From an optimization exercise on the open Yosys and OpenROAD flow, aimed at small area; shortcuts taken in it are not production practice. Where RTL was checked, it was by simulation tests only, not by an equivalence proof against the original. Not every run is shown, and edits may drop behaviour that the tests do not exercise. For runs 3 to 6, 9, 10 and 14, only the layout was checked, not whether the RTL still works. Power figures rest on the tool's default switching activity, not on a simulated workload.

==> run_1/met1.png <==
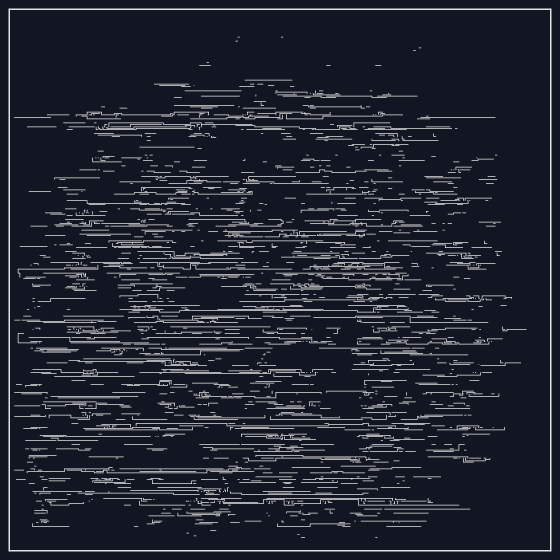
==> run_1/final_congestion.png <==
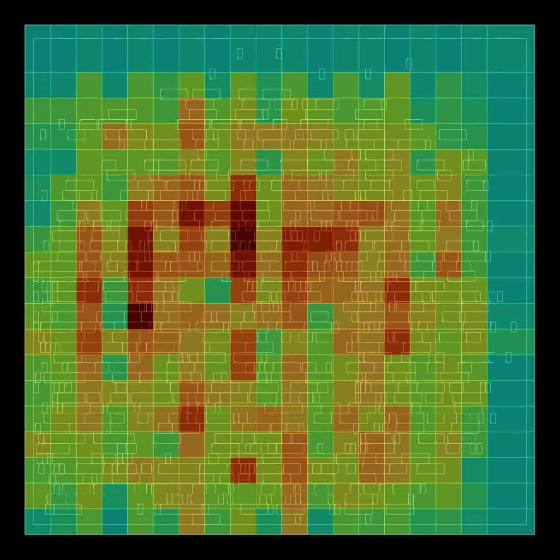
==> run_1/gate_families.png <==
Bar = 50 um.
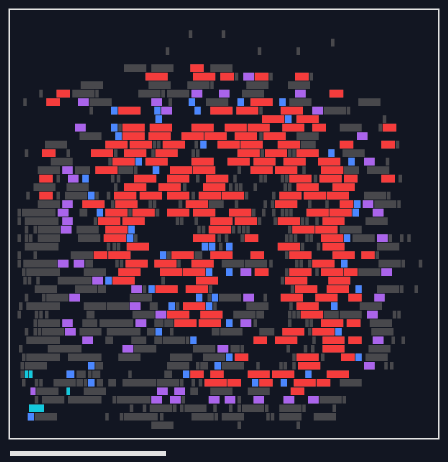
==> run_1/final_ir_drop.png <==
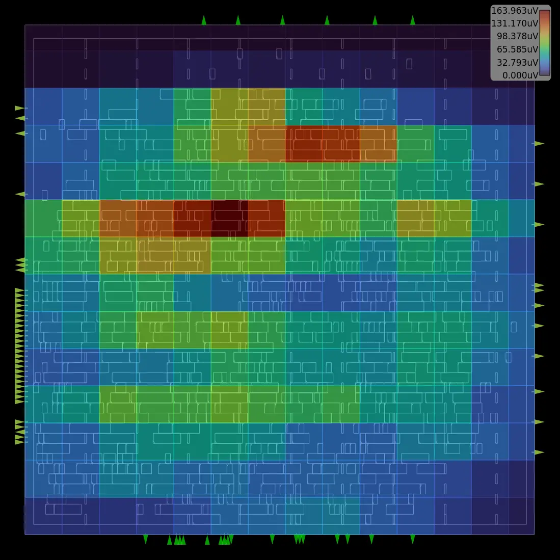
**design.v**
```verilog
module p_fa(input a, input b, input c, output s, output co);
  assign s = a ^ b ^ c;
  assign co = (a & b) | (c & (a ^ b));
endmodule
module p_fac(input a, input b, output s, output co);
  assign s = ~(a ^ b);
  assign co = a | b;
endmodule
module p_ha(input a, input b, output s, output co);
  assign s = a ^ b;
  assign co = a & b;
endmodule
module p_nor2(input a, input b, output y);
  assign y = ~(a | b);
endmodule
module p_or2(input a, input b, output y);
  assign y = a | b;
endmodule
module p_and2(input a, input b, output y);
  assign y = a & b;
endmodule
module p_inv(input a, output y);
  assign y = ~a;
endmodule
module p_xor2(input a, input b, output y);
  assign y = a ^ b;
endmodule
module p_xnor2(input a, input b, output y);
  assign y = ~(a ^ b);
endmodule
module p_xor3(input a, input b, input c, output y);
  assign y = a ^ b ^ c;
endmodule
module p_a222oi(input a1, input a2, input b1, input b2, input c1, input c2, output y);
  assign y = ~((a1 & a2) | (b1 & b2) | (c1 & c2));
endmodule
module magnitude_wrapper(
	input aclk,
	input aresetn,
	input s_i_data_valid,
	output reg s_o_data_ready,
	input [31:0] s_i_data,
	output reg m_o_data_valid,
	input m_i_data_ready,
	output [31:0] m_o_data
    );
	reg start, ack;
	reg f1, f2, f3;
	reg [15:0] a_re, a_im;
	reg [31:0] p;         
	reg [31:0] cn;        
	reg pc_12, cnc_12;
	wire tc_12, cvc_12, cdc_12;
	reg pc_20, cnc_20;
	wire tc_20, cvc_20, cdc_20;
	wire acc = s_i_data_valid & ~ack;
	wire [15:0] xn;       
	wire [31:0] t;        
	wire [31:0] cv;       
	wire [31:0] mo;
	wire [31:0] cd;
	wire sel_re = f2;
	wire sel_im = f1 | f3;
	wire sel_pin = ~ack & ~f1;
	wire pm = f1 | (ack & ~f2);
	wire ld_t = m_i_data_ready & f3;
	wire ld_p = m_i_data_ready & ~f3;
	wire hold = ~m_i_data_ready;
	p_a222oi um0 (.a1(sel_re), .a2(a_re[0]), .b1(sel_im), .b2(a_im[0]), .c1(sel_pin), .c2(s_i_data[0]), .y(xn[0]));
	p_a222oi um1 (.a1(sel_re), .a2(a_re[1]), .b1(sel_im), .b2(a_im[1]), .c1(sel_pin), .c2(s_i_data[1]), .y(xn[1]));
	p_a222oi um2 (.a1(sel_re), .a2(a_re[2]), .b1(sel_im), .b2(a_im[2]), .c1(sel_pin), .c2(s_i_data[2]), .y(xn[2]));
	p_a222oi um3 (.a1(sel_re), .a2(a_re[3]), .b1(sel_im), .b2(a_im[3]), .c1(sel_pin), .c2(s_i_data[3]), .y(xn[3]));
	p_a222oi um4 (.a1(sel_re), .a2(a_re[4]), .b1(sel_im), .b2(a_im[4]), .c1(sel_pin), .c2(s_i_data[4]), .y(xn[4]));
	p_a222oi um5 (.a1(sel_re), .a2(a_re[5]), .b1(sel_im), .b2(a_im[5]), .c1(sel_pin), .c2(s_i_data[5]), .y(xn[5]));
	p_a222oi um6 (.a1(sel_re), .a2(a_re[6]), .b1(sel_im), .b2(a_im[6]), .c1(sel_pin), .c2(s_i_data[6]), .y(xn[6]));
	p_a222oi um7 (.a1(sel_re), .a2(a_re[7]), .b1(sel_im), .b2(a_im[7]), .c1(sel_pin), .c2(s_i_data[7]), .y(xn[7]));
	p_a222oi um8 (.a1(sel_re), .a2(a_re[8]), .b1(sel_im), .b2(a_im[8]), .c1(sel_pin), .c2(s_i_data[8]), .y(xn[8]));
	p_a222oi um9 (.a1(sel_re), .a2(a_re[9]), .b1(sel_im), .b2(a_im[9]), .c1(sel_pin), .c2(s_i_data[9]), .y(xn[9]));
	p_a222oi um10 (.a1(sel_re), .a2(a_re[10]), .b1(sel_im), .b2(a_im[10]), .c1(sel_pin), .c2(s_i_data[10]), .y(xn[10]));
	p_a222oi um11 (.a1(sel_re), .a2(a_re[11]), .b1(sel_im), .b2(a_im[11]), .c1(sel_pin), .c2(s_i_data[11]), .y(xn[11]));
	p_a222oi um12 (.a1(sel_re), .a2(a_re[12]), .b1(sel_im), .b2(a_im[12]), .c1(sel_pin), .c2(s_i_data[12]), .y(xn[12]));
	p_a222oi um13 (.a1(sel_re), .a2(a_re[13]), .b1(sel_im), .b2(a_im[13]), .c1(sel_pin), .c2(s_i_data[13]), .y(xn[13]));
	p_a222oi um14 (.a1(sel_re), .a2(a_re[14]), .b1(sel_im), .b2(a_im[14]), .c1(sel_pin), .c2(s_i_data[14]), .y(xn[14]));
	p_a222oi um15 (.a1(sel_re), .a2(a_re[15]), .b1(sel_im), .b2(a_im[15]), .c1(sel_pin), .c2(s_i_data[15]), .y(xn[15]));
	assign t[0] = s_734;
	assign t[1] = s_737;
	assign t[2] = s_740;
	assign t[3] = s_743;
	assign t[4] = s_746;
	assign t[5] = s_749;
	assign t[6] = s_752;
	assign t[7] = s_755;
	assign t[8] = s_758;
	assign t[9] = s_761;
	assign t[10] = s_764;
	assign t[11] = s_767;
	assign t[12] = s_770;
	assign t[13] = s_773;
	assign t[14] = s_776;
	assign t[15] = s_779;
	assign t[16] = s_782;
	assign t[17] = s_785;
	assign t[18] = s_788;
	assign t[19] = s_791;
	assign t[20] = s_611;
	assign t[21] = s_629;
	assign t[22] = s_647;
	assign t[23] = s_662;
	assign t[24] = s_677;
	assign t[25] = s_689;
	assign t[26] = s_701;
	assign t[27] = s_710;
	assign t[28] = s_719;
	assign t[29] = s_725;
	assign t[30] = s_731;
	assign t[31] = s_798;
	assign tc_12 = c_768;
	assign tc_20 = c_792;
	p_a222oi uc0 (.a1(ld_t), .a2(t[0]), .b1(ld_p), .b2(p[0]), .c1(hold), .c2(cv[0]), .y(cd[0]));
	p_inv ui0 (.a(cn[0]), .y(cv[0]));
	p_a222oi uc1 (.a1(ld_t), .a2(t[1]), .b1(ld_p), .b2(p[1]), .c1(hold), .c2(cv[1]), .y(cd[1]));
	p_inv ui1 (.a(cn[1]), .y(cv[1]));
	p_a222oi uc2 (.a1(ld_t), .a2(t[2]), .b1(ld_p), .b2(p[2]), .c1(hold), .c2(cv[2]), .y(cd[2]));
	p_inv ui2 (.a(cn[2]), .y(cv[2]));
	p_a222oi uc3 (.a1(ld_t), .a2(t[3]), .b1(ld_p), .b2(p[3]), .c1(hold), .c2(cv[3]), .y(cd[3]));
	p_inv ui3 (.a(cn[3]), .y(cv[3]));
	p_a222oi uc4 (.a1(ld_t), .a2(t[4]), .b1(ld_p), .b2(p[4]), .c1(hold), .c2(cv[4]), .y(cd[4]));
	p_inv ui4 (.a(cn[4]), .y(cv[4]));
	p_a222oi uc5 (.a1(ld_t), .a2(t[5]), .b1(ld_p), .b2(p[5]), .c1(hold), .c2(cv[5]), .y(cd[5]));
	p_inv ui5 (.a(cn[5]), .y(cv[5]));
	p_a222oi uc6 (.a1(ld_t), .a2(t[6]), .b1(ld_p), .b2(p[6]), .c1(hold), .c2(cv[6]), .y(cd[6]));
	p_inv ui6 (.a(cn[6]), .y(cv[6]));
	p_a222oi uc7 (.a1(ld_t), .a2(t[7]), .b1(ld_p), .b2(p[7]), .c1(hold), .c2(cv[7]), .y(cd[7]));
	p_inv ui7 (.a(cn[7]), .y(cv[7]));
	p_a222oi uc8 (.a1(ld_t), .a2(t[8]), .b1(ld_p), .b2(p[8]), .c1(hold), .c2(cv[8]), .y(cd[8]));
	p_inv ui8 (.a(cn[8]), .y(cv[8]));
	p_a222oi uc9 (.a1(ld_t), .a2(t[9]), .b1(ld_p), .b2(p[9]), .c1(hold), .c2(cv[9]), .y(cd[9]));
	p_inv ui9 (.a(cn[9]), .y(cv[9]));
	p_a222oi uc10 (.a1(ld_t), .a2(t[10]), .b1(ld_p), .b2(p[10]), .c1(hold), .c2(cv[10]), .y(cd[10]));
	p_inv ui10 (.a(cn[10]), .y(cv[10]));
	p_a222oi uc11 (.a1(ld_t), .a2(t[11]), .b1(ld_p), .b2(p[11]), .c1(hold), .c2(cv[11]), .y(cd[11]));
	p_inv ui11 (.a(cn[11]), .y(cv[11]));
	p_a222oi uc12 (.a1(ld_t), .a2(t[12]), .b1(ld_p), .b2(p[12]), .c1(hold), .c2(cv[12]), .y(cd[12]));
	p_inv ui12 (.a(cn[12]), .y(cv[12]));
	p_a222oi uc13 (.a1(ld_t), .a2(t[13]), .b1(ld_p), .b2(p[13]), .c1(hold), .c2(cv[13]), .y(cd[13]));
	p_inv ui13 (.a(cn[13]), .y(cv[13]));
	p_a222oi uc14 (.a1(ld_t), .a2(t[14]), .b1(ld_p), .b2(p[14]), .c1(hold), .c2(cv[14]), .y(cd[14]));
	p_inv ui14 (.a(cn[14]), .y(cv[14]));
	p_a222oi uc15 (.a1(ld_t), .a2(t[15]), .b1(ld_p), .b2(p[15]), .c1(hold), .c2(cv[15]), .y(cd[15]));
	p_inv ui15 (.a(cn[15]), .y(cv[15]));
	p_a222oi uc16 (.a1(ld_t), .a2(t[16]), .b1(ld_p), .b2(p[16]), .c1(hold), .c2(cv[16]), .y(cd[16]));
	p_inv ui16 (.a(cn[16]), .y(cv[16]));
	p_a222oi uc17 (.a1(ld_t), .a2(t[17]), .b1(ld_p), .b2(p[17]), .c1(hold), .c2(cv[17]), .y(cd[17]));
	p_inv ui17 (.a(cn[17]), .y(cv[17]));
	p_a222oi uc18 (.a1(ld_t), .a2(t[18]), .b1(ld_p), .b2(p[18]), .c1(hold), .c2(cv[18]), .y(cd[18]));
	p_inv ui18 (.a(cn[18]), .y(cv[18]));
	p_a222oi uc19 (.a1(ld_t), .a2(t[19]), .b1(ld_p), .b2(p[19]), .c1(hold), .c2(cv[19]), .y(cd[19]));
	p_inv ui19 (.a(cn[19]), .y(cv[19]));
	p_a222oi uc20 (.a1(ld_t), .a2(t[20]), .b1(ld_p), .b2(p[20]), .c1(hold), .c2(cv[20]), .y(cd[20]));
	p_inv ui20 (.a(cn[20]), .y(cv[20]));
	p_a222oi uc21 (.a1(ld_t), .a2(t[21]), .b1(ld_p), .b2(p[21]), .c1(hold), .c2(cv[21]), .y(cd[21]));
	p_inv ui21 (.a(cn[21]), .y(cv[21]));
	p_a222oi uc22 (.a1(ld_t), .a2(t[22]), .b1(ld_p), .b2(p[22]), .c1(hold), .c2(cv[22]), .y(cd[22]));
	p_inv ui22 (.a(cn[22]), .y(cv[22]));
	p_a222oi uc23 (.a1(ld_t), .a2(t[23]), .b1(ld_p), .b2(p[23]), .c1(hold), .c2(cv[23]), .y(cd[23]));
	p_inv ui23 (.a(cn[23]), .y(cv[23]));
	p_a222oi uc24 (.a1(ld_t), .a2(t[24]), .b1(ld_p), .b2(p[24]), .c1(hold), .c2(cv[24]), .y(cd[24]));
	p_inv ui24 (.a(cn[24]), .y(cv[24]));
	p_a222oi uc25 (.a1(ld_t), .a2(t[25]), .b1(ld_p), .b2(p[25]), .c1(hold), .c2(cv[25]), .y(cd[25]));
	p_inv ui25 (.a(cn[25]), .y(cv[25]));
	p_a222oi uc26 (.a1(ld_t), .a2(t[26]), .b1(ld_p), .b2(p[26]), .c1(hold), .c2(cv[26]), .y(cd[26]));
	p_inv ui26 (.a(cn[26]), .y(cv[26]));
	p_a222oi uc27 (.a1(ld_t), .a2(t[27]), .b1(ld_p), .b2(p[27]), .c1(hold), .c2(cv[27]), .y(cd[27]));
	p_inv ui27 (.a(cn[27]), .y(cv[27]));
	p_a222oi uc28 (.a1(ld_t), .a2(t[28]), .b1(ld_p), .b2(p[28]), .c1(hold), .c2(cv[28]), .y(cd[28]));
	p_inv ui28 (.a(cn[28]), .y(cv[28]));
	p_a222oi uc29 (.a1(ld_t), .a2(t[29]), .b1(ld_p), .b2(p[29]), .c1(hold), .c2(cv[29]), .y(cd[29]));
	p_inv ui29 (.a(cn[29]), .y(cv[29]));
	p_a222oi uc30 (.a1(ld_t), .a2(t[30]), .b1(ld_p), .b2(p[30]), .c1(hold), .c2(cv[30]), .y(cd[30]));
	p_inv ui30 (.a(cn[30]), .y(cv[30]));
	p_a222oi uc31 (.a1(ld_t), .a2(t[31]), .b1(ld_p), .b2(p[31]), .c1(hold), .c2(cv[31]), .y(cd[31]));
	p_inv ui31 (.a(cn[31]), .y(cv[31]));
	p_a222oi ucc12 (.a1(ld_t), .a2(tc_12), .b1(ld_p), .b2(pc_12), .c1(hold), .c2(cvc_12), .y(cdc_12));
	p_inv uic12 (.a(cnc_12), .y(cvc_12));
	p_a222oi ucc20 (.a1(ld_t), .a2(tc_20), .b1(ld_p), .b2(pc_20), .c1(hold), .c2(cvc_20), .y(cdc_20));
	p_inv uic20 (.a(cnc_20), .y(cvc_20));
	assign mo[0] = cv[0];
	assign mo[1] = cv[1];
	assign mo[2] = cv[2];
	assign mo[3] = cv[3];
	assign mo[4] = cv[4];
	assign mo[5] = cv[5];
	assign mo[6] = cv[6];
	assign mo[7] = cv[7];
	assign mo[8] = cv[8];
	assign mo[9] = cv[9];
	assign mo[10] = cv[10];
	assign mo[11] = cv[11];
	assign m_o_data = mo;
	wire dg_1;
	wire pp_3;
	wire pp_5;
	wire pp_7;
	wire pp_9;
	wire pp_11;
	wire pp_13;
	wire pp_15;
	wire pp_17;
	wire pp_19;
	wire pp_21;
	wire pp_23;
	wire pp_25;
	wire pp_27;
	wire pp_29;
	wire pp_31;
	wire dg_33;
	wire pp_35;
	wire pp_37;
	wire pp_39;
	wire pp_41;
	wire pp_43;
	wire pp_45;
	wire pp_47;
	wire pp_49;
	wire pp_51;
	wire pp_53;
	wire pp_55;
	wire pp_57;
	wire pp_59;
	wire pp_61;
	wire dg_63;
	wire pp_65;
	wire pp_67;
	wire pp_69;
	wire pp_71;
	wire pp_73;
	wire pp_75;
	wire pp_77;
	wire pp_79;
	wire pp_81;
	wire pp_83;
	wire pp_85;
	wire pp_87;
	wire pp_89;
	wire dg_91;
	wire pp_93;
	wire pp_95;
	wire pp_97;
	wire pp_99;
	wire pp_101;
	wire pp_103;
	wire pp_105;
	wire pp_107;
	wire pp_109;
	wire pp_111;
	wire pp_113;
	wire pp_115;
	wire dg_117;
	wire pp_119;
	wire pp_121;
	wire pp_123;
	wire pp_125;
	wire pp_127;
	wire pp_129;
	wire pp_131;
	wire pp_133;
	wire pp_135;
	wire pp_137;
	wire pp_139;
	wire dg_141;
	wire pp_143;
	wire pp_145;
	wire pp_147;
	wire pp_149;
	wire pp_151;
	wire pp_153;
	wire pp_155;
	wire pp_157;
	wire pp_159;
	wire pp_161;
	wire dg_163;
	wire pp_165;
	wire pp_167;
	wire pp_169;
	wire pp_171;
	wire pp_173;
	wire pp_175;
	wire pp_177;
	wire pp_179;
	wire pp_181;
	wire dg_183;
	wire pp_185;
	wire pp_187;
	wire pp_189;
	wire pp_191;
	wire pp_193;
	wire pp_195;
	wire pp_197;
	wire pp_199;
	wire dg_201;
	wire pp_203;
	wire pp_205;
	wire pp_207;
	wire pp_209;
	wire pp_211;
	wire pp_213;
	wire pp_215;
	wire dg_217;
	wire pp_219;
	wire pp_221;
	wire pp_223;
	wire pp_225;
	wire pp_227;
	wire pp_229;
	wire dg_231;
	wire pp_233;
	wire pp_235;
	wire pp_237;
	wire pp_239;
	wire pp_241;
	wire dg_243;
	wire pp_245;
	wire pp_247;
	wire pp_249;
	wire pp_251;
	wire dg_253;
	wire pp_255;
	wire pp_257;
	wire pp_259;
	wire dg_261;
	wire pp_263;
	wire pp_265;
	wire dg_267;
	wire pp_269;
	wire dg_271;
	wire pm_273;
	wire pm_275;
	wire pm_277;
	wire pm_279;
	wire pm_281;
	wire pm_283;
	wire pm_285;
	wire pm_287;
	wire pm_289;
	wire pm_291;
	wire pm_293;
	wire pm_295;
	wire pm_297;
	wire pm_299;
	wire pm_301;
	wire pm_303;
	wire pm_305;
	wire pm_307;
	wire pm_309;
	wire pm_311;
	wire pm_313;
	wire pm_315;
	wire pm_317;
	wire pm_319;
	wire pm_321;
	wire pm_323;
	wire pm_325;
	wire pm_327;
	wire pm_329;
	wire pm_331;
	wire pm_333;
	wire pm_335;
	wire pmc_337;
	wire pmc_339;
	wire s_341;
	wire c_342;
	wire s_344;
	wire c_345;
	wire s_347;
	wire c_348;
	wire s_350;
	wire c_351;
	wire s_353;
	wire c_354;
	wire s_356;
	wire c_357;
	wire s_359;
	wire c_360;
	wire s_362;
	wire c_363;
	wire s_365;
	wire c_366;
	wire s_368;
	wire c_369;
	wire s_371;
	wire c_372;
	wire s_374;
	wire c_375;
	wire s_377;
	wire c_378;
	wire s_380;
	wire c_381;
	wire s_383;
	wire c_384;
	wire s_386;
	wire c_387;
	wire s_389;
	wire c_390;
	wire s_392;
	wire c_393;
	wire s_395;
	wire c_396;
	wire s_398;
	wire c_399;
	wire s_401;
	wire c_402;
	wire s_404;
	wire c_405;
	wire s_407;
	wire c_408;
	wire s_410;
	wire c_411;
	wire s_413;
	wire c_414;
	wire s_416;
	wire c_417;
	wire s_419;
	wire c_420;
	wire s_422;
	wire c_423;
	wire s_425;
	wire c_426;
	wire s_428;
	wire c_429;
	wire s_431;
	wire c_432;
	wire s_434;
	wire c_435;
	wire s_437;
	wire c_438;
	wire s_440;
	wire c_441;
	wire s_443;
	wire c_444;
	wire s_446;
	wire c_447;
	wire s_449;
	wire c_450;
	wire s_452;
	wire c_453;
	wire s_455;
	wire c_456;
	wire s_458;
	wire c_459;
	wire s_461;
	wire c_462;
	wire s_464;
	wire c_465;
	wire s_467;
	wire c_468;
	wire s_470;
	wire c_471;
	wire s_473;
	wire c_474;
	wire s_476;
	wire c_477;
	wire s_479;
	wire c_480;
	wire s_482;
	wire c_483;
	wire s_485;
	wire c_486;
	wire s_488;
	wire c_489;
	wire s_491;
	wire c_492;
	wire s_494;
	wire c_495;
	wire s_497;
	wire c_498;
	wire s_500;
	wire c_501;
	wire s_503;
	wire c_504;
	wire s_506;
	wire c_507;
	wire s_509;
	wire c_510;
	wire s_512;
	wire c_513;
	wire s_515;
	wire c_516;
	wire s_518;
	wire c_519;
	wire s_521;
	wire c_522;
	wire s_524;
	wire c_525;
	wire s_527;
	wire c_528;
	wire s_530;
	wire c_531;
	wire s_533;
	wire c_534;
	wire s_536;
	wire c_537;
	wire s_539;
	wire c_540;
	wire s_542;
	wire c_543;
	wire s_545;
	wire c_546;
	wire s_548;
	wire c_549;
	wire s_551;
	wire c_552;
	wire s_554;
	wire c_555;
	wire s_557;
	wire c_558;
	wire s_560;
	wire c_561;
	wire s_563;
	wire c_564;
	wire s_566;
	wire c_567;
	wire s_569;
	wire c_570;
	wire s_572;
	wire c_573;
	wire s_575;
	wire c_576;
	wire s_578;
	wire c_579;
	wire s_581;
	wire c_582;
	wire s_584;
	wire c_585;
	wire s_587;
	wire c_588;
	wire s_590;
	wire c_591;
	wire s_593;
	wire c_594;
	wire s_596;
	wire c_597;
	wire s_599;
	wire c_600;
	wire s_602;
	wire c_603;
	wire s_605;
	wire c_606;
	wire s_608;
	wire c_609;
	wire s_611;
	wire c_612;
	wire s_614;
	wire c_615;
	wire s_617;
	wire c_618;
	wire s_620;
	wire c_621;
	wire s_623;
	wire c_624;
	wire s_626;
	wire c_627;
	wire s_629;
	wire c_630;
	wire s_632;
	wire c_633;
	wire s_635;
	wire c_636;
	wire s_638;
	wire c_639;
	wire s_641;
	wire c_642;
	wire s_644;
	wire c_645;
	wire s_647;
	wire c_648;
	wire s_650;
	wire c_651;
	wire s_653;
	wire c_654;
	wire s_656;
	wire c_657;
	wire s_659;
	wire c_660;
	wire s_662;
	wire c_663;
	wire s_665;
	wire c_666;
	wire s_668;
	wire c_669;
	wire s_671;
	wire c_672;
	wire s_674;
	wire c_675;
	wire s_677;
	wire c_678;
	wire s_680;
	wire c_681;
	wire s_683;
	wire c_684;
	wire s_686;
	wire c_687;
	wire s_689;
	wire c_690;
	wire s_692;
	wire c_693;
	wire s_695;
	wire c_696;
	wire s_698;
	wire c_699;
	wire s_701;
	wire c_702;
	wire s_704;
	wire c_705;
	wire s_707;
	wire c_708;
	wire s_710;
	wire c_711;
	wire s_713;
	wire c_714;
	wire s_716;
	wire c_717;
	wire s_719;
	wire c_720;
	wire s_722;
	wire c_723;
	wire s_725;
	wire c_726;
	wire s_728;
	wire c_729;
	wire s_731;
	wire c_732;
	wire s_734;
	wire c_735;
	wire s_737;
	wire c_738;
	wire s_740;
	wire c_741;
	wire s_743;
	wire c_744;
	wire s_746;
	wire c_747;
	wire s_749;
	wire c_750;
	wire s_752;
	wire c_753;
	wire s_755;
	wire c_756;
	wire s_758;
	wire c_759;
	wire s_761;
	wire c_762;
	wire s_764;
	wire c_765;
	wire s_767;
	wire c_768;
	wire s_770;
	wire c_771;
	wire s_773;
	wire c_774;
	wire s_776;
	wire c_777;
	wire s_779;
	wire c_780;
	wire s_782;
	wire c_783;
	wire s_785;
	wire c_786;
	wire s_788;
	wire c_789;
	wire s_791;
	wire c_792;
	wire s_794;
	wire s_796;
	wire s_798;
	wire e_800;
	wire e_802;
	wire e_804;
	wire e_806;
	wire e_808;
	wire e_810;
	wire e_812;
	wire e_814;
	wire e_816;
	wire e_818;
	wire e_820;
	wire e_822;
	wire e_824;
	wire e_826;
	wire e_828;
	wire e_830;
	wire e_832;
	wire e_834;
	wire e_836;
  p_inv u2 (.a(xn[0]), .y(dg_1));
  p_nor2 u4 (.a(xn[0]), .b(xn[1]), .y(pp_3));
  p_nor2 u6 (.a(xn[0]), .b(xn[2]), .y(pp_5));
  p_nor2 u8 (.a(xn[0]), .b(xn[3]), .y(pp_7));
  p_nor2 u10 (.a(xn[0]), .b(xn[4]), .y(pp_9));
  p_nor2 u12 (.a(xn[0]), .b(xn[5]), .y(pp_11));
  p_nor2 u14 (.a(xn[0]), .b(xn[6]), .y(pp_13));
  p_nor2 u16 (.a(xn[0]), .b(xn[7]), .y(pp_15));
  p_nor2 u18 (.a(xn[0]), .b(xn[8]), .y(pp_17));
  p_nor2 u20 (.a(xn[0]), .b(xn[9]), .y(pp_19));
  p_nor2 u22 (.a(xn[0]), .b(xn[10]), .y(pp_21));
  p_nor2 u24 (.a(xn[0]), .b(xn[11]), .y(pp_23));
  p_nor2 u26 (.a(xn[0]), .b(xn[12]), .y(pp_25));
  p_nor2 u28 (.a(xn[0]), .b(xn[13]), .y(pp_27));
  p_nor2 u30 (.a(xn[0]), .b(xn[14]), .y(pp_29));
  p_or2 u32 (.a(xn[0]), .b(xn[15]), .y(pp_31));
  p_inv u34 (.a(xn[1]), .y(dg_33));
  p_nor2 u36 (.a(xn[1]), .b(xn[2]), .y(pp_35));
  p_nor2 u38 (.a(xn[1]), .b(xn[3]), .y(pp_37));
  p_nor2 u40 (.a(xn[1]), .b(xn[4]), .y(pp_39));
  p_nor2 u42 (.a(xn[1]), .b(xn[5]), .y(pp_41));
  p_nor2 u44 (.a(xn[1]), .b(xn[6]), .y(pp_43));
  p_nor2 u46 (.a(xn[1]), .b(xn[7]), .y(pp_45));
  p_nor2 u48 (.a(xn[1]), .b(xn[8]), .y(pp_47));
  p_nor2 u50 (.a(xn[1]), .b(xn[9]), .y(pp_49));
  p_nor2 u52 (.a(xn[1]), .b(xn[10]), .y(pp_51));
  p_nor2 u54 (.a(xn[1]), .b(xn[11]), .y(pp_53));
  p_nor2 u56 (.a(xn[1]), .b(xn[12]), .y(pp_55));
  p_nor2 u58 (.a(xn[1]), .b(xn[13]), .y(pp_57));
  p_nor2 u60 (.a(xn[1]), .b(xn[14]), .y(pp_59));
  p_or2 u62 (.a(xn[1]), .b(xn[15]), .y(pp_61));
  p_inv u64 (.a(xn[2]), .y(dg_63));
  p_nor2 u66 (.a(xn[2]), .b(xn[3]), .y(pp_65));
  p_nor2 u68 (.a(xn[2]), .b(xn[4]), .y(pp_67));
  p_nor2 u70 (.a(xn[2]), .b(xn[5]), .y(pp_69));
  p_nor2 u72 (.a(xn[2]), .b(xn[6]), .y(pp_71));
  p_nor2 u74 (.a(xn[2]), .b(xn[7]), .y(pp_73));
  p_nor2 u76 (.a(xn[2]), .b(xn[8]), .y(pp_75));
  p_nor2 u78 (.a(xn[2]), .b(xn[9]), .y(pp_77));
  p_nor2 u80 (.a(xn[2]), .b(xn[10]), .y(pp_79));
  p_nor2 u82 (.a(xn[2]), .b(xn[11]), .y(pp_81));
  p_nor2 u84 (.a(xn[2]), .b(xn[12]), .y(pp_83));
  p_nor2 u86 (.a(xn[2]), .b(xn[13]), .y(pp_85));
  p_nor2 u88 (.a(xn[2]), .b(xn[14]), .y(pp_87));
  p_or2 u90 (.a(xn[2]), .b(xn[15]), .y(pp_89));
  p_inv u92 (.a(xn[3]), .y(dg_91));
  p_nor2 u94 (.a(xn[3]), .b(xn[4]), .y(pp_93));
  p_nor2 u96 (.a(xn[3]), .b(xn[5]), .y(pp_95));
  p_nor2 u98 (.a(xn[3]), .b(xn[6]), .y(pp_97));
  p_nor2 u100 (.a(xn[3]), .b(xn[7]), .y(pp_99));
  p_nor2 u102 (.a(xn[3]), .b(xn[8]), .y(pp_101));
  p_nor2 u104 (.a(xn[3]), .b(xn[9]), .y(pp_103));
  p_nor2 u106 (.a(xn[3]), .b(xn[10]), .y(pp_105));
  p_nor2 u108 (.a(xn[3]), .b(xn[11]), .y(pp_107));
  p_nor2 u110 (.a(xn[3]), .b(xn[12]), .y(pp_109));
  p_nor2 u112 (.a(xn[3]), .b(xn[13]), .y(pp_111));
  p_nor2 u114 (.a(xn[3]), .b(xn[14]), .y(pp_113));
  p_or2 u116 (.a(xn[3]), .b(xn[15]), .y(pp_115));
  p_inv u118 (.a(xn[4]), .y(dg_117));
  p_nor2 u120 (.a(xn[4]), .b(xn[5]), .y(pp_119));
  p_nor2 u122 (.a(xn[4]), .b(xn[6]), .y(pp_121));
  p_nor2 u124 (.a(xn[4]), .b(xn[7]), .y(pp_123));
  p_nor2 u126 (.a(xn[4]), .b(xn[8]), .y(pp_125));
  p_nor2 u128 (.a(xn[4]), .b(xn[9]), .y(pp_127));
  p_nor2 u130 (.a(xn[4]), .b(xn[10]), .y(pp_129));
  p_nor2 u132 (.a(xn[4]), .b(xn[11]), .y(pp_131));
  p_nor2 u134 (.a(xn[4]), .b(xn[12]), .y(pp_133));
  p_nor2 u136 (.a(xn[4]), .b(xn[13]), .y(pp_135));
  p_nor2 u138 (.a(xn[4]), .b(xn[14]), .y(pp_137));
  p_or2 u140 (.a(xn[4]), .b(xn[15]), .y(pp_139));
  p_inv u142 (.a(xn[5]), .y(dg_141));
  p_nor2 u144 (.a(xn[5]), .b(xn[6]), .y(pp_143));
  p_nor2 u146 (.a(xn[5]), .b(xn[7]), .y(pp_145));
  p_nor2 u148 (.a(xn[5]), .b(xn[8]), .y(pp_147));
  p_nor2 u150 (.a(xn[5]), .b(xn[9]), .y(pp_149));
  p_nor2 u152 (.a(xn[5]), .b(xn[10]), .y(pp_151));
  p_nor2 u154 (.a(xn[5]), .b(xn[11]), .y(pp_153));
  p_nor2 u156 (.a(xn[5]), .b(xn[12]), .y(pp_155));
  p_nor2 u158 (.a(xn[5]), .b(xn[13]), .y(pp_157));
  p_nor2 u160 (.a(xn[5]), .b(xn[14]), .y(pp_159));
  p_or2 u162 (.a(xn[5]), .b(xn[15]), .y(pp_161));
  p_inv u164 (.a(xn[6]), .y(dg_163));
  p_nor2 u166 (.a(xn[6]), .b(xn[7]), .y(pp_165));
  p_nor2 u168 (.a(xn[6]), .b(xn[8]), .y(pp_167));
  p_nor2 u170 (.a(xn[6]), .b(xn[9]), .y(pp_169));
  p_nor2 u172 (.a(xn[6]), .b(xn[10]), .y(pp_171));
  p_nor2 u174 (.a(xn[6]), .b(xn[11]), .y(pp_173));
  p_nor2 u176 (.a(xn[6]), .b(xn[12]), .y(pp_175));
  p_nor2 u178 (.a(xn[6]), .b(xn[13]), .y(pp_177));
  p_nor2 u180 (.a(xn[6]), .b(xn[14]), .y(pp_179));
  p_or2 u182 (.a(xn[6]), .b(xn[15]), .y(pp_181));
  p_inv u184 (.a(xn[7]), .y(dg_183));
  p_nor2 u186 (.a(xn[7]), .b(xn[8]), .y(pp_185));
  p_nor2 u188 (.a(xn[7]), .b(xn[9]), .y(pp_187));
  p_nor2 u190 (.a(xn[7]), .b(xn[10]), .y(pp_189));
  p_nor2 u192 (.a(xn[7]), .b(xn[11]), .y(pp_191));
  p_nor2 u194 (.a(xn[7]), .b(xn[12]), .y(pp_193));
  p_nor2 u196 (.a(xn[7]), .b(xn[13]), .y(pp_195));
  p_nor2 u198 (.a(xn[7]), .b(xn[14]), .y(pp_197));
  p_or2 u200 (.a(xn[7]), .b(xn[15]), .y(pp_199));
  p_inv u202 (.a(xn[8]), .y(dg_201));
  p_nor2 u204 (.a(xn[8]), .b(xn[9]), .y(pp_203));
  p_nor2 u206 (.a(xn[8]), .b(xn[10]), .y(pp_205));
  p_nor2 u208 (.a(xn[8]), .b(xn[11]), .y(pp_207));
  p_nor2 u210 (.a(xn[8]), .b(xn[12]), .y(pp_209));
  p_nor2 u212 (.a(xn[8]), .b(xn[13]), .y(pp_211));
  p_nor2 u214 (.a(xn[8]), .b(xn[14]), .y(pp_213));
  p_or2 u216 (.a(xn[8]), .b(xn[15]), .y(pp_215));
  p_inv u218 (.a(xn[9]), .y(dg_217));
  p_nor2 u220 (.a(xn[9]), .b(xn[10]), .y(pp_219));
  p_nor2 u222 (.a(xn[9]), .b(xn[11]), .y(pp_221));
  p_nor2 u224 (.a(xn[9]), .b(xn[12]), .y(pp_223));
  p_nor2 u226 (.a(xn[9]), .b(xn[13]), .y(pp_225));
  p_nor2 u228 (.a(xn[9]), .b(xn[14]), .y(pp_227));
  p_or2 u230 (.a(xn[9]), .b(xn[15]), .y(pp_229));
  p_inv u232 (.a(xn[10]), .y(dg_231));
  p_nor2 u234 (.a(xn[10]), .b(xn[11]), .y(pp_233));
  p_nor2 u236 (.a(xn[10]), .b(xn[12]), .y(pp_235));
  p_nor2 u238 (.a(xn[10]), .b(xn[13]), .y(pp_237));
  p_nor2 u240 (.a(xn[10]), .b(xn[14]), .y(pp_239));
  p_or2 u242 (.a(xn[10]), .b(xn[15]), .y(pp_241));
  p_inv u244 (.a(xn[11]), .y(dg_243));
  p_nor2 u246 (.a(xn[11]), .b(xn[12]), .y(pp_245));
  p_nor2 u248 (.a(xn[11]), .b(xn[13]), .y(pp_247));
  p_nor2 u250 (.a(xn[11]), .b(xn[14]), .y(pp_249));
  p_or2 u252 (.a(xn[11]), .b(xn[15]), .y(pp_251));
  p_inv u254 (.a(xn[12]), .y(dg_253));
  p_nor2 u256 (.a(xn[12]), .b(xn[13]), .y(pp_255));
  p_nor2 u258 (.a(xn[12]), .b(xn[14]), .y(pp_257));
  p_or2 u260 (.a(xn[12]), .b(xn[15]), .y(pp_259));
  p_inv u262 (.a(xn[13]), .y(dg_261));
  p_nor2 u264 (.a(xn[13]), .b(xn[14]), .y(pp_263));
  p_or2 u266 (.a(xn[13]), .b(xn[15]), .y(pp_265));
  p_inv u268 (.a(xn[14]), .y(dg_267));
  p_or2 u270 (.a(xn[14]), .b(xn[15]), .y(pp_269));
  p_inv u272 (.a(xn[15]), .y(dg_271));
  p_and2 u274 (.a(p[0]), .b(pm), .y(pm_273));
  p_and2 u276 (.a(p[1]), .b(pm), .y(pm_275));
  p_and2 u278 (.a(p[2]), .b(pm), .y(pm_277));
  p_and2 u280 (.a(p[3]), .b(pm), .y(pm_279));
  p_and2 u282 (.a(p[4]), .b(pm), .y(pm_281));
  p_and2 u284 (.a(p[5]), .b(pm), .y(pm_283));
  p_and2 u286 (.a(p[6]), .b(pm), .y(pm_285));
  p_and2 u288 (.a(p[7]), .b(pm), .y(pm_287));
  p_and2 u290 (.a(p[8]), .b(pm), .y(pm_289));
  p_and2 u292 (.a(p[9]), .b(pm), .y(pm_291));
  p_and2 u294 (.a(p[10]), .b(pm), .y(pm_293));
  p_and2 u296 (.a(p[11]), .b(pm), .y(pm_295));
  p_and2 u298 (.a(p[12]), .b(pm), .y(pm_297));
  p_and2 u300 (.a(p[13]), .b(pm), .y(pm_299));
  p_and2 u302 (.a(p[14]), .b(pm), .y(pm_301));
  p_and2 u304 (.a(p[15]), .b(pm), .y(pm_303));
  p_and2 u306 (.a(p[16]), .b(pm), .y(pm_305));
  p_and2 u308 (.a(p[17]), .b(pm), .y(pm_307));
  p_and2 u310 (.a(p[18]), .b(pm), .y(pm_309));
  p_and2 u312 (.a(p[19]), .b(pm), .y(pm_311));
  p_and2 u314 (.a(p[20]), .b(pm), .y(pm_313));
  p_and2 u316 (.a(p[21]), .b(pm), .y(pm_315));
  p_and2 u318 (.a(p[22]), .b(pm), .y(pm_317));
  p_and2 u320 (.a(p[23]), .b(pm), .y(pm_319));
  p_and2 u322 (.a(p[24]), .b(pm), .y(pm_321));
  p_and2 u324 (.a(p[25]), .b(pm), .y(pm_323));
  p_and2 u326 (.a(p[26]), .b(pm), .y(pm_325));
  p_and2 u328 (.a(p[27]), .b(pm), .y(pm_327));
  p_and2 u330 (.a(p[28]), .b(pm), .y(pm_329));
  p_and2 u332 (.a(p[29]), .b(pm), .y(pm_331));
  p_and2 u334 (.a(p[30]), .b(pm), .y(pm_333));
  p_and2 u336 (.a(p[31]), .b(pm), .y(pm_335));
  p_and2 u338 (.a(pc_12), .b(pm), .y(pmc_337));
  p_and2 u340 (.a(pc_20), .b(pm), .y(pmc_339));
  p_fac u343 (.a(pm_305), .b(dg_201), .s(s_341), .co(c_342));
  p_fa u346 (.a(pm_277), .b(dg_33), .c(pp_3), .s(s_344), .co(c_345));
  p_fa u349 (.a(pm_279), .b(pp_5), .c(c_345), .s(s_347), .co(c_348));
  p_fa u352 (.a(pm_281), .b(dg_63), .c(pp_35), .s(s_350), .co(c_351));
  p_fa u355 (.a(pp_7), .b(s_350), .c(c_348), .s(s_353), .co(c_354));
  p_fa u358 (.a(pm_283), .b(pp_37), .c(pp_9), .s(s_356), .co(c_357));
  p_fa u361 (.a(c_351), .b(s_356), .c(c_354), .s(s_359), .co(c_360));
  p_fa u364 (.a(pm_285), .b(dg_91), .c(pp_11), .s(s_362), .co(c_363));
  p_fa u367 (.a(pp_39), .b(pp_65), .c(c_357), .s(s_365), .co(c_366));
  p_fa u370 (.a(s_362), .b(s_365), .c(c_360), .s(s_368), .co(c_369));
  p_fa u373 (.a(pm_287), .b(pp_13), .c(pp_41), .s(s_371), .co(c_372));
  p_fa u376 (.a(pp_67), .b(c_363), .c(s_371), .s(s_374), .co(c_375));
  p_fa u379 (.a(c_366), .b(s_374), .c(c_369), .s(s_377), .co(c_378));
  p_fa u382 (.a(pm_289), .b(dg_117), .c(pp_15), .s(s_380), .co(c_381));
  p_fa u385 (.a(pp_43), .b(pp_69), .c(pp_93), .s(s_383), .co(c_384));
  p_fa u388 (.a(c_372), .b(s_380), .c(s_383), .s(s_386), .co(c_387));
  p_fa u391 (.a(c_375), .b(s_386), .c(c_378), .s(s_389), .co(c_390));
  p_fa u394 (.a(pm_291), .b(pp_17), .c(pp_45), .s(s_392), .co(c_393));
  p_fa u397 (.a(pp_71), .b(pp_95), .c(c_381), .s(s_395), .co(c_396));
  p_fa u400 (.a(c_384), .b(s_392), .c(s_395), .s(s_398), .co(c_399));
  p_fa u403 (.a(c_387), .b(s_398), .c(c_390), .s(s_401), .co(c_402));
  p_fa u406 (.a(pm_293), .b(dg_141), .c(pp_119), .s(s_404), .co(c_405));
  p_fa u409 (.a(pp_19), .b(pp_47), .c(pp_73), .s(s_407), .co(c_408));
  p_fa u412 (.a(pp_97), .b(c_393), .c(s_404), .s(s_410), .co(c_411));
  p_fa u415 (.a(s_407), .b(c_396), .c(s_410), .s(s_413), .co(c_414));
  p_fa u418 (.a(c_399), .b(s_413), .c(c_402), .s(s_416), .co(c_417));
  p_fa u421 (.a(pm_295), .b(pp_121), .c(pp_21), .s(s_419), .co(c_420));
  p_fa u424 (.a(pp_49), .b(pp_75), .c(pp_99), .s(s_422), .co(c_423));
  p_fa u427 (.a(c_405), .b(c_408), .c(s_419), .s(s_425), .co(c_426));
  p_fa u430 (.a(s_422), .b(c_411), .c(s_425), .s(s_428), .co(c_429));
  p_fa u433 (.a(c_414), .b(s_428), .c(c_417), .s(s_431), .co(c_432));
  p_fa u436 (.a(pm_297), .b(pmc_337), .c(dg_163), .s(s_434), .co(c_435));
  p_fa u439 (.a(pp_101), .b(pp_123), .c(pp_143), .s(s_437), .co(c_438));
  p_fa u442 (.a(pp_23), .b(pp_51), .c(pp_77), .s(s_440), .co(c_441));
  p_fa u445 (.a(c_420), .b(s_434), .c(c_423), .s(s_443), .co(c_444));
  p_fa u448 (.a(s_437), .b(s_440), .c(c_426), .s(s_446), .co(c_447));
  p_fa u451 (.a(s_443), .b(c_429), .c(s_446), .s(s_449), .co(c_450));
  p_fa u454 (.a(pm_299), .b(pp_103), .c(pp_125), .s(s_452), .co(c_453));
  p_fa u457 (.a(pp_145), .b(pp_25), .c(pp_53), .s(s_455), .co(c_456));
  p_fa u460 (.a(pp_79), .b(c_435), .c(c_438), .s(s_458), .co(c_459));
  p_fa u463 (.a(c_441), .b(s_452), .c(s_455), .s(s_461), .co(c_462));
  p_fa u466 (.a(c_444), .b(s_458), .c(s_461), .s(s_464), .co(c_465));
  p_fa u469 (.a(c_447), .b(s_464), .c(c_450), .s(s_467), .co(c_468));
  p_fa u472 (.a(pm_301), .b(dg_183), .c(pp_105), .s(s_470), .co(c_471));
  p_fa u475 (.a(pp_127), .b(pp_147), .c(pp_165), .s(s_473), .co(c_474));
  p_fa u478 (.a(pp_27), .b(pp_55), .c(pp_81), .s(s_476), .co(c_477));
  p_fa u481 (.a(c_453), .b(c_456), .c(s_470), .s(s_479), .co(c_480));
  p_fa u484 (.a(s_473), .b(s_476), .c(c_459), .s(s_482), .co(c_483));
  p_fa u487 (.a(c_462), .b(s_479), .c(s_482), .s(s_485), .co(c_486));
  p_fa u490 (.a(c_465), .b(s_485), .c(c_468), .s(s_488), .co(c_489));
  p_fa u493 (.a(pm_303), .b(pp_107), .c(pp_129), .s(s_491), .co(c_492));
  p_fa u496 (.a(pp_149), .b(pp_167), .c(pp_29), .s(s_494), .co(c_495));
  p_fa u499 (.a(pp_57), .b(pp_83), .c(c_471), .s(s_497), .co(c_498));
  p_fa u502 (.a(c_474), .b(c_477), .c(s_491), .s(s_500), .co(c_501));
  p_fa u505 (.a(s_494), .b(c_480), .c(s_497), .s(s_503), .co(c_504));
  p_fa u508 (.a(s_500), .b(c_483), .c(s_503), .s(s_506), .co(c_507));
  p_fa u511 (.a(c_486), .b(s_506), .c(c_489), .s(s_509), .co(c_510));
  p_fa u514 (.a(pp_109), .b(pp_131), .c(pp_151), .s(s_512), .co(c_513));
  p_fa u517 (.a(pp_169), .b(pp_185), .c(pp_31), .s(s_515), .co(c_516));
  p_fa u520 (.a(pp_59), .b(pp_85), .c(s_341), .s(s_518), .co(c_519));
  p_fa u523 (.a(c_492), .b(c_495), .c(s_512), .s(s_521), .co(c_522));
  p_fa u526 (.a(s_515), .b(s_518), .c(c_498), .s(s_524), .co(c_525));
  p_fa u529 (.a(c_501), .b(s_521), .c(s_524), .s(s_527), .co(c_528));
  p_fa u532 (.a(c_504), .b(s_527), .c(c_507), .s(s_530), .co(c_531));
  p_fa u535 (.a(pm_307), .b(pp_111), .c(pp_133), .s(s_533), .co(c_534));
  p_fa u538 (.a(pp_153), .b(pp_171), .c(pp_187), .s(s_536), .co(c_537));
  p_fa u541 (.a(pp_61), .b(pp_87), .c(c_342), .s(s_539), .co(c_540));
  p_fa u544 (.a(c_513), .b(c_516), .c(s_533), .s(s_542), .co(c_543));
  p_fa u547 (.a(s_536), .b(c_519), .c(s_539), .s(s_545), .co(c_546));
  p_fa u550 (.a(c_522), .b(s_542), .c(s_545), .s(s_548), .co(c_549));
  p_fa u553 (.a(c_525), .b(s_548), .c(c_528), .s(s_551), .co(c_552));
  p_fa u556 (.a(pm_309), .b(dg_217), .c(pp_113), .s(s_554), .co(c_555));
  p_fa u559 (.a(pp_135), .b(pp_155), .c(pp_173), .s(s_557), .co(c_558));
  p_fa u562 (.a(pp_189), .b(pp_203), .c(pp_89), .s(s_560), .co(c_561));
  p_fa u565 (.a(c_534), .b(c_537), .c(s_554), .s(s_563), .co(c_564));
  p_fa u568 (.a(s_557), .b(s_560), .c(c_540), .s(s_566), .co(c_567));
  p_fa u571 (.a(c_543), .b(s_563), .c(c_546), .s(s_569), .co(c_570));
  p_fa u574 (.a(s_566), .b(c_549), .c(s_569), .s(s_572), .co(c_573));
  p_fa u577 (.a(pm_311), .b(pp_115), .c(pp_137), .s(s_575), .co(c_576));
  p_fa u580 (.a(pp_157), .b(pp_175), .c(pp_191), .s(s_578), .co(c_579));
  p_fa u583 (.a(pp_205), .b(c_555), .c(c_558), .s(s_581), .co(c_582));
  p_fa u586 (.a(c_561), .b(s_575), .c(s_578), .s(s_584), .co(c_585));
  p_fa u589 (.a(c_564), .b(s_581), .c(c_567), .s(s_587), .co(c_588));
  p_fa u592 (.a(s_584), .b(c_570), .c(s_587), .s(s_590), .co(c_591));
  p_fa u595 (.a(pm_313), .b(pmc_339), .c(dg_231), .s(s_593), .co(c_594));
  p_fa u598 (.a(pp_139), .b(pp_159), .c(pp_177), .s(s_596), .co(c_597));
  p_fa u601 (.a(pp_193), .b(pp_207), .c(pp_219), .s(s_599), .co(c_600));
  p_fa u604 (.a(c_576), .b(s_593), .c(c_579), .s(s_602), .co(c_603));
  p_fa u607 (.a(s_596), .b(s_599), .c(c_582), .s(s_605), .co(c_606));
  p_fa u610 (.a(c_585), .b(s_602), .c(s_605), .s(s_608), .co(c_609));
  p_fa u613 (.a(c_588), .b(s_608), .c(c_591), .s(s_611), .co(c_612));
  p_fa u616 (.a(pm_315), .b(pp_161), .c(pp_179), .s(s_614), .co(c_615));
  p_fa u619 (.a(pp_195), .b(pp_209), .c(pp_221), .s(s_617), .co(c_618));
  p_fa u622 (.a(c_594), .b(c_597), .c(c_600), .s(s_620), .co(c_621));
  p_fa u625 (.a(s_614), .b(s_617), .c(c_603), .s(s_623), .co(c_624));
  p_fa u628 (.a(s_620), .b(c_606), .c(s_623), .s(s_626), .co(c_627));
  p_fa u631 (.a(c_609), .b(s_626), .c(c_612), .s(s_629), .co(c_630));
  p_fa u634 (.a(pm_317), .b(dg_243), .c(pp_181), .s(s_632), .co(c_633));
  p_fa u637 (.a(pp_197), .b(pp_211), .c(pp_223), .s(s_635), .co(c_636));
  p_fa u640 (.a(pp_233), .b(c_615), .c(c_618), .s(s_638), .co(c_639));
  p_fa u643 (.a(s_632), .b(s_635), .c(c_621), .s(s_641), .co(c_642));
  p_fa u646 (.a(s_638), .b(c_624), .c(s_641), .s(s_644), .co(c_645));
  p_fa u649 (.a(c_627), .b(s_644), .c(c_630), .s(s_647), .co(c_648));
  p_fa u652 (.a(pm_319), .b(pp_199), .c(pp_213), .s(s_650), .co(c_651));
  p_fa u655 (.a(pp_225), .b(pp_235), .c(c_633), .s(s_653), .co(c_654));
  p_fa u658 (.a(c_636), .b(s_650), .c(c_639), .s(s_656), .co(c_657));
  p_fa u661 (.a(s_653), .b(c_642), .c(s_656), .s(s_659), .co(c_660));
  p_fa u664 (.a(c_645), .b(s_659), .c(c_648), .s(s_662), .co(c_663));
  p_fa u667 (.a(pm_321), .b(dg_253), .c(pp_215), .s(s_665), .co(c_666));
  p_fa u670 (.a(pp_227), .b(pp_237), .c(pp_245), .s(s_668), .co(c_669));
  p_fa u673 (.a(c_651), .b(s_665), .c(s_668), .s(s_671), .co(c_672));
  p_fa u676 (.a(c_654), .b(s_671), .c(c_657), .s(s_674), .co(c_675));
  p_fa u679 (.a(c_660), .b(s_674), .c(c_663), .s(s_677), .co(c_678));
  p_fa u682 (.a(pm_323), .b(pp_229), .c(pp_239), .s(s_680), .co(c_681));
  p_fa u685 (.a(pp_247), .b(c_666), .c(c_669), .s(s_683), .co(c_684));
  p_fa u688 (.a(s_680), .b(c_672), .c(s_683), .s(s_686), .co(c_687));
  p_fa u691 (.a(s_686), .b(c_675), .c(c_678), .s(s_689), .co(c_690));
  p_fa u694 (.a(pm_325), .b(dg_261), .c(pp_241), .s(s_692), .co(c_693));
  p_fa u697 (.a(pp_249), .b(pp_255), .c(c_681), .s(s_695), .co(c_696));
  p_fa u700 (.a(s_692), .b(c_684), .c(s_695), .s(s_698), .co(c_699));
  p_fa u703 (.a(c_687), .b(s_698), .c(c_690), .s(s_701), .co(c_702));
  p_fa u706 (.a(pm_327), .b(pp_251), .c(pp_257), .s(s_704), .co(c_705));
  p_fa u709 (.a(c_693), .b(s_704), .c(c_696), .s(s_707), .co(c_708));
  p_fa u712 (.a(c_699), .b(s_707), .c(c_702), .s(s_710), .co(c_711));
  p_fa u715 (.a(pm_329), .b(dg_267), .c(pp_259), .s(s_713), .co(c_714));
  p_fa u718 (.a(pp_263), .b(c_705), .c(s_713), .s(s_716), .co(c_717));
  p_fa u721 (.a(s_716), .b(c_708), .c(c_711), .s(s_719), .co(c_720));
  p_fa u724 (.a(pm_331), .b(pp_265), .c(c_714), .s(s_722), .co(c_723));
  p_fa u727 (.a(c_717), .b(s_722), .c(c_720), .s(s_725), .co(c_726));
  p_fa u730 (.a(pm_333), .b(dg_271), .c(pp_269), .s(s_728), .co(c_729));
  p_fa u733 (.a(s_728), .b(c_723), .c(c_726), .s(s_731), .co(c_732));
  p_ha u736 (.a(pm_273), .b(dg_1), .s(s_734), .co(c_735));
  p_ha u739 (.a(pm_275), .b(c_735), .s(s_737), .co(c_738));
  p_ha u742 (.a(c_738), .b(s_344), .s(s_740), .co(c_741));
  p_ha u745 (.a(c_741), .b(s_347), .s(s_743), .co(c_744));
  p_ha u748 (.a(c_744), .b(s_353), .s(s_746), .co(c_747));
  p_ha u751 (.a(c_747), .b(s_359), .s(s_749), .co(c_750));
  p_ha u754 (.a(c_750), .b(s_368), .s(s_752), .co(c_753));
  p_ha u757 (.a(c_753), .b(s_377), .s(s_755), .co(c_756));
  p_ha u760 (.a(c_756), .b(s_389), .s(s_758), .co(c_759));
  p_ha u763 (.a(c_759), .b(s_401), .s(s_761), .co(c_762));
  p_ha u766 (.a(c_762), .b(s_416), .s(s_764), .co(c_765));
  p_ha u769 (.a(c_765), .b(s_431), .s(s_767), .co(c_768));
  p_ha u772 (.a(s_449), .b(c_432), .s(s_770), .co(c_771));
  p_ha u775 (.a(s_467), .b(c_771), .s(s_773), .co(c_774));
  p_ha u778 (.a(s_488), .b(c_774), .s(s_776), .co(c_777));
  p_ha u781 (.a(s_509), .b(c_777), .s(s_779), .co(c_780));
  p_fa u784 (.a(s_530), .b(c_510), .c(c_780), .s(s_782), .co(c_783));
  p_fa u787 (.a(s_551), .b(c_531), .c(c_783), .s(s_785), .co(c_786));
  p_fa u790 (.a(s_572), .b(c_552), .c(c_786), .s(s_788), .co(c_789));
  p_fa u793 (.a(s_590), .b(c_573), .c(c_789), .s(s_791), .co(c_792));
  p_xor2 u795 (.a(pm_335), .b(c_729), .y(s_794));
  p_xor2 u797 (.a(s_794), .b(c_732), .y(s_796));
  p_inv u799 (.a(s_796), .y(s_798));
  p_ha u801 (.a(cv[12]), .b(cvc_12), .s(mo[12]), .co(e_800));
  p_ha u803 (.a(cv[13]), .b(e_800), .s(mo[13]), .co(e_802));
  p_ha u805 (.a(cv[14]), .b(e_802), .s(mo[14]), .co(e_804));
  p_ha u807 (.a(cv[15]), .b(e_804), .s(mo[15]), .co(e_806));
  p_ha u809 (.a(cv[16]), .b(e_806), .s(mo[16]), .co(e_808));
  p_ha u811 (.a(cv[17]), .b(e_808), .s(mo[17]), .co(e_810));
  p_ha u813 (.a(cv[18]), .b(e_810), .s(mo[18]), .co(e_812));
  p_ha u815 (.a(cv[19]), .b(e_812), .s(mo[19]), .co(e_814));
  p_fa u817 (.a(cv[20]), .b(cvc_20), .c(e_814), .s(mo[20]), .co(e_816));
  p_ha u819 (.a(cv[21]), .b(e_816), .s(mo[21]), .co(e_818));
  p_ha u821 (.a(cv[22]), .b(e_818), .s(mo[22]), .co(e_820));
  p_ha u823 (.a(cv[23]), .b(e_820), .s(mo[23]), .co(e_822));
  p_ha u825 (.a(cv[24]), .b(e_822), .s(mo[24]), .co(e_824));
  p_ha u827 (.a(cv[25]), .b(e_824), .s(mo[25]), .co(e_826));
  p_ha u829 (.a(cv[26]), .b(e_826), .s(mo[26]), .co(e_828));
  p_ha u831 (.a(cv[27]), .b(e_828), .s(mo[27]), .co(e_830));
  p_ha u833 (.a(cv[28]), .b(e_830), .s(mo[28]), .co(e_832));
  p_ha u835 (.a(cv[29]), .b(e_832), .s(mo[29]), .co(e_834));
  p_ha u837 (.a(cv[30]), .b(e_834), .s(mo[30]), .co(e_836));
  p_xor2 u838 (.a(cv[31]), .b(e_836), .y(mo[31]));
	always @(posedge aclk) begin
		start <= acc | (start & ~ack & aresetn);
		s_o_data_ready <= acc | (s_o_data_ready & aresetn);
		ack <= start;
		f1 <= acc & ~start;
		f2 <= acc & start;
		f3 <= f2;
		if (m_i_data_ready) m_o_data_valid <= ack;
		else if (!aresetn) m_o_data_valid <= 1'b0;
		a_re <= s_i_data[15:0];
		if (acc) a_im <= s_i_data[31:16];
		p <= t;
		cn <= cd;
		pc_12 <= tc_12;
		cnc_12 <= cdc_12;
		pc_20 <= tc_20;
		cnc_20 <= cdc_20;
	end
endmodule
```
**flow/run.sh**
```bash
#!/bin/bash
# Standard layout, but the port buffers are the smallest plain buffer and
# the clock tree uses smaller buffers without dummy loads.
set -euo pipefail
export BUFFER_PORTS_ARGS="-buffer_cell sky130_fd_sc_hd__buf_1"
export CTS_ARGS="-sink_clustering_enable -repair_clock_nets -dont_use_dummy_load -root_buf sky130_fd_sc_hd__clkbuf_8 -buf_list sky130_fd_sc_hd__clkbuf_4"
bash standard.sh finish > standard_flow.log 2>&1
```
**standard.sh**
```bash
#!/bin/bash
# synth_recipe.tcl (not shown) runs the flow's synth.tcl, then flattens the netlist and writes it again
# the make line also repeats each setting of config.mk as NAME=value (left out here)
make -C /OpenROAD-flow-scripts/flow DESIGN_CONFIG=/design/flow/config.mk WORK_HOME=/design/flow/orfs CLKGATE_MAP_FILE= SYNTH_SCRIPT=/design/flow/synth_recipe.tcl "${@:-finish}"
```
**config.mk**
```make
export PLATFORM = sky130hd
export DESIGN_NAME = magnitude_wrapper
export DESIGN_NICKNAME = magnitude_wrapper
export VERILOG_FILES = /design/flow/design.v
export SDC_FILE = /design/flow/constraint.sdc
export NUM_CORES = 4
export LEC_CHECK = 0
export CAP_MARGIN = 20
export CORE_MARGIN = 2
export CORE_UTILIZATION = 40
export SLEW_MARGIN = 20
export SYNTH_HIERARCHICAL = 1
export SYNTH_MINIMUM_KEEP_SIZE = 0
```
**constraint.sdc**
```tcl
create_clock -name core_clock -period 10.0 [get_ports {aclk}]
set_input_delay 2.0000 -clock core_clock [delete_from_list [all_inputs] [get_ports {aclk}]]
set_output_delay 2.0000 -clock core_clock [all_outputs]
set_load 0.01 [all_outputs]
```
==> flow_metrics.tcl, run 1 <==
set metrics [dict create \
    status "timing/DRC/antenna clean" \
    h-tree-depth 3 \
    power.internal_uw 1650 \
    synth_edf_count 17 \
    core-area_mm2 0.0173 \
    regToRegEndpoint "cn[31]$_DFF_P_" \
    startpoint "s_i_data[15]" \
    num-multi-input-gates 391 \
    synth_compound_area_share_pct 7.28 \
    grt_start_max_net_pins 37 \
    dieArea_mm2 0.0187 \
    syn-cell-area_mm2 0.00707 \
    synth_top_area_cell "fa_1" \
    post_cts_buffers 0 \
    tightest_slew_ps 765 \
    rows 48 \
    endpoint "cn[31]$_DFF_P_" \
    synth_simple_gate_area_share_pct 10.9 \
    critical_path_class "primary input to register" \
    grt_pass1_vias 5378 \
    io_pins 70 \
    grt_pass1_wl_mm 27.5 \
    root_buffer "clkbuf_8" \
    area_growth_pct 11.1 \
    worstHoldStart "start$_DFF_P_" \
    min_delay_path_depth 0 \
    drive_gt1_share_pct 5.65 \
    synth_area_leaders "fa_1 38%, dfxtp_1 25%, edfxtp_1 7.2%" \
    nWellTaps 225 \
    period_needed_ps 9310 \
    hpwl_mm 11.5 \
    crit_path_top_delay_cell "a222oi_1" \
    hold_end "ack$_DFF_P_" \
    final-max-slew-violation-count 0 \
    skew_ps 38.3 \
    cpLargestDelayFamily "adder cells" \
    clkbuf_count 9 \
    arrival_ps 9600 \
    ys.flop_type "dfxtp_1" \
    ant_nets 0 \
    r2r_start "f2$_DFF_P_" \
    netlist_instances 568 \
]
Notes on met1.png above:
The wires run mostly horizontal. The longest straight run is 35.9 um. The layer holds 44% of the routed length.
total wire length: 15.7 mm
vias after detailed routing: 4621
routing usage on met1: 25.1%

Notes on final_congestion.png above:
routed len/inst: 17.9 um
GRT Total Usage: 19.1%
final core occ: 45.4%
grt met2 use: 32.0%
M3 GR Usage: 4.26%

Notes on gate_families.png above:
Key: red = adder and majority cells [cells 170]; purple = inverting AOI/OAI gates [cells 51, where widely spread]; blue = AND and OR gates [cells 53]; cyan = NAND gates [cells 4, where lower left]

Notes on final_ir_drop.png above:
power per cell area: 376 mW/mm^2
Tot Pwr: 2960 uW

## run 1: layout by cell type (no fill, tap or decap)
cell,count
nand2b_4,1
a21o_2,1
and2_2,1
or2_1,15
xor2_1,3
buf_4,17
dfxtp_1,90
nor2_2,2
a222oi_1,50
buf_12,4
ha_1,35
fa_1,135
or2_2,1
nand2_1,3
inv_2,1
edfxtp_1,17
inv_1,57
buf_1,69
and2_1,36
nor2_1,107
clkbuf_8,9
a21oi_1,1
## run 1: worst register-to-register path: stages (launching register included)
cell and delay, ps:
dfxtp_1 740, inv_1 90, a21o_2 440, and2_1 260, inv_1 80, ha_1 160
inv_1 50, fa_1 460, fa_1 420, fa_1 400, fa_1 420, fa_1 390
fa_1 400, fa_1 390, fa_1 390, fa_1 400, fa_1 410, fa_1 420
fa_1 400, fa_1 390, fa_1 390, fa_1 380, xor2_1 160, inv_1 70
a222oi_1 310
## run 1: per-layer routing
metal	up-vias	track usage, %	routed length, um
li1	2073	-	-
met1	2401	25.1	6860
met2	131	32.0	7800
met3	16	4.26	840
met4	0	4.87	245
met5	-	0	0
==> inputs of run 2 (changes only) <==
==> flow/run.sh (replaced) <==
#!/bin/bash
# Standard layout, but the port buffers are the smallest plain buffer and
# the clock tree uses smaller buffers without dummy loads.
set -euo pipefail
export BUFFER_PORTS_ARGS="-buffer_cell sky130_fd_sc_hd__buf_1"
export CTS_ARGS="-sink_clustering_enable -repair_clock_nets -dont_use_dummy_load -root_buf sky130_fd_sc_hd__clkbuf_8 -tree_buf sky130_fd_sc_hd__clkbuf_4 -sink_clustering_buffer sky130_fd_sc_hd__clkbuf_4 -buf_list sky130_fd_sc_hd__clkbuf_4 -sink_clustering_size 12"
bash standard.sh finish > standard_flow.log 2>&1
==> run_2/drive_strength.png <==
Bar = 50 um.
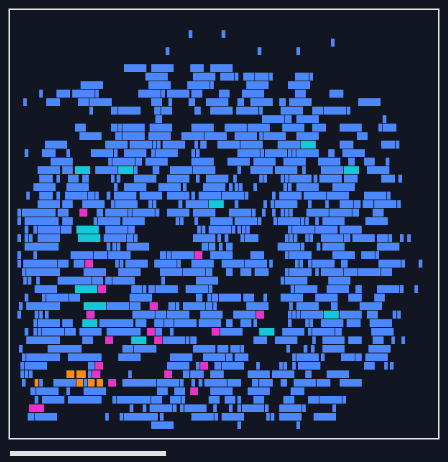
Key: blue = drive 1 or less [cells 618, share 94%]; magenta = drive 3 to 4 [cells 18, share 2.7%]; cyan = drive 6 and up [cells 13, share 2.0%]; orange = drive 2 [cells 6, share 0.92%]

==> run_2/met2.png <==
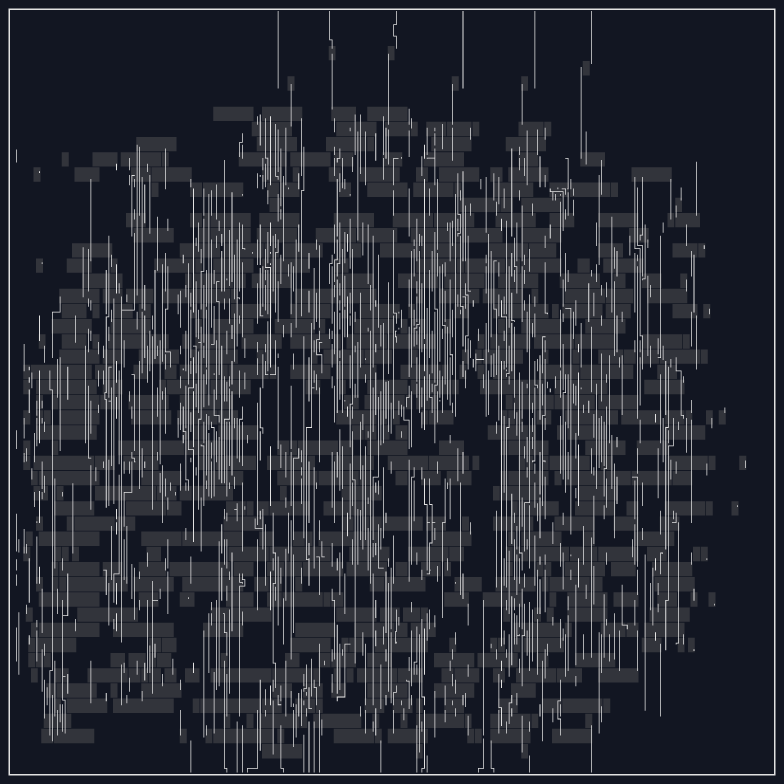
The layer holds 50% of the routed length. 767 nets have wire on it.

==> run 2 against run 1 <==
Combinational power barely moved. Critical path depth did not move. Via count did not move. Clock skew did not move. Sequential share of layout area did not move. Power did not move. Wire length did not move. Clock power barely moved. Global-route usage did not move. Cell area did not move. Synthesized cell count did not move. Critical path type unchanged. Largest cell class unchanged.
==> flow_metrics.tcl, run 2 <==
set metrics [dict create \
    rows 48 \
    synth_area_leaders "fa_1 38%, dfxtp_1 25%, edfxtp_1 7.2%" \
    area_growth_pct 11.1 \
    drive_gt1_share_pct 5.65 \
    min_delay_path_depth 0 \
    grtUsageMet1_pct 25.1 \
    avgSynthCellArea_um2 12.4 \
    startpoint "s_i_data[15]" \
    syn-cell-area_mm2 0.00707 \
    ys.flop_type "dfxtp_1" \
    tns_ps 0 \
    critical_path_class "primary input to register" \
    h-tree-depth 3 \
    tightest_slew_ps 765 \
    powerDensity_mw_per_mm2 376 \
    r2r_start "f2$_DFF_P_" \
    status "timing/DRC/antenna clean" \
    period_needed_ps 9310 \
    track_usage_pct 19.1 \
    drt-wirelength-per-cell_um 17.9 \
    core-area_mm2 0.0173 \
    fin_util_pct 45.4 \
    num_vias 4621 \
    final_cell_mix "135 x fa_1, 107 x nor2_1, 90 x dfxtp_1" \
    place_area_mm2 0.00773 \
    root_buffer "clkbuf_8" \
    post_cts_buffers 0 \
    arrival_ps 9600 \
    regToRegEndpoint "cn[31]$_DFF_P_" \
    cts_hold_buf 0 \
    grt_start_max_net_pins 37 \
    ant_nets 0 \
    grt-busiest-layer "met2" \
    hpwl_mm 11.5 \
    skew_ps 38.3 \
    grt_pass1_wl_mm 27.5 \
    grt_pass1_vias 5378 \
    synth_compound_area_share_pct 7.28 \
    endpoint "cn[31]$_DFF_P_" \
    finalPower_uw 2960 \
    synthTopCellsByCount "135 x fa_1, 109 x nor2_1, 90 x dfxtp_1" \
    gr-usage-met3_pct 4.26 \
    worstHoldStart "start$_DFF_P_" \
]
## run 2: routing by layer
layer  part of all wire [%]  vias up
li1                       -     2073
met1                     44     2401
met2                     50      131
met3                    5.3       16
met4                    1.6        0
met5                      0        -
## run 2: power breakdown
| part | switching [uW] | internal [uW] | total, uW |
|---|---|---|---|
| sequential | 53.7 | 637 | 690 |
| clock | 132 | 81.1 | 213 |
| combinational | 1120 | 930 | 2050 |
## run 2: layout make-up
class                      instances  area, um^2
clock buffer                       9         124
fill                            1628        9440
inverter                          58         218
multi-input combinational        391        4450
sequential                       107        2310
tap                              225         282
timing repair buffer              90         467
## run 2: critical path, cell delays in order
cell	delay, ps
buf_1	90
a222oi_1	650
buf_4	330
or2_1	160
fa_1	430
fa_1	570
fa_1	440
fa_1	420
fa_1	400
fa_1	390
fa_1	390
fa_1	400
fa_1	410
fa_1	420
fa_1	400
fa_1	390
fa_1	390
fa_1	380
xor2_1	160
inv_1	70
a222oi_1	310
## run 2: logic make-up (layout without fill, tap and decap cells)
logic type / after synthesis / after routing
fa+ha+maj: 170 / 170
simple gates: 166 / 166
flops: 107 / 107
buf+inv: 70 / 157
compound gates: 52 / 52
xor+xnor: 3 / 3
==> inputs of run 3 (changes only) <==
--- a/design.v
+++ b/design.v
@@ -45,12 +45,12 @@
 	output [31:0] m_o_data
     );
 	reg start, ack;
-	reg f1, f2, f3;
+	reg f2, f3;
 	reg [15:0] a_re, a_im;
 	reg [31:0] p;         
 	reg [31:0] cn;        
-	reg pc_12, cnc_12;
-	wire tc_12, cvc_12, cdc_12;
+	reg pc_11, cnc_11;
+	wire tc_11, cvc_11, cdc_11;
 	reg pc_20, cnc_20;
 	wire tc_20, cvc_20, cdc_20;
 	wire acc = s_i_data_valid & ~ack;
@@ -60,8 +60,9 @@
 	wire [31:0] mo;
 	wire [31:0] cd;
 	wire sel_re = f2;
+	wire f1 = start & ~ack;
 	wire sel_im = f1 | f3;
-	wire sel_pin = ~ack & ~f1;
+	wire sel_pin = ~ack & ~start;
 	wire pm = f1 | (ack & ~f2);
 	wire ld_t = m_i_data_ready & f3;
 	wire ld_p = m_i_data_ready & ~f3;
@@ -114,7 +115,7 @@
 	assign t[29] = s_725;
 	assign t[30] = s_731;
 	assign t[31] = s_798;
-	assign tc_12 = c_768;
+	assign tc_11 = c_765;
 	assign tc_20 = c_792;
 	p_a222oi uc0 (.a1(ld_t), .a2(t[0]), .b1(ld_p), .b2(p[0]), .c1(hold), .c2(cv[0]), .y(cd[0]));
 	p_inv ui0 (.a(cn[0]), .y(cv[0]));
@@ -180,8 +181,8 @@
 	p_inv ui30 (.a(cn[30]), .y(cv[30]));
 	p_a222oi uc31 (.a1(ld_t), .a2(t[31]), .b1(ld_p), .b2(p[31]), .c1(hold), .c2(cv[31]), .y(cd[31]));
 	p_inv ui31 (.a(cn[31]), .y(cv[31]));
-	p_a222oi ucc12 (.a1(ld_t), .a2(tc_12), .b1(ld_p), .b2(pc_12), .c1(hold), .c2(cvc_12), .y(cdc_12));
-	p_inv uic12 (.a(cnc_12), .y(cvc_12));
+	p_a222oi ucc11 (.a1(ld_t), .a2(tc_11), .b1(ld_p), .b2(pc_11), .c1(hold), .c2(cvc_11), .y(cdc_11));
+	p_inv uic11 (.a(cnc_11), .y(cvc_11));
 	p_a222oi ucc20 (.a1(ld_t), .a2(tc_20), .b1(ld_p), .b2(pc_20), .c1(hold), .c2(cvc_20), .y(cdc_20));
 	p_inv uic20 (.a(cnc_20), .y(cvc_20));
 	assign mo[0] = cv[0];
@@ -195,7 +196,6 @@
 	assign mo[8] = cv[8];
 	assign mo[9] = cv[9];
 	assign mo[10] = cv[10];
-	assign mo[11] = cv[11];
 	assign m_o_data = mo;
 	wire dg_1;
 	wire pp_3;
@@ -691,6 +691,7 @@
 	wire e_832;
 	wire e_834;
 	wire e_836;
+	wire e_838;
   p_inv u2 (.a(xn[0]), .y(dg_1));
   p_nor2 u4 (.a(xn[0]), .b(xn[1]), .y(pp_3));
   p_nor2 u6 (.a(xn[0]), .b(xn[2]), .y(pp_5));
@@ -859,7 +860,7 @@
   p_and2 u332 (.a(p[29]), .b(pm), .y(pm_331));
   p_and2 u334 (.a(p[30]), .b(pm), .y(pm_333));
   p_and2 u336 (.a(p[31]), .b(pm), .y(pm_335));
-  p_and2 u338 (.a(pc_12), .b(pm), .y(pmc_337));
+  p_and2 u338 (.a(pc_11), .b(pm), .y(pmc_337));
   p_and2 u340 (.a(pc_20), .b(pm), .y(pmc_339));
   p_fac u343 (.a(pm_305), .b(dg_201), .s(s_341), .co(c_342));
   p_fa u346 (.a(pm_277), .b(dg_33), .c(pp_3), .s(s_344), .co(c_345));
@@ -887,21 +888,21 @@
   p_fa u412 (.a(pp_97), .b(c_393), .c(s_404), .s(s_410), .co(c_411));
   p_fa u415 (.a(s_407), .b(c_396), .c(s_410), .s(s_413), .co(c_414));
   p_fa u418 (.a(c_399), .b(s_413), .c(c_402), .s(s_416), .co(c_417));
-  p_fa u421 (.a(pm_295), .b(pp_121), .c(pp_21), .s(s_419), .co(c_420));
-  p_fa u424 (.a(pp_49), .b(pp_75), .c(pp_99), .s(s_422), .co(c_423));
-  p_fa u427 (.a(c_405), .b(c_408), .c(s_419), .s(s_425), .co(c_426));
-  p_fa u430 (.a(s_422), .b(c_411), .c(s_425), .s(s_428), .co(c_429));
-  p_fa u433 (.a(c_414), .b(s_428), .c(c_417), .s(s_431), .co(c_432));
-  p_fa u436 (.a(pm_297), .b(pmc_337), .c(dg_163), .s(s_434), .co(c_435));
-  p_fa u439 (.a(pp_101), .b(pp_123), .c(pp_143), .s(s_437), .co(c_438));
-  p_fa u442 (.a(pp_23), .b(pp_51), .c(pp_77), .s(s_440), .co(c_441));
-  p_fa u445 (.a(c_420), .b(s_434), .c(c_423), .s(s_443), .co(c_444));
-  p_fa u448 (.a(s_437), .b(s_440), .c(c_426), .s(s_446), .co(c_447));
-  p_fa u451 (.a(s_443), .b(c_429), .c(s_446), .s(s_449), .co(c_450));
+  p_fa u421 (.a(pm_295), .b(pmc_337), .c(pp_121), .s(s_419), .co(c_420));
+  p_fa u424 (.a(pp_21), .b(pp_49), .c(pp_75), .s(s_422), .co(c_423));
+  p_fa u427 (.a(pp_99), .b(c_405), .c(c_408), .s(s_425), .co(c_426));
+  p_fa u430 (.a(s_419), .b(s_422), .c(c_411), .s(s_428), .co(c_429));
+  p_fa u433 (.a(s_425), .b(c_414), .c(s_428), .s(s_431), .co(c_432));
+  p_fa u436 (.a(pm_297), .b(dg_163), .c(pp_101), .s(s_434), .co(c_435));
+  p_fa u439 (.a(pp_123), .b(pp_143), .c(pp_23), .s(s_437), .co(c_438));
+  p_fa u442 (.a(pp_51), .b(pp_77), .c(c_420), .s(s_440), .co(c_441));
+  p_fa u445 (.a(c_423), .b(s_434), .c(s_437), .s(s_443), .co(c_444));
+  p_fa u448 (.a(c_426), .b(s_440), .c(s_443), .s(s_446), .co(c_447));
+  p_fa u451 (.a(c_429), .b(s_446), .c(c_432), .s(s_449), .co(c_450));
   p_fa u454 (.a(pm_299), .b(pp_103), .c(pp_125), .s(s_452), .co(c_453));
   p_fa u457 (.a(pp_145), .b(pp_25), .c(pp_53), .s(s_455), .co(c_456));
   p_fa u460 (.a(pp_79), .b(c_435), .c(c_438), .s(s_458), .co(c_459));
-  p_fa u463 (.a(c_441), .b(s_452), .c(s_455), .s(s_461), .co(c_462));
+  p_fa u463 (.a(s_452), .b(s_455), .c(c_441), .s(s_461), .co(c_462));
   p_fa u466 (.a(c_444), .b(s_458), .c(s_461), .s(s_464), .co(c_465));
   p_fa u469 (.a(c_447), .b(s_464), .c(c_450), .s(s_467), .co(c_468));
   p_fa u472 (.a(pm_301), .b(dg_183), .c(pp_105), .s(s_470), .co(c_471));
@@ -909,7 +910,7 @@
   p_fa u478 (.a(pp_27), .b(pp_55), .c(pp_81), .s(s_476), .co(c_477));
   p_fa u481 (.a(c_453), .b(c_456), .c(s_470), .s(s_479), .co(c_480));
   p_fa u484 (.a(s_473), .b(s_476), .c(c_459), .s(s_482), .co(c_483));
-  p_fa u487 (.a(c_462), .b(s_479), .c(s_482), .s(s_485), .co(c_486));
+  p_fa u487 (.a(s_479), .b(c_462), .c(s_482), .s(s_485), .co(c_486));
   p_fa u490 (.a(c_465), .b(s_485), .c(c_468), .s(s_488), .co(c_489));
   p_fa u493 (.a(pm_303), .b(pp_107), .c(pp_129), .s(s_491), .co(c_492));
   p_fa u496 (.a(pp_149), .b(pp_167), .c(pp_29), .s(s_494), .co(c_495));
@@ -1003,8 +1004,8 @@
   p_ha u760 (.a(c_756), .b(s_389), .s(s_758), .co(c_759));
   p_ha u763 (.a(c_759), .b(s_401), .s(s_761), .co(c_762));
   p_ha u766 (.a(c_762), .b(s_416), .s(s_764), .co(c_765));
-  p_ha u769 (.a(c_765), .b(s_431), .s(s_767), .co(c_768));
-  p_ha u772 (.a(s_449), .b(c_432), .s(s_770), .co(c_771));
+  p_ha u769 (.a(s_431), .b(c_417), .s(s_767), .co(c_768));
+  p_ha u772 (.a(s_449), .b(c_768), .s(s_770), .co(c_771));
   p_ha u775 (.a(s_467), .b(c_771), .s(s_773), .co(c_774));
   p_ha u778 (.a(s_488), .b(c_774), .s(s_776), .co(c_777));
   p_ha u781 (.a(s_509), .b(c_777), .s(s_779), .co(c_780));
@@ -1015,31 +1016,31 @@
   p_xor2 u795 (.a(pm_335), .b(c_729), .y(s_794));
   p_xor2 u797 (.a(s_794), .b(c_732), .y(s_796));
   p_inv u799 (.a(s_796), .y(s_798));
-  p_ha u801 (.a(cv[12]), .b(cvc_12), .s(mo[12]), .co(e_800));
-  p_ha u803 (.a(cv[13]), .b(e_800), .s(mo[13]), .co(e_802));
-  p_ha u805 (.a(cv[14]), .b(e_802), .s(mo[14]), .co(e_804));
-  p_ha u807 (.a(cv[15]), .b(e_804), .s(mo[15]), .co(e_806));
-  p_ha u809 (.a(cv[16]), .b(e_806), .s(mo[16]), .co(e_808));
-  p_ha u811 (.a(cv[17]), .b(e_808), .s(mo[17]), .co(e_810));
-  p_ha u813 (.a(cv[18]), .b(e_810), .s(mo[18]), .co(e_812));
-  p_ha u815 (.a(cv[19]), .b(e_812), .s(mo[19]), .co(e_814));
-  p_fa u817 (.a(cv[20]), .b(cvc_20), .c(e_814), .s(mo[20]), .co(e_816));
-  p_ha u819 (.a(cv[21]), .b(e_816), .s(mo[21]), .co(e_818));
-  p_ha u821 (.a(cv[22]), .b(e_818), .s(mo[22]), .co(e_820));
-  p_ha u823 (.a(cv[23]), .b(e_820), .s(mo[23]), .co(e_822));
-  p_ha u825 (.a(cv[24]), .b(e_822), .s(mo[24]), .co(e_824));
-  p_ha u827 (.a(cv[25]), .b(e_824), .s(mo[25]), .co(e_826));
-  p_ha u829 (.a(cv[26]), .b(e_826), .s(mo[26]), .co(e_828));
-  p_ha u831 (.a(cv[27]), .b(e_828), .s(mo[27]), .co(e_830));
-  p_ha u833 (.a(cv[28]), .b(e_830), .s(mo[28]), .co(e_832));
-  p_ha u835 (.a(cv[29]), .b(e_832), .s(mo[29]), .co(e_834));
-  p_ha u837 (.a(cv[30]), .b(e_834), .s(mo[30]), .co(e_836));
-  p_xor2 u838 (.a(cv[31]), .b(e_836), .y(mo[31]));
+  p_ha u801 (.a(cv[11]), .b(cvc_11), .s(mo[11]), .co(e_800));
+  p_ha u803 (.a(cv[12]), .b(e_800), .s(mo[12]), .co(e_802));
+  p_ha u805 (.a(cv[13]), .b(e_802), .s(mo[13]), .co(e_804));
+  p_ha u807 (.a(cv[14]), .b(e_804), .s(mo[14]), .co(e_806));
+  p_ha u809 (.a(cv[15]), .b(e_806), .s(mo[15]), .co(e_808));
+  p_ha u811 (.a(cv[16]), .b(e_808), .s(mo[16]), .co(e_810));
+  p_ha u813 (.a(cv[17]), .b(e_810), .s(mo[17]), .co(e_812));
+  p_ha u815 (.a(cv[18]), .b(e_812), .s(mo[18]), .co(e_814));
+  p_ha u817 (.a(cv[19]), .b(e_814), .s(mo[19]), .co(e_816));
+  p_fa u819 (.a(cv[20]), .b(cvc_20), .c(e_816), .s(mo[20]), .co(e_818));
+  p_ha u821 (.a(cv[21]), .b(e_818), .s(mo[21]), .co(e_820));
+  p_ha u823 (.a(cv[22]), .b(e_820), .s(mo[22]), .co(e_822));
+  p_ha u825 (.a(cv[23]), .b(e_822), .s(mo[23]), .co(e_824));
+  p_ha u827 (.a(cv[24]), .b(e_824), .s(mo[24]), .co(e_826));
+  p_ha u829 (.a(cv[25]), .b(e_826), .s(mo[25]), .co(e_828));
+  p_ha u831 (.a(cv[26]), .b(e_828), .s(mo[26]), .co(e_830));
+  p_ha u833 (.a(cv[27]), .b(e_830), .s(mo[27]), .co(e_832));
+  p_ha u835 (.a(cv[28]), .b(e_832), .s(mo[28]), .co(e_834));
+  p_ha u837 (.a(cv[29]), .b(e_834), .s(mo[29]), .co(e_836));
+  p_ha u839 (.a(cv[30]), .b(e_836), .s(mo[30]), .co(e_838));
+  p_xor2 u840 (.a(cv[31]), .b(e_838), .y(mo[31]));
 	always @(posedge aclk) begin
 		start <= acc | (start & ~ack & aresetn);
 		s_o_data_ready <= acc | (s_o_data_ready & aresetn);
 		ack <= start;
-		f1 <= acc & ~start;
 		f2 <= acc & start;
 		f3 <= f2;
 		if (m_i_data_ready) m_o_data_valid <= ack;
@@ -1048,8 +1049,8 @@
 		if (acc) a_im <= s_i_data[31:16];
 		p <= t;
 		cn <= cd;
-		pc_12 <= tc_12;
-		cnc_12 <= cdc_12;
+		pc_11 <= tc_11;
+		cnc_11 <= cdc_11;
 		pc_20 <= tc_20;
 		cnc_20 <= cdc_20;
 	end
==> flow/run.sh (replaced) <==
#!/bin/bash
# Standard layout, but the port buffers are the smallest plain buffer and
# the clock tree uses smaller buffers without dummy loads.
set -euo pipefail
export BUFFER_PORTS_ARGS="-buffer_cell sky130_fd_sc_hd__buf_1"
export CTS_ARGS="-sink_clustering_enable -repair_clock_nets -dont_use_dummy_load -buf_list sky130_fd_sc_hd__clkbuf_8"
bash standard.sh finish > standard_flow.log 2>&1
==> run_3/met1.png <==
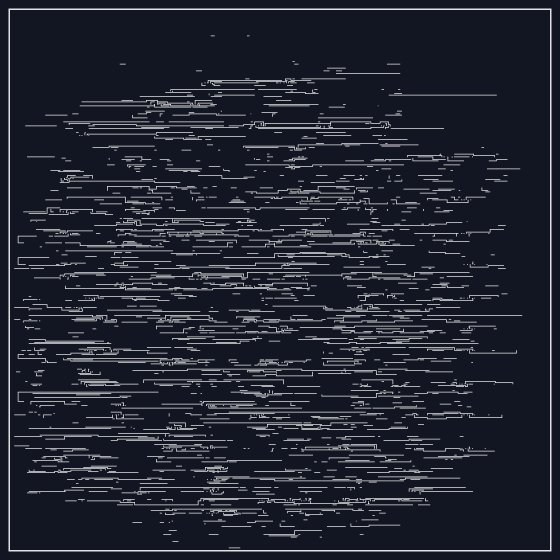
The longest straight run is 35.4 um. The layer holds 44% of the routed length. 770 nets have wire on it. The wires run mostly horizontal.
routing usage on met1: 24.5%
total wire length: 15.6 mm
vias after detailed routing: 4581

==> run_3/met2.png <==
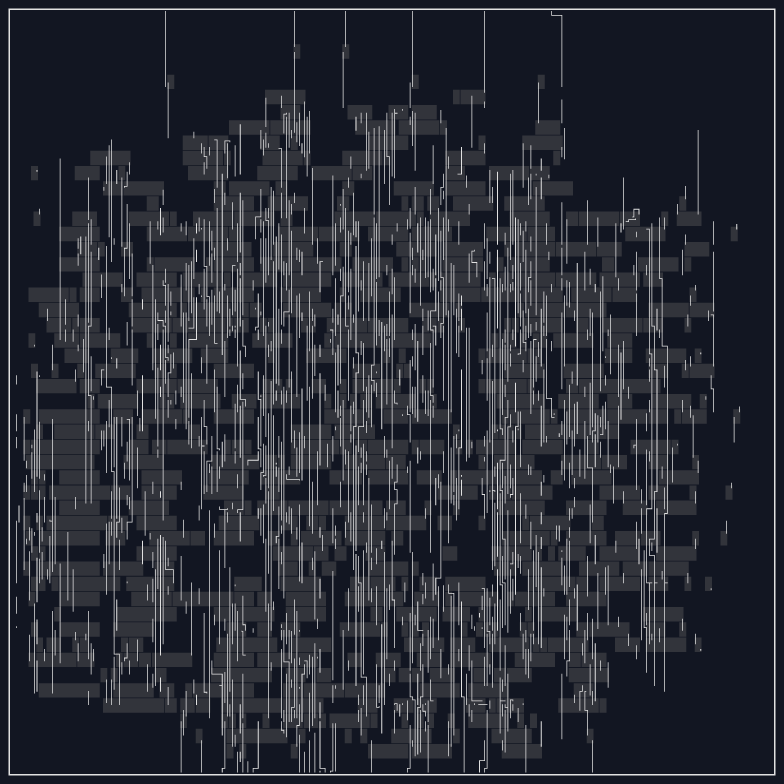
grt met2 use: 31.6%

==> run 3 against run 2 <==
Wire length shrank 0.95%. Setup slack gained 13 ps. Clock skew shrank 5.6 ps. Flip-flop and latch count shrank 1. Critical endpoint unchanged. Largest power group unchanged.
==> flow_metrics.tcl, run 3 <==
set metrics [dict create \
    ant_nets 0 \
    skew_ps 32.6 \
    ys.flop_type "dfxtp_1" \
    syn-cell-area_mm2 0.00703 \
    p_switching_uw 1320 \
    swShare_pct 44.1 \
    avgSynthCellArea_um2 12.5 \
    h-tree-depth 3 \
    cts_hold_buf 0 \
    place_ws_ps 282 \
    min_delay_path_depth 0 \
    arrival_ps 9610 \
    slowest_delay_ps 460 \
    tightest_slew_ps 839 \
    drive_gt1_share_pct 5.50 \
    grt_pass1_wl_mm 26.8 \
    power.internal_uw 1680 \
    startpoint "s_i_data[8]" \
    track_usage_pct 18.8 \
    drt-wirelength-per-cell_um 17.7 \
    regToRegEndpoint "cn[31]$_DFF_P_" \
    root_buffer "clkbuf_8" \
    synth_seq_area_share_pct 32.6 \
    crit_path_top_delay_cell "fa_1" \
    r2r_cells 26 \
    antenna_cells 0 \
    synthTopCellsByCount "135 x fa_1, 109 x nor2_1, 89 x dfxtp_1" \
    area_growth_pct 12.0 \
    cpMostUsedCell "fa_1" \
    fillers 1596 \
    period_needed_ps 9300 \
    rows 48 \
    core-area_mm2 0.0172 \
    grt_pass1_vias 5227 \
    place_area_mm2 0.00775 \
    post_cts_buffers 0 \
    dieArea_mm2 0.0187 \
    power_frac_comb_pct 69.8 \
    hpwl_mm 11.5 \
    tns_ps 0 \
    powerDensity_mw_per_mm2 381 \
    r2r_setup_slack_ps 1470 \
    r2r_start "ack$_DFF_P_" \
    pwr-share-seq_pct 23.0 \
    endpoint "cn[31]$_DFF_P_" \
    die_width_um 137 \
    critical_path_class "primary input to register" \
    status "timing/DRC/antenna clean" \
    final_cell_mix "135 x fa_1, 108 x nor2_1, 89 x dfxtp_1" \
    synth_area_leaders "fa_1 38%, dfxtp_1 25%, edfxtp_1 7.3%" \
    worstHoldStart "start$_DFF_P_" \
    finalPower_uw 3000 \
    grt_start_max_net_pins 38 \
    worst_setup_path_start_kind "primary input" \
    p_clk_share_pct 7.2 \
    fin_util_pct 45.7 \
]
-- run 3: worst max-delay path: cells and delay by family --
family	cells	cell delay [ps]
buffers and inverters	6	530
xor gates and xnor gates	1	160
AOI/OAI and AO/OA	2	720
adders and majority gates	16	6190
-- run 3: per-layer routing --
metal	track usage, %	up-vias	wire length, um
met5	0	-	0
met4	5.27	0	327
met3	4.37	22	863
met2	31.6	143	7600
met1	24.5	2349	6810
li1	-	2067	-
-- run 3: power groups by stage --
stage	combinational (uW)	clock, uW	sequential [uW]
2_1_floorplan	1540	0	681
3_3_place_gp	2050	0	694
3_5_place_dp	2090	0	699
4_1_cts	2140	225	690
5_1_grt	2420	238	705
6_report	2100	216	689
-- run 3: layout make-up --
cell class                 count  area, um^2  share of cell area (%)
clock buffer                   9         124                    1.57
multi-input combinational    390        4450                    56.5
sequential                   106        2290                    29.1
tap                          225         282                    3.57
inverter                      57         214                    2.72
timing repair buffer          93         514                    6.53
-- run 3: logic make-up after synthesis --
kind of cell	synth area share [%]
adder cells (fa/ha/maj)	44.8
AND/OR/NAND/NOR	10.5
flip-flops	32.6
buffers and inverters	4.22
AO/OA/AOI/OAI	7.47
XOR/XNOR	0.374
==> inputs of run 4 (changes only) <==
--- a/design.v
+++ b/design.v
@@ -49,8 +49,8 @@
 	reg [15:0] a_re, a_im;
 	reg [31:0] p;         
 	reg [31:0] cn;        
-	reg pc_11, cnc_11;
-	wire tc_11, cvc_11, cdc_11;
+	reg pc_13, cnc_13;
+	wire tc_13, cvc_13, cdc_13;
 	reg pc_20, cnc_20;
 	wire tc_20, cvc_20, cdc_20;
 	wire acc = s_i_data_valid & ~ack;
@@ -115,7 +115,7 @@
 	assign t[29] = s_725;
 	assign t[30] = s_731;
 	assign t[31] = s_798;
-	assign tc_11 = c_765;
+	assign tc_13 = c_771;
 	assign tc_20 = c_792;
 	p_a222oi uc0 (.a1(ld_t), .a2(t[0]), .b1(ld_p), .b2(p[0]), .c1(hold), .c2(cv[0]), .y(cd[0]));
 	p_inv ui0 (.a(cn[0]), .y(cv[0]));
@@ -181,8 +181,8 @@
 	p_inv ui30 (.a(cn[30]), .y(cv[30]));
 	p_a222oi uc31 (.a1(ld_t), .a2(t[31]), .b1(ld_p), .b2(p[31]), .c1(hold), .c2(cv[31]), .y(cd[31]));
 	p_inv ui31 (.a(cn[31]), .y(cv[31]));
-	p_a222oi ucc11 (.a1(ld_t), .a2(tc_11), .b1(ld_p), .b2(pc_11), .c1(hold), .c2(cvc_11), .y(cdc_11));
-	p_inv uic11 (.a(cnc_11), .y(cvc_11));
+	p_a222oi ucc13 (.a1(ld_t), .a2(tc_13), .b1(ld_p), .b2(pc_13), .c1(hold), .c2(cvc_13), .y(cdc_13));
+	p_inv uic13 (.a(cnc_13), .y(cvc_13));
 	p_a222oi ucc20 (.a1(ld_t), .a2(tc_20), .b1(ld_p), .b2(pc_20), .c1(hold), .c2(cvc_20), .y(cdc_20));
 	p_inv uic20 (.a(cnc_20), .y(cvc_20));
 	assign mo[0] = cv[0];
@@ -196,6 +196,8 @@
 	assign mo[8] = cv[8];
 	assign mo[9] = cv[9];
 	assign mo[10] = cv[10];
+	assign mo[11] = cv[11];
+	assign mo[12] = cv[12];
 	assign m_o_data = mo;
 	wire dg_1;
 	wire pp_3;
@@ -690,8 +692,6 @@
 	wire e_830;
 	wire e_832;
 	wire e_834;
-	wire e_836;
-	wire e_838;
   p_inv u2 (.a(xn[0]), .y(dg_1));
   p_nor2 u4 (.a(xn[0]), .b(xn[1]), .y(pp_3));
   p_nor2 u6 (.a(xn[0]), .b(xn[2]), .y(pp_5));
@@ -860,7 +860,7 @@
   p_and2 u332 (.a(p[29]), .b(pm), .y(pm_331));
   p_and2 u334 (.a(p[30]), .b(pm), .y(pm_333));
   p_and2 u336 (.a(p[31]), .b(pm), .y(pm_335));
-  p_and2 u338 (.a(pc_11), .b(pm), .y(pmc_337));
+  p_and2 u338 (.a(pc_13), .b(pm), .y(pmc_337));
   p_and2 u340 (.a(pc_20), .b(pm), .y(pmc_339));
   p_fac u343 (.a(pm_305), .b(dg_201), .s(s_341), .co(c_342));
   p_fa u346 (.a(pm_277), .b(dg_33), .c(pp_3), .s(s_344), .co(c_345));
@@ -888,29 +888,29 @@
   p_fa u412 (.a(pp_97), .b(c_393), .c(s_404), .s(s_410), .co(c_411));
   p_fa u415 (.a(s_407), .b(c_396), .c(s_410), .s(s_413), .co(c_414));
   p_fa u418 (.a(c_399), .b(s_413), .c(c_402), .s(s_416), .co(c_417));
-  p_fa u421 (.a(pm_295), .b(pmc_337), .c(pp_121), .s(s_419), .co(c_420));
-  p_fa u424 (.a(pp_21), .b(pp_49), .c(pp_75), .s(s_422), .co(c_423));
-  p_fa u427 (.a(pp_99), .b(c_405), .c(c_408), .s(s_425), .co(c_426));
-  p_fa u430 (.a(s_419), .b(s_422), .c(c_411), .s(s_428), .co(c_429));
-  p_fa u433 (.a(s_425), .b(c_414), .c(s_428), .s(s_431), .co(c_432));
+  p_fa u421 (.a(pm_295), .b(pp_121), .c(pp_21), .s(s_419), .co(c_420));
+  p_fa u424 (.a(pp_49), .b(pp_75), .c(pp_99), .s(s_422), .co(c_423));
+  p_fa u427 (.a(c_405), .b(c_408), .c(s_419), .s(s_425), .co(c_426));
+  p_fa u430 (.a(s_422), .b(c_411), .c(s_425), .s(s_428), .co(c_429));
+  p_fa u433 (.a(c_414), .b(s_428), .c(c_417), .s(s_431), .co(c_432));
   p_fa u436 (.a(pm_297), .b(dg_163), .c(pp_101), .s(s_434), .co(c_435));
   p_fa u439 (.a(pp_123), .b(pp_143), .c(pp_23), .s(s_437), .co(c_438));
   p_fa u442 (.a(pp_51), .b(pp_77), .c(c_420), .s(s_440), .co(c_441));
   p_fa u445 (.a(c_423), .b(s_434), .c(s_437), .s(s_443), .co(c_444));
   p_fa u448 (.a(c_426), .b(s_440), .c(s_443), .s(s_446), .co(c_447));
   p_fa u451 (.a(c_429), .b(s_446), .c(c_432), .s(s_449), .co(c_450));
-  p_fa u454 (.a(pm_299), .b(pp_103), .c(pp_125), .s(s_452), .co(c_453));
-  p_fa u457 (.a(pp_145), .b(pp_25), .c(pp_53), .s(s_455), .co(c_456));
-  p_fa u460 (.a(pp_79), .b(c_435), .c(c_438), .s(s_458), .co(c_459));
-  p_fa u463 (.a(s_452), .b(s_455), .c(c_441), .s(s_461), .co(c_462));
-  p_fa u466 (.a(c_444), .b(s_458), .c(s_461), .s(s_464), .co(c_465));
-  p_fa u469 (.a(c_447), .b(s_464), .c(c_450), .s(s_467), .co(c_468));
+  p_fa u454 (.a(pm_299), .b(pmc_337), .c(pp_103), .s(s_452), .co(c_453));
+  p_fa u457 (.a(pp_125), .b(pp_145), .c(pp_25), .s(s_455), .co(c_456));
+  p_fa u460 (.a(pp_53), .b(pp_79), .c(c_435), .s(s_458), .co(c_459));
+  p_fa u463 (.a(c_438), .b(s_452), .c(s_455), .s(s_461), .co(c_462));
+  p_fa u466 (.a(c_441), .b(s_458), .c(c_444), .s(s_464), .co(c_465));
+  p_fa u469 (.a(s_461), .b(c_447), .c(s_464), .s(s_467), .co(c_468));
   p_fa u472 (.a(pm_301), .b(dg_183), .c(pp_105), .s(s_470), .co(c_471));
   p_fa u475 (.a(pp_127), .b(pp_147), .c(pp_165), .s(s_473), .co(c_474));
   p_fa u478 (.a(pp_27), .b(pp_55), .c(pp_81), .s(s_476), .co(c_477));
   p_fa u481 (.a(c_453), .b(c_456), .c(s_470), .s(s_479), .co(c_480));
   p_fa u484 (.a(s_473), .b(s_476), .c(c_459), .s(s_482), .co(c_483));
-  p_fa u487 (.a(s_479), .b(c_462), .c(s_482), .s(s_485), .co(c_486));
+  p_fa u487 (.a(c_462), .b(s_479), .c(s_482), .s(s_485), .co(c_486));
   p_fa u490 (.a(c_465), .b(s_485), .c(c_468), .s(s_488), .co(c_489));
   p_fa u493 (.a(pm_303), .b(pp_107), .c(pp_129), .s(s_491), .co(c_492));
   p_fa u496 (.a(pp_149), .b(pp_167), .c(pp_29), .s(s_494), .co(c_495));
@@ -1004,9 +1004,9 @@
   p_ha u760 (.a(c_756), .b(s_389), .s(s_758), .co(c_759));
   p_ha u763 (.a(c_759), .b(s_401), .s(s_761), .co(c_762));
   p_ha u766 (.a(c_762), .b(s_416), .s(s_764), .co(c_765));
-  p_ha u769 (.a(s_431), .b(c_417), .s(s_767), .co(c_768));
-  p_ha u772 (.a(s_449), .b(c_768), .s(s_770), .co(c_771));
-  p_ha u775 (.a(s_467), .b(c_771), .s(s_773), .co(c_774));
+  p_ha u769 (.a(c_765), .b(s_431), .s(s_767), .co(c_768));
+  p_ha u772 (.a(c_768), .b(s_449), .s(s_770), .co(c_771));
+  p_ha u775 (.a(s_467), .b(c_450), .s(s_773), .co(c_774));
   p_ha u778 (.a(s_488), .b(c_774), .s(s_776), .co(c_777));
   p_ha u781 (.a(s_509), .b(c_777), .s(s_779), .co(c_780));
   p_fa u784 (.a(s_530), .b(c_510), .c(c_780), .s(s_782), .co(c_783));
@@ -1016,27 +1016,25 @@
   p_xor2 u795 (.a(pm_335), .b(c_729), .y(s_794));
   p_xor2 u797 (.a(s_794), .b(c_732), .y(s_796));
   p_inv u799 (.a(s_796), .y(s_798));
-  p_ha u801 (.a(cv[11]), .b(cvc_11), .s(mo[11]), .co(e_800));
-  p_ha u803 (.a(cv[12]), .b(e_800), .s(mo[12]), .co(e_802));
-  p_ha u805 (.a(cv[13]), .b(e_802), .s(mo[13]), .co(e_804));
-  p_ha u807 (.a(cv[14]), .b(e_804), .s(mo[14]), .co(e_806));
-  p_ha u809 (.a(cv[15]), .b(e_806), .s(mo[15]), .co(e_808));
-  p_ha u811 (.a(cv[16]), .b(e_808), .s(mo[16]), .co(e_810));
-  p_ha u813 (.a(cv[17]), .b(e_810), .s(mo[17]), .co(e_812));
-  p_ha u815 (.a(cv[18]), .b(e_812), .s(mo[18]), .co(e_814));
-  p_ha u817 (.a(cv[19]), .b(e_814), .s(mo[19]), .co(e_816));
-  p_fa u819 (.a(cv[20]), .b(cvc_20), .c(e_816), .s(mo[20]), .co(e_818));
-  p_ha u821 (.a(cv[21]), .b(e_818), .s(mo[21]), .co(e_820));
-  p_ha u823 (.a(cv[22]), .b(e_820), .s(mo[22]), .co(e_822));
-  p_ha u825 (.a(cv[23]), .b(e_822), .s(mo[23]), .co(e_824));
-  p_ha u827 (.a(cv[24]), .b(e_824), .s(mo[24]), .co(e_826));
-  p_ha u829 (.a(cv[25]), .b(e_826), .s(mo[25]), .co(e_828));
-  p_ha u831 (.a(cv[26]), .b(e_828), .s(mo[26]), .co(e_830));
-  p_ha u833 (.a(cv[27]), .b(e_830), .s(mo[27]), .co(e_832));
-  p_ha u835 (.a(cv[28]), .b(e_832), .s(mo[28]), .co(e_834));
-  p_ha u837 (.a(cv[29]), .b(e_834), .s(mo[29]), .co(e_836));
-  p_ha u839 (.a(cv[30]), .b(e_836), .s(mo[30]), .co(e_838));
-  p_xor2 u840 (.a(cv[31]), .b(e_838), .y(mo[31]));
+  p_ha u801 (.a(cv[13]), .b(cvc_13), .s(mo[13]), .co(e_800));
+  p_ha u803 (.a(cv[14]), .b(e_800), .s(mo[14]), .co(e_802));
+  p_ha u805 (.a(cv[15]), .b(e_802), .s(mo[15]), .co(e_804));
+  p_ha u807 (.a(cv[16]), .b(e_804), .s(mo[16]), .co(e_806));
+  p_ha u809 (.a(cv[17]), .b(e_806), .s(mo[17]), .co(e_808));
+  p_ha u811 (.a(cv[18]), .b(e_808), .s(mo[18]), .co(e_810));
+  p_ha u813 (.a(cv[19]), .b(e_810), .s(mo[19]), .co(e_812));
+  p_fa u815 (.a(cv[20]), .b(cvc_20), .c(e_812), .s(mo[20]), .co(e_814));
+  p_ha u817 (.a(cv[21]), .b(e_814), .s(mo[21]), .co(e_816));
+  p_ha u819 (.a(cv[22]), .b(e_816), .s(mo[22]), .co(e_818));
+  p_ha u821 (.a(cv[23]), .b(e_818), .s(mo[23]), .co(e_820));
+  p_ha u823 (.a(cv[24]), .b(e_820), .s(mo[24]), .co(e_822));
+  p_ha u825 (.a(cv[25]), .b(e_822), .s(mo[25]), .co(e_824));
+  p_ha u827 (.a(cv[26]), .b(e_824), .s(mo[26]), .co(e_826));
+  p_ha u829 (.a(cv[27]), .b(e_826), .s(mo[27]), .co(e_828));
+  p_ha u831 (.a(cv[28]), .b(e_828), .s(mo[28]), .co(e_830));
+  p_ha u833 (.a(cv[29]), .b(e_830), .s(mo[29]), .co(e_832));
+  p_ha u835 (.a(cv[30]), .b(e_832), .s(mo[30]), .co(e_834));
+  p_xor2 u836 (.a(cv[31]), .b(e_834), .y(mo[31]));
 	always @(posedge aclk) begin
 		start <= acc | (start & ~ack & aresetn);
 		s_o_data_ready <= acc | (s_o_data_ready & aresetn);
@@ -1049,8 +1047,8 @@
 		if (acc) a_im <= s_i_data[31:16];
 		p <= t;
 		cn <= cd;
-		pc_11 <= tc_11;
-		cnc_11 <= cdc_11;
+		pc_13 <= tc_13;
+		cnc_13 <= cdc_13;
 		pc_20 <= tc_20;
 		cnc_20 <= cdc_20;
 	end
==> run_4/gate_families.png <==
Bar = 50 um.
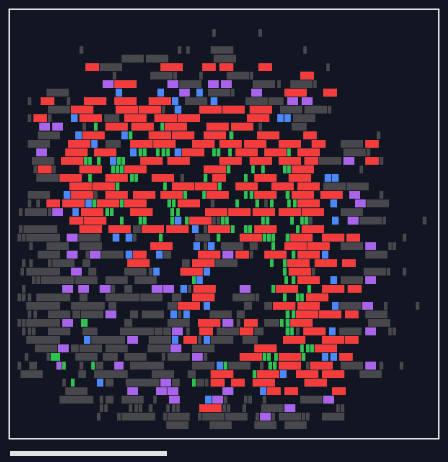
Key: blue = AND and OR gates [cells 51]; green = NOR gates [cells 110]; red = adder and majority cells [cells 169]; purple = inverting AOI/OAI gates [cells 52, where widely spread]
commonest non-fill, non-tap cell in the layout: fa_1
fraction of area in multi-input gates: 56.8%
Post-Layout Cell Count: 879

==> run_4/met1.png <==
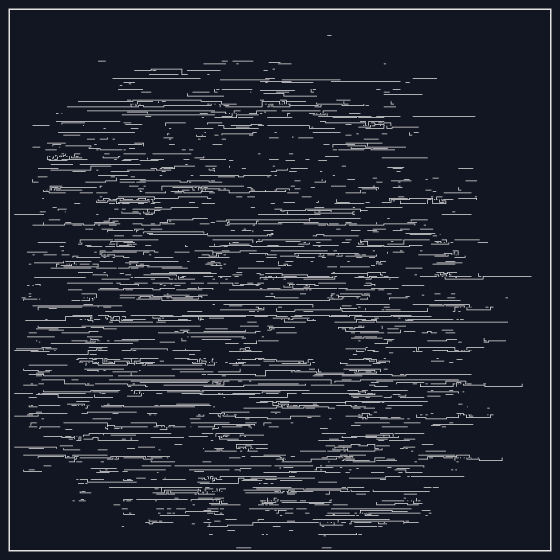
The layer carries 6770 um of wire. The wires run mostly horizontal. The longest straight run is 56.1 um. The layer holds 43% of the routed length.
total wire length: 15.7 mm
routing usage on met1: 24.8%
vias after detailed routing: 4644

==> run 4 against run 3 <==
Still clean on timing, DRC and antenna. Critical path depth decreased by 3. Register-to-register slack worse by 60 ps. Cell count down 0.11%. First-iteration DRC count increased by 0.25%. Maximum frequency fell by 0.94%. Setup slack got worse by 89 ps.
==> flow_metrics.tcl, run 4 <==
set metrics [dict create \
    status "timing/DRC/antenna clean" \
    path_buf_inv 2 \
    critical_path_class "primary input to register" \
    synth_seq_area_share_pct 32.6 \
    cpLargestDelayFamily "adder cells" \
    area_growth_pct 11.0 \
    finalPower_uw 2960 \
    place_area_mm2 0.00767 \
    synthTopCellsByCount "135 x fa_1, 109 x nor2_1, 89 x dfxtp_1" \
    gr-usage-met3_pct 3.78 \
    worst_setup_path_start_kind "primary input" \
    ys.flop_type "dfxtp_1" \
    post_cts_buffers 0 \
    slowest_delay_ps 460 \
    grt_util_met2_pct 31.6 \
    startpoint "s_i_data[1]" \
    grt_pass1_wl_mm 26.5 \
    die_width_um 137 \
    fillers 1607 \
    drt-wirelength-per-cell_um 17.9 \
    tns_ps 0 \
    regToRegEndpoint "cn[19]$_DFF_P_" \
    r2r_setup_slack_ps 1410 \
    drive_gt1_share_pct 5.66 \
    grt-busiest-layer "met2" \
    root_buffer "clkbuf_8" \
    fin_util_pct 45.2 \
    r2r_start "ack$_DFF_P_" \
    r2r_cells 23 \
    endpoint "cn[19]$_DFF_P_" \
]
[run 4: cell types whose count changed in the layout (fill, tap and decap cells not counted), sizes merged]
cell  change
buf       +1
ha        -2
[run 4: cell type report]
class                      instances  area [um^2]  area share [%]
multi-input combinational        388         4430            56.8
sequential                       106         2290            29.4
timing repair buffer              94          459            5.89
tap                              225          282            3.61
inverter                          57          214            2.74
clock buffer                       9          124            1.59
[run 4: logic make-up after synthesis]
group | after synthesis | share of synthesized area (%)
compound gates | 54 | 7.48
xor+xnor | 3 | 0.374
fa+ha+maj | 169 | 44.5
buf+inv | 70 | 4.44
flops | 106 | 32.6
simple gates | 162 | 10.5
[run 4: metal layers]
layer  wire, um  part of all wire (%)
met1       6770                    43
met2       7830                    50
met3       1000                   6.4
met4        125                  0.79
met5          0                     0
[run 4: stage by stage]
stage               std cells  setup slack, ps
detailed placement        870              276
floorplan                 564             82.6
global route              879              245
CTS                       879              630
global placement          870              379
finish                    879              612
[run 4: report_power, final]
group	internal (uW)	leakage [uW]	total (uW)	switching, uW
Combinational	940	0.00259	2060	1120
Sequential	635	0.000912	690	54.7
Clock	81.2	0.0000647	216	135
==> inputs of run 5 (changes only) <==
--- a/design.v
+++ b/design.v
@@ -49,8 +49,8 @@
 	reg [15:0] a_re, a_im;
 	reg [31:0] p;         
 	reg [31:0] cn;        
-	reg pc_13, cnc_13;
-	wire tc_13, cvc_13, cdc_13;
+	reg pc_14, cnc_14;
+	wire tc_14, cvc_14, cdc_14;
 	reg pc_20, cnc_20;
 	wire tc_20, cvc_20, cdc_20;
 	wire acc = s_i_data_valid & ~ack;
@@ -115,7 +115,7 @@
 	assign t[29] = s_725;
 	assign t[30] = s_731;
 	assign t[31] = s_798;
-	assign tc_13 = c_771;
+	assign tc_14 = c_774;
 	assign tc_20 = c_792;
 	p_a222oi uc0 (.a1(ld_t), .a2(t[0]), .b1(ld_p), .b2(p[0]), .c1(hold), .c2(cv[0]), .y(cd[0]));
 	p_inv ui0 (.a(cn[0]), .y(cv[0]));
@@ -181,8 +181,8 @@
 	p_inv ui30 (.a(cn[30]), .y(cv[30]));
 	p_a222oi uc31 (.a1(ld_t), .a2(t[31]), .b1(ld_p), .b2(p[31]), .c1(hold), .c2(cv[31]), .y(cd[31]));
 	p_inv ui31 (.a(cn[31]), .y(cv[31]));
-	p_a222oi ucc13 (.a1(ld_t), .a2(tc_13), .b1(ld_p), .b2(pc_13), .c1(hold), .c2(cvc_13), .y(cdc_13));
-	p_inv uic13 (.a(cnc_13), .y(cvc_13));
+	p_a222oi ucc14 (.a1(ld_t), .a2(tc_14), .b1(ld_p), .b2(pc_14), .c1(hold), .c2(cvc_14), .y(cdc_14));
+	p_inv uic14 (.a(cnc_14), .y(cvc_14));
 	p_a222oi ucc20 (.a1(ld_t), .a2(tc_20), .b1(ld_p), .b2(pc_20), .c1(hold), .c2(cvc_20), .y(cdc_20));
 	p_inv uic20 (.a(cnc_20), .y(cvc_20));
 	assign mo[0] = cv[0];
@@ -198,6 +198,7 @@
 	assign mo[10] = cv[10];
 	assign mo[11] = cv[11];
 	assign mo[12] = cv[12];
+	assign mo[13] = cv[13];
 	assign m_o_data = mo;
 	wire dg_1;
 	wire pp_3;
@@ -691,7 +692,6 @@
 	wire e_828;
 	wire e_830;
 	wire e_832;
-	wire e_834;
   p_inv u2 (.a(xn[0]), .y(dg_1));
   p_nor2 u4 (.a(xn[0]), .b(xn[1]), .y(pp_3));
   p_nor2 u6 (.a(xn[0]), .b(xn[2]), .y(pp_5));
@@ -860,7 +860,7 @@
   p_and2 u332 (.a(p[29]), .b(pm), .y(pm_331));
   p_and2 u334 (.a(p[30]), .b(pm), .y(pm_333));
   p_and2 u336 (.a(p[31]), .b(pm), .y(pm_335));
-  p_and2 u338 (.a(pc_13), .b(pm), .y(pmc_337));
+  p_and2 u338 (.a(pc_14), .b(pm), .y(pmc_337));
   p_and2 u340 (.a(pc_20), .b(pm), .y(pmc_339));
   p_fac u343 (.a(pm_305), .b(dg_201), .s(s_341), .co(c_342));
   p_fa u346 (.a(pm_277), .b(dg_33), .c(pp_3), .s(s_344), .co(c_345));
@@ -899,40 +899,40 @@
   p_fa u445 (.a(c_423), .b(s_434), .c(s_437), .s(s_443), .co(c_444));
   p_fa u448 (.a(c_426), .b(s_440), .c(s_443), .s(s_446), .co(c_447));
   p_fa u451 (.a(c_429), .b(s_446), .c(c_432), .s(s_449), .co(c_450));
-  p_fa u454 (.a(pm_299), .b(pmc_337), .c(pp_103), .s(s_452), .co(c_453));
-  p_fa u457 (.a(pp_125), .b(pp_145), .c(pp_25), .s(s_455), .co(c_456));
-  p_fa u460 (.a(pp_53), .b(pp_79), .c(c_435), .s(s_458), .co(c_459));
-  p_fa u463 (.a(c_438), .b(s_452), .c(s_455), .s(s_461), .co(c_462));
-  p_fa u466 (.a(c_441), .b(s_458), .c(c_444), .s(s_464), .co(c_465));
-  p_fa u469 (.a(s_461), .b(c_447), .c(s_464), .s(s_467), .co(c_468));
-  p_fa u472 (.a(pm_301), .b(dg_183), .c(pp_105), .s(s_470), .co(c_471));
-  p_fa u475 (.a(pp_127), .b(pp_147), .c(pp_165), .s(s_473), .co(c_474));
-  p_fa u478 (.a(pp_27), .b(pp_55), .c(pp_81), .s(s_476), .co(c_477));
-  p_fa u481 (.a(c_453), .b(c_456), .c(s_470), .s(s_479), .co(c_480));
-  p_fa u484 (.a(s_473), .b(s_476), .c(c_459), .s(s_482), .co(c_483));
-  p_fa u487 (.a(c_462), .b(s_479), .c(s_482), .s(s_485), .co(c_486));
-  p_fa u490 (.a(c_465), .b(s_485), .c(c_468), .s(s_488), .co(c_489));
+  p_fa u454 (.a(pm_299), .b(pp_103), .c(pp_125), .s(s_452), .co(c_453));
+  p_fa u457 (.a(pp_145), .b(pp_25), .c(pp_53), .s(s_455), .co(c_456));
+  p_fa u460 (.a(pp_79), .b(c_435), .c(c_438), .s(s_458), .co(c_459));
+  p_fa u463 (.a(s_452), .b(s_455), .c(c_441), .s(s_461), .co(c_462));
+  p_fa u466 (.a(c_444), .b(s_458), .c(s_461), .s(s_464), .co(c_465));
+  p_fa u469 (.a(c_447), .b(s_464), .c(c_450), .s(s_467), .co(c_468));
+  p_fa u472 (.a(pm_301), .b(pmc_337), .c(dg_183), .s(s_470), .co(c_471));
+  p_fa u475 (.a(pp_105), .b(pp_127), .c(pp_147), .s(s_473), .co(c_474));
+  p_fa u478 (.a(pp_165), .b(pp_27), .c(pp_55), .s(s_476), .co(c_477));
+  p_fa u481 (.a(pp_81), .b(c_453), .c(s_470), .s(s_479), .co(c_480));
+  p_fa u484 (.a(c_456), .b(s_473), .c(s_476), .s(s_482), .co(c_483));
+  p_fa u487 (.a(c_459), .b(s_479), .c(s_482), .s(s_485), .co(c_486));
+  p_fa u490 (.a(c_462), .b(s_485), .c(c_465), .s(s_488), .co(c_489));
   p_fa u493 (.a(pm_303), .b(pp_107), .c(pp_129), .s(s_491), .co(c_492));
   p_fa u496 (.a(pp_149), .b(pp_167), .c(pp_29), .s(s_494), .co(c_495));
   p_fa u499 (.a(pp_57), .b(pp_83), .c(c_471), .s(s_497), .co(c_498));
   p_fa u502 (.a(c_474), .b(c_477), .c(s_491), .s(s_500), .co(c_501));
-  p_fa u505 (.a(s_494), .b(c_480), .c(s_497), .s(s_503), .co(c_504));
-  p_fa u508 (.a(s_500), .b(c_483), .c(s_503), .s(s_506), .co(c_507));
+  p_fa u505 (.a(s_494), .b(s_497), .c(c_480), .s(s_503), .co(c_504));
+  p_fa u508 (.a(c_483), .b(s_500), .c(s_503), .s(s_506), .co(c_507));
   p_fa u511 (.a(c_486), .b(s_506), .c(c_489), .s(s_509), .co(c_510));
   p_fa u514 (.a(pp_109), .b(pp_131), .c(pp_151), .s(s_512), .co(c_513));
   p_fa u517 (.a(pp_169), .b(pp_185), .c(pp_31), .s(s_515), .co(c_516));
   p_fa u520 (.a(pp_59), .b(pp_85), .c(s_341), .s(s_518), .co(c_519));
   p_fa u523 (.a(c_492), .b(c_495), .c(s_512), .s(s_521), .co(c_522));
-  p_fa u526 (.a(s_515), .b(s_518), .c(c_498), .s(s_524), .co(c_525));
-  p_fa u529 (.a(c_501), .b(s_521), .c(s_524), .s(s_527), .co(c_528));
-  p_fa u532 (.a(c_504), .b(s_527), .c(c_507), .s(s_530), .co(c_531));
+  p_fa u526 (.a(s_515), .b(c_498), .c(s_518), .s(s_524), .co(c_525));
+  p_fa u529 (.a(c_501), .b(s_521), .c(c_504), .s(s_527), .co(c_528));
+  p_fa u532 (.a(s_524), .b(c_507), .c(s_527), .s(s_530), .co(c_531));
   p_fa u535 (.a(pm_307), .b(pp_111), .c(pp_133), .s(s_533), .co(c_534));
   p_fa u538 (.a(pp_153), .b(pp_171), .c(pp_187), .s(s_536), .co(c_537));
   p_fa u541 (.a(pp_61), .b(pp_87), .c(c_342), .s(s_539), .co(c_540));
   p_fa u544 (.a(c_513), .b(c_516), .c(s_533), .s(s_542), .co(c_543));
   p_fa u547 (.a(s_536), .b(c_519), .c(s_539), .s(s_545), .co(c_546));
-  p_fa u550 (.a(c_522), .b(s_542), .c(s_545), .s(s_548), .co(c_549));
-  p_fa u553 (.a(c_525), .b(s_548), .c(c_528), .s(s_551), .co(c_552));
+  p_fa u550 (.a(c_522), .b(s_542), .c(c_525), .s(s_548), .co(c_549));
+  p_fa u553 (.a(s_545), .b(c_528), .c(s_548), .s(s_551), .co(c_552));
   p_fa u556 (.a(pm_309), .b(dg_217), .c(pp_113), .s(s_554), .co(c_555));
   p_fa u559 (.a(pp_135), .b(pp_155), .c(pp_173), .s(s_557), .co(c_558));
   p_fa u562 (.a(pp_189), .b(pp_203), .c(pp_89), .s(s_560), .co(c_561));
@@ -1006,35 +1006,34 @@
   p_ha u766 (.a(c_762), .b(s_416), .s(s_764), .co(c_765));
   p_ha u769 (.a(c_765), .b(s_431), .s(s_767), .co(c_768));
   p_ha u772 (.a(c_768), .b(s_449), .s(s_770), .co(c_771));
-  p_ha u775 (.a(s_467), .b(c_450), .s(s_773), .co(c_774));
-  p_ha u778 (.a(s_488), .b(c_774), .s(s_776), .co(c_777));
+  p_ha u775 (.a(c_771), .b(s_467), .s(s_773), .co(c_774));
+  p_ha u778 (.a(s_488), .b(c_468), .s(s_776), .co(c_777));
   p_ha u781 (.a(s_509), .b(c_777), .s(s_779), .co(c_780));
   p_fa u784 (.a(s_530), .b(c_510), .c(c_780), .s(s_782), .co(c_783));
   p_fa u787 (.a(s_551), .b(c_531), .c(c_783), .s(s_785), .co(c_786));
   p_fa u790 (.a(s_572), .b(c_552), .c(c_786), .s(s_788), .co(c_789));
-  p_fa u793 (.a(s_590), .b(c_573), .c(c_789), .s(s_791), .co(c_792));
+  p_fa u793 (.a(c_573), .b(s_590), .c(c_789), .s(s_791), .co(c_792));
   p_xor2 u795 (.a(pm_335), .b(c_729), .y(s_794));
   p_xor2 u797 (.a(s_794), .b(c_732), .y(s_796));
   p_inv u799 (.a(s_796), .y(s_798));
-  p_ha u801 (.a(cv[13]), .b(cvc_13), .s(mo[13]), .co(e_800));
-  p_ha u803 (.a(cv[14]), .b(e_800), .s(mo[14]), .co(e_802));
-  p_ha u805 (.a(cv[15]), .b(e_802), .s(mo[15]), .co(e_804));
-  p_ha u807 (.a(cv[16]), .b(e_804), .s(mo[16]), .co(e_806));
-  p_ha u809 (.a(cv[17]), .b(e_806), .s(mo[17]), .co(e_808));
-  p_ha u811 (.a(cv[18]), .b(e_808), .s(mo[18]), .co(e_810));
-  p_ha u813 (.a(cv[19]), .b(e_810), .s(mo[19]), .co(e_812));
-  p_fa u815 (.a(cv[20]), .b(cvc_20), .c(e_812), .s(mo[20]), .co(e_814));
-  p_ha u817 (.a(cv[21]), .b(e_814), .s(mo[21]), .co(e_816));
-  p_ha u819 (.a(cv[22]), .b(e_816), .s(mo[22]), .co(e_818));
-  p_ha u821 (.a(cv[23]), .b(e_818), .s(mo[23]), .co(e_820));
-  p_ha u823 (.a(cv[24]), .b(e_820), .s(mo[24]), .co(e_822));
-  p_ha u825 (.a(cv[25]), .b(e_822), .s(mo[25]), .co(e_824));
-  p_ha u827 (.a(cv[26]), .b(e_824), .s(mo[26]), .co(e_826));
-  p_ha u829 (.a(cv[27]), .b(e_826), .s(mo[27]), .co(e_828));
-  p_ha u831 (.a(cv[28]), .b(e_828), .s(mo[28]), .co(e_830));
-  p_ha u833 (.a(cv[29]), .b(e_830), .s(mo[29]), .co(e_832));
-  p_ha u835 (.a(cv[30]), .b(e_832), .s(mo[30]), .co(e_834));
-  p_xor2 u836 (.a(cv[31]), .b(e_834), .y(mo[31]));
+  p_ha u801 (.a(cv[14]), .b(cvc_14), .s(mo[14]), .co(e_800));
+  p_ha u803 (.a(cv[15]), .b(e_800), .s(mo[15]), .co(e_802));
+  p_ha u805 (.a(cv[16]), .b(e_802), .s(mo[16]), .co(e_804));
+  p_ha u807 (.a(cv[17]), .b(e_804), .s(mo[17]), .co(e_806));
+  p_ha u809 (.a(cv[18]), .b(e_806), .s(mo[18]), .co(e_808));
+  p_ha u811 (.a(cv[19]), .b(e_808), .s(mo[19]), .co(e_810));
+  p_fa u813 (.a(cv[20]), .b(cvc_20), .c(e_810), .s(mo[20]), .co(e_812));
+  p_ha u815 (.a(cv[21]), .b(e_812), .s(mo[21]), .co(e_814));
+  p_ha u817 (.a(cv[22]), .b(e_814), .s(mo[22]), .co(e_816));
+  p_ha u819 (.a(cv[23]), .b(e_816), .s(mo[23]), .co(e_818));
+  p_ha u821 (.a(cv[24]), .b(e_818), .s(mo[24]), .co(e_820));
+  p_ha u823 (.a(cv[25]), .b(e_820), .s(mo[25]), .co(e_822));
+  p_ha u825 (.a(cv[26]), .b(e_822), .s(mo[26]), .co(e_824));
+  p_ha u827 (.a(cv[27]), .b(e_824), .s(mo[27]), .co(e_826));
+  p_ha u829 (.a(cv[28]), .b(e_826), .s(mo[28]), .co(e_828));
+  p_ha u831 (.a(cv[29]), .b(e_828), .s(mo[29]), .co(e_830));
+  p_ha u833 (.a(cv[30]), .b(e_830), .s(mo[30]), .co(e_832));
+  p_xor2 u834 (.a(cv[31]), .b(e_832), .y(mo[31]));
 	always @(posedge aclk) begin
 		start <= acc | (start & ~ack & aresetn);
 		s_o_data_ready <= acc | (s_o_data_ready & aresetn);
@@ -1047,8 +1046,8 @@
 		if (acc) a_im <= s_i_data[31:16];
 		p <= t;
 		cn <= cd;
-		pc_13 <= tc_13;
-		cnc_13 <= cdc_13;
+		pc_14 <= tc_14;
+		cnc_14 <= cdc_14;
 		pc_20 <= tc_20;
 		cnc_20 <= cdc_20;
 	end
==> run_5/final_congestion.png <==
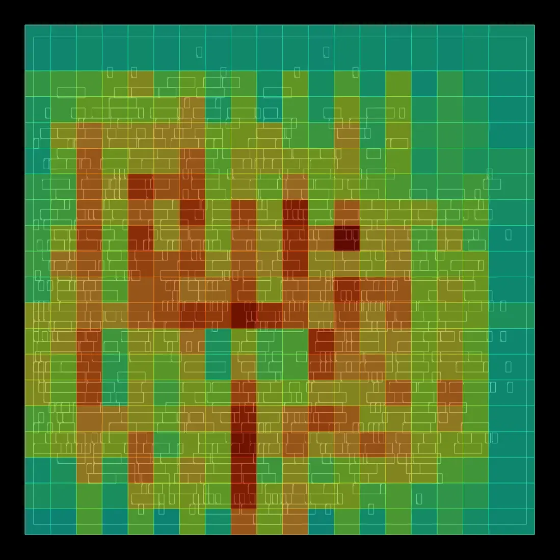
final core occ: 45.5%
M3 GR Usage: 4.10%
grt met2 use: 32.9%

==> run_5/gate_families.png <==
Bar = 50 um.
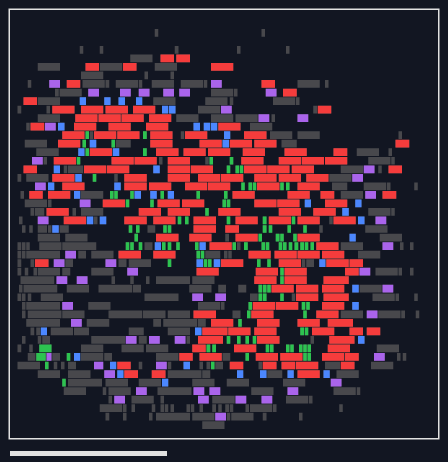
Key: green = NOR gates [cells 110]; red = adder and majority cells [cells 168]; blue = AND and OR gates [cells 51, where widely spread]; purple = inverting AOI/OAI gates [cells 52, where widely spread]
fraction of area in multi-input gates: 56.5%
Post-Layout Cell Count: 878

==> run 5 against run 4 <==
Largest power group unchanged. Via count decreased by 1.1%. Highest routed layer unchanged. Count of clock-buffer cells in the layout unchanged. Cell count decreased by 0.11%. Non-clock buffer count unchanged. Maximum frequency increased by 0.65%. Critical path type unchanged. Sequential power about the same. Critical endpoint unchanged. Clock power about the same. Still clean. Hold slack got worse by 8.7 ps. Global-route usage increased by 0.46 points. Sequential share of layout area decreased by 0.17 points.
==> flow_metrics.tcl, run 5 <==
set metrics [dict create \
    n_all_inverters 57 \
    die_width_um 136 \
    clk_share_pct 1.58 \
    synth_simple_gate_area_share_pct 10.6 \
    synthTopCellsByCount "135 x fa_1, 109 x nor2_1, 89 x dfxtp_1" \
    final_common_cell "fa_1" \
    slowest_delay_ps 470 \
    synth_top_family_by_area "adder cells" \
    status "timing/DRC/antenna clean" \
    regToRegEndpoint "cn[19]$_DFF_P_" \
    power_leader "combinational cells" \
    drive_gt1_share_pct 6.58 \
    seq_share_pct 29.2 \
    pg_clk_uw 215 \
    synthAdderAreaFrac_pct 44.4 \
    root_buffer "clkbuf_8" \
    ys.flop_type "dfxtp_1" \
    grt_pass1_wl_mm 26.9 \
    buf_share_pct 6.33 \
    synth_seq_area_share_pct 32.7 \
    clkbuf_count 9 \
    routed_wl_mm 15.8 \
    r2r_cells 23 \
    p_clk_share_pct 7.2 \
    pwr-share-seq_pct 23.2 \
    swShare_pct 43.9 \
    post_cts_buffers 0 \
    worst_setup_path_start_kind "primary input" \
    drt-wirelength-per-cell_um 18.0 \
    seqCellArea_mm2 0.00229 \
    p_comb_uw 2060 \
    num_vias 4591 \
    p_switching_uw 1300 \
    n_all_buffers 94 \
    tns_ps 0 \
    power.internal_uw 1670 \
    yosys-mux-area-fraction_pct 0 \
    r2r_setup_slack_ps 1420 \
    num-multi-input-gates 387 \
    place_area_mm2 0.00771 \
    finalPower_uw 2970 \
    cpLargestDelayFamily "adder cells" \
    dp_cells 869 \
    fillers 1602 \
    nWellTaps 225 \
    endpoint "cn[19]$_DFF_P_" \
    power_frac_comb_pct 69.5 \
    area_growth_pct 11.7 \
    p_seq_uw 690 \
]
## run 5: cell count changes after synthesis
cell and change:
buf_4 +1, ha_1 -1
## run 5: Yosys stat by module (local to each module, per instance)
module | flops+latches | times used
magnitude_wrapper | 106 | 1
p_a222oi | 0 | 50
p_and2 | 0 | 34
p_fa | 0 | 135
p_fac | 0 | 1
p_ha | 0 | 32
p_inv | 0 | 51
p_nor2 | 0 | 105
p_or2 | 0 | 15
p_xor2 | 0 | 3
## run 5: metal layers
layer / part of all wire, % / vias up / global-route usage, %
met2: 52 / 129 / 32.9
li1: - / 2059 / -
met3: 5.7 / 14 / 4.10
met1: 41 / 2389 / 24.0
met4: 1.4 / 0 / 5.61
met5: 0 / - / 0
## run 5: worst min path at each step
stage | startpoint | to | slack (ps) | cells past startpoint
finish | start$_DFF_P_ | ack$_DFF_P_ | 400 | 0
global route | start$_DFF_P_ | ack$_DFF_P_ | 420 | 0
CTS | start$_DFF_P_ | ack$_DFF_P_ | 400 | 0
detailed placement | start$_DFF_P_ | ack$_DFF_P_ | 390 | 0
global placement | start$_DFF_P_ | ack$_DFF_P_ | 380 | 0
floorplan | start$_DFF_P_ | ack$_DFF_P_ | 370 | 0
==> inputs of run 6 (changes only) <==
--- a/design.v
+++ b/design.v
@@ -49,10 +49,10 @@
 	reg [15:0] a_re, a_im;
 	reg [31:0] p;         
 	reg [31:0] cn;        
-	reg pc_14, cnc_14;
-	wire tc_14, cvc_14, cdc_14;
-	reg pc_20, cnc_20;
-	wire tc_20, cvc_20, cdc_20;
+	reg pc_13, cnc_13;
+	wire tc_13, cvc_13, cdc_13;
+	reg pc_21, cnc_21;
+	wire tc_21, cvc_21, cdc_21;
 	wire acc = s_i_data_valid & ~ack;
 	wire [15:0] xn;       
 	wire [31:0] t;        
@@ -83,40 +83,40 @@
 	p_a222oi um13 (.a1(sel_re), .a2(a_re[13]), .b1(sel_im), .b2(a_im[13]), .c1(sel_pin), .c2(s_i_data[13]), .y(xn[13]));
 	p_a222oi um14 (.a1(sel_re), .a2(a_re[14]), .b1(sel_im), .b2(a_im[14]), .c1(sel_pin), .c2(s_i_data[14]), .y(xn[14]));
 	p_a222oi um15 (.a1(sel_re), .a2(a_re[15]), .b1(sel_im), .b2(a_im[15]), .c1(sel_pin), .c2(s_i_data[15]), .y(xn[15]));
-	assign t[0] = s_734;
-	assign t[1] = s_737;
-	assign t[2] = s_740;
-	assign t[3] = s_743;
-	assign t[4] = s_746;
-	assign t[5] = s_749;
-	assign t[6] = s_752;
-	assign t[7] = s_755;
-	assign t[8] = s_758;
-	assign t[9] = s_761;
-	assign t[10] = s_764;
-	assign t[11] = s_767;
-	assign t[12] = s_770;
-	assign t[13] = s_773;
-	assign t[14] = s_776;
-	assign t[15] = s_779;
-	assign t[16] = s_782;
-	assign t[17] = s_785;
-	assign t[18] = s_788;
-	assign t[19] = s_791;
-	assign t[20] = s_611;
-	assign t[21] = s_629;
-	assign t[22] = s_647;
-	assign t[23] = s_662;
-	assign t[24] = s_677;
-	assign t[25] = s_689;
-	assign t[26] = s_701;
-	assign t[27] = s_710;
-	assign t[28] = s_719;
-	assign t[29] = s_725;
-	assign t[30] = s_731;
+	assign t[0] = s_731;
+	assign t[1] = s_734;
+	assign t[2] = s_737;
+	assign t[3] = s_740;
+	assign t[4] = s_743;
+	assign t[5] = s_746;
+	assign t[6] = s_749;
+	assign t[7] = s_752;
+	assign t[8] = s_755;
+	assign t[9] = s_758;
+	assign t[10] = s_761;
+	assign t[11] = s_764;
+	assign t[12] = s_767;
+	assign t[13] = s_770;
+	assign t[14] = s_773;
+	assign t[15] = s_776;
+	assign t[16] = s_779;
+	assign t[17] = s_782;
+	assign t[18] = s_785;
+	assign t[19] = s_788;
+	assign t[20] = s_791;
+	assign t[21] = s_626;
+	assign t[22] = s_644;
+	assign t[23] = s_659;
+	assign t[24] = s_674;
+	assign t[25] = s_686;
+	assign t[26] = s_698;
+	assign t[27] = s_707;
+	assign t[28] = s_716;
+	assign t[29] = s_722;
+	assign t[30] = s_728;
 	assign t[31] = s_798;
-	assign tc_14 = c_774;
-	assign tc_20 = c_792;
+	assign tc_13 = c_768;
+	assign tc_21 = c_792;
 	p_a222oi uc0 (.a1(ld_t), .a2(t[0]), .b1(ld_p), .b2(p[0]), .c1(hold), .c2(cv[0]), .y(cd[0]));
 	p_inv ui0 (.a(cn[0]), .y(cv[0]));
 	p_a222oi uc1 (.a1(ld_t), .a2(t[1]), .b1(ld_p), .b2(p[1]), .c1(hold), .c2(cv[1]), .y(cd[1]));
@@ -181,10 +181,10 @@
 	p_inv ui30 (.a(cn[30]), .y(cv[30]));
 	p_a222oi uc31 (.a1(ld_t), .a2(t[31]), .b1(ld_p), .b2(p[31]), .c1(hold), .c2(cv[31]), .y(cd[31]));
 	p_inv ui31 (.a(cn[31]), .y(cv[31]));
-	p_a222oi ucc14 (.a1(ld_t), .a2(tc_14), .b1(ld_p), .b2(pc_14), .c1(hold), .c2(cvc_14), .y(cdc_14));
-	p_inv uic14 (.a(cnc_14), .y(cvc_14));
-	p_a222oi ucc20 (.a1(ld_t), .a2(tc_20), .b1(ld_p), .b2(pc_20), .c1(hold), .c2(cvc_20), .y(cdc_20));
-	p_inv uic20 (.a(cnc_20), .y(cvc_20));
+	p_a222oi ucc13 (.a1(ld_t), .a2(tc_13), .b1(ld_p), .b2(pc_13), .c1(hold), .c2(cvc_13), .y(cdc_13));
+	p_inv uic13 (.a(cnc_13), .y(cvc_13));
+	p_a222oi ucc21 (.a1(ld_t), .a2(tc_21), .b1(ld_p), .b2(pc_21), .c1(hold), .c2(cvc_21), .y(cdc_21));
+	p_inv uic21 (.a(cnc_21), .y(cvc_21));
 	assign mo[0] = cv[0];
 	assign mo[1] = cv[1];
 	assign mo[2] = cv[2];
@@ -198,7 +198,6 @@
 	assign mo[10] = cv[10];
 	assign mo[11] = cv[11];
 	assign mo[12] = cv[12];
-	assign mo[13] = cv[13];
 	assign m_o_data = mo;
 	wire dg_1;
 	wire pp_3;
@@ -692,6 +691,7 @@
 	wire e_828;
 	wire e_830;
 	wire e_832;
+	wire e_834;
   p_inv u2 (.a(xn[0]), .y(dg_1));
   p_nor2 u4 (.a(xn[0]), .b(xn[1]), .y(pp_3));
   p_nor2 u6 (.a(xn[0]), .b(xn[2]), .y(pp_5));
@@ -860,8 +860,8 @@
   p_and2 u332 (.a(p[29]), .b(pm), .y(pm_331));
   p_and2 u334 (.a(p[30]), .b(pm), .y(pm_333));
   p_and2 u336 (.a(p[31]), .b(pm), .y(pm_335));
-  p_and2 u338 (.a(pc_14), .b(pm), .y(pmc_337));
-  p_and2 u340 (.a(pc_20), .b(pm), .y(pmc_339));
+  p_and2 u338 (.a(pc_13), .b(pm), .y(pmc_337));
+  p_and2 u340 (.a(pc_21), .b(pm), .y(pmc_339));
   p_fac u343 (.a(pm_305), .b(dg_201), .s(s_341), .co(c_342));
   p_fa u346 (.a(pm_277), .b(dg_33), .c(pp_3), .s(s_344), .co(c_345));
   p_fa u349 (.a(pm_279), .b(pp_5), .c(c_345), .s(s_347), .co(c_348));
@@ -899,40 +899,40 @@
   p_fa u445 (.a(c_423), .b(s_434), .c(s_437), .s(s_443), .co(c_444));
   p_fa u448 (.a(c_426), .b(s_440), .c(s_443), .s(s_446), .co(c_447));
   p_fa u451 (.a(c_429), .b(s_446), .c(c_432), .s(s_449), .co(c_450));
-  p_fa u454 (.a(pm_299), .b(pp_103), .c(pp_125), .s(s_452), .co(c_453));
-  p_fa u457 (.a(pp_145), .b(pp_25), .c(pp_53), .s(s_455), .co(c_456));
-  p_fa u460 (.a(pp_79), .b(c_435), .c(c_438), .s(s_458), .co(c_459));
-  p_fa u463 (.a(s_452), .b(s_455), .c(c_441), .s(s_461), .co(c_462));
-  p_fa u466 (.a(c_444), .b(s_458), .c(s_461), .s(s_464), .co(c_465));
-  p_fa u469 (.a(c_447), .b(s_464), .c(c_450), .s(s_467), .co(c_468));
-  p_fa u472 (.a(pm_301), .b(pmc_337), .c(dg_183), .s(s_470), .co(c_471));
-  p_fa u475 (.a(pp_105), .b(pp_127), .c(pp_147), .s(s_473), .co(c_474));
-  p_fa u478 (.a(pp_165), .b(pp_27), .c(pp_55), .s(s_476), .co(c_477));
-  p_fa u481 (.a(pp_81), .b(c_453), .c(s_470), .s(s_479), .co(c_480));
-  p_fa u484 (.a(c_456), .b(s_473), .c(s_476), .s(s_482), .co(c_483));
-  p_fa u487 (.a(c_459), .b(s_479), .c(s_482), .s(s_485), .co(c_486));
-  p_fa u490 (.a(c_462), .b(s_485), .c(c_465), .s(s_488), .co(c_489));
+  p_fa u454 (.a(pm_299), .b(pmc_337), .c(pp_103), .s(s_452), .co(c_453));
+  p_fa u457 (.a(pp_125), .b(pp_145), .c(pp_25), .s(s_455), .co(c_456));
+  p_fa u460 (.a(pp_53), .b(pp_79), .c(c_435), .s(s_458), .co(c_459));
+  p_fa u463 (.a(c_438), .b(s_452), .c(s_455), .s(s_461), .co(c_462));
+  p_fa u466 (.a(c_441), .b(s_458), .c(c_444), .s(s_464), .co(c_465));
+  p_fa u469 (.a(s_461), .b(c_447), .c(s_464), .s(s_467), .co(c_468));
+  p_fa u472 (.a(pm_301), .b(dg_183), .c(pp_105), .s(s_470), .co(c_471));
+  p_fa u475 (.a(pp_127), .b(pp_147), .c(pp_165), .s(s_473), .co(c_474));
+  p_fa u478 (.a(pp_27), .b(pp_55), .c(pp_81), .s(s_476), .co(c_477));
+  p_fa u481 (.a(c_453), .b(c_456), .c(s_470), .s(s_479), .co(c_480));
+  p_fa u484 (.a(s_473), .b(s_476), .c(c_459), .s(s_482), .co(c_483));
+  p_fa u487 (.a(c_462), .b(s_479), .c(s_482), .s(s_485), .co(c_486));
+  p_fa u490 (.a(c_465), .b(s_485), .c(c_468), .s(s_488), .co(c_489));
   p_fa u493 (.a(pm_303), .b(pp_107), .c(pp_129), .s(s_491), .co(c_492));
   p_fa u496 (.a(pp_149), .b(pp_167), .c(pp_29), .s(s_494), .co(c_495));
   p_fa u499 (.a(pp_57), .b(pp_83), .c(c_471), .s(s_497), .co(c_498));
   p_fa u502 (.a(c_474), .b(c_477), .c(s_491), .s(s_500), .co(c_501));
-  p_fa u505 (.a(s_494), .b(s_497), .c(c_480), .s(s_503), .co(c_504));
-  p_fa u508 (.a(c_483), .b(s_500), .c(s_503), .s(s_506), .co(c_507));
+  p_fa u505 (.a(s_494), .b(c_480), .c(s_497), .s(s_503), .co(c_504));
+  p_fa u508 (.a(s_500), .b(c_483), .c(s_503), .s(s_506), .co(c_507));
   p_fa u511 (.a(c_486), .b(s_506), .c(c_489), .s(s_509), .co(c_510));
   p_fa u514 (.a(pp_109), .b(pp_131), .c(pp_151), .s(s_512), .co(c_513));
   p_fa u517 (.a(pp_169), .b(pp_185), .c(pp_31), .s(s_515), .co(c_516));
   p_fa u520 (.a(pp_59), .b(pp_85), .c(s_341), .s(s_518), .co(c_519));
   p_fa u523 (.a(c_492), .b(c_495), .c(s_512), .s(s_521), .co(c_522));
-  p_fa u526 (.a(s_515), .b(c_498), .c(s_518), .s(s_524), .co(c_525));
-  p_fa u529 (.a(c_501), .b(s_521), .c(c_504), .s(s_527), .co(c_528));
-  p_fa u532 (.a(s_524), .b(c_507), .c(s_527), .s(s_530), .co(c_531));
+  p_fa u526 (.a(s_515), .b(s_518), .c(c_498), .s(s_524), .co(c_525));
+  p_fa u529 (.a(c_501), .b(s_521), .c(s_524), .s(s_527), .co(c_528));
+  p_fa u532 (.a(c_504), .b(s_527), .c(c_507), .s(s_530), .co(c_531));
   p_fa u535 (.a(pm_307), .b(pp_111), .c(pp_133), .s(s_533), .co(c_534));
   p_fa u538 (.a(pp_153), .b(pp_171), .c(pp_187), .s(s_536), .co(c_537));
   p_fa u541 (.a(pp_61), .b(pp_87), .c(c_342), .s(s_539), .co(c_540));
   p_fa u544 (.a(c_513), .b(c_516), .c(s_533), .s(s_542), .co(c_543));
   p_fa u547 (.a(s_536), .b(c_519), .c(s_539), .s(s_545), .co(c_546));
-  p_fa u550 (.a(c_522), .b(s_542), .c(c_525), .s(s_548), .co(c_549));
-  p_fa u553 (.a(s_545), .b(c_528), .c(s_548), .s(s_551), .co(c_552));
+  p_fa u550 (.a(c_522), .b(s_542), .c(s_545), .s(s_548), .co(c_549));
+  p_fa u553 (.a(c_525), .b(s_548), .c(c_528), .s(s_551), .co(c_552));
   p_fa u556 (.a(pm_309), .b(dg_217), .c(pp_113), .s(s_554), .co(c_555));
   p_fa u559 (.a(pp_135), .b(pp_155), .c(pp_173), .s(s_557), .co(c_558));
   p_fa u562 (.a(pp_189), .b(pp_203), .c(pp_89), .s(s_560), .co(c_561));
@@ -946,94 +946,95 @@
   p_fa u586 (.a(c_561), .b(s_575), .c(s_578), .s(s_584), .co(c_585));
   p_fa u589 (.a(c_564), .b(s_581), .c(c_567), .s(s_587), .co(c_588));
   p_fa u592 (.a(s_584), .b(c_570), .c(s_587), .s(s_590), .co(c_591));
-  p_fa u595 (.a(pm_313), .b(pmc_339), .c(dg_231), .s(s_593), .co(c_594));
-  p_fa u598 (.a(pp_139), .b(pp_159), .c(pp_177), .s(s_596), .co(c_597));
-  p_fa u601 (.a(pp_193), .b(pp_207), .c(pp_219), .s(s_599), .co(c_600));
-  p_fa u604 (.a(c_576), .b(s_593), .c(c_579), .s(s_602), .co(c_603));
-  p_fa u607 (.a(s_596), .b(s_599), .c(c_582), .s(s_605), .co(c_606));
-  p_fa u610 (.a(c_585), .b(s_602), .c(s_605), .s(s_608), .co(c_609));
-  p_fa u613 (.a(c_588), .b(s_608), .c(c_591), .s(s_611), .co(c_612));
-  p_fa u616 (.a(pm_315), .b(pp_161), .c(pp_179), .s(s_614), .co(c_615));
-  p_fa u619 (.a(pp_195), .b(pp_209), .c(pp_221), .s(s_617), .co(c_618));
-  p_fa u622 (.a(c_594), .b(c_597), .c(c_600), .s(s_620), .co(c_621));
-  p_fa u625 (.a(s_614), .b(s_617), .c(c_603), .s(s_623), .co(c_624));
-  p_fa u628 (.a(s_620), .b(c_606), .c(s_623), .s(s_626), .co(c_627));
-  p_fa u631 (.a(c_609), .b(s_626), .c(c_612), .s(s_629), .co(c_630));
-  p_fa u634 (.a(pm_317), .b(dg_243), .c(pp_181), .s(s_632), .co(c_633));
-  p_fa u637 (.a(pp_197), .b(pp_211), .c(pp_223), .s(s_635), .co(c_636));
-  p_fa u640 (.a(pp_233), .b(c_615), .c(c_618), .s(s_638), .co(c_639));
-  p_fa u643 (.a(s_632), .b(s_635), .c(c_621), .s(s_641), .co(c_642));
-  p_fa u646 (.a(s_638), .b(c_624), .c(s_641), .s(s_644), .co(c_645));
-  p_fa u649 (.a(c_627), .b(s_644), .c(c_630), .s(s_647), .co(c_648));
-  p_fa u652 (.a(pm_319), .b(pp_199), .c(pp_213), .s(s_650), .co(c_651));
-  p_fa u655 (.a(pp_225), .b(pp_235), .c(c_633), .s(s_653), .co(c_654));
-  p_fa u658 (.a(c_636), .b(s_650), .c(c_639), .s(s_656), .co(c_657));
-  p_fa u661 (.a(s_653), .b(c_642), .c(s_656), .s(s_659), .co(c_660));
-  p_fa u664 (.a(c_645), .b(s_659), .c(c_648), .s(s_662), .co(c_663));
-  p_fa u667 (.a(pm_321), .b(dg_253), .c(pp_215), .s(s_665), .co(c_666));
-  p_fa u670 (.a(pp_227), .b(pp_237), .c(pp_245), .s(s_668), .co(c_669));
-  p_fa u673 (.a(c_651), .b(s_665), .c(s_668), .s(s_671), .co(c_672));
-  p_fa u676 (.a(c_654), .b(s_671), .c(c_657), .s(s_674), .co(c_675));
-  p_fa u679 (.a(c_660), .b(s_674), .c(c_663), .s(s_677), .co(c_678));
-  p_fa u682 (.a(pm_323), .b(pp_229), .c(pp_239), .s(s_680), .co(c_681));
-  p_fa u685 (.a(pp_247), .b(c_666), .c(c_669), .s(s_683), .co(c_684));
-  p_fa u688 (.a(s_680), .b(c_672), .c(s_683), .s(s_686), .co(c_687));
-  p_fa u691 (.a(s_686), .b(c_675), .c(c_678), .s(s_689), .co(c_690));
-  p_fa u694 (.a(pm_325), .b(dg_261), .c(pp_241), .s(s_692), .co(c_693));
-  p_fa u697 (.a(pp_249), .b(pp_255), .c(c_681), .s(s_695), .co(c_696));
-  p_fa u700 (.a(s_692), .b(c_684), .c(s_695), .s(s_698), .co(c_699));
-  p_fa u703 (.a(c_687), .b(s_698), .c(c_690), .s(s_701), .co(c_702));
-  p_fa u706 (.a(pm_327), .b(pp_251), .c(pp_257), .s(s_704), .co(c_705));
-  p_fa u709 (.a(c_693), .b(s_704), .c(c_696), .s(s_707), .co(c_708));
-  p_fa u712 (.a(c_699), .b(s_707), .c(c_702), .s(s_710), .co(c_711));
-  p_fa u715 (.a(pm_329), .b(dg_267), .c(pp_259), .s(s_713), .co(c_714));
-  p_fa u718 (.a(pp_263), .b(c_705), .c(s_713), .s(s_716), .co(c_717));
-  p_fa u721 (.a(s_716), .b(c_708), .c(c_711), .s(s_719), .co(c_720));
-  p_fa u724 (.a(pm_331), .b(pp_265), .c(c_714), .s(s_722), .co(c_723));
-  p_fa u727 (.a(c_717), .b(s_722), .c(c_720), .s(s_725), .co(c_726));
-  p_fa u730 (.a(pm_333), .b(dg_271), .c(pp_269), .s(s_728), .co(c_729));
-  p_fa u733 (.a(s_728), .b(c_723), .c(c_726), .s(s_731), .co(c_732));
-  p_ha u736 (.a(pm_273), .b(dg_1), .s(s_734), .co(c_735));
-  p_ha u739 (.a(pm_275), .b(c_735), .s(s_737), .co(c_738));
-  p_ha u742 (.a(c_738), .b(s_344), .s(s_740), .co(c_741));
-  p_ha u745 (.a(c_741), .b(s_347), .s(s_743), .co(c_744));
-  p_ha u748 (.a(c_744), .b(s_353), .s(s_746), .co(c_747));
-  p_ha u751 (.a(c_747), .b(s_359), .s(s_749), .co(c_750));
-  p_ha u754 (.a(c_750), .b(s_368), .s(s_752), .co(c_753));
-  p_ha u757 (.a(c_753), .b(s_377), .s(s_755), .co(c_756));
-  p_ha u760 (.a(c_756), .b(s_389), .s(s_758), .co(c_759));
-  p_ha u763 (.a(c_759), .b(s_401), .s(s_761), .co(c_762));
-  p_ha u766 (.a(c_762), .b(s_416), .s(s_764), .co(c_765));
-  p_ha u769 (.a(c_765), .b(s_431), .s(s_767), .co(c_768));
-  p_ha u772 (.a(c_768), .b(s_449), .s(s_770), .co(c_771));
-  p_ha u775 (.a(c_771), .b(s_467), .s(s_773), .co(c_774));
-  p_ha u778 (.a(s_488), .b(c_468), .s(s_776), .co(c_777));
-  p_ha u781 (.a(s_509), .b(c_777), .s(s_779), .co(c_780));
-  p_fa u784 (.a(s_530), .b(c_510), .c(c_780), .s(s_782), .co(c_783));
-  p_fa u787 (.a(s_551), .b(c_531), .c(c_783), .s(s_785), .co(c_786));
-  p_fa u790 (.a(s_572), .b(c_552), .c(c_786), .s(s_788), .co(c_789));
-  p_fa u793 (.a(c_573), .b(s_590), .c(c_789), .s(s_791), .co(c_792));
-  p_xor2 u795 (.a(pm_335), .b(c_729), .y(s_794));
-  p_xor2 u797 (.a(s_794), .b(c_732), .y(s_796));
+  p_fa u595 (.a(pm_313), .b(dg_231), .c(pp_139), .s(s_593), .co(c_594));
+  p_fa u598 (.a(pp_159), .b(pp_177), .c(pp_193), .s(s_596), .co(c_597));
+  p_fa u601 (.a(pp_207), .b(pp_219), .c(c_576), .s(s_599), .co(c_600));
+  p_fa u604 (.a(c_579), .b(s_593), .c(s_596), .s(s_602), .co(c_603));
+  p_fa u607 (.a(c_582), .b(s_599), .c(c_585), .s(s_605), .co(c_606));
+  p_fa u610 (.a(s_602), .b(c_588), .c(s_605), .s(s_608), .co(c_609));
+  p_fa u613 (.a(pm_315), .b(pmc_339), .c(pp_161), .s(s_611), .co(c_612));
+  p_fa u616 (.a(pp_179), .b(pp_195), .c(pp_209), .s(s_614), .co(c_615));
+  p_fa u619 (.a(pp_221), .b(c_594), .c(c_597), .s(s_617), .co(c_618));
+  p_fa u622 (.a(s_611), .b(s_614), .c(c_600), .s(s_620), .co(c_621));
+  p_fa u625 (.a(c_603), .b(s_617), .c(s_620), .s(s_623), .co(c_624));
+  p_fa u628 (.a(c_606), .b(s_623), .c(c_609), .s(s_626), .co(c_627));
+  p_fa u631 (.a(pm_317), .b(dg_243), .c(pp_181), .s(s_629), .co(c_630));
+  p_fa u634 (.a(pp_197), .b(pp_211), .c(pp_223), .s(s_632), .co(c_633));
+  p_fa u637 (.a(pp_233), .b(c_612), .c(c_615), .s(s_635), .co(c_636));
+  p_fa u640 (.a(s_629), .b(s_632), .c(c_618), .s(s_638), .co(c_639));
+  p_fa u643 (.a(s_635), .b(c_621), .c(s_638), .s(s_641), .co(c_642));
+  p_fa u646 (.a(c_624), .b(s_641), .c(c_627), .s(s_644), .co(c_645));
+  p_fa u649 (.a(pm_319), .b(pp_199), .c(pp_213), .s(s_647), .co(c_648));
+  p_fa u652 (.a(pp_225), .b(pp_235), .c(c_630), .s(s_650), .co(c_651));
+  p_fa u655 (.a(c_633), .b(s_647), .c(c_636), .s(s_653), .co(c_654));
+  p_fa u658 (.a(s_650), .b(c_639), .c(s_653), .s(s_656), .co(c_657));
+  p_fa u661 (.a(c_642), .b(s_656), .c(c_645), .s(s_659), .co(c_660));
+  p_fa u664 (.a(pm_321), .b(dg_253), .c(pp_215), .s(s_662), .co(c_663));
+  p_fa u667 (.a(pp_227), .b(pp_237), .c(pp_245), .s(s_665), .co(c_666));
+  p_fa u670 (.a(c_648), .b(s_662), .c(s_665), .s(s_668), .co(c_669));
+  p_fa u673 (.a(c_651), .b(s_668), .c(c_654), .s(s_671), .co(c_672));
+  p_fa u676 (.a(c_657), .b(s_671), .c(c_660), .s(s_674), .co(c_675));
+  p_fa u679 (.a(pm_323), .b(pp_229), .c(pp_239), .s(s_677), .co(c_678));
+  p_fa u682 (.a(pp_247), .b(c_663), .c(c_666), .s(s_680), .co(c_681));
+  p_fa u685 (.a(s_677), .b(c_669), .c(s_680), .s(s_683), .co(c_684));
+  p_fa u688 (.a(s_683), .b(c_672), .c(c_675), .s(s_686), .co(c_687));
+  p_fa u691 (.a(pm_325), .b(dg_261), .c(pp_241), .s(s_689), .co(c_690));
+  p_fa u694 (.a(pp_249), .b(pp_255), .c(c_678), .s(s_692), .co(c_693));
+  p_fa u697 (.a(s_689), .b(c_681), .c(s_692), .s(s_695), .co(c_696));
+  p_fa u700 (.a(c_684), .b(s_695), .c(c_687), .s(s_698), .co(c_699));
+  p_fa u703 (.a(pm_327), .b(pp_251), .c(pp_257), .s(s_701), .co(c_702));
+  p_fa u706 (.a(c_690), .b(s_701), .c(c_693), .s(s_704), .co(c_705));
+  p_fa u709 (.a(c_696), .b(s_704), .c(c_699), .s(s_707), .co(c_708));
+  p_fa u712 (.a(pm_329), .b(dg_267), .c(pp_259), .s(s_710), .co(c_711));
+  p_fa u715 (.a(pp_263), .b(c_702), .c(s_710), .s(s_713), .co(c_714));
+  p_fa u718 (.a(s_713), .b(c_705), .c(c_708), .s(s_716), .co(c_717));
+  p_fa u721 (.a(pm_331), .b(pp_265), .c(c_711), .s(s_719), .co(c_720));
+  p_fa u724 (.a(c_714), .b(s_719), .c(c_717), .s(s_722), .co(c_723));
+  p_fa u727 (.a(pm_333), .b(dg_271), .c(pp_269), .s(s_725), .co(c_726));
+  p_fa u730 (.a(s_725), .b(c_720), .c(c_723), .s(s_728), .co(c_729));
+  p_ha u733 (.a(pm_273), .b(dg_1), .s(s_731), .co(c_732));
+  p_ha u736 (.a(pm_275), .b(c_732), .s(s_734), .co(c_735));
+  p_ha u739 (.a(c_735), .b(s_344), .s(s_737), .co(c_738));
+  p_ha u742 (.a(c_738), .b(s_347), .s(s_740), .co(c_741));
+  p_ha u745 (.a(c_741), .b(s_353), .s(s_743), .co(c_744));
+  p_ha u748 (.a(c_744), .b(s_359), .s(s_746), .co(c_747));
+  p_ha u751 (.a(c_747), .b(s_368), .s(s_749), .co(c_750));
+  p_ha u754 (.a(c_750), .b(s_377), .s(s_752), .co(c_753));
+  p_ha u757 (.a(c_753), .b(s_389), .s(s_755), .co(c_756));
+  p_ha u760 (.a(c_756), .b(s_401), .s(s_758), .co(c_759));
+  p_ha u763 (.a(c_759), .b(s_416), .s(s_761), .co(c_762));
+  p_ha u766 (.a(c_762), .b(s_431), .s(s_764), .co(c_765));
+  p_ha u769 (.a(c_765), .b(s_449), .s(s_767), .co(c_768));
+  p_ha u772 (.a(s_467), .b(c_450), .s(s_770), .co(c_771));
+  p_ha u775 (.a(s_488), .b(c_771), .s(s_773), .co(c_774));
+  p_ha u778 (.a(s_509), .b(c_774), .s(s_776), .co(c_777));
+  p_fa u781 (.a(s_530), .b(c_510), .c(c_777), .s(s_779), .co(c_780));
+  p_fa u784 (.a(s_551), .b(c_531), .c(c_780), .s(s_782), .co(c_783));
+  p_fa u787 (.a(s_572), .b(c_552), .c(c_783), .s(s_785), .co(c_786));
+  p_fa u790 (.a(s_590), .b(c_573), .c(c_786), .s(s_788), .co(c_789));
+  p_fa u793 (.a(s_608), .b(c_591), .c(c_789), .s(s_791), .co(c_792));
+  p_xor2 u795 (.a(pm_335), .b(c_726), .y(s_794));
+  p_xor2 u797 (.a(s_794), .b(c_729), .y(s_796));
   p_inv u799 (.a(s_796), .y(s_798));
-  p_ha u801 (.a(cv[14]), .b(cvc_14), .s(mo[14]), .co(e_800));
-  p_ha u803 (.a(cv[15]), .b(e_800), .s(mo[15]), .co(e_802));
-  p_ha u805 (.a(cv[16]), .b(e_802), .s(mo[16]), .co(e_804));
-  p_ha u807 (.a(cv[17]), .b(e_804), .s(mo[17]), .co(e_806));
-  p_ha u809 (.a(cv[18]), .b(e_806), .s(mo[18]), .co(e_808));
-  p_ha u811 (.a(cv[19]), .b(e_808), .s(mo[19]), .co(e_810));
-  p_fa u813 (.a(cv[20]), .b(cvc_20), .c(e_810), .s(mo[20]), .co(e_812));
-  p_ha u815 (.a(cv[21]), .b(e_812), .s(mo[21]), .co(e_814));
-  p_ha u817 (.a(cv[22]), .b(e_814), .s(mo[22]), .co(e_816));
-  p_ha u819 (.a(cv[23]), .b(e_816), .s(mo[23]), .co(e_818));
-  p_ha u821 (.a(cv[24]), .b(e_818), .s(mo[24]), .co(e_820));
-  p_ha u823 (.a(cv[25]), .b(e_820), .s(mo[25]), .co(e_822));
-  p_ha u825 (.a(cv[26]), .b(e_822), .s(mo[26]), .co(e_824));
-  p_ha u827 (.a(cv[27]), .b(e_824), .s(mo[27]), .co(e_826));
-  p_ha u829 (.a(cv[28]), .b(e_826), .s(mo[28]), .co(e_828));
-  p_ha u831 (.a(cv[29]), .b(e_828), .s(mo[29]), .co(e_830));
-  p_ha u833 (.a(cv[30]), .b(e_830), .s(mo[30]), .co(e_832));
-  p_xor2 u834 (.a(cv[31]), .b(e_832), .y(mo[31]));
+  p_ha u801 (.a(cv[13]), .b(cvc_13), .s(mo[13]), .co(e_800));
+  p_ha u803 (.a(cv[14]), .b(e_800), .s(mo[14]), .co(e_802));
+  p_ha u805 (.a(cv[15]), .b(e_802), .s(mo[15]), .co(e_804));
+  p_ha u807 (.a(cv[16]), .b(e_804), .s(mo[16]), .co(e_806));
+  p_ha u809 (.a(cv[17]), .b(e_806), .s(mo[17]), .co(e_808));
+  p_ha u811 (.a(cv[18]), .b(e_808), .s(mo[18]), .co(e_810));
+  p_ha u813 (.a(cv[19]), .b(e_810), .s(mo[19]), .co(e_812));
+  p_ha u815 (.a(cv[20]), .b(e_812), .s(mo[20]), .co(e_814));
+  p_fa u817 (.a(cv[21]), .b(cvc_21), .c(e_814), .s(mo[21]), .co(e_816));
+  p_ha u819 (.a(cv[22]), .b(e_816), .s(mo[22]), .co(e_818));
+  p_ha u821 (.a(cv[23]), .b(e_818), .s(mo[23]), .co(e_820));
+  p_ha u823 (.a(cv[24]), .b(e_820), .s(mo[24]), .co(e_822));
+  p_ha u825 (.a(cv[25]), .b(e_822), .s(mo[25]), .co(e_824));
+  p_ha u827 (.a(cv[26]), .b(e_824), .s(mo[26]), .co(e_826));
+  p_ha u829 (.a(cv[27]), .b(e_826), .s(mo[27]), .co(e_828));
+  p_ha u831 (.a(cv[28]), .b(e_828), .s(mo[28]), .co(e_830));
+  p_ha u833 (.a(cv[29]), .b(e_830), .s(mo[29]), .co(e_832));
+  p_ha u835 (.a(cv[30]), .b(e_832), .s(mo[30]), .co(e_834));
+  p_xor2 u836 (.a(cv[31]), .b(e_834), .y(mo[31]));
 	always @(posedge aclk) begin
 		start <= acc | (start & ~ack & aresetn);
 		s_o_data_ready <= acc | (s_o_data_ready & aresetn);
@@ -1046,9 +1047,9 @@
 		if (acc) a_im <= s_i_data[31:16];
 		p <= t;
 		cn <= cd;
-		pc_14 <= tc_14;
-		cnc_14 <= cdc_14;
-		pc_20 <= tc_20;
-		cnc_20 <= cdc_20;
+		pc_13 <= tc_13;
+		cnc_13 <= cdc_13;
+		pc_21 <= tc_21;
+		cnc_21 <= cdc_21;
 	end
 endmodule
==> run_6/gate_families.png <==
Bar = 50 um.
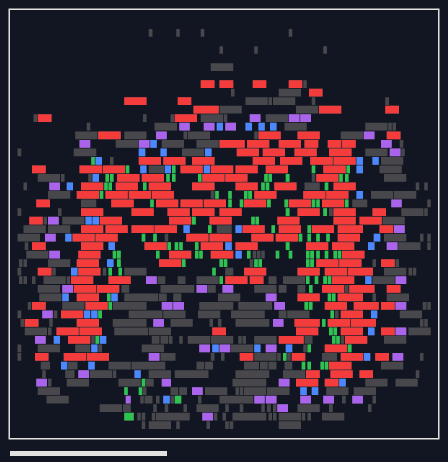
fraction of area in multi-input gates: 57.2%
Post-Layout Cell Count: 876

==> run_6/final_ir_drop.png <==
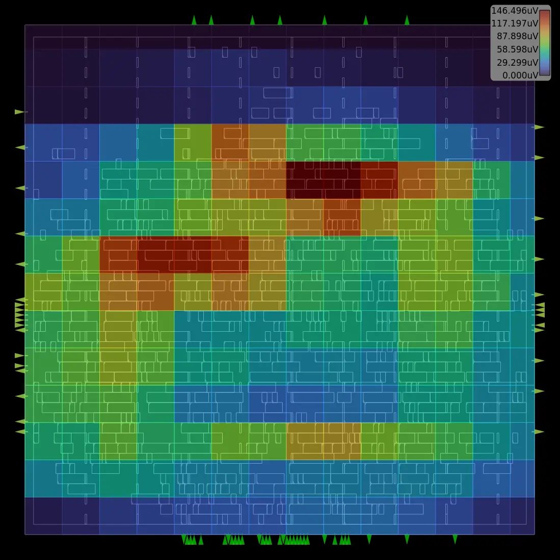
Int Power: 1670 uW
Tot Pwr: 2980 uW
power per cell area: 383 mW/mm^2
net switching power figure: 1310 uW

==> run 6 against run 5 <==
Non-clock buffer count shrank 3. Cell count shrank 0.23%. Utilization shrank 0.32 points. Clock skew shrank 9.7 ps. Critical path type unchanged.
==> flow_metrics.tcl, run 6 <==
set metrics [dict create \
    status "timing/DRC/antenna clean" \
    grt_pass1_wl_mm 26.4 \
    post_cts_buffers 0 \
    pwr-share-seq_pct 23.2 \
    area_growth_pct 10.9 \
    final_common_cell "fa_1" \
    initial_core_util_pct 40.8 \
    tns_ps 0 \
    power_frac_comb_pct 69.5 \
    synthAdderAreaFrac_pct 44.5 \
    drive_gt1_share_pct 6.76 \
    highest_layer "met4" \
    wl_met3_um 743 \
    synth_top_family_by_area "adder cells" \
    swShare_pct 44.0 \
    slowest_delay_ps 450 \
    io_pins 70 \
    dp_cells 867 \
    yosysWarnings 7 \
    root_buffer "clkbuf_8" \
    fin_util_pct 45.2 \
    grt_util_met2_pct 32.8 \
    yosys-mux-area-fraction_pct 0 \
    clock_latency_ps 400 \
    met1_length_mm 6.52 \
    ys.flop_type "dfxtp_1" \
    grt-busiest-layer "met2" \
    drt-wirelength-per-cell_um 17.9 \
    p_clk_share_pct 7.3 \
    fillers 1604 \
    synth_seq_area_share_pct 32.6 \
    worst_setup_path_start_kind "primary input" \
    die_width_um 137 \
    cpLargestDelayFamily "adder cells" \
]
[run 6: cell type report]
| cell class | instances | area, um^2 | area share, % |
|---|---|---|---|
| clock buffer | 9 | 124 | 1.59 |
| inverter | 57 | 214 | 2.75 |
| multi-input combinational | 388 | 4450 | 57.2 |
| sequential | 106 | 2290 | 29.4 |
| tap | 225 | 282 | 3.62 |
| timing repair buffer | 91 | 424 | 5.45 |
[run 6: power by group through the flow]
stage               combinational [uW]  clock, uW  sequential [uW]
finish                            2070        218              691
detailed placement                2080          0              698
global route                      2410        242              708
CTS                               2110        227              690
floorplan                         1570          0              682
global placement                  2030          0              695
[run 6: path summary, 6_finish.rpt]
check                start              to  slack, ps  cells past startpoint
max            s_i_data[1]  cn[20]$_DFF_P_        690                     23
max reg2reg    ack$_DFF_P_  cn[20]$_DFF_P_       1490                     24
min          start$_DFF_P_     ack$_DFF_P_        410                      0
min reg2reg  start$_DFF_P_     ack$_DFF_P_        410                      0
[run 6: per-module statistics from Yosys, one instance, submodules excluded, a selection]
module,cell area (um^2),times used,cells inside
p_ha,12.5,33,1
p_or2,6.26,15,1
magnitude_wrapper,2460,1,133
p_fa,20.0,135,1
p_a222oi,10.0,50,1
p_xor2,8.76,3,1
==> inputs of run 7 (changes only) <==
--- a/design.v
+++ b/design.v
@@ -49,8 +49,8 @@
 	reg [15:0] a_re, a_im;
 	reg [31:0] p;         
 	reg [31:0] cn;        
-	reg pc_13, cnc_13;
-	wire tc_13, cvc_13, cdc_13;
+	reg pc_12, cnc_12;
+	wire tc_12, cvc_12, cdc_12;
 	reg pc_21, cnc_21;
 	wire tc_21, cvc_21, cdc_21;
 	wire acc = s_i_data_valid & ~ack;
@@ -115,7 +115,7 @@
 	assign t[29] = s_722;
 	assign t[30] = s_728;
 	assign t[31] = s_798;
-	assign tc_13 = c_768;
+	assign tc_12 = c_765;
 	assign tc_21 = c_792;
 	p_a222oi uc0 (.a1(ld_t), .a2(t[0]), .b1(ld_p), .b2(p[0]), .c1(hold), .c2(cv[0]), .y(cd[0]));
 	p_inv ui0 (.a(cn[0]), .y(cv[0]));
@@ -181,8 +181,8 @@
 	p_inv ui30 (.a(cn[30]), .y(cv[30]));
 	p_a222oi uc31 (.a1(ld_t), .a2(t[31]), .b1(ld_p), .b2(p[31]), .c1(hold), .c2(cv[31]), .y(cd[31]));
 	p_inv ui31 (.a(cn[31]), .y(cv[31]));
-	p_a222oi ucc13 (.a1(ld_t), .a2(tc_13), .b1(ld_p), .b2(pc_13), .c1(hold), .c2(cvc_13), .y(cdc_13));
-	p_inv uic13 (.a(cnc_13), .y(cvc_13));
+	p_a222oi ucc12 (.a1(ld_t), .a2(tc_12), .b1(ld_p), .b2(pc_12), .c1(hold), .c2(cvc_12), .y(cdc_12));
+	p_inv uic12 (.a(cnc_12), .y(cvc_12));
 	p_a222oi ucc21 (.a1(ld_t), .a2(tc_21), .b1(ld_p), .b2(pc_21), .c1(hold), .c2(cvc_21), .y(cdc_21));
 	p_inv uic21 (.a(cnc_21), .y(cvc_21));
 	assign mo[0] = cv[0];
@@ -197,7 +197,6 @@
 	assign mo[9] = cv[9];
 	assign mo[10] = cv[10];
 	assign mo[11] = cv[11];
-	assign mo[12] = cv[12];
 	assign m_o_data = mo;
 	wire dg_1;
 	wire pp_3;
@@ -692,6 +691,7 @@
 	wire e_830;
 	wire e_832;
 	wire e_834;
+	wire e_836;
   p_inv u2 (.a(xn[0]), .y(dg_1));
   p_nor2 u4 (.a(xn[0]), .b(xn[1]), .y(pp_3));
   p_nor2 u6 (.a(xn[0]), .b(xn[2]), .y(pp_5));
@@ -860,7 +860,7 @@
   p_and2 u332 (.a(p[29]), .b(pm), .y(pm_331));
   p_and2 u334 (.a(p[30]), .b(pm), .y(pm_333));
   p_and2 u336 (.a(p[31]), .b(pm), .y(pm_335));
-  p_and2 u338 (.a(pc_13), .b(pm), .y(pmc_337));
+  p_and2 u338 (.a(pc_12), .b(pm), .y(pmc_337));
   p_and2 u340 (.a(pc_21), .b(pm), .y(pmc_339));
   p_fac u343 (.a(pm_305), .b(dg_201), .s(s_341), .co(c_342));
   p_fa u346 (.a(pm_277), .b(dg_33), .c(pp_3), .s(s_344), .co(c_345));
@@ -893,18 +893,18 @@
   p_fa u427 (.a(c_405), .b(c_408), .c(s_419), .s(s_425), .co(c_426));
   p_fa u430 (.a(s_422), .b(c_411), .c(s_425), .s(s_428), .co(c_429));
   p_fa u433 (.a(c_414), .b(s_428), .c(c_417), .s(s_431), .co(c_432));
-  p_fa u436 (.a(pm_297), .b(dg_163), .c(pp_101), .s(s_434), .co(c_435));
-  p_fa u439 (.a(pp_123), .b(pp_143), .c(pp_23), .s(s_437), .co(c_438));
-  p_fa u442 (.a(pp_51), .b(pp_77), .c(c_420), .s(s_440), .co(c_441));
-  p_fa u445 (.a(c_423), .b(s_434), .c(s_437), .s(s_443), .co(c_444));
-  p_fa u448 (.a(c_426), .b(s_440), .c(s_443), .s(s_446), .co(c_447));
-  p_fa u451 (.a(c_429), .b(s_446), .c(c_432), .s(s_449), .co(c_450));
-  p_fa u454 (.a(pm_299), .b(pmc_337), .c(pp_103), .s(s_452), .co(c_453));
-  p_fa u457 (.a(pp_125), .b(pp_145), .c(pp_25), .s(s_455), .co(c_456));
-  p_fa u460 (.a(pp_53), .b(pp_79), .c(c_435), .s(s_458), .co(c_459));
-  p_fa u463 (.a(c_438), .b(s_452), .c(s_455), .s(s_461), .co(c_462));
-  p_fa u466 (.a(c_441), .b(s_458), .c(c_444), .s(s_464), .co(c_465));
-  p_fa u469 (.a(s_461), .b(c_447), .c(s_464), .s(s_467), .co(c_468));
+  p_fa u436 (.a(pm_297), .b(pmc_337), .c(dg_163), .s(s_434), .co(c_435));
+  p_fa u439 (.a(pp_101), .b(pp_123), .c(pp_143), .s(s_437), .co(c_438));
+  p_fa u442 (.a(pp_23), .b(pp_51), .c(pp_77), .s(s_440), .co(c_441));
+  p_fa u445 (.a(c_420), .b(s_434), .c(c_423), .s(s_443), .co(c_444));
+  p_fa u448 (.a(s_437), .b(s_440), .c(c_426), .s(s_446), .co(c_447));
+  p_fa u451 (.a(s_443), .b(c_429), .c(s_446), .s(s_449), .co(c_450));
+  p_fa u454 (.a(pm_299), .b(pp_103), .c(pp_125), .s(s_452), .co(c_453));
+  p_fa u457 (.a(pp_145), .b(pp_25), .c(pp_53), .s(s_455), .co(c_456));
+  p_fa u460 (.a(pp_79), .b(c_435), .c(c_438), .s(s_458), .co(c_459));
+  p_fa u463 (.a(c_441), .b(s_452), .c(s_455), .s(s_461), .co(c_462));
+  p_fa u466 (.a(c_444), .b(s_458), .c(s_461), .s(s_464), .co(c_465));
+  p_fa u469 (.a(c_447), .b(s_464), .c(c_450), .s(s_467), .co(c_468));
   p_fa u472 (.a(pm_301), .b(dg_183), .c(pp_105), .s(s_470), .co(c_471));
   p_fa u475 (.a(pp_127), .b(pp_147), .c(pp_165), .s(s_473), .co(c_474));
   p_fa u478 (.a(pp_27), .b(pp_55), .c(pp_81), .s(s_476), .co(c_477));
@@ -1004,8 +1004,8 @@
   p_ha u760 (.a(c_756), .b(s_401), .s(s_758), .co(c_759));
   p_ha u763 (.a(c_759), .b(s_416), .s(s_761), .co(c_762));
   p_ha u766 (.a(c_762), .b(s_431), .s(s_764), .co(c_765));
-  p_ha u769 (.a(c_765), .b(s_449), .s(s_767), .co(c_768));
-  p_ha u772 (.a(s_467), .b(c_450), .s(s_770), .co(c_771));
+  p_ha u769 (.a(s_449), .b(c_432), .s(s_767), .co(c_768));
+  p_ha u772 (.a(s_467), .b(c_768), .s(s_770), .co(c_771));
   p_ha u775 (.a(s_488), .b(c_771), .s(s_773), .co(c_774));
   p_ha u778 (.a(s_509), .b(c_774), .s(s_776), .co(c_777));
   p_fa u781 (.a(s_530), .b(c_510), .c(c_777), .s(s_779), .co(c_780));
@@ -1016,25 +1016,26 @@
   p_xor2 u795 (.a(pm_335), .b(c_726), .y(s_794));
   p_xor2 u797 (.a(s_794), .b(c_729), .y(s_796));
   p_inv u799 (.a(s_796), .y(s_798));
-  p_ha u801 (.a(cv[13]), .b(cvc_13), .s(mo[13]), .co(e_800));
-  p_ha u803 (.a(cv[14]), .b(e_800), .s(mo[14]), .co(e_802));
-  p_ha u805 (.a(cv[15]), .b(e_802), .s(mo[15]), .co(e_804));
-  p_ha u807 (.a(cv[16]), .b(e_804), .s(mo[16]), .co(e_806));
-  p_ha u809 (.a(cv[17]), .b(e_806), .s(mo[17]), .co(e_808));
-  p_ha u811 (.a(cv[18]), .b(e_808), .s(mo[18]), .co(e_810));
-  p_ha u813 (.a(cv[19]), .b(e_810), .s(mo[19]), .co(e_812));
-  p_ha u815 (.a(cv[20]), .b(e_812), .s(mo[20]), .co(e_814));
-  p_fa u817 (.a(cv[21]), .b(cvc_21), .c(e_814), .s(mo[21]), .co(e_816));
-  p_ha u819 (.a(cv[22]), .b(e_816), .s(mo[22]), .co(e_818));
-  p_ha u821 (.a(cv[23]), .b(e_818), .s(mo[23]), .co(e_820));
-  p_ha u823 (.a(cv[24]), .b(e_820), .s(mo[24]), .co(e_822));
-  p_ha u825 (.a(cv[25]), .b(e_822), .s(mo[25]), .co(e_824));
-  p_ha u827 (.a(cv[26]), .b(e_824), .s(mo[26]), .co(e_826));
-  p_ha u829 (.a(cv[27]), .b(e_826), .s(mo[27]), .co(e_828));
-  p_ha u831 (.a(cv[28]), .b(e_828), .s(mo[28]), .co(e_830));
-  p_ha u833 (.a(cv[29]), .b(e_830), .s(mo[29]), .co(e_832));
-  p_ha u835 (.a(cv[30]), .b(e_832), .s(mo[30]), .co(e_834));
-  p_xor2 u836 (.a(cv[31]), .b(e_834), .y(mo[31]));
+  p_ha u801 (.a(cv[12]), .b(cvc_12), .s(mo[12]), .co(e_800));
+  p_ha u803 (.a(cv[13]), .b(e_800), .s(mo[13]), .co(e_802));
+  p_ha u805 (.a(cv[14]), .b(e_802), .s(mo[14]), .co(e_804));
+  p_ha u807 (.a(cv[15]), .b(e_804), .s(mo[15]), .co(e_806));
+  p_ha u809 (.a(cv[16]), .b(e_806), .s(mo[16]), .co(e_808));
+  p_ha u811 (.a(cv[17]), .b(e_808), .s(mo[17]), .co(e_810));
+  p_ha u813 (.a(cv[18]), .b(e_810), .s(mo[18]), .co(e_812));
+  p_ha u815 (.a(cv[19]), .b(e_812), .s(mo[19]), .co(e_814));
+  p_ha u817 (.a(cv[20]), .b(e_814), .s(mo[20]), .co(e_816));
+  p_fa u819 (.a(cv[21]), .b(cvc_21), .c(e_816), .s(mo[21]), .co(e_818));
+  p_ha u821 (.a(cv[22]), .b(e_818), .s(mo[22]), .co(e_820));
+  p_ha u823 (.a(cv[23]), .b(e_820), .s(mo[23]), .co(e_822));
+  p_ha u825 (.a(cv[24]), .b(e_822), .s(mo[24]), .co(e_824));
+  p_ha u827 (.a(cv[25]), .b(e_824), .s(mo[25]), .co(e_826));
+  p_ha u829 (.a(cv[26]), .b(e_826), .s(mo[26]), .co(e_828));
+  p_ha u831 (.a(cv[27]), .b(e_828), .s(mo[27]), .co(e_830));
+  p_ha u833 (.a(cv[28]), .b(e_830), .s(mo[28]), .co(e_832));
+  p_ha u835 (.a(cv[29]), .b(e_832), .s(mo[29]), .co(e_834));
+  p_ha u837 (.a(cv[30]), .b(e_834), .s(mo[30]), .co(e_836));
+  p_xor2 u838 (.a(cv[31]), .b(e_836), .y(mo[31]));
 	always @(posedge aclk) begin
 		start <= acc | (start & ~ack & aresetn);
 		s_o_data_ready <= acc | (s_o_data_ready & aresetn);
@@ -1047,8 +1048,8 @@
 		if (acc) a_im <= s_i_data[31:16];
 		p <= t;
 		cn <= cd;
-		pc_13 <= tc_13;
-		cnc_13 <= cdc_13;
+		pc_12 <= tc_12;
+		cnc_12 <= cdc_12;
 		pc_21 <= tc_21;
 		cnc_21 <= cdc_21;
 	end
==> flow/run.sh (replaced) <==
#!/bin/bash
# Standard layout, but the port buffers are the smallest plain buffer and
# the clock tree uses smaller buffers without dummy loads.
set -euo pipefail
export BUFFER_PORTS_ARGS="-buffer_cell sky130_fd_sc_hd__buf_1"
export CTS_ARGS="-sink_clustering_enable -repair_clock_nets -dont_use_dummy_load -buf_list sky130_fd_sc_hd__clkbuf_8 -sink_clustering_size 30 -sink_clustering_max_diameter 150"
bash standard.sh finish > standard_flow.log 2>&1
==> run_7/met1.png <==
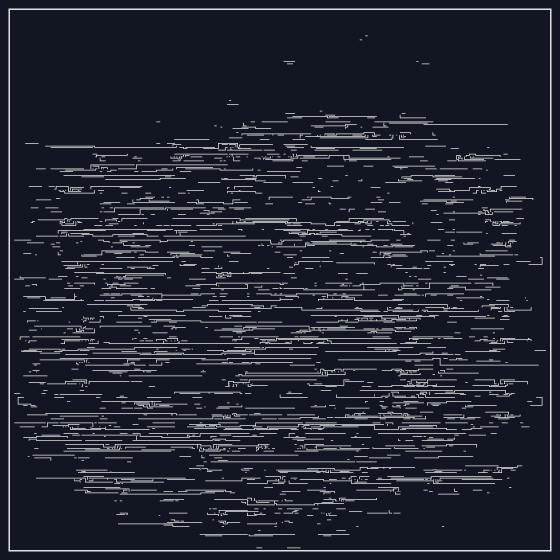
total wire length: 16.0 mm
routing usage on met1: 24.2%

==> run_7/drive_strength.png <==
Bar = 50 um.
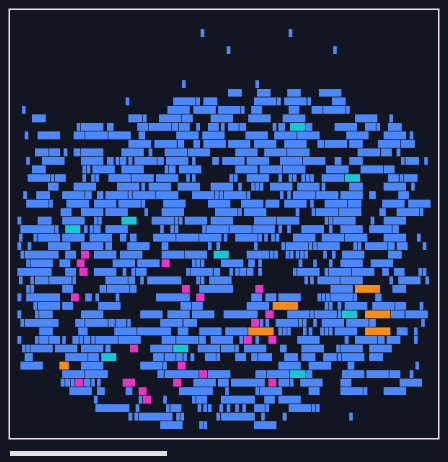
final instance area: 0.00777 mm^2
area grow syn2layout: 10.6%
Final WS setup: 671 ps

==> run 7 against run 6 <==
Flip-flop and latch count unchanged. Clock power about the same. Critical path depth unchanged. Sequential power about the same. Combinational power about the same. First-iteration DRC count down 2.3%. Cell count down 0.11%. Largest power group unchanged. Global-route usage up 0.39 points.
==> flow_metrics.tcl, run 7 <==
set metrics [dict create \
    skew_ps 43.4 \
    synth_seq_area_share_pct 32.6 \
    rows 48 \
    antenna_cells 0 \
    powerDensity_mw_per_mm2 383 \
    synth_top_family_by_area "adder cells" \
    final_common_cell "fa_1" \
    final_cells 875 \
    drt-wirelength-per-cell_um 18.3 \
    synth_edf_count 17 \
    r2r_start "ack$_DFF_P_" \
    dieArea_mm2 0.0187 \
    hold_end "ack$_DFF_P_" \
    fin_util_pct 45.1 \
    drc_errors 0 \
    synthAdderAreaFrac_pct 44.7 \
    regToRegEndpoint "cn[20]$_DFF_P_" \
    worst_setup_path_start_kind "primary input" \
    endpoint "cn[20]$_DFF_P_" \
    seqCellArea_mm2 0.00229 \
    multi_input_area_mm2 0.00445 \
    synth_cell_types 15 \
    r2r_cells 24 \
    final_cell_mix "130 x fa_1, 108 x nor2_1, 89 x dfxtp_1" \
    clock_latency_ps 410 \
    finalPower_uw 2980 \
    grt_remaining_overflow 0 \
    io_pins 70 \
    initial_core_util_pct 40.8 \
    dp_cells 866 \
    tns_ps 0 \
    reg.largest.list "cn: 32 flops, p: 32 flops" \
    viasPerCell 5.34 \
    yosysWarnings 7 \
    post_cts_buffers 0 \
    antenna_found_initial 0 \
    critical_path_class "primary input to register" \
    worstHoldStart "start$_DFF_P_" \
    ys.flop_type "dfxtp_1" \
    whs_ps 402 \
    die_width_um 137 \
    status "timing/DRC/antenna clean" \
    period_needed_ps 9330 \
    yosys-mux-area-fraction_pct 0 \
    drive_gt1_share_pct 5.54 \
    fillers 1591 \
    min_delay_path_depth 0 \
    grt_pass1_wl_mm 27.0 \
    cts.repair.resized 0 \
    cts_max_path_buffers 2 \
    r2r_setup_slack_ps 1480 \
    fp.dieH_um 137 \
    startpoint "s_i_data[1]" \
    root_buffer "clkbuf_8" \
]
==> run 7: cell count changes in the layout (fill, tap and decap cells not counted) <==
cell     previous run  this run
a21oi_1             1         2
buf_4              22        20
ha_1               34        35
fa_1              125       130
nor2_2              1         0
a21oi_2             1         0
nor2_4              0         1
fa_2               10         5
==> run 7: worst max-delay path: stages <==
cell,delay [ps]
buf_1,110
a222oi_1,430
inv_1,130
fa_2,400
fa_1,410
fa_2,380
fa_1,390
fa_1,420
fa_1,410
fa_2,360
fa_2,350
fa_2,350
fa_1,390
ha_1,200
ha_1,180
ha_1,180
ha_1,200
fa_1,380
fa_1,380
fa_1,390
fa_1,390
fa_1,470
a222oi_1,320
==> run 7: cell type report <==
cell class,count,area share [%]
Timing Repair Buffer,89,5.26
Clock buffer,9,1.59
Sequential cell,106,29.5
Tap cell,225,3.62
Inverter,57,2.75
Multi-Input combinational cell,389,57.3
==> run 7: routing by layer <==
layer	GRT usage (%)	share of wire [%]
met4	7.29	2.2
met2	32.1	49
met3	4.04	5.4
met5	0	0
met1	24.2	43
==> run 7: power by group <==
part,total [uW],switching [uW],internal (uW)
registers,691,55.7,635
clock network,216,134,81.1
logic,2070,1130,941
total,2980,1320,1660
==> inputs of run 8 (changes only) <==
==> flow/run.sh (replaced) <==
#!/bin/bash
# Standard layout, but the port buffers are the smallest plain buffer and
# the clock tree uses smaller buffers without dummy loads.
set -euo pipefail
export BUFFER_PORTS_ARGS="-buffer_cell sky130_fd_sc_hd__buf_1"
export CTS_ARGS="-sink_clustering_enable -repair_clock_nets -dont_use_dummy_load -buf_list sky130_fd_sc_hd__clkbuf_8"
bash standard.sh finish > standard_flow.log 2>&1
==> run_8/final_ir_drop.png <==
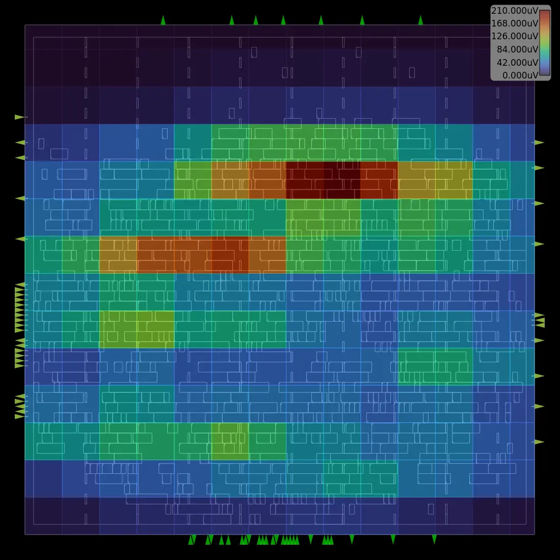
net switching power figure: 1320 uW
Int Power: 1660 uW
power per cell area: 383 mW/mm^2

==> run_8/met2.png <==
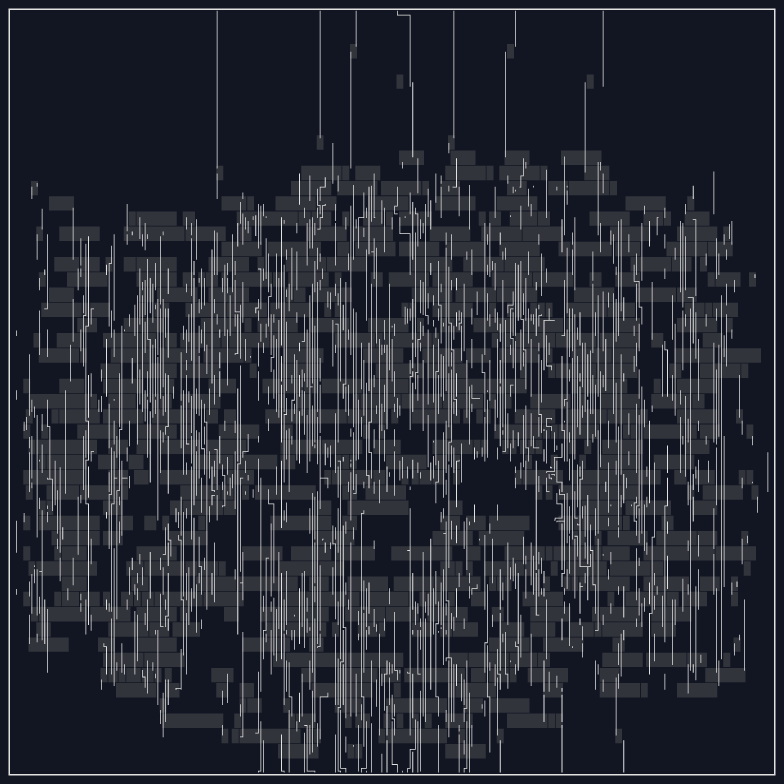
The layer carries 7900 um of wire. The layer holds 49% of the routed length. 775 nets have wire on it. The longest straight run is 64.9 um.

==> run 8 against run 7 <==
Power unchanged. Maximum frequency unchanged. Setup slack unchanged. Sequential share of layout area unchanged. Largest power group unchanged.
==> flow_metrics.tcl, run 8 <==
set metrics [dict create \
    buf_share_pct 5.26 \
    skew_ps 43.4 \
    r2r_start "ack$_DFF_P_" \
    fin_util_pct 45.1 \
    drive_gt1_share_pct 5.54 \
    critical_path_class "primary input to register" \
    final_common_cell "fa_1" \
    regToRegEndpoint "cn[20]$_DFF_P_" \
    initial_core_util_pct 40.8 \
    synth_cell_types 15 \
    area_dominant_class "multi-input combinational cells" \
    cts.repair.resized 0 \
    r2r_cells 24 \
    final_cells 875 \
    area_growth_pct 10.6 \
    post_cts_buffers 0 \
    antenna_found_initial 0 \
    n_all_buffers 89 \
    io_pins 70 \
    final_cell_area_mm2 0.00777 \
    whs_ps 402 \
    rows 48 \
    dp_cells 866 \
    antenna_cells 0 \
    dieArea_mm2 0.0187 \
    min_delay_path_depth 0 \
    ys.flop_type "dfxtp_1" \
    seq_cells 106 \
    nWellTaps 225 \
    status "timing/DRC/antenna clean" \
    routed_wl_mm 16.0 \
]
==> run 8: per-layer routing <==
metal  up-vias  track usage (%)  part of all wire (%)
li1       2060                -                     -
met4         0             7.29                   2.2
met3        26             4.04                   5.4
met2       151             32.1                    49
met1      2436             24.2                    43
met5         -                0                     0
==> run 8: kinds of logic after synthesis <==
group / synth area share [%]
flops: 32.6
fa+ha+maj: 44.7
compound gates: 7.48
xor+xnor: 0.374
simple gates: 10.5
buf+inv: 4.33
==> run 8: worst max path at each step <==
stage,from,endpoint,depth (start not counted)
6_report,s_i_data[1],cn[20]$_DFF_P_,23
5_1_grt,s_i_data[1],cn[20]$_DFF_P_,23
4_1_cts,s_i_data[1],cn[20]$_DFF_P_,23
3_5_place_dp,s_i_data[1],cn[20]$_DFF_P_,23
3_3_place_gp,s_i_data[1],cn[20]$_DFF_P_,23
2_1_floorplan,s_i_data[1],cn[20]$_DFF_P_,22
==> run 8: critical path: cells and delay by family <==
family	cells	cell delay [ps]
buffers and inverters	2	240
adders and majority gates	19	6630
AOI/OAI and AO/OA	2	750
==> run 8: power breakdown <==
part	switching [uW]	internal [uW]
combinational	1130	941
clock	134	81.1
sequential	55.7	635
total	1320	1660
==> inputs of run 9 (changes only) <==
--- a/design.v
+++ b/design.v
@@ -49,10 +49,10 @@
 	reg [15:0] a_re, a_im;
 	reg [31:0] p;         
 	reg [31:0] cn;        
-	reg pc_12, cnc_12;
-	wire tc_12, cvc_12, cdc_12;
-	reg pc_21, cnc_21;
-	wire tc_21, cvc_21, cdc_21;
+	reg pc_13, cnc_13;
+	wire tc_13, cvc_13, cdc_13;
+	reg pc_22, cnc_22;
+	wire tc_22, cvc_22, cdc_22;
 	wire acc = s_i_data_valid & ~ack;
 	wire [15:0] xn;       
 	wire [31:0] t;        
@@ -83,40 +83,40 @@
 	p_a222oi um13 (.a1(sel_re), .a2(a_re[13]), .b1(sel_im), .b2(a_im[13]), .c1(sel_pin), .c2(s_i_data[13]), .y(xn[13]));
 	p_a222oi um14 (.a1(sel_re), .a2(a_re[14]), .b1(sel_im), .b2(a_im[14]), .c1(sel_pin), .c2(s_i_data[14]), .y(xn[14]));
 	p_a222oi um15 (.a1(sel_re), .a2(a_re[15]), .b1(sel_im), .b2(a_im[15]), .c1(sel_pin), .c2(s_i_data[15]), .y(xn[15]));
-	assign t[0] = s_731;
-	assign t[1] = s_734;
-	assign t[2] = s_737;
-	assign t[3] = s_740;
-	assign t[4] = s_743;
-	assign t[5] = s_746;
-	assign t[6] = s_749;
-	assign t[7] = s_752;
-	assign t[8] = s_755;
-	assign t[9] = s_758;
-	assign t[10] = s_761;
-	assign t[11] = s_764;
-	assign t[12] = s_767;
-	assign t[13] = s_770;
-	assign t[14] = s_773;
-	assign t[15] = s_776;
-	assign t[16] = s_779;
-	assign t[17] = s_782;
-	assign t[18] = s_785;
-	assign t[19] = s_788;
-	assign t[20] = s_791;
-	assign t[21] = s_626;
-	assign t[22] = s_644;
-	assign t[23] = s_659;
-	assign t[24] = s_674;
-	assign t[25] = s_686;
-	assign t[26] = s_698;
-	assign t[27] = s_707;
-	assign t[28] = s_716;
-	assign t[29] = s_722;
-	assign t[30] = s_728;
+	assign t[0] = s_728;
+	assign t[1] = s_731;
+	assign t[2] = s_734;
+	assign t[3] = s_737;
+	assign t[4] = s_740;
+	assign t[5] = s_743;
+	assign t[6] = s_746;
+	assign t[7] = s_749;
+	assign t[8] = s_752;
+	assign t[9] = s_755;
+	assign t[10] = s_758;
+	assign t[11] = s_761;
+	assign t[12] = s_764;
+	assign t[13] = s_767;
+	assign t[14] = s_770;
+	assign t[15] = s_773;
+	assign t[16] = s_776;
+	assign t[17] = s_779;
+	assign t[18] = s_782;
+	assign t[19] = s_785;
+	assign t[20] = s_788;
+	assign t[21] = s_791;
+	assign t[22] = s_641;
+	assign t[23] = s_656;
+	assign t[24] = s_671;
+	assign t[25] = s_683;
+	assign t[26] = s_695;
+	assign t[27] = s_704;
+	assign t[28] = s_713;
+	assign t[29] = s_719;
+	assign t[30] = s_725;
 	assign t[31] = s_798;
-	assign tc_12 = c_765;
-	assign tc_21 = c_792;
+	assign tc_13 = c_765;
+	assign tc_22 = c_792;
 	p_a222oi uc0 (.a1(ld_t), .a2(t[0]), .b1(ld_p), .b2(p[0]), .c1(hold), .c2(cv[0]), .y(cd[0]));
 	p_inv ui0 (.a(cn[0]), .y(cv[0]));
 	p_a222oi uc1 (.a1(ld_t), .a2(t[1]), .b1(ld_p), .b2(p[1]), .c1(hold), .c2(cv[1]), .y(cd[1]));
@@ -181,10 +181,10 @@
 	p_inv ui30 (.a(cn[30]), .y(cv[30]));
 	p_a222oi uc31 (.a1(ld_t), .a2(t[31]), .b1(ld_p), .b2(p[31]), .c1(hold), .c2(cv[31]), .y(cd[31]));
 	p_inv ui31 (.a(cn[31]), .y(cv[31]));
-	p_a222oi ucc12 (.a1(ld_t), .a2(tc_12), .b1(ld_p), .b2(pc_12), .c1(hold), .c2(cvc_12), .y(cdc_12));
-	p_inv uic12 (.a(cnc_12), .y(cvc_12));
-	p_a222oi ucc21 (.a1(ld_t), .a2(tc_21), .b1(ld_p), .b2(pc_21), .c1(hold), .c2(cvc_21), .y(cdc_21));
-	p_inv uic21 (.a(cnc_21), .y(cvc_21));
+	p_a222oi ucc13 (.a1(ld_t), .a2(tc_13), .b1(ld_p), .b2(pc_13), .c1(hold), .c2(cvc_13), .y(cdc_13));
+	p_inv uic13 (.a(cnc_13), .y(cvc_13));
+	p_a222oi ucc22 (.a1(ld_t), .a2(tc_22), .b1(ld_p), .b2(pc_22), .c1(hold), .c2(cvc_22), .y(cdc_22));
+	p_inv uic22 (.a(cnc_22), .y(cvc_22));
 	assign mo[0] = cv[0];
 	assign mo[1] = cv[1];
 	assign mo[2] = cv[2];
@@ -197,6 +197,7 @@
 	assign mo[9] = cv[9];
 	assign mo[10] = cv[10];
 	assign mo[11] = cv[11];
+	assign mo[12] = cv[12];
 	assign m_o_data = mo;
 	wire dg_1;
 	wire pp_3;
@@ -691,7 +692,6 @@
 	wire e_830;
 	wire e_832;
 	wire e_834;
-	wire e_836;
   p_inv u2 (.a(xn[0]), .y(dg_1));
   p_nor2 u4 (.a(xn[0]), .b(xn[1]), .y(pp_3));
   p_nor2 u6 (.a(xn[0]), .b(xn[2]), .y(pp_5));
@@ -860,8 +860,8 @@
   p_and2 u332 (.a(p[29]), .b(pm), .y(pm_331));
   p_and2 u334 (.a(p[30]), .b(pm), .y(pm_333));
   p_and2 u336 (.a(p[31]), .b(pm), .y(pm_335));
-  p_and2 u338 (.a(pc_12), .b(pm), .y(pmc_337));
-  p_and2 u340 (.a(pc_21), .b(pm), .y(pmc_339));
+  p_and2 u338 (.a(pc_13), .b(pm), .y(pmc_337));
+  p_and2 u340 (.a(pc_22), .b(pm), .y(pmc_339));
   p_fac u343 (.a(pm_305), .b(dg_201), .s(s_341), .co(c_342));
   p_fa u346 (.a(pm_277), .b(dg_33), .c(pp_3), .s(s_344), .co(c_345));
   p_fa u349 (.a(pm_279), .b(pp_5), .c(c_345), .s(s_347), .co(c_348));
@@ -893,18 +893,18 @@
   p_fa u427 (.a(c_405), .b(c_408), .c(s_419), .s(s_425), .co(c_426));
   p_fa u430 (.a(s_422), .b(c_411), .c(s_425), .s(s_428), .co(c_429));
   p_fa u433 (.a(c_414), .b(s_428), .c(c_417), .s(s_431), .co(c_432));
-  p_fa u436 (.a(pm_297), .b(pmc_337), .c(dg_163), .s(s_434), .co(c_435));
-  p_fa u439 (.a(pp_101), .b(pp_123), .c(pp_143), .s(s_437), .co(c_438));
-  p_fa u442 (.a(pp_23), .b(pp_51), .c(pp_77), .s(s_440), .co(c_441));
-  p_fa u445 (.a(c_420), .b(s_434), .c(c_423), .s(s_443), .co(c_444));
-  p_fa u448 (.a(s_437), .b(s_440), .c(c_426), .s(s_446), .co(c_447));
-  p_fa u451 (.a(s_443), .b(c_429), .c(s_446), .s(s_449), .co(c_450));
-  p_fa u454 (.a(pm_299), .b(pp_103), .c(pp_125), .s(s_452), .co(c_453));
-  p_fa u457 (.a(pp_145), .b(pp_25), .c(pp_53), .s(s_455), .co(c_456));
-  p_fa u460 (.a(pp_79), .b(c_435), .c(c_438), .s(s_458), .co(c_459));
-  p_fa u463 (.a(c_441), .b(s_452), .c(s_455), .s(s_461), .co(c_462));
-  p_fa u466 (.a(c_444), .b(s_458), .c(s_461), .s(s_464), .co(c_465));
-  p_fa u469 (.a(c_447), .b(s_464), .c(c_450), .s(s_467), .co(c_468));
+  p_fa u436 (.a(pm_297), .b(dg_163), .c(pp_101), .s(s_434), .co(c_435));
+  p_fa u439 (.a(pp_123), .b(pp_143), .c(pp_23), .s(s_437), .co(c_438));
+  p_fa u442 (.a(pp_51), .b(pp_77), .c(c_420), .s(s_440), .co(c_441));
+  p_fa u445 (.a(c_423), .b(s_434), .c(s_437), .s(s_443), .co(c_444));
+  p_fa u448 (.a(c_426), .b(s_440), .c(s_443), .s(s_446), .co(c_447));
+  p_fa u451 (.a(c_429), .b(s_446), .c(c_432), .s(s_449), .co(c_450));
+  p_fa u454 (.a(pm_299), .b(pmc_337), .c(pp_103), .s(s_452), .co(c_453));
+  p_fa u457 (.a(pp_125), .b(pp_145), .c(pp_25), .s(s_455), .co(c_456));
+  p_fa u460 (.a(pp_53), .b(pp_79), .c(c_435), .s(s_458), .co(c_459));
+  p_fa u463 (.a(c_438), .b(s_452), .c(s_455), .s(s_461), .co(c_462));
+  p_fa u466 (.a(c_441), .b(s_458), .c(c_444), .s(s_464), .co(c_465));
+  p_fa u469 (.a(s_461), .b(c_447), .c(s_464), .s(s_467), .co(c_468));
   p_fa u472 (.a(pm_301), .b(dg_183), .c(pp_105), .s(s_470), .co(c_471));
   p_fa u475 (.a(pp_127), .b(pp_147), .c(pp_165), .s(s_473), .co(c_474));
   p_fa u478 (.a(pp_27), .b(pp_55), .c(pp_81), .s(s_476), .co(c_477));
@@ -952,90 +952,89 @@
   p_fa u604 (.a(c_579), .b(s_593), .c(s_596), .s(s_602), .co(c_603));
   p_fa u607 (.a(c_582), .b(s_599), .c(c_585), .s(s_605), .co(c_606));
   p_fa u610 (.a(s_602), .b(c_588), .c(s_605), .s(s_608), .co(c_609));
-  p_fa u613 (.a(pm_315), .b(pmc_339), .c(pp_161), .s(s_611), .co(c_612));
-  p_fa u616 (.a(pp_179), .b(pp_195), .c(pp_209), .s(s_614), .co(c_615));
-  p_fa u619 (.a(pp_221), .b(c_594), .c(c_597), .s(s_617), .co(c_618));
-  p_fa u622 (.a(s_611), .b(s_614), .c(c_600), .s(s_620), .co(c_621));
-  p_fa u625 (.a(c_603), .b(s_617), .c(s_620), .s(s_623), .co(c_624));
-  p_fa u628 (.a(c_606), .b(s_623), .c(c_609), .s(s_626), .co(c_627));
-  p_fa u631 (.a(pm_317), .b(dg_243), .c(pp_181), .s(s_629), .co(c_630));
-  p_fa u634 (.a(pp_197), .b(pp_211), .c(pp_223), .s(s_632), .co(c_633));
-  p_fa u637 (.a(pp_233), .b(c_612), .c(c_615), .s(s_635), .co(c_636));
-  p_fa u640 (.a(s_629), .b(s_632), .c(c_618), .s(s_638), .co(c_639));
-  p_fa u643 (.a(s_635), .b(c_621), .c(s_638), .s(s_641), .co(c_642));
-  p_fa u646 (.a(c_624), .b(s_641), .c(c_627), .s(s_644), .co(c_645));
-  p_fa u649 (.a(pm_319), .b(pp_199), .c(pp_213), .s(s_647), .co(c_648));
-  p_fa u652 (.a(pp_225), .b(pp_235), .c(c_630), .s(s_650), .co(c_651));
-  p_fa u655 (.a(c_633), .b(s_647), .c(c_636), .s(s_653), .co(c_654));
-  p_fa u658 (.a(s_650), .b(c_639), .c(s_653), .s(s_656), .co(c_657));
-  p_fa u661 (.a(c_642), .b(s_656), .c(c_645), .s(s_659), .co(c_660));
-  p_fa u664 (.a(pm_321), .b(dg_253), .c(pp_215), .s(s_662), .co(c_663));
-  p_fa u667 (.a(pp_227), .b(pp_237), .c(pp_245), .s(s_665), .co(c_666));
-  p_fa u670 (.a(c_648), .b(s_662), .c(s_665), .s(s_668), .co(c_669));
-  p_fa u673 (.a(c_651), .b(s_668), .c(c_654), .s(s_671), .co(c_672));
-  p_fa u676 (.a(c_657), .b(s_671), .c(c_660), .s(s_674), .co(c_675));
-  p_fa u679 (.a(pm_323), .b(pp_229), .c(pp_239), .s(s_677), .co(c_678));
-  p_fa u682 (.a(pp_247), .b(c_663), .c(c_666), .s(s_680), .co(c_681));
-  p_fa u685 (.a(s_677), .b(c_669), .c(s_680), .s(s_683), .co(c_684));
-  p_fa u688 (.a(s_683), .b(c_672), .c(c_675), .s(s_686), .co(c_687));
-  p_fa u691 (.a(pm_325), .b(dg_261), .c(pp_241), .s(s_689), .co(c_690));
-  p_fa u694 (.a(pp_249), .b(pp_255), .c(c_678), .s(s_692), .co(c_693));
-  p_fa u697 (.a(s_689), .b(c_681), .c(s_692), .s(s_695), .co(c_696));
-  p_fa u700 (.a(c_684), .b(s_695), .c(c_687), .s(s_698), .co(c_699));
-  p_fa u703 (.a(pm_327), .b(pp_251), .c(pp_257), .s(s_701), .co(c_702));
-  p_fa u706 (.a(c_690), .b(s_701), .c(c_693), .s(s_704), .co(c_705));
-  p_fa u709 (.a(c_696), .b(s_704), .c(c_699), .s(s_707), .co(c_708));
-  p_fa u712 (.a(pm_329), .b(dg_267), .c(pp_259), .s(s_710), .co(c_711));
-  p_fa u715 (.a(pp_263), .b(c_702), .c(s_710), .s(s_713), .co(c_714));
-  p_fa u718 (.a(s_713), .b(c_705), .c(c_708), .s(s_716), .co(c_717));
-  p_fa u721 (.a(pm_331), .b(pp_265), .c(c_711), .s(s_719), .co(c_720));
-  p_fa u724 (.a(c_714), .b(s_719), .c(c_717), .s(s_722), .co(c_723));
-  p_fa u727 (.a(pm_333), .b(dg_271), .c(pp_269), .s(s_725), .co(c_726));
-  p_fa u730 (.a(s_725), .b(c_720), .c(c_723), .s(s_728), .co(c_729));
-  p_ha u733 (.a(pm_273), .b(dg_1), .s(s_731), .co(c_732));
-  p_ha u736 (.a(pm_275), .b(c_732), .s(s_734), .co(c_735));
-  p_ha u739 (.a(c_735), .b(s_344), .s(s_737), .co(c_738));
-  p_ha u742 (.a(c_738), .b(s_347), .s(s_740), .co(c_741));
-  p_ha u745 (.a(c_741), .b(s_353), .s(s_743), .co(c_744));
-  p_ha u748 (.a(c_744), .b(s_359), .s(s_746), .co(c_747));
-  p_ha u751 (.a(c_747), .b(s_368), .s(s_749), .co(c_750));
-  p_ha u754 (.a(c_750), .b(s_377), .s(s_752), .co(c_753));
-  p_ha u757 (.a(c_753), .b(s_389), .s(s_755), .co(c_756));
-  p_ha u760 (.a(c_756), .b(s_401), .s(s_758), .co(c_759));
-  p_ha u763 (.a(c_759), .b(s_416), .s(s_761), .co(c_762));
-  p_ha u766 (.a(c_762), .b(s_431), .s(s_764), .co(c_765));
-  p_ha u769 (.a(s_449), .b(c_432), .s(s_767), .co(c_768));
-  p_ha u772 (.a(s_467), .b(c_768), .s(s_770), .co(c_771));
-  p_ha u775 (.a(s_488), .b(c_771), .s(s_773), .co(c_774));
-  p_ha u778 (.a(s_509), .b(c_774), .s(s_776), .co(c_777));
-  p_fa u781 (.a(s_530), .b(c_510), .c(c_777), .s(s_779), .co(c_780));
-  p_fa u784 (.a(s_551), .b(c_531), .c(c_780), .s(s_782), .co(c_783));
-  p_fa u787 (.a(s_572), .b(c_552), .c(c_783), .s(s_785), .co(c_786));
-  p_fa u790 (.a(s_590), .b(c_573), .c(c_786), .s(s_788), .co(c_789));
-  p_fa u793 (.a(s_608), .b(c_591), .c(c_789), .s(s_791), .co(c_792));
-  p_xor2 u795 (.a(pm_335), .b(c_726), .y(s_794));
-  p_xor2 u797 (.a(s_794), .b(c_729), .y(s_796));
+  p_fa u613 (.a(pm_315), .b(pp_161), .c(pp_179), .s(s_611), .co(c_612));
+  p_fa u616 (.a(pp_195), .b(pp_209), .c(pp_221), .s(s_614), .co(c_615));
+  p_fa u619 (.a(c_594), .b(c_597), .c(s_611), .s(s_617), .co(c_618));
+  p_fa u622 (.a(s_614), .b(c_600), .c(c_603), .s(s_620), .co(c_621));
+  p_fa u625 (.a(s_617), .b(c_606), .c(s_620), .s(s_623), .co(c_624));
+  p_fa u628 (.a(pm_317), .b(pmc_339), .c(dg_243), .s(s_626), .co(c_627));
+  p_fa u631 (.a(pp_181), .b(pp_197), .c(pp_211), .s(s_629), .co(c_630));
+  p_fa u634 (.a(pp_223), .b(pp_233), .c(c_612), .s(s_632), .co(c_633));
+  p_fa u637 (.a(s_626), .b(c_615), .c(s_629), .s(s_635), .co(c_636));
+  p_fa u640 (.a(c_618), .b(s_632), .c(s_635), .s(s_638), .co(c_639));
+  p_fa u643 (.a(c_621), .b(s_638), .c(c_624), .s(s_641), .co(c_642));
+  p_fa u646 (.a(pm_319), .b(pp_199), .c(pp_213), .s(s_644), .co(c_645));
+  p_fa u649 (.a(pp_225), .b(pp_235), .c(c_627), .s(s_647), .co(c_648));
+  p_fa u652 (.a(c_630), .b(s_644), .c(c_633), .s(s_650), .co(c_651));
+  p_fa u655 (.a(s_647), .b(c_636), .c(s_650), .s(s_653), .co(c_654));
+  p_fa u658 (.a(c_639), .b(s_653), .c(c_642), .s(s_656), .co(c_657));
+  p_fa u661 (.a(pm_321), .b(dg_253), .c(pp_215), .s(s_659), .co(c_660));
+  p_fa u664 (.a(pp_227), .b(pp_237), .c(pp_245), .s(s_662), .co(c_663));
+  p_fa u667 (.a(c_645), .b(s_659), .c(s_662), .s(s_665), .co(c_666));
+  p_fa u670 (.a(c_648), .b(s_665), .c(c_651), .s(s_668), .co(c_669));
+  p_fa u673 (.a(c_654), .b(s_668), .c(c_657), .s(s_671), .co(c_672));
+  p_fa u676 (.a(pm_323), .b(pp_229), .c(pp_239), .s(s_674), .co(c_675));
+  p_fa u679 (.a(pp_247), .b(c_660), .c(c_663), .s(s_677), .co(c_678));
+  p_fa u682 (.a(s_674), .b(c_666), .c(s_677), .s(s_680), .co(c_681));
+  p_fa u685 (.a(s_680), .b(c_669), .c(c_672), .s(s_683), .co(c_684));
+  p_fa u688 (.a(pm_325), .b(dg_261), .c(pp_241), .s(s_686), .co(c_687));
+  p_fa u691 (.a(pp_249), .b(pp_255), .c(c_675), .s(s_689), .co(c_690));
+  p_fa u694 (.a(s_686), .b(c_678), .c(s_689), .s(s_692), .co(c_693));
+  p_fa u697 (.a(c_681), .b(s_692), .c(c_684), .s(s_695), .co(c_696));
+  p_fa u700 (.a(pm_327), .b(pp_251), .c(pp_257), .s(s_698), .co(c_699));
+  p_fa u703 (.a(c_687), .b(s_698), .c(c_690), .s(s_701), .co(c_702));
+  p_fa u706 (.a(c_693), .b(s_701), .c(c_696), .s(s_704), .co(c_705));
+  p_fa u709 (.a(pm_329), .b(dg_267), .c(pp_259), .s(s_707), .co(c_708));
+  p_fa u712 (.a(pp_263), .b(c_699), .c(s_707), .s(s_710), .co(c_711));
+  p_fa u715 (.a(s_710), .b(c_702), .c(c_705), .s(s_713), .co(c_714));
+  p_fa u718 (.a(pm_331), .b(pp_265), .c(c_708), .s(s_716), .co(c_717));
+  p_fa u721 (.a(c_711), .b(s_716), .c(c_714), .s(s_719), .co(c_720));
+  p_fa u724 (.a(pm_333), .b(dg_271), .c(pp_269), .s(s_722), .co(c_723));
+  p_fa u727 (.a(s_722), .b(c_717), .c(c_720), .s(s_725), .co(c_726));
+  p_ha u730 (.a(pm_273), .b(dg_1), .s(s_728), .co(c_729));
+  p_ha u733 (.a(pm_275), .b(c_729), .s(s_731), .co(c_732));
+  p_ha u736 (.a(c_732), .b(s_344), .s(s_734), .co(c_735));
+  p_ha u739 (.a(c_735), .b(s_347), .s(s_737), .co(c_738));
+  p_ha u742 (.a(c_738), .b(s_353), .s(s_740), .co(c_741));
+  p_ha u745 (.a(c_741), .b(s_359), .s(s_743), .co(c_744));
+  p_ha u748 (.a(c_744), .b(s_368), .s(s_746), .co(c_747));
+  p_ha u751 (.a(c_747), .b(s_377), .s(s_749), .co(c_750));
+  p_ha u754 (.a(c_750), .b(s_389), .s(s_752), .co(c_753));
+  p_ha u757 (.a(c_753), .b(s_401), .s(s_755), .co(c_756));
+  p_ha u760 (.a(c_756), .b(s_416), .s(s_758), .co(c_759));
+  p_ha u763 (.a(c_759), .b(s_431), .s(s_761), .co(c_762));
+  p_ha u766 (.a(c_762), .b(s_449), .s(s_764), .co(c_765));
+  p_ha u769 (.a(s_467), .b(c_450), .s(s_767), .co(c_768));
+  p_ha u772 (.a(s_488), .b(c_768), .s(s_770), .co(c_771));
+  p_ha u775 (.a(s_509), .b(c_771), .s(s_773), .co(c_774));
+  p_fa u778 (.a(s_530), .b(c_510), .c(c_774), .s(s_776), .co(c_777));
+  p_fa u781 (.a(s_551), .b(c_531), .c(c_777), .s(s_779), .co(c_780));
+  p_fa u784 (.a(s_572), .b(c_552), .c(c_780), .s(s_782), .co(c_783));
+  p_fa u787 (.a(s_590), .b(c_573), .c(c_783), .s(s_785), .co(c_786));
+  p_fa u790 (.a(s_608), .b(c_591), .c(c_786), .s(s_788), .co(c_789));
+  p_fa u793 (.a(c_609), .b(s_623), .c(c_789), .s(s_791), .co(c_792));
+  p_xor2 u795 (.a(pm_335), .b(c_723), .y(s_794));
+  p_xor2 u797 (.a(s_794), .b(c_726), .y(s_796));
   p_inv u799 (.a(s_796), .y(s_798));
-  p_ha u801 (.a(cv[12]), .b(cvc_12), .s(mo[12]), .co(e_800));
-  p_ha u803 (.a(cv[13]), .b(e_800), .s(mo[13]), .co(e_802));
-  p_ha u805 (.a(cv[14]), .b(e_802), .s(mo[14]), .co(e_804));
-  p_ha u807 (.a(cv[15]), .b(e_804), .s(mo[15]), .co(e_806));
-  p_ha u809 (.a(cv[16]), .b(e_806), .s(mo[16]), .co(e_808));
-  p_ha u811 (.a(cv[17]), .b(e_808), .s(mo[17]), .co(e_810));
-  p_ha u813 (.a(cv[18]), .b(e_810), .s(mo[18]), .co(e_812));
-  p_ha u815 (.a(cv[19]), .b(e_812), .s(mo[19]), .co(e_814));
-  p_ha u817 (.a(cv[20]), .b(e_814), .s(mo[20]), .co(e_816));
-  p_fa u819 (.a(cv[21]), .b(cvc_21), .c(e_816), .s(mo[21]), .co(e_818));
-  p_ha u821 (.a(cv[22]), .b(e_818), .s(mo[22]), .co(e_820));
-  p_ha u823 (.a(cv[23]), .b(e_820), .s(mo[23]), .co(e_822));
-  p_ha u825 (.a(cv[24]), .b(e_822), .s(mo[24]), .co(e_824));
-  p_ha u827 (.a(cv[25]), .b(e_824), .s(mo[25]), .co(e_826));
-  p_ha u829 (.a(cv[26]), .b(e_826), .s(mo[26]), .co(e_828));
-  p_ha u831 (.a(cv[27]), .b(e_828), .s(mo[27]), .co(e_830));
-  p_ha u833 (.a(cv[28]), .b(e_830), .s(mo[28]), .co(e_832));
-  p_ha u835 (.a(cv[29]), .b(e_832), .s(mo[29]), .co(e_834));
-  p_ha u837 (.a(cv[30]), .b(e_834), .s(mo[30]), .co(e_836));
-  p_xor2 u838 (.a(cv[31]), .b(e_836), .y(mo[31]));
+  p_ha u801 (.a(cv[13]), .b(cvc_13), .s(mo[13]), .co(e_800));
+  p_ha u803 (.a(cv[14]), .b(e_800), .s(mo[14]), .co(e_802));
+  p_ha u805 (.a(cv[15]), .b(e_802), .s(mo[15]), .co(e_804));
+  p_ha u807 (.a(cv[16]), .b(e_804), .s(mo[16]), .co(e_806));
+  p_ha u809 (.a(cv[17]), .b(e_806), .s(mo[17]), .co(e_808));
+  p_ha u811 (.a(cv[18]), .b(e_808), .s(mo[18]), .co(e_810));
+  p_ha u813 (.a(cv[19]), .b(e_810), .s(mo[19]), .co(e_812));
+  p_ha u815 (.a(cv[20]), .b(e_812), .s(mo[20]), .co(e_814));
+  p_ha u817 (.a(cv[21]), .b(e_814), .s(mo[21]), .co(e_816));
+  p_fa u819 (.a(cv[22]), .b(cvc_22), .c(e_816), .s(mo[22]), .co(e_818));
+  p_ha u821 (.a(cv[23]), .b(e_818), .s(mo[23]), .co(e_820));
+  p_ha u823 (.a(cv[24]), .b(e_820), .s(mo[24]), .co(e_822));
+  p_ha u825 (.a(cv[25]), .b(e_822), .s(mo[25]), .co(e_824));
+  p_ha u827 (.a(cv[26]), .b(e_824), .s(mo[26]), .co(e_826));
+  p_ha u829 (.a(cv[27]), .b(e_826), .s(mo[27]), .co(e_828));
+  p_ha u831 (.a(cv[28]), .b(e_828), .s(mo[28]), .co(e_830));
+  p_ha u833 (.a(cv[29]), .b(e_830), .s(mo[29]), .co(e_832));
+  p_ha u835 (.a(cv[30]), .b(e_832), .s(mo[30]), .co(e_834));
+  p_xor2 u836 (.a(cv[31]), .b(e_834), .y(mo[31]));
 	always @(posedge aclk) begin
 		start <= acc | (start & ~ack & aresetn);
 		s_o_data_ready <= acc | (s_o_data_ready & aresetn);
@@ -1048,9 +1047,9 @@
 		if (acc) a_im <= s_i_data[31:16];
 		p <= t;
 		cn <= cd;
-		pc_12 <= tc_12;
-		cnc_12 <= cdc_12;
-		pc_21 <= tc_21;
-		cnc_21 <= cdc_21;
+		pc_13 <= tc_13;
+		cnc_13 <= cdc_13;
+		pc_22 <= tc_22;
+		cnc_22 <= cdc_22;
 	end
 endmodule
==> run_9/met2.png <==
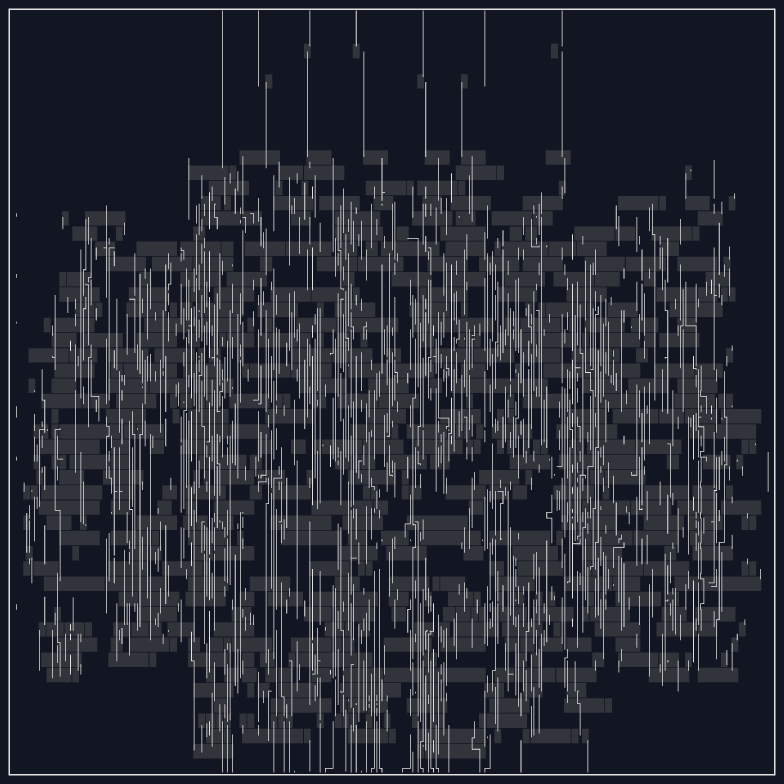
grt met2 use: 30.9%
vias after detailed routing: 4615

==> run_9/met1.png <==
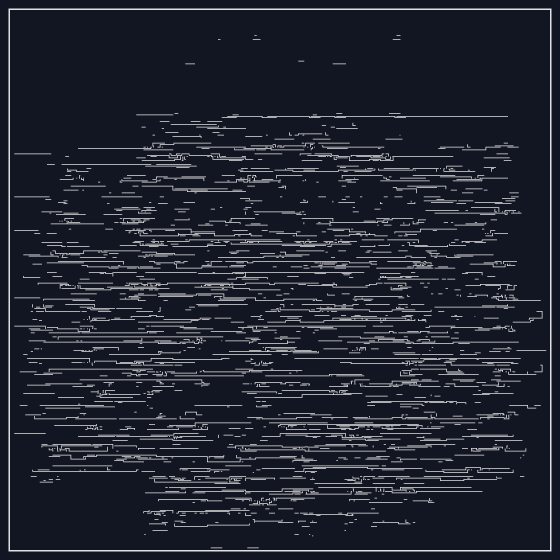
750 nets have wire on it. The wires run mostly horizontal.

==> run 9 against run 8 <==
Flip-flop and latch count unchanged. Power up 0.50%. Sequential share of layout area down 0.095 points. Maximum frequency down 0.49%. Synthesized area about the same. Count of clock-buffer cells in the layout unchanged. Critical path depth up 1. First-iteration DRC count up 16%. Combinational power about the same.
==> flow_metrics.tcl, run 9 <==
set metrics [dict create \
    status "timing/DRC/antenna clean" \
    yosys-mux-area-fraction_pct 0 \
    dieArea_mm2 0.0186 \
    highest_layer "met4" \
    pg_clk_uw 211 \
    p_clk_share_pct 7.1 \
    routed_wl_mm 15.5 \
    buf_share_pct 5.34 \
    initial_core_util_pct 40.8 \
    post_cts_buffers 0 \
    n_all_buffers 90 \
    skew_ps 44.5 \
    p_switching_uw 1300 \
    slew_headroom_pct 36.3 \
    synthAdderAreaFrac_pct 44.5 \
    power_leader "combinational cells" \
    pwr-share-seq_pct 23.1 \
    drive_gt1_share_pct 7.85 \
    power_frac_comb_pct 69.9 \
    cts.repair.resized 0 \
    area_dominant_class "multi-input combinational cells" \
    final_cells 875 \
    swShare_pct 43.5 \
    p_seq_uw 691 \
    synth_top_family_by_area "adder cells" \
    synth_compound_area_share_pct 7.48 \
    antenna_cells 0 \
    whs_ps 397 \
    synth_simple_gate_area_share_pct 10.5 \
    cpLargestDelayFamily "adder cells" \
    final_cell_area_mm2 0.00780 \
    grtUsageMet1_pct 23.9 \
    ys_async_sr_fraction_pct 0 \
    ys.flop_type "dfxtp_1" \
    path_buf_inv 2 \
    io_pins 70 \
    wl_met2_mm 7.74 \
    final_common_cell "fa_1" \
    area_growth_pct 11.0 \
    gr-usage-met3_pct 3.56 \
    antenna_found_initial 0 \
    avgSynthCellArea_um2 12.5 \
    seq_cells 106 \
    p_comb_uw 2090 \
    dp_cells 866 \
    fin_util_pct 45.2 \
    power.internal_uw 1690 \
    synth_cell_types 15 \
    nWellTaps 225 \
    critical_path_class "primary input to register" \
]
[run 9: cell types whose count changed in the layout (fill, tap and decap cells not counted)]
cell    delta
fa_1      -12
fa_2      +12
ha_1       -3
nor2_2     +1
buf_4      +1
ha_2       +2
nor2_4     -1
[run 9: per-module statistics from Yosys (local to each module, per instance)]
module,area [um^2],times used,cells,flip-flops and latches
p_and2,6.26,34,1,0
magnitude_wrapper,2460,1,133,106
p_or2,6.26,15,1,0
p_fa,20.0,135,1,0
p_xor2,8.76,3,1,0
p_a222oi,10.0,50,1,0
p_inv,3.75,51,1,0
p_ha,12.5,33,1,0
p_nor2,3.75,105,1,0
p_fac,27.5,1,5,0
[run 9: path summary, 6_finish.rpt]
check | end | cells after the start | from
hold / removal | cn[27]$_DFF_P_ | 1 | p[27]$_DFF_P_
setup reg to reg | cn[21]$_DFF_P_ | 25 | ack$_DFF_P_
setup / recovery | cn[21]$_DFF_P_ | 24 | s_i_data[1]
hold reg to reg | cn[27]$_DFF_P_ | 1 | p[27]$_DFF_P_
[run 9: kinds of logic after synthesis]
logic type | Yosys count
xor+xnor | 3
buf+inv | 70
simple gates | 162
compound gates | 54
fa+ha+maj | 169
flops | 106
## Run 10: large edit since run 9, in outline
design.v: 1055 -> 1055 lines; modules unchanged: 11
  magnitude_wrapper: edited, 1019 -> 1019 lines
==> run_10/final_congestion.png <==
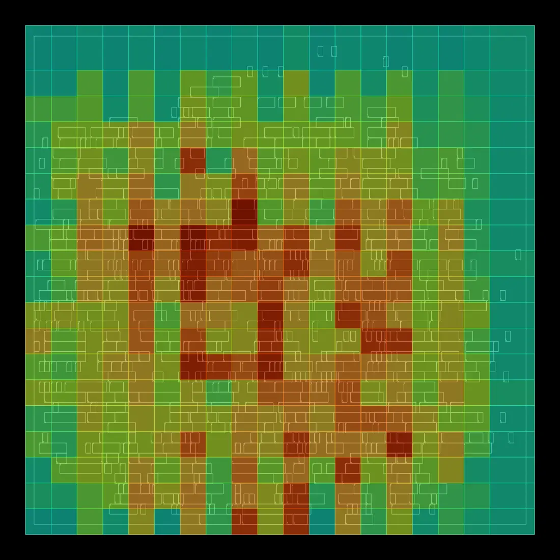
routing usage on met1: 23.9%
final core occ: 45.1%

==> run_10/final_ir_drop.png <==
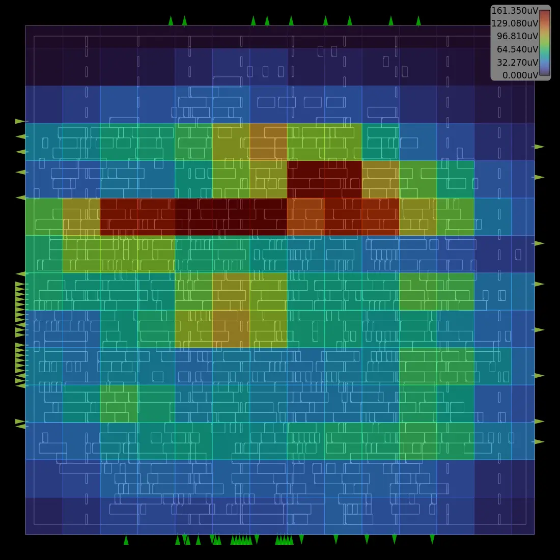
Int Power: 1570 uW
net switching power figure: 1240 uW
Tot Pwr: 2820 uW
power per cell area: 364 mW/mm^2

==> run 10 against run 9 <==
Still clean. Sequential share of layout area grew 0.22 points. Cell count shrank 0.46%. Register-to-register slack is essentially flat. Power shrank 6.0%. Utilization shrank 0.18 points. Count of clock-buffer cells in the layout is the same. Die area shrank 0.55%. Critical path depth shrank 1. First-iteration DRC count shrank 14%. Cell area shrank 0.74%. Critical path type unchanged. Largest power group unchanged.
==> flow_metrics.tcl, run 10 <==
set metrics [dict create \
    r2r_cells 24 \
    path_buf_inv 2 \
    p_clk_share_pct 7.7 \
    startpoint "s_i_data[1]" \
    num_vias 4664 \
    highest_layer "met4" \
    ys.flop_type "dfxtp_1" \
    synth_compound_area_share_pct 7.52 \
    avgSynthCellArea_um2 12.5 \
    critPathRequiredTime_ps 10280 \
    slew_headroom_pct 37.2 \
    pg_clk_uw 217 \
    min_delay_path_depth 1 \
    worstHoldStart "p[2]$_DFF_P_" \
    endpoint "cn[20]$_DFF_P_" \
    swShare_pct 44.2 \
    synth_top_family_by_area "adder cells" \
    antenna_cells 0 \
    p_comb_uw 1920 \
    grt_util_met2_pct 34.0 \
    dieArea_mm2 0.0185 \
    initial_core_util_pct 40.7 \
    antenna_found_initial 0 \
    pwr-share-seq_pct 24.2 \
    synth_simple_gate_area_share_pct 10.1 \
    critical_path_class "primary input to register" \
    regToRegEndpoint "cn[20]$_DFF_P_" \
    hold_end "cn[2]$_DFF_P_" \
    io_pins 70 \
    p_seq_uw 681 \
    drive_gt1_share_pct 6.50 \
    gr-usage-met3_pct 5.03 \
    status "timing/DRC/antenna clean" \
    final_cell_area_mm2 0.00774 \
    final_common_cell "fa_1" \
    cts.repair.resized 0 \
    skew_ps 35.0 \
    wl_met2_mm 8.31 \
    power_leader "combinational cells" \
    post_cts_buffers 0 \
    arrival_ps 9640 \
    synthAdderAreaFrac_pct 44.9 \
    power_frac_comb_pct 68.1 \
    routed_wl_mm 16.2 \
    hp-class "register to register" \
    worstSetupPathDepth 23 \
    synth_cell_types 14 \
]
## run 10: cell count changes in the layout (fill, tap and decap cells not counted)
| cell | before | now |
|---|---|---|
| nor2_1 | 108 | 123 |
| ha_1 | 32 | 33 |
| nor2_2 | 1 | 0 |
| ha_2 | 2 | 0 |
| fa_1 | 118 | 126 |
| xor2_1 | 3 | 4 |
| or2_1 | 15 | 0 |
| inv_1 | 57 | 52 |
| fa_2 | 17 | 10 |
| nor2_4 | 0 | 1 |
## run 10: layout make-up
class / count / share of cell area [%]
Clock buffer: 9 / 1.60
Inverter: 52 / 2.52
Multi-Input combinational cell: 389 / 57.2
Sequential cell: 106 / 29.6
Tap cell: 225 / 3.64
Timing Repair Buffer: 90 / 5.38
## run 10: through the flow
stage / power [uW] / hold slack, ps / std cells / util (%) / setup WS [ps]
2_1_floorplan: 2100 / 372 / 560 / - / 12.7
3_3_place_gp: 2550 / 383 / 862 / 44.3 / 408
3_5_place_dp: 2620 / 391 / 862 / 44.3 / 281
4_1_cts: 2870 / 407 / 871 / 45.1 / 655
5_1_grt: 3160 / 409 / 871 / 45.1 / 388
6_report: 2820 / 401 / 871 / 45.1 / 643
==> inputs of run 11 (changes only) <==
--- a/design.v
+++ b/design.v
@@ -49,8 +49,8 @@
 	reg [15:0] a_re, a_im;
 	reg [31:0] p;         
 	reg [31:0] cn;        
-	reg pc_13, cnc_13;
-	wire tc_13, cvc_13, cdc_13;
+	reg pc_12, cnc_12;
+	wire tc_12, cvc_12, cdc_12;
 	reg pc_21, cnc_21;
 	wire tc_21, cvc_21, cdc_21;
 	wire acc = s_i_data_valid & ~ack;
@@ -115,7 +115,7 @@
 	assign t[29] = s_722;
 	assign t[30] = s_728;
 	assign t[31] = s_798;
-	assign tc_13 = c_768;
+	assign tc_12 = c_765;
 	assign tc_21 = c_792;
 	p_a222oi uc0 (.a1(ld_t), .a2(t[0]), .b1(ld_p), .b2(p[0]), .c1(hold), .c2(cv[0]), .y(cd[0]));
 	p_inv ui0 (.a(cn[0]), .y(cv[0]));
@@ -181,8 +181,8 @@
 	p_inv ui30 (.a(cn[30]), .y(cv[30]));
 	p_a222oi uc31 (.a1(ld_t), .a2(t[31]), .b1(ld_p), .b2(p[31]), .c1(hold), .c2(cv[31]), .y(cd[31]));
 	p_inv ui31 (.a(cn[31]), .y(cv[31]));
-	p_a222oi ucc13 (.a1(ld_t), .a2(tc_13), .b1(ld_p), .b2(pc_13), .c1(hold), .c2(cvc_13), .y(cdc_13));
-	p_inv uic13 (.a(cnc_13), .y(cvc_13));
+	p_a222oi ucc12 (.a1(ld_t), .a2(tc_12), .b1(ld_p), .b2(pc_12), .c1(hold), .c2(cvc_12), .y(cdc_12));
+	p_inv uic12 (.a(cnc_12), .y(cvc_12));
 	p_a222oi ucc21 (.a1(ld_t), .a2(tc_21), .b1(ld_p), .b2(pc_21), .c1(hold), .c2(cvc_21), .y(cdc_21));
 	p_inv uic21 (.a(cnc_21), .y(cvc_21));
 	assign mo[0] = cv[0];
@@ -197,7 +197,6 @@
 	assign mo[9] = cv[9];
 	assign mo[10] = cv[10];
 	assign mo[11] = cv[11];
-	assign mo[12] = cv[12];
 	assign m_o_data = mo;
 	wire dg_1;
 	wire dg_3;
@@ -692,6 +691,7 @@
 	wire e_830;
 	wire e_832;
 	wire e_834;
+	wire e_836;
   p_inv u2 (.a(xn[0]), .y(dg_1));
   p_inv u4 (.a(xn[1]), .y(dg_3));
   p_inv u6 (.a(xn[2]), .y(dg_5));
@@ -860,7 +860,7 @@
   p_and2 u332 (.a(p[29]), .b(pm), .y(pm_331));
   p_and2 u334 (.a(p[30]), .b(pm), .y(pm_333));
   p_and2 u336 (.a(p[31]), .b(pm), .y(pm_335));
-  p_and2 u338 (.a(pc_13), .b(pm), .y(pmc_337));
+  p_and2 u338 (.a(pc_12), .b(pm), .y(pmc_337));
   p_and2 u340 (.a(pc_21), .b(pm), .y(pmc_339));
   p_fa u343 (.a(pm_277), .b(dg_3), .c(pp_33), .s(s_341), .co(c_342));
   p_fa u346 (.a(pm_279), .b(pp_35), .c(c_342), .s(s_344), .co(c_345));
@@ -892,18 +892,18 @@
   p_fa u424 (.a(c_402), .b(c_405), .c(s_416), .s(s_422), .co(c_423));
   p_fa u427 (.a(s_419), .b(c_408), .c(s_422), .s(s_425), .co(c_426));
   p_fa u430 (.a(c_411), .b(s_425), .c(c_414), .s(s_428), .co(c_429));
-  p_fa u433 (.a(pm_297), .b(dg_13), .c(pp_103), .s(s_431), .co(c_432));
-  p_fa u436 (.a(pp_125), .b(pp_145), .c(pp_163), .s(s_434), .co(c_435));
-  p_fa u439 (.a(pp_53), .b(pp_79), .c(c_417), .s(s_437), .co(c_438));
-  p_fa u442 (.a(c_420), .b(s_431), .c(s_434), .s(s_440), .co(c_441));
-  p_fa u445 (.a(c_423), .b(s_437), .c(s_440), .s(s_443), .co(c_444));
-  p_fa u448 (.a(c_426), .b(s_443), .c(c_429), .s(s_446), .co(c_447));
-  p_fa u451 (.a(pm_299), .b(pmc_337), .c(pp_105), .s(s_449), .co(c_450));
-  p_fa u454 (.a(pp_127), .b(pp_147), .c(pp_165), .s(s_452), .co(c_453));
-  p_fa u457 (.a(pp_55), .b(pp_81), .c(c_432), .s(s_455), .co(c_456));
-  p_fa u460 (.a(c_435), .b(s_449), .c(s_452), .s(s_458), .co(c_459));
-  p_fa u463 (.a(c_438), .b(s_455), .c(c_441), .s(s_461), .co(c_462));
-  p_fa u466 (.a(s_458), .b(c_444), .c(s_461), .s(s_464), .co(c_465));
+  p_fa u433 (.a(pm_297), .b(pmc_337), .c(dg_13), .s(s_431), .co(c_432));
+  p_fa u436 (.a(pp_103), .b(pp_125), .c(pp_145), .s(s_434), .co(c_435));
+  p_fa u439 (.a(pp_163), .b(pp_53), .c(pp_79), .s(s_437), .co(c_438));
+  p_fa u442 (.a(c_417), .b(s_431), .c(c_420), .s(s_440), .co(c_441));
+  p_fa u445 (.a(s_434), .b(s_437), .c(c_423), .s(s_443), .co(c_444));
+  p_fa u448 (.a(s_440), .b(c_426), .c(s_443), .s(s_446), .co(c_447));
+  p_fa u451 (.a(pm_299), .b(pp_105), .c(pp_127), .s(s_449), .co(c_450));
+  p_fa u454 (.a(pp_147), .b(pp_165), .c(pp_55), .s(s_452), .co(c_453));
+  p_fa u457 (.a(pp_81), .b(c_432), .c(c_435), .s(s_455), .co(c_456));
+  p_fa u460 (.a(c_438), .b(s_449), .c(s_452), .s(s_458), .co(c_459));
+  p_fa u463 (.a(c_441), .b(s_455), .c(s_458), .s(s_461), .co(c_462));
+  p_fa u466 (.a(c_444), .b(s_461), .c(c_447), .s(s_464), .co(c_465));
   p_fa u469 (.a(pm_301), .b(dg_15), .c(pp_107), .s(s_467), .co(c_468));
   p_fa u472 (.a(pp_129), .b(pp_149), .c(pp_167), .s(s_470), .co(c_471));
   p_fa u475 (.a(pp_183), .b(pp_57), .c(pp_83), .s(s_473), .co(c_474));
@@ -1004,8 +1004,8 @@
   p_ha u760 (.a(c_756), .b(s_398), .s(s_758), .co(c_759));
   p_ha u763 (.a(c_759), .b(s_413), .s(s_761), .co(c_762));
   p_ha u766 (.a(c_762), .b(s_428), .s(s_764), .co(c_765));
-  p_ha u769 (.a(c_765), .b(s_446), .s(s_767), .co(c_768));
-  p_ha u772 (.a(s_464), .b(c_447), .s(s_770), .co(c_771));
+  p_ha u769 (.a(s_446), .b(c_429), .s(s_767), .co(c_768));
+  p_ha u772 (.a(s_464), .b(c_768), .s(s_770), .co(c_771));
   p_ha u775 (.a(s_485), .b(c_771), .s(s_773), .co(c_774));
   p_ha u778 (.a(s_506), .b(c_774), .s(s_776), .co(c_777));
   p_fa u781 (.a(s_530), .b(c_507), .c(c_777), .s(s_779), .co(c_780));
@@ -1016,25 +1016,26 @@
   p_xor2 u795 (.a(pm_335), .b(dg_31), .y(s_794));
   p_xor2 u797 (.a(s_794), .b(c_726), .y(s_796));
   p_xor2 u799 (.a(s_796), .b(c_729), .y(s_798));
-  p_ha u801 (.a(cv[13]), .b(cvc_13), .s(mo[13]), .co(e_800));
-  p_ha u803 (.a(cv[14]), .b(e_800), .s(mo[14]), .co(e_802));
-  p_ha u805 (.a(cv[15]), .b(e_802), .s(mo[15]), .co(e_804));
-  p_ha u807 (.a(cv[16]), .b(e_804), .s(mo[16]), .co(e_806));
-  p_ha u809 (.a(cv[17]), .b(e_806), .s(mo[17]), .co(e_808));
-  p_ha u811 (.a(cv[18]), .b(e_808), .s(mo[18]), .co(e_810));
-  p_ha u813 (.a(cv[19]), .b(e_810), .s(mo[19]), .co(e_812));
-  p_ha u815 (.a(cv[20]), .b(e_812), .s(mo[20]), .co(e_814));
-  p_fa u817 (.a(cv[21]), .b(cvc_21), .c(e_814), .s(mo[21]), .co(e_816));
-  p_ha u819 (.a(cv[22]), .b(e_816), .s(mo[22]), .co(e_818));
-  p_ha u821 (.a(cv[23]), .b(e_818), .s(mo[23]), .co(e_820));
-  p_ha u823 (.a(cv[24]), .b(e_820), .s(mo[24]), .co(e_822));
-  p_ha u825 (.a(cv[25]), .b(e_822), .s(mo[25]), .co(e_824));
-  p_ha u827 (.a(cv[26]), .b(e_824), .s(mo[26]), .co(e_826));
-  p_ha u829 (.a(cv[27]), .b(e_826), .s(mo[27]), .co(e_828));
-  p_ha u831 (.a(cv[28]), .b(e_828), .s(mo[28]), .co(e_830));
-  p_ha u833 (.a(cv[29]), .b(e_830), .s(mo[29]), .co(e_832));
-  p_ha u835 (.a(cv[30]), .b(e_832), .s(mo[30]), .co(e_834));
-  p_xor2 u836 (.a(cv[31]), .b(e_834), .y(mo[31]));
+  p_ha u801 (.a(cv[12]), .b(cvc_12), .s(mo[12]), .co(e_800));
+  p_ha u803 (.a(cv[13]), .b(e_800), .s(mo[13]), .co(e_802));
+  p_ha u805 (.a(cv[14]), .b(e_802), .s(mo[14]), .co(e_804));
+  p_ha u807 (.a(cv[15]), .b(e_804), .s(mo[15]), .co(e_806));
+  p_ha u809 (.a(cv[16]), .b(e_806), .s(mo[16]), .co(e_808));
+  p_ha u811 (.a(cv[17]), .b(e_808), .s(mo[17]), .co(e_810));
+  p_ha u813 (.a(cv[18]), .b(e_810), .s(mo[18]), .co(e_812));
+  p_ha u815 (.a(cv[19]), .b(e_812), .s(mo[19]), .co(e_814));
+  p_ha u817 (.a(cv[20]), .b(e_814), .s(mo[20]), .co(e_816));
+  p_fa u819 (.a(cv[21]), .b(cvc_21), .c(e_816), .s(mo[21]), .co(e_818));
+  p_ha u821 (.a(cv[22]), .b(e_818), .s(mo[22]), .co(e_820));
+  p_ha u823 (.a(cv[23]), .b(e_820), .s(mo[23]), .co(e_822));
+  p_ha u825 (.a(cv[24]), .b(e_822), .s(mo[24]), .co(e_824));
+  p_ha u827 (.a(cv[25]), .b(e_824), .s(mo[25]), .co(e_826));
+  p_ha u829 (.a(cv[26]), .b(e_826), .s(mo[26]), .co(e_828));
+  p_ha u831 (.a(cv[27]), .b(e_828), .s(mo[27]), .co(e_830));
+  p_ha u833 (.a(cv[28]), .b(e_830), .s(mo[28]), .co(e_832));
+  p_ha u835 (.a(cv[29]), .b(e_832), .s(mo[29]), .co(e_834));
+  p_ha u837 (.a(cv[30]), .b(e_834), .s(mo[30]), .co(e_836));
+  p_xor2 u838 (.a(cv[31]), .b(e_836), .y(mo[31]));
 	always @(posedge aclk) begin
 		start <= acc | (start & ~ack & aresetn);
 		s_o_data_ready <= acc | (s_o_data_ready & aresetn);
@@ -1047,8 +1048,8 @@
 		if (acc) a_im <= s_i_data[31:16];
 		p <= t;
 		cn <= cd;
-		pc_13 <= tc_13;
-		cnc_13 <= cdc_13;
+		pc_12 <= tc_12;
+		cnc_12 <= cdc_12;
 		pc_21 <= tc_21;
 		cnc_21 <= cdc_21;
 	end
--- a/flow/run.sh
+++ b/flow/run.sh
@@ -4,4 +4,5 @@
 set -euo pipefail
 export BUFFER_PORTS_ARGS="-buffer_cell sky130_fd_sc_hd__buf_1"
 export CTS_ARGS="-sink_clustering_enable -repair_clock_nets -dont_use_dummy_load -buf_list sky130_fd_sc_hd__clkbuf_8"
+export GPL_KEEP_OVERFLOW=0
 bash standard.sh finish > standard_flow.log 2>&1
==> run_11/final_congestion.png <==
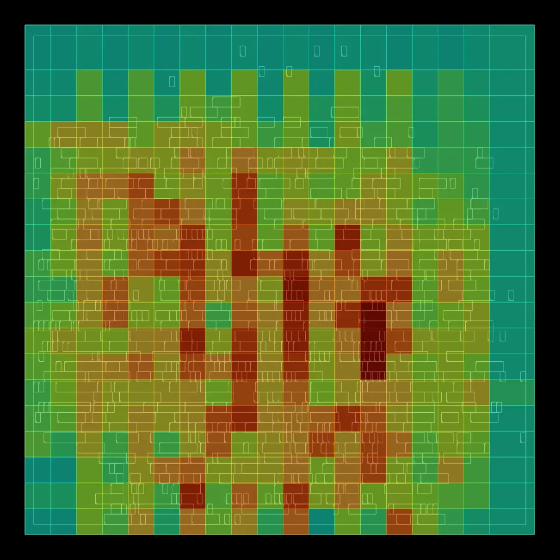
M3 GR Usage: 4.59%
GRT Total Usage: 19.0%
grt met2 use: 34.0%
routing usage on met1: 22.9%

==> run_11/met2.png <==
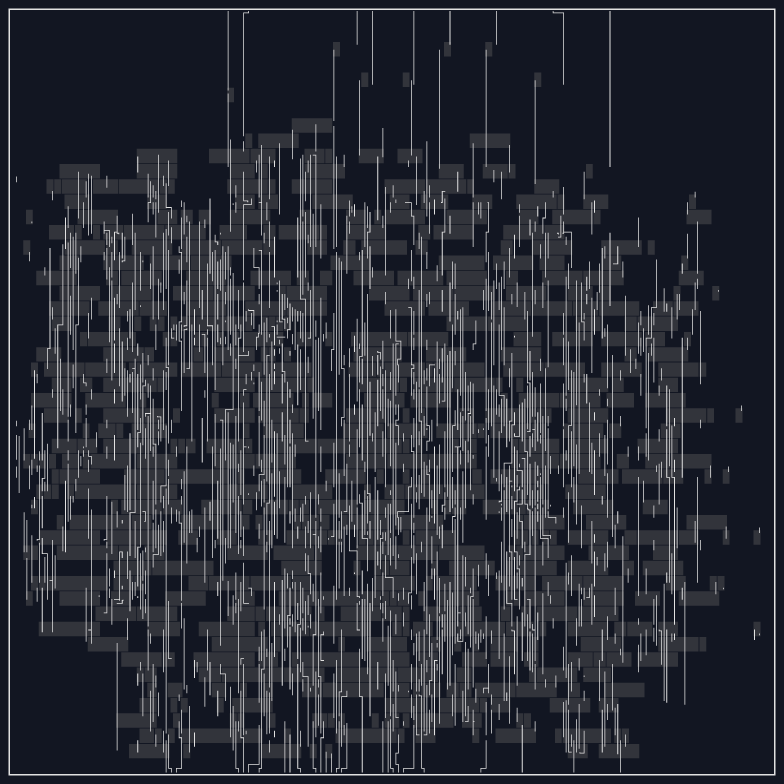
The layer carries 8390 um of wire. The longest straight run is 61.9 um.

==> run 11 against run 10 <==
Non-clock buffer count rose by 23. Register-to-register slack got worse by 460 ps. Critical endpoint unchanged. Hold slack improved by 15 ps. Critical path type unchanged. Synthesized area about the same. Utilization up 0.98 points. Via count up 3.1%.
==> flow_metrics.tcl, run 11 <==
set metrics [dict create \
    synth_simple_gate_area_share_pct 10.1 \
    fin_util_pct 46.0 \
    p_clk_share_pct 7.6 \
    hold_end "ack$_DFF_P_" \
    min_delay_path_depth 0 \
    skew_ps 46.2 \
    critical_path_class "primary input to register" \
    p_comb_uw 1900 \
    initial_core_util_pct 40.7 \
    dieArea_mm2 0.0185 \
    arrival_ps 9940 \
    power_frac_comb_pct 68.0 \
    p_switching_uw 1220 \
    r2r_cells 25 \
    num_vias 4808 \
    cts.repair.resized 0 \
    final_cell_area_mm2 0.00791 \
    synth_top_area_cell "fa_1" \
    synth_compound_area_share_pct 7.52 \
    antenna_cells 0 \
    antenna_found_initial 0 \
    power_leader "combinational cells" \
    whs_ps 416 \
    synth_cell_types 14 \
    place_ws_ps -40.9 \
    final_common_cell "fa_1" \
    pg_clk_uw 212 \
    worst_slack_ps 329 \
    critPathRequiredTime_ps 10270 \
    synthAdderAreaFrac_pct 45.0 \
    routed_wl_mm 16.1 \
    p_seq_uw 681 \
    pwr-share-seq_pct 24.4 \
    synth_top_family_by_area "adder cells" \
    swShare_pct 43.8 \
    drive_gt1_share_pct 9.40 \
    p_leak_uw 0.00370 \
    ys.flop_type "dfxtp_1" \
    post_cts_buffers 0 \
    finalPower_uw 2790 \
    dp_cells 883 \
    hp-class "register to register" \
    final_cells 895 \
    powerDensity_mw_per_mm2 353 \
    path_buf_inv 3 \
    status "timing/DRC/antenna clean" \
]
==> run 11: cell types whose count changed in the layout (fill, tap and decap cells not counted), moves of 2 or more <==
cell / change
buf_16: +2
fa_1: +5
buf_2: +30
clkdlybuf4s18_2: +6
fa_2: -5
buf_4: -17
==> run 11: final cells by class <==
class | instances | area [um^2]
fill | 1624 | 9270
clock buffer | 9 | 124
tap | 225 | 282
sequential | 106 | 2290
multi-input combinational | 390 | 4450
timing repair buffer | 113 | 569
inverter | 52 | 195
==> run 11: worst max path at each step <==
stage                     depth (start not counted)              to  slack [ps]         from
after floorplan                                  22  cn[20]$_DFF_P_          20  s_i_data[1]
after global placement                           23  cn[20]$_DFF_P_        -720  s_i_data[1]
after detailed placement                         24  cn[20]$_DFF_P_         -40  s_i_data[1]
after CTS                                        24  cn[20]$_DFF_P_         330  s_i_data[1]
after global routing                             24  cn[20]$_DFF_P_          10  s_i_data[1]
final                                            24  cn[20]$_DFF_P_         330  s_i_data[1]
==> run 11: layer usage <==
layer | wire, um | track usage [%]
met5 | 0 | 0
met4 | 277 | 4.92
met3 | 1060 | 4.59
met2 | 8390 | 34.0
met1 | 6380 | 22.9
==> inputs of run 12 (changes only) <==
--- a/flow/run.sh
+++ b/flow/run.sh
@@ -4,5 +4,4 @@
 set -euo pipefail
 export BUFFER_PORTS_ARGS="-buffer_cell sky130_fd_sc_hd__buf_1"
 export CTS_ARGS="-sink_clustering_enable -repair_clock_nets -dont_use_dummy_load -buf_list sky130_fd_sc_hd__clkbuf_8"
-export GPL_KEEP_OVERFLOW=0
 bash standard.sh finish > standard_flow.log 2>&1
==> run_12/met2.png <==
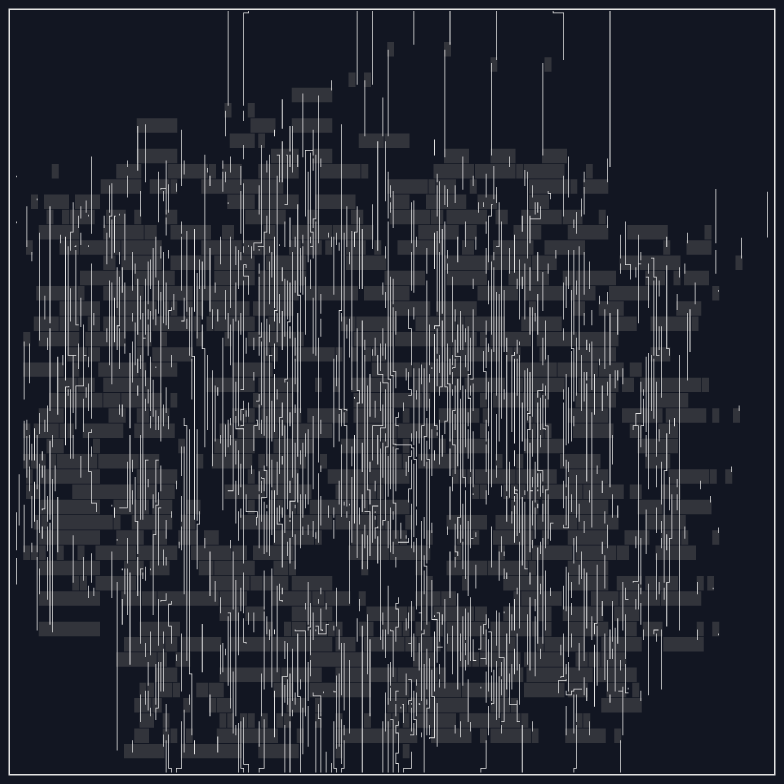
The longest straight run is 49.0 um. The layer carries 8170 um of wire. 778 nets have wire on it. The layer holds 51% of the routed length. The wires run mostly vertical.

==> run_12/final_congestion.png <==
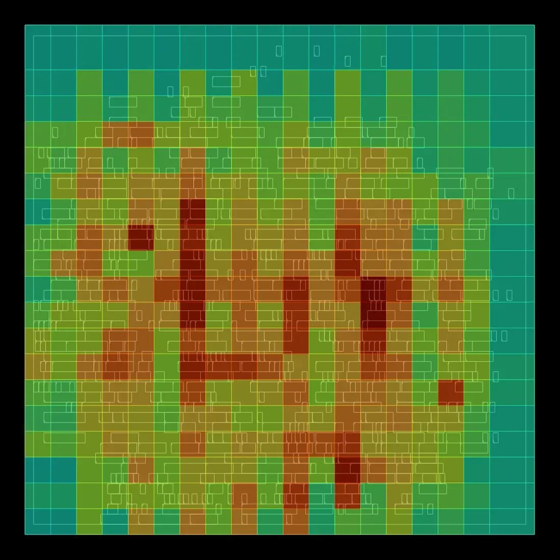
routed len/inst: 18.4 um
final core occ: 45.0%
M3 GR Usage: 3.84%
GRT Total Usage: 19.1%

==> run 12 against run 11 <==
Sequential share of layout area grew 0.66 points. Wire length shrank 0.65%. Clock skew shrank 9.5 ps. Critical path depth shrank 1. Non-clock buffer count shrank 24. Largest cell class unchanged. Global-route usage grew 0.070 points. Synthesized area is the same. Utilization shrank 1.0 points. Cell count shrank 2.7%. Clock power is essentially flat. Synthesized cell count is the same. Critical endpoint unchanged.
==> flow_metrics.tcl, run 12 <==
set metrics [dict create \
    n_all_buffers 89 \
    status "timing/DRC/antenna clean" \
    fillers 1638 \
    multi_input_area_mm2 0.00443 \
    hold_end "ack$_DFF_P_" \
    synth_top_area_cell "fa_1" \
    seqCellArea_mm2 0.00229 \
    critPathRequiredTime_ps 10270 \
    critical_path_class "primary input to register" \
    synth_compound_area_share_pct 7.52 \
    endpoint "cn[20]$_DFF_P_" \
    pg_clk_uw 210 \
    startpoint "s_i_data[1]" \
    post_cts_buffers 0 \
    skew_ps 36.8 \
    whs_ps 398 \
    ys.flop_type "dfxtp_1" \
    arrival_ps 9700 \
    hp-class "register to register" \
    synthAdderAreaFrac_pct 45.0 \
    final_common_cell "fa_1" \
    clk_share_pct 1.60 \
    n_all_inverters 52 \
    synth_simple_gate_area_share_pct 10.1 \
    antenna_found_initial 0 \
    power_frac_comb_pct 68.2 \
    p_clk_share_pct 7.5 \
    cts.repair.resized 0 \
    pwr-share-seq_pct 24.3 \
    antenna_cells 0 \
    p_seq_uw 680 \
]
run 12: changes by cell type in the layout (fill, tap and decap cells not counted), moves of 2 or more:
| cell | change |
|---|---|
| clkdlybuf4s18_2 | -6 |
| buf_16 | -2 |
| buf_2 | -30 |
| buf_4 | +16 |
run 12: per-module statistics from Yosys, one instance, submodules excluded:
module	flip-flops and latches	cells inside
p_fa	0	1
magnitude_wrapper	106	132
p_ha	0	1
p_and2	0	1
p_nor2	0	1
p_inv	0	1
p_a222oi	0	1
p_xor2	0	1
run 12: worst max-delay path: stages:
cell	delay [ps]
buf_1	90
a222oi_1	490
inv_1	170
fa_2	430
fa_1	430
fa_2	380
fa_1	390
fa_1	400
fa_1	400
fa_1	400
fa_1	390
fa_1	390
fa_1	390
ha_1	200
ha_1	180
ha_1	180
ha_1	190
fa_1	380
fa_2	350
fa_2	350
fa_2	350
fa_1	460
a222oi_1	300
run 12: metrics by stage:
stage	instances	total power, uW	worst slack (ps)	area (um^2)	utilization (%)
final	871	2800	575	7730	45.0
after global placement	862	2540	383	7610	44.3
after global routing	871	3110	231	7730	45.0
after floorplan	560	2090	21.8	7000	-
after CTS	871	2850	562	7730	45.0
after detailed placement	862	2620	198	7610	44.3
==> inputs of run 13 (changes only) <==
==> run.sh (new file) <==
#!/bin/bash
# synth_recipe.tcl (not shown) runs the flow's synth.tcl, then flattens the netlist and writes it again
# the make line also repeats each setting of config.mk as NAME=value (left out here)
make -C /OpenROAD-flow-scripts/flow DESIGN_CONFIG=/design/flow/config.mk WORK_HOME=/design/flow/orfs CLKGATE_MAP_FILE= SYNTH_SCRIPT=/design/flow/synth_recipe.tcl finish
removed: flow/run.sh
removed: standard.sh
==> run_13/final_congestion.png <==
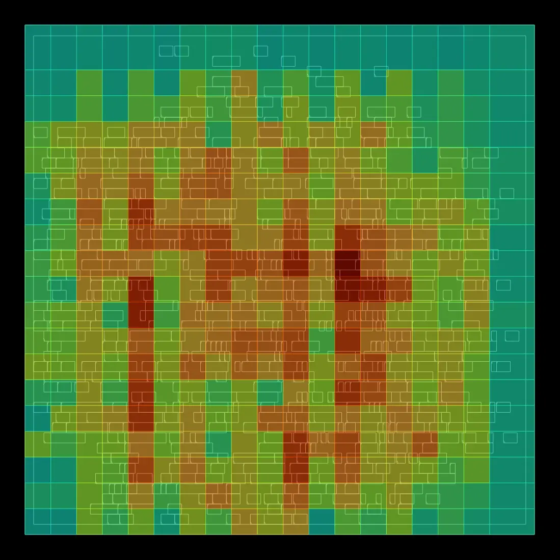
GRT Total Usage: 19.5%
busiest grt layer: met2
grt met2 use: 34.3%
M3 GR Usage: 2.98%

==> run_13/final_ir_drop.png <==
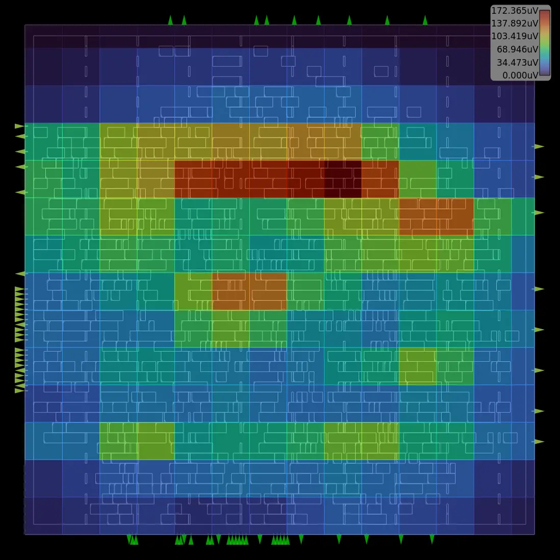
Tot Pwr: 3040 uW
net switching power figure: 1280 uW
power per cell area: 362 mW/mm^2
Int Power: 1760 uW

==> run 13 against run 12 <==
Clock power up 72%. Sequential power about the same. First-iteration DRC count down 7.3%. Wire length up 2.0%. Largest power group unchanged. Synthesized cell count unchanged. Power up 8.6%. Clock skew down 22 ps. Maximum frequency down 2.4%. Non-clock buffer count up 2. Synthesized area unchanged. Critical endpoint unchanged. Sequential share of layout area down 2.3 points. Setup slack worse by 230 ps.
==> flow_metrics.tcl, run 13 <==
set metrics [dict create \
    status "timing/DRC/antenna clean" \
    place_ws_ps -145 \
    synth_top_area_cell "fa_1" \
    synth_simple_gate_area_share_pct 10.1 \
    hp-class "register to register" \
    clock_latency_ps 360 \
    p_seq_uw 680 \
    drt-wirelength-per-cell_um 18.6 \
    p_leak_uw 0.00390 \
    pwr-share-seq_pct 22.4 \
    p_clk_share_pct 11.9 \
    synth_compound_area_share_pct 7.52 \
    final_cell_area_mm2 0.00840 \
    synth_top_area_share_pct 39.0 \
    clock_sinks 106 \
    synth_seq_area_share_pct 32.8 \
    place_area_mm2 0.00809 \
    antenna_cells 0 \
    skew_ps 14.5 \
    antenna_found_initial 0 \
    synthAdderAreaFrac_pct 45.0 \
    worst_slack_ps 343 \
    wl_met3_um 813 \
    ys.flop_type "dfxtp_1" \
    arrival_ps 9910 \
    whs_ps 405 \
    cts_max_path_buffers 2 \
    fin_util_pct 48.9 \
    final_common_cell "fa_1" \
    ir_worst_vdd_uv 182 \
    post_cts_buffers 0 \
    final_cells 880 \
    dp_cells 863 \
    critical_path_class "primary input to register" \
    cp_max_fo 3 \
    syn-cell-area_mm2 0.00699 \
    pg_clk_uw 361 \
    critPathRequiredTime_ps 10250 \
    cts.repair.resized 0 \
    path_clk_slew_ps 80 \
    power_frac_comb_pct 65.7 \
    fmax_mhz 104 \
]
## run 13: cell counts after synthesis
Identical to the previous run, type by type.
## run 13: critical path, cell delays in order
cell and delay [ps]:
clkdlybuf4s50_1 420, a222oi_1 300, buf_4 190, inv_1 60
fa_2 390, fa_1 390, fa_2 380, fa_1 400
fa_1 400, fa_1 400, fa_1 400, fa_1 400
fa_1 400, fa_1 400, ha_1 200, ha_1 180
ha_1 190, ha_1 190, fa_1 380, fa_2 350
fa_2 350, fa_2 350, fa_1 460, a222oi_1 320
## run 13: worst paths after layout
path	endpoint	startpoint	cells past startpoint	slack, ps
max	cn[20]$_DFF_P_	s_i_data[1]	24	340
min	ack$_DFF_P_	start$_DFF_P_	0	410
max reg2reg	cn[20]$_DFF_P_	ack$_DFF_P_	25	1500
min reg2reg	ack$_DFF_P_	start$_DFF_P_	0	410
## run 13: final cells by class
cell class | instances | area (um^2) | area share, %
inverters | 52 | 195 | 2.32
clock inverters | 7 | 80.1 | 0.953
flip-flops and latches | 106 | 2290 | 27.3
well taps | 225 | 282 | 3.35
multi-input cells | 390 | 4430 | 52.8
repair buffers | 91 | 893 | 10.6
clock buffers | 9 | 225 | 2.68
==> inputs of run 14 (changes only) <==
--- a/design.v
+++ b/design.v
@@ -31,6 +31,12 @@
 module p_xor3(input a, input b, input c, output y);
   assign y = a ^ b ^ c;
 endmodule
+module p_a22o(input a1, input a2, input b1, input b2, output y);
+  assign y = (a1 & a2) | (b1 & b2);
+endmodule
+module p_a21oi(input a1, input a2, input b1, output y);
+  assign y = ~((a1 & a2) | b1);
+endmodule
 module p_a222oi(input a1, input a2, input b1, input b2, input c1, input c2, output y);
   assign y = ~((a1 & a2) | (b1 & b2) | (c1 & c2));
 endmodule
@@ -55,6 +61,7 @@
 	wire tc_21, cvc_21, cdc_21;
 	wire acc = s_i_data_valid & ~ack;
 	wire [15:0] xn;       
+	wire [15:0] xr;       
 	wire [31:0] t;        
 	wire [31:0] cv;       
 	wire [31:0] mo;
@@ -67,22 +74,38 @@
 	wire ld_t = m_i_data_ready & f3;
 	wire ld_p = m_i_data_ready & ~f3;
 	wire hold = ~m_i_data_ready;
-	p_a222oi um0 (.a1(sel_re), .a2(a_re[0]), .b1(sel_im), .b2(a_im[0]), .c1(sel_pin), .c2(s_i_data[0]), .y(xn[0]));
-	p_a222oi um1 (.a1(sel_re), .a2(a_re[1]), .b1(sel_im), .b2(a_im[1]), .c1(sel_pin), .c2(s_i_data[1]), .y(xn[1]));
-	p_a222oi um2 (.a1(sel_re), .a2(a_re[2]), .b1(sel_im), .b2(a_im[2]), .c1(sel_pin), .c2(s_i_data[2]), .y(xn[2]));
-	p_a222oi um3 (.a1(sel_re), .a2(a_re[3]), .b1(sel_im), .b2(a_im[3]), .c1(sel_pin), .c2(s_i_data[3]), .y(xn[3]));
-	p_a222oi um4 (.a1(sel_re), .a2(a_re[4]), .b1(sel_im), .b2(a_im[4]), .c1(sel_pin), .c2(s_i_data[4]), .y(xn[4]));
-	p_a222oi um5 (.a1(sel_re), .a2(a_re[5]), .b1(sel_im), .b2(a_im[5]), .c1(sel_pin), .c2(s_i_data[5]), .y(xn[5]));
-	p_a222oi um6 (.a1(sel_re), .a2(a_re[6]), .b1(sel_im), .b2(a_im[6]), .c1(sel_pin), .c2(s_i_data[6]), .y(xn[6]));
-	p_a222oi um7 (.a1(sel_re), .a2(a_re[7]), .b1(sel_im), .b2(a_im[7]), .c1(sel_pin), .c2(s_i_data[7]), .y(xn[7]));
-	p_a222oi um8 (.a1(sel_re), .a2(a_re[8]), .b1(sel_im), .b2(a_im[8]), .c1(sel_pin), .c2(s_i_data[8]), .y(xn[8]));
-	p_a222oi um9 (.a1(sel_re), .a2(a_re[9]), .b1(sel_im), .b2(a_im[9]), .c1(sel_pin), .c2(s_i_data[9]), .y(xn[9]));
-	p_a222oi um10 (.a1(sel_re), .a2(a_re[10]), .b1(sel_im), .b2(a_im[10]), .c1(sel_pin), .c2(s_i_data[10]), .y(xn[10]));
-	p_a222oi um11 (.a1(sel_re), .a2(a_re[11]), .b1(sel_im), .b2(a_im[11]), .c1(sel_pin), .c2(s_i_data[11]), .y(xn[11]));
-	p_a222oi um12 (.a1(sel_re), .a2(a_re[12]), .b1(sel_im), .b2(a_im[12]), .c1(sel_pin), .c2(s_i_data[12]), .y(xn[12]));
-	p_a222oi um13 (.a1(sel_re), .a2(a_re[13]), .b1(sel_im), .b2(a_im[13]), .c1(sel_pin), .c2(s_i_data[13]), .y(xn[13]));
-	p_a222oi um14 (.a1(sel_re), .a2(a_re[14]), .b1(sel_im), .b2(a_im[14]), .c1(sel_pin), .c2(s_i_data[14]), .y(xn[14]));
-	p_a222oi um15 (.a1(sel_re), .a2(a_re[15]), .b1(sel_im), .b2(a_im[15]), .c1(sel_pin), .c2(s_i_data[15]), .y(xn[15]));
+	p_a22o umr0 (.a1(sel_re), .a2(a_re[0]), .b1(sel_im), .b2(a_im[0]), .y(xr[0]));
+	p_a21oi um0 (.a1(sel_pin), .a2(s_i_data[0]), .b1(xr[0]), .y(xn[0]));
+	p_a22o umr1 (.a1(sel_re), .a2(a_re[1]), .b1(sel_im), .b2(a_im[1]), .y(xr[1]));
+	p_a21oi um1 (.a1(sel_pin), .a2(s_i_data[1]), .b1(xr[1]), .y(xn[1]));
+	p_a22o umr2 (.a1(sel_re), .a2(a_re[2]), .b1(sel_im), .b2(a_im[2]), .y(xr[2]));
+	p_a21oi um2 (.a1(sel_pin), .a2(s_i_data[2]), .b1(xr[2]), .y(xn[2]));
+	p_a22o umr3 (.a1(sel_re), .a2(a_re[3]), .b1(sel_im), .b2(a_im[3]), .y(xr[3]));
+	p_a21oi um3 (.a1(sel_pin), .a2(s_i_data[3]), .b1(xr[3]), .y(xn[3]));
+	p_a22o umr4 (.a1(sel_re), .a2(a_re[4]), .b1(sel_im), .b2(a_im[4]), .y(xr[4]));
+	p_a21oi um4 (.a1(sel_pin), .a2(s_i_data[4]), .b1(xr[4]), .y(xn[4]));
+	p_a22o umr5 (.a1(sel_re), .a2(a_re[5]), .b1(sel_im), .b2(a_im[5]), .y(xr[5]));
+	p_a21oi um5 (.a1(sel_pin), .a2(s_i_data[5]), .b1(xr[5]), .y(xn[5]));
+	p_a22o umr6 (.a1(sel_re), .a2(a_re[6]), .b1(sel_im), .b2(a_im[6]), .y(xr[6]));
+	p_a21oi um6 (.a1(sel_pin), .a2(s_i_data[6]), .b1(xr[6]), .y(xn[6]));
+	p_a22o umr7 (.a1(sel_re), .a2(a_re[7]), .b1(sel_im), .b2(a_im[7]), .y(xr[7]));
+	p_a21oi um7 (.a1(sel_pin), .a2(s_i_data[7]), .b1(xr[7]), .y(xn[7]));
+	p_a22o umr8 (.a1(sel_re), .a2(a_re[8]), .b1(sel_im), .b2(a_im[8]), .y(xr[8]));
+	p_a21oi um8 (.a1(sel_pin), .a2(s_i_data[8]), .b1(xr[8]), .y(xn[8]));
+	p_a22o umr9 (.a1(sel_re), .a2(a_re[9]), .b1(sel_im), .b2(a_im[9]), .y(xr[9]));
+	p_a21oi um9 (.a1(sel_pin), .a2(s_i_data[9]), .b1(xr[9]), .y(xn[9]));
+	p_a22o umr10 (.a1(sel_re), .a2(a_re[10]), .b1(sel_im), .b2(a_im[10]), .y(xr[10]));
+	p_a21oi um10 (.a1(sel_pin), .a2(s_i_data[10]), .b1(xr[10]), .y(xn[10]));
+	p_a22o umr11 (.a1(sel_re), .a2(a_re[11]), .b1(sel_im), .b2(a_im[11]), .y(xr[11]));
+	p_a21oi um11 (.a1(sel_pin), .a2(s_i_data[11]), .b1(xr[11]), .y(xn[11]));
+	p_a22o umr12 (.a1(sel_re), .a2(a_re[12]), .b1(sel_im), .b2(a_im[12]), .y(xr[12]));
+	p_a21oi um12 (.a1(sel_pin), .a2(s_i_data[12]), .b1(xr[12]), .y(xn[12]));
+	p_a22o umr13 (.a1(sel_re), .a2(a_re[13]), .b1(sel_im), .b2(a_im[13]), .y(xr[13]));
+	p_a21oi um13 (.a1(sel_pin), .a2(s_i_data[13]), .b1(xr[13]), .y(xn[13]));
+	p_a22o umr14 (.a1(sel_re), .a2(a_re[14]), .b1(sel_im), .b2(a_im[14]), .y(xr[14]));
+	p_a21oi um14 (.a1(sel_pin), .a2(s_i_data[14]), .b1(xr[14]), .y(xn[14]));
+	p_a22o umr15 (.a1(sel_re), .a2(a_re[15]), .b1(sel_im), .b2(a_im[15]), .y(xr[15]));
+	p_a21oi um15 (.a1(sel_pin), .a2(s_i_data[15]), .b1(xr[15]), .y(xn[15]));
 	assign t[0] = s_731;
 	assign t[1] = s_734;
 	assign t[2] = s_737;
==> flow/run.sh (new file) <==
#!/bin/bash
# Standard layout, but the port buffers are the smallest plain buffer and
# the clock tree uses smaller buffers without dummy loads.
set -euo pipefail
export BUFFER_PORTS_ARGS="-buffer_cell sky130_fd_sc_hd__buf_1"
export CTS_ARGS="-sink_clustering_enable -repair_clock_nets -dont_use_dummy_load -buf_list sky130_fd_sc_hd__clkbuf_8"
bash standard.sh finish > standard_flow.log 2>&1
==> standard.sh (new file) <==
#!/bin/bash
# synth_recipe.tcl (not shown) runs the flow's synth.tcl, then flattens the netlist and writes it again
# the make line also repeats each setting of config.mk as NAME=value (left out here)
make -C /OpenROAD-flow-scripts/flow DESIGN_CONFIG=/design/flow/config.mk WORK_HOME=/design/flow/orfs CLKGATE_MAP_FILE= SYNTH_SCRIPT=/design/flow/synth_recipe.tcl "${@:-finish}"
removed: run.sh
==> run_14/gate_families.png <==
Bar = 50 um.
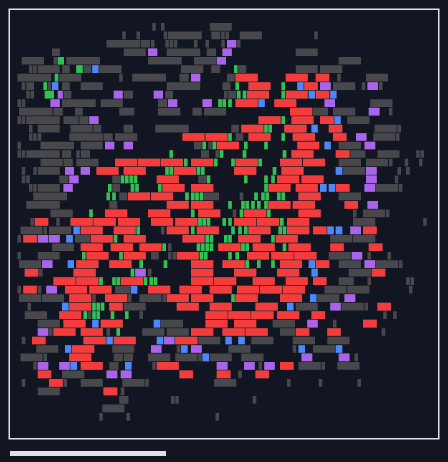
Key: red = adder and majority cells [cells 170]; blue = AND and OR gates [cells 36]; purple = inverting AOI/OAI gates [cells 52, where widely spread]; green = NOR gates [cells 125]

==> run_14/final_congestion.png <==
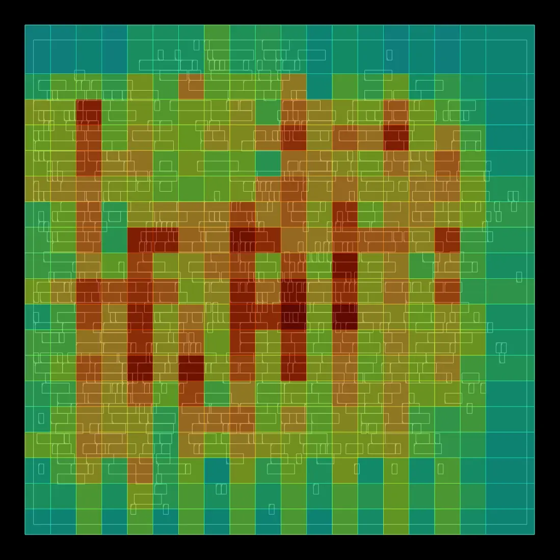
grt met2 use: 32.2%
routed len/inst: 18.7 um
routing usage on met1: 25.0%

==> run 14 against run 13 <==
Cell area down 6.5%. Combinational power down 6%. Clock skew up 14 ps. Register-to-register slack worse by 170 ps. Largest cell class unchanged. Largest power group unchanged.
==> flow_metrics.tcl, run 14 <==
set metrics [dict create \
    cpMostUsedCell "fa_1" \
    arrival_ps 9400 \
    critical_path_class "primary input to register" \
    area_growth_pct 10.4 \
    worst_slack_ps 883 \
    fin_util_pct 45.2 \
    crit_path_top_delay_cell "fa_1" \
    path_clk_slew_ps 110 \
    antenna_cells 0 \
    cts.repair.resized 0 \
    root_buffer "clkbuf_8" \
    gr-usage-met3_pct 4.05 \
    tns_ps 0 \
    worst_setup_path_start_kind "primary input" \
    cpLargestDelayFamily "adder cells" \
    skew_ps 28.6 \
    antenna_found_initial 0 \
    place_area_mm2 0.00773 \
    clock_latency_ps 400 \
    grt_pass1_wl_mm 27.2 \
    final_common_cell "fa_1" \
    drt_iter0_drc 328 \
    first_pass_iters 5 \
    whs_ps 420 \
    critPathRequiredTime_ps 10280 \
    path_cells "buf_1, a21oi_2, inv_1, fa_1, fa_1, fa_1, fa_1, fa_1, fa_1, fa_1, fa_1, fa_1, fa_1, ha_1, ha_1, ha_1, ha_1, fa_1, fa_1, fa_1, fa_1, fa_1, a222oi_1" \
    hp-class "register to register" \
    post_cts_buffers 0 \
    ir_worst_vdd_uv 191 \
    dp_cells 879 \
    synth_seq_area_share_pct 32.2 \
    cp_max_fo 3 \
    final_cells 888 \
    slowest_delay_ps 450 \
    place_ws_ps 436 \
    syn-cell-area_mm2 0.00711 \
    wl_met3_um 966 \
    final_cell_area_mm2 0.00785 \
    synth_top_area_share_pct 38.3 \
    fmax_mhz 110 \
    powerDensity_mw_per_mm2 355 \
    reg.largest.list "cn: 32 flops, p: 32 flops" \
    finalPower_uw 2780 \
    ys.flop_type "dfxtp_1" \
    ys_async_sr_fraction_pct 0 \
    grt-busiest-layer "met2" \
    track_usage_pct 19.3 \
    synth_top_area_cell "fa_1" \
    path_buf_inv 2 \
    p_leak_uw 0.00367 \
    clock_sinks 106 \
    status "timing/DRC/antenna clean" \
]
[run 14: worst paths after layout]
path	startpoint	to	slack [ps]	cells past startpoint
worst max-delay path	s_i_data[1]	cn[20]$_DFF_P_	880	23
worst min-delay path	start$_DFF_P_	ack$_DFF_P_	420	0
worst max register to register	ack$_DFF_P_	cn[20]$_DFF_P_	1330	25
worst min register to register	start$_DFF_P_	ack$_DFF_P_	420	0
[run 14: cell families (layout without fill, tap and decap cells)]
logic type / count (synthesis) / after routing / share of synthesized area (%)
compound gates: 70 / 70 / 9.08
xor+xnor: 4 / 4 / 0.493
fa+ha+maj: 170 / 170 / 44.3
buf+inv: 64 / 151 / 4.01
flops: 106 / 106 / 32.2
simple gates: 162 / 162 / 9.89
[run 14: where the power goes]
group / switching, uW / leakage (uW) / internal [uW]
logic: 1040 / 0.00270 / 843
clock network: 133 / 0.0000647 / 81.1
registers: 57.5 / 0.000911 / 626
[run 14: area by class of cell]
class | count | area [um^2]
fillers | 1611 | 9510
repair buffers | 90 | 417
well taps | 225 | 282
clock buffers | 9 | 124
flip-flops and latches | 106 | 2290
inverters | 52 | 195
multi-input cells | 406 | 4540

## re-timing with driven ports
Ports are ideal in the flow. The routed layouts listed here were re-timed in OpenROAD.
Step 1 sets driving cells, clkbuf_16 on the clock port and buf_2 on the other inputs (assumed; they add their load-dependent delay and slew).
Step 2 times the ports against the registers' clock, not the clock port: input delays grow and output delays shrink by t, the midpoint of the rising clock arrivals with the driver on.
Slacks: ideal / step 1 / step 2; pairs: ideal / step 1.
run	t, ns	setup WS [ns]	worst setup path after step 2	clock arrival spread, ns	worst register clock-pin slew, ns
run 1	0.408	0.688 / 0.700 / 0.292	input to register	0.038 / 0.038	0.11 / 0.11
run 2	0.408	0.688 / 0.700 / 0.292	input to register	0.038 / 0.038	0.11 / 0.11
run 3	0.416	0.700 / 0.716 / 0.299	input to register	0.033 / 0.033	0.11 / 0.11
run 4	0.410	0.612 / 0.624 / 0.213	input to register	0.029 / 0.029	0.11 / 0.11
run 5	0.427	0.673 / 0.683 / 0.256	input to register	0.042 / 0.042	0.12 / 0.12
run 6	0.417	0.686 / 0.697 / 0.280	input to register	0.032 / 0.032	0.11 / 0.11
run 7	0.425	0.671 / 0.685 / 0.260	input to register	0.043 / 0.044	0.12 / 0.12
run 8	0.425	0.671 / 0.685 / 0.260	input to register	0.043 / 0.044	0.12 / 0.12
run 9	0.419	0.625 / 0.642 / 0.222	input to register	0.044 / 0.045	0.12 / 0.12
run 10	0.420	0.643 / 0.658 / 0.238	input to register	0.035 / 0.035	0.11 / 0.11
run 11	0.421	0.329 / 0.340 / -0.081	input to register	0.047 / 0.046	0.12 / 0.12
run 12	0.420	0.575 / 0.588 / 0.168	input to register	0.037 / 0.037	0.11 / 0.11
run 13	0.400	0.343 / 0.363 / -0.037	input to register	0.014 / 0.014	0.08 / 0.08
run 14	0.417	0.883 / 0.891 / 0.474	input to register	0.028 / 0.028	0.11 / 0.11
Met with ideal ports but missed after step 2: setup timing in run 11 and run 13. For run 5, which loses most, drivers alone change the setup slack by +0.010 ns; drivers and shift together by -0.417 ns.
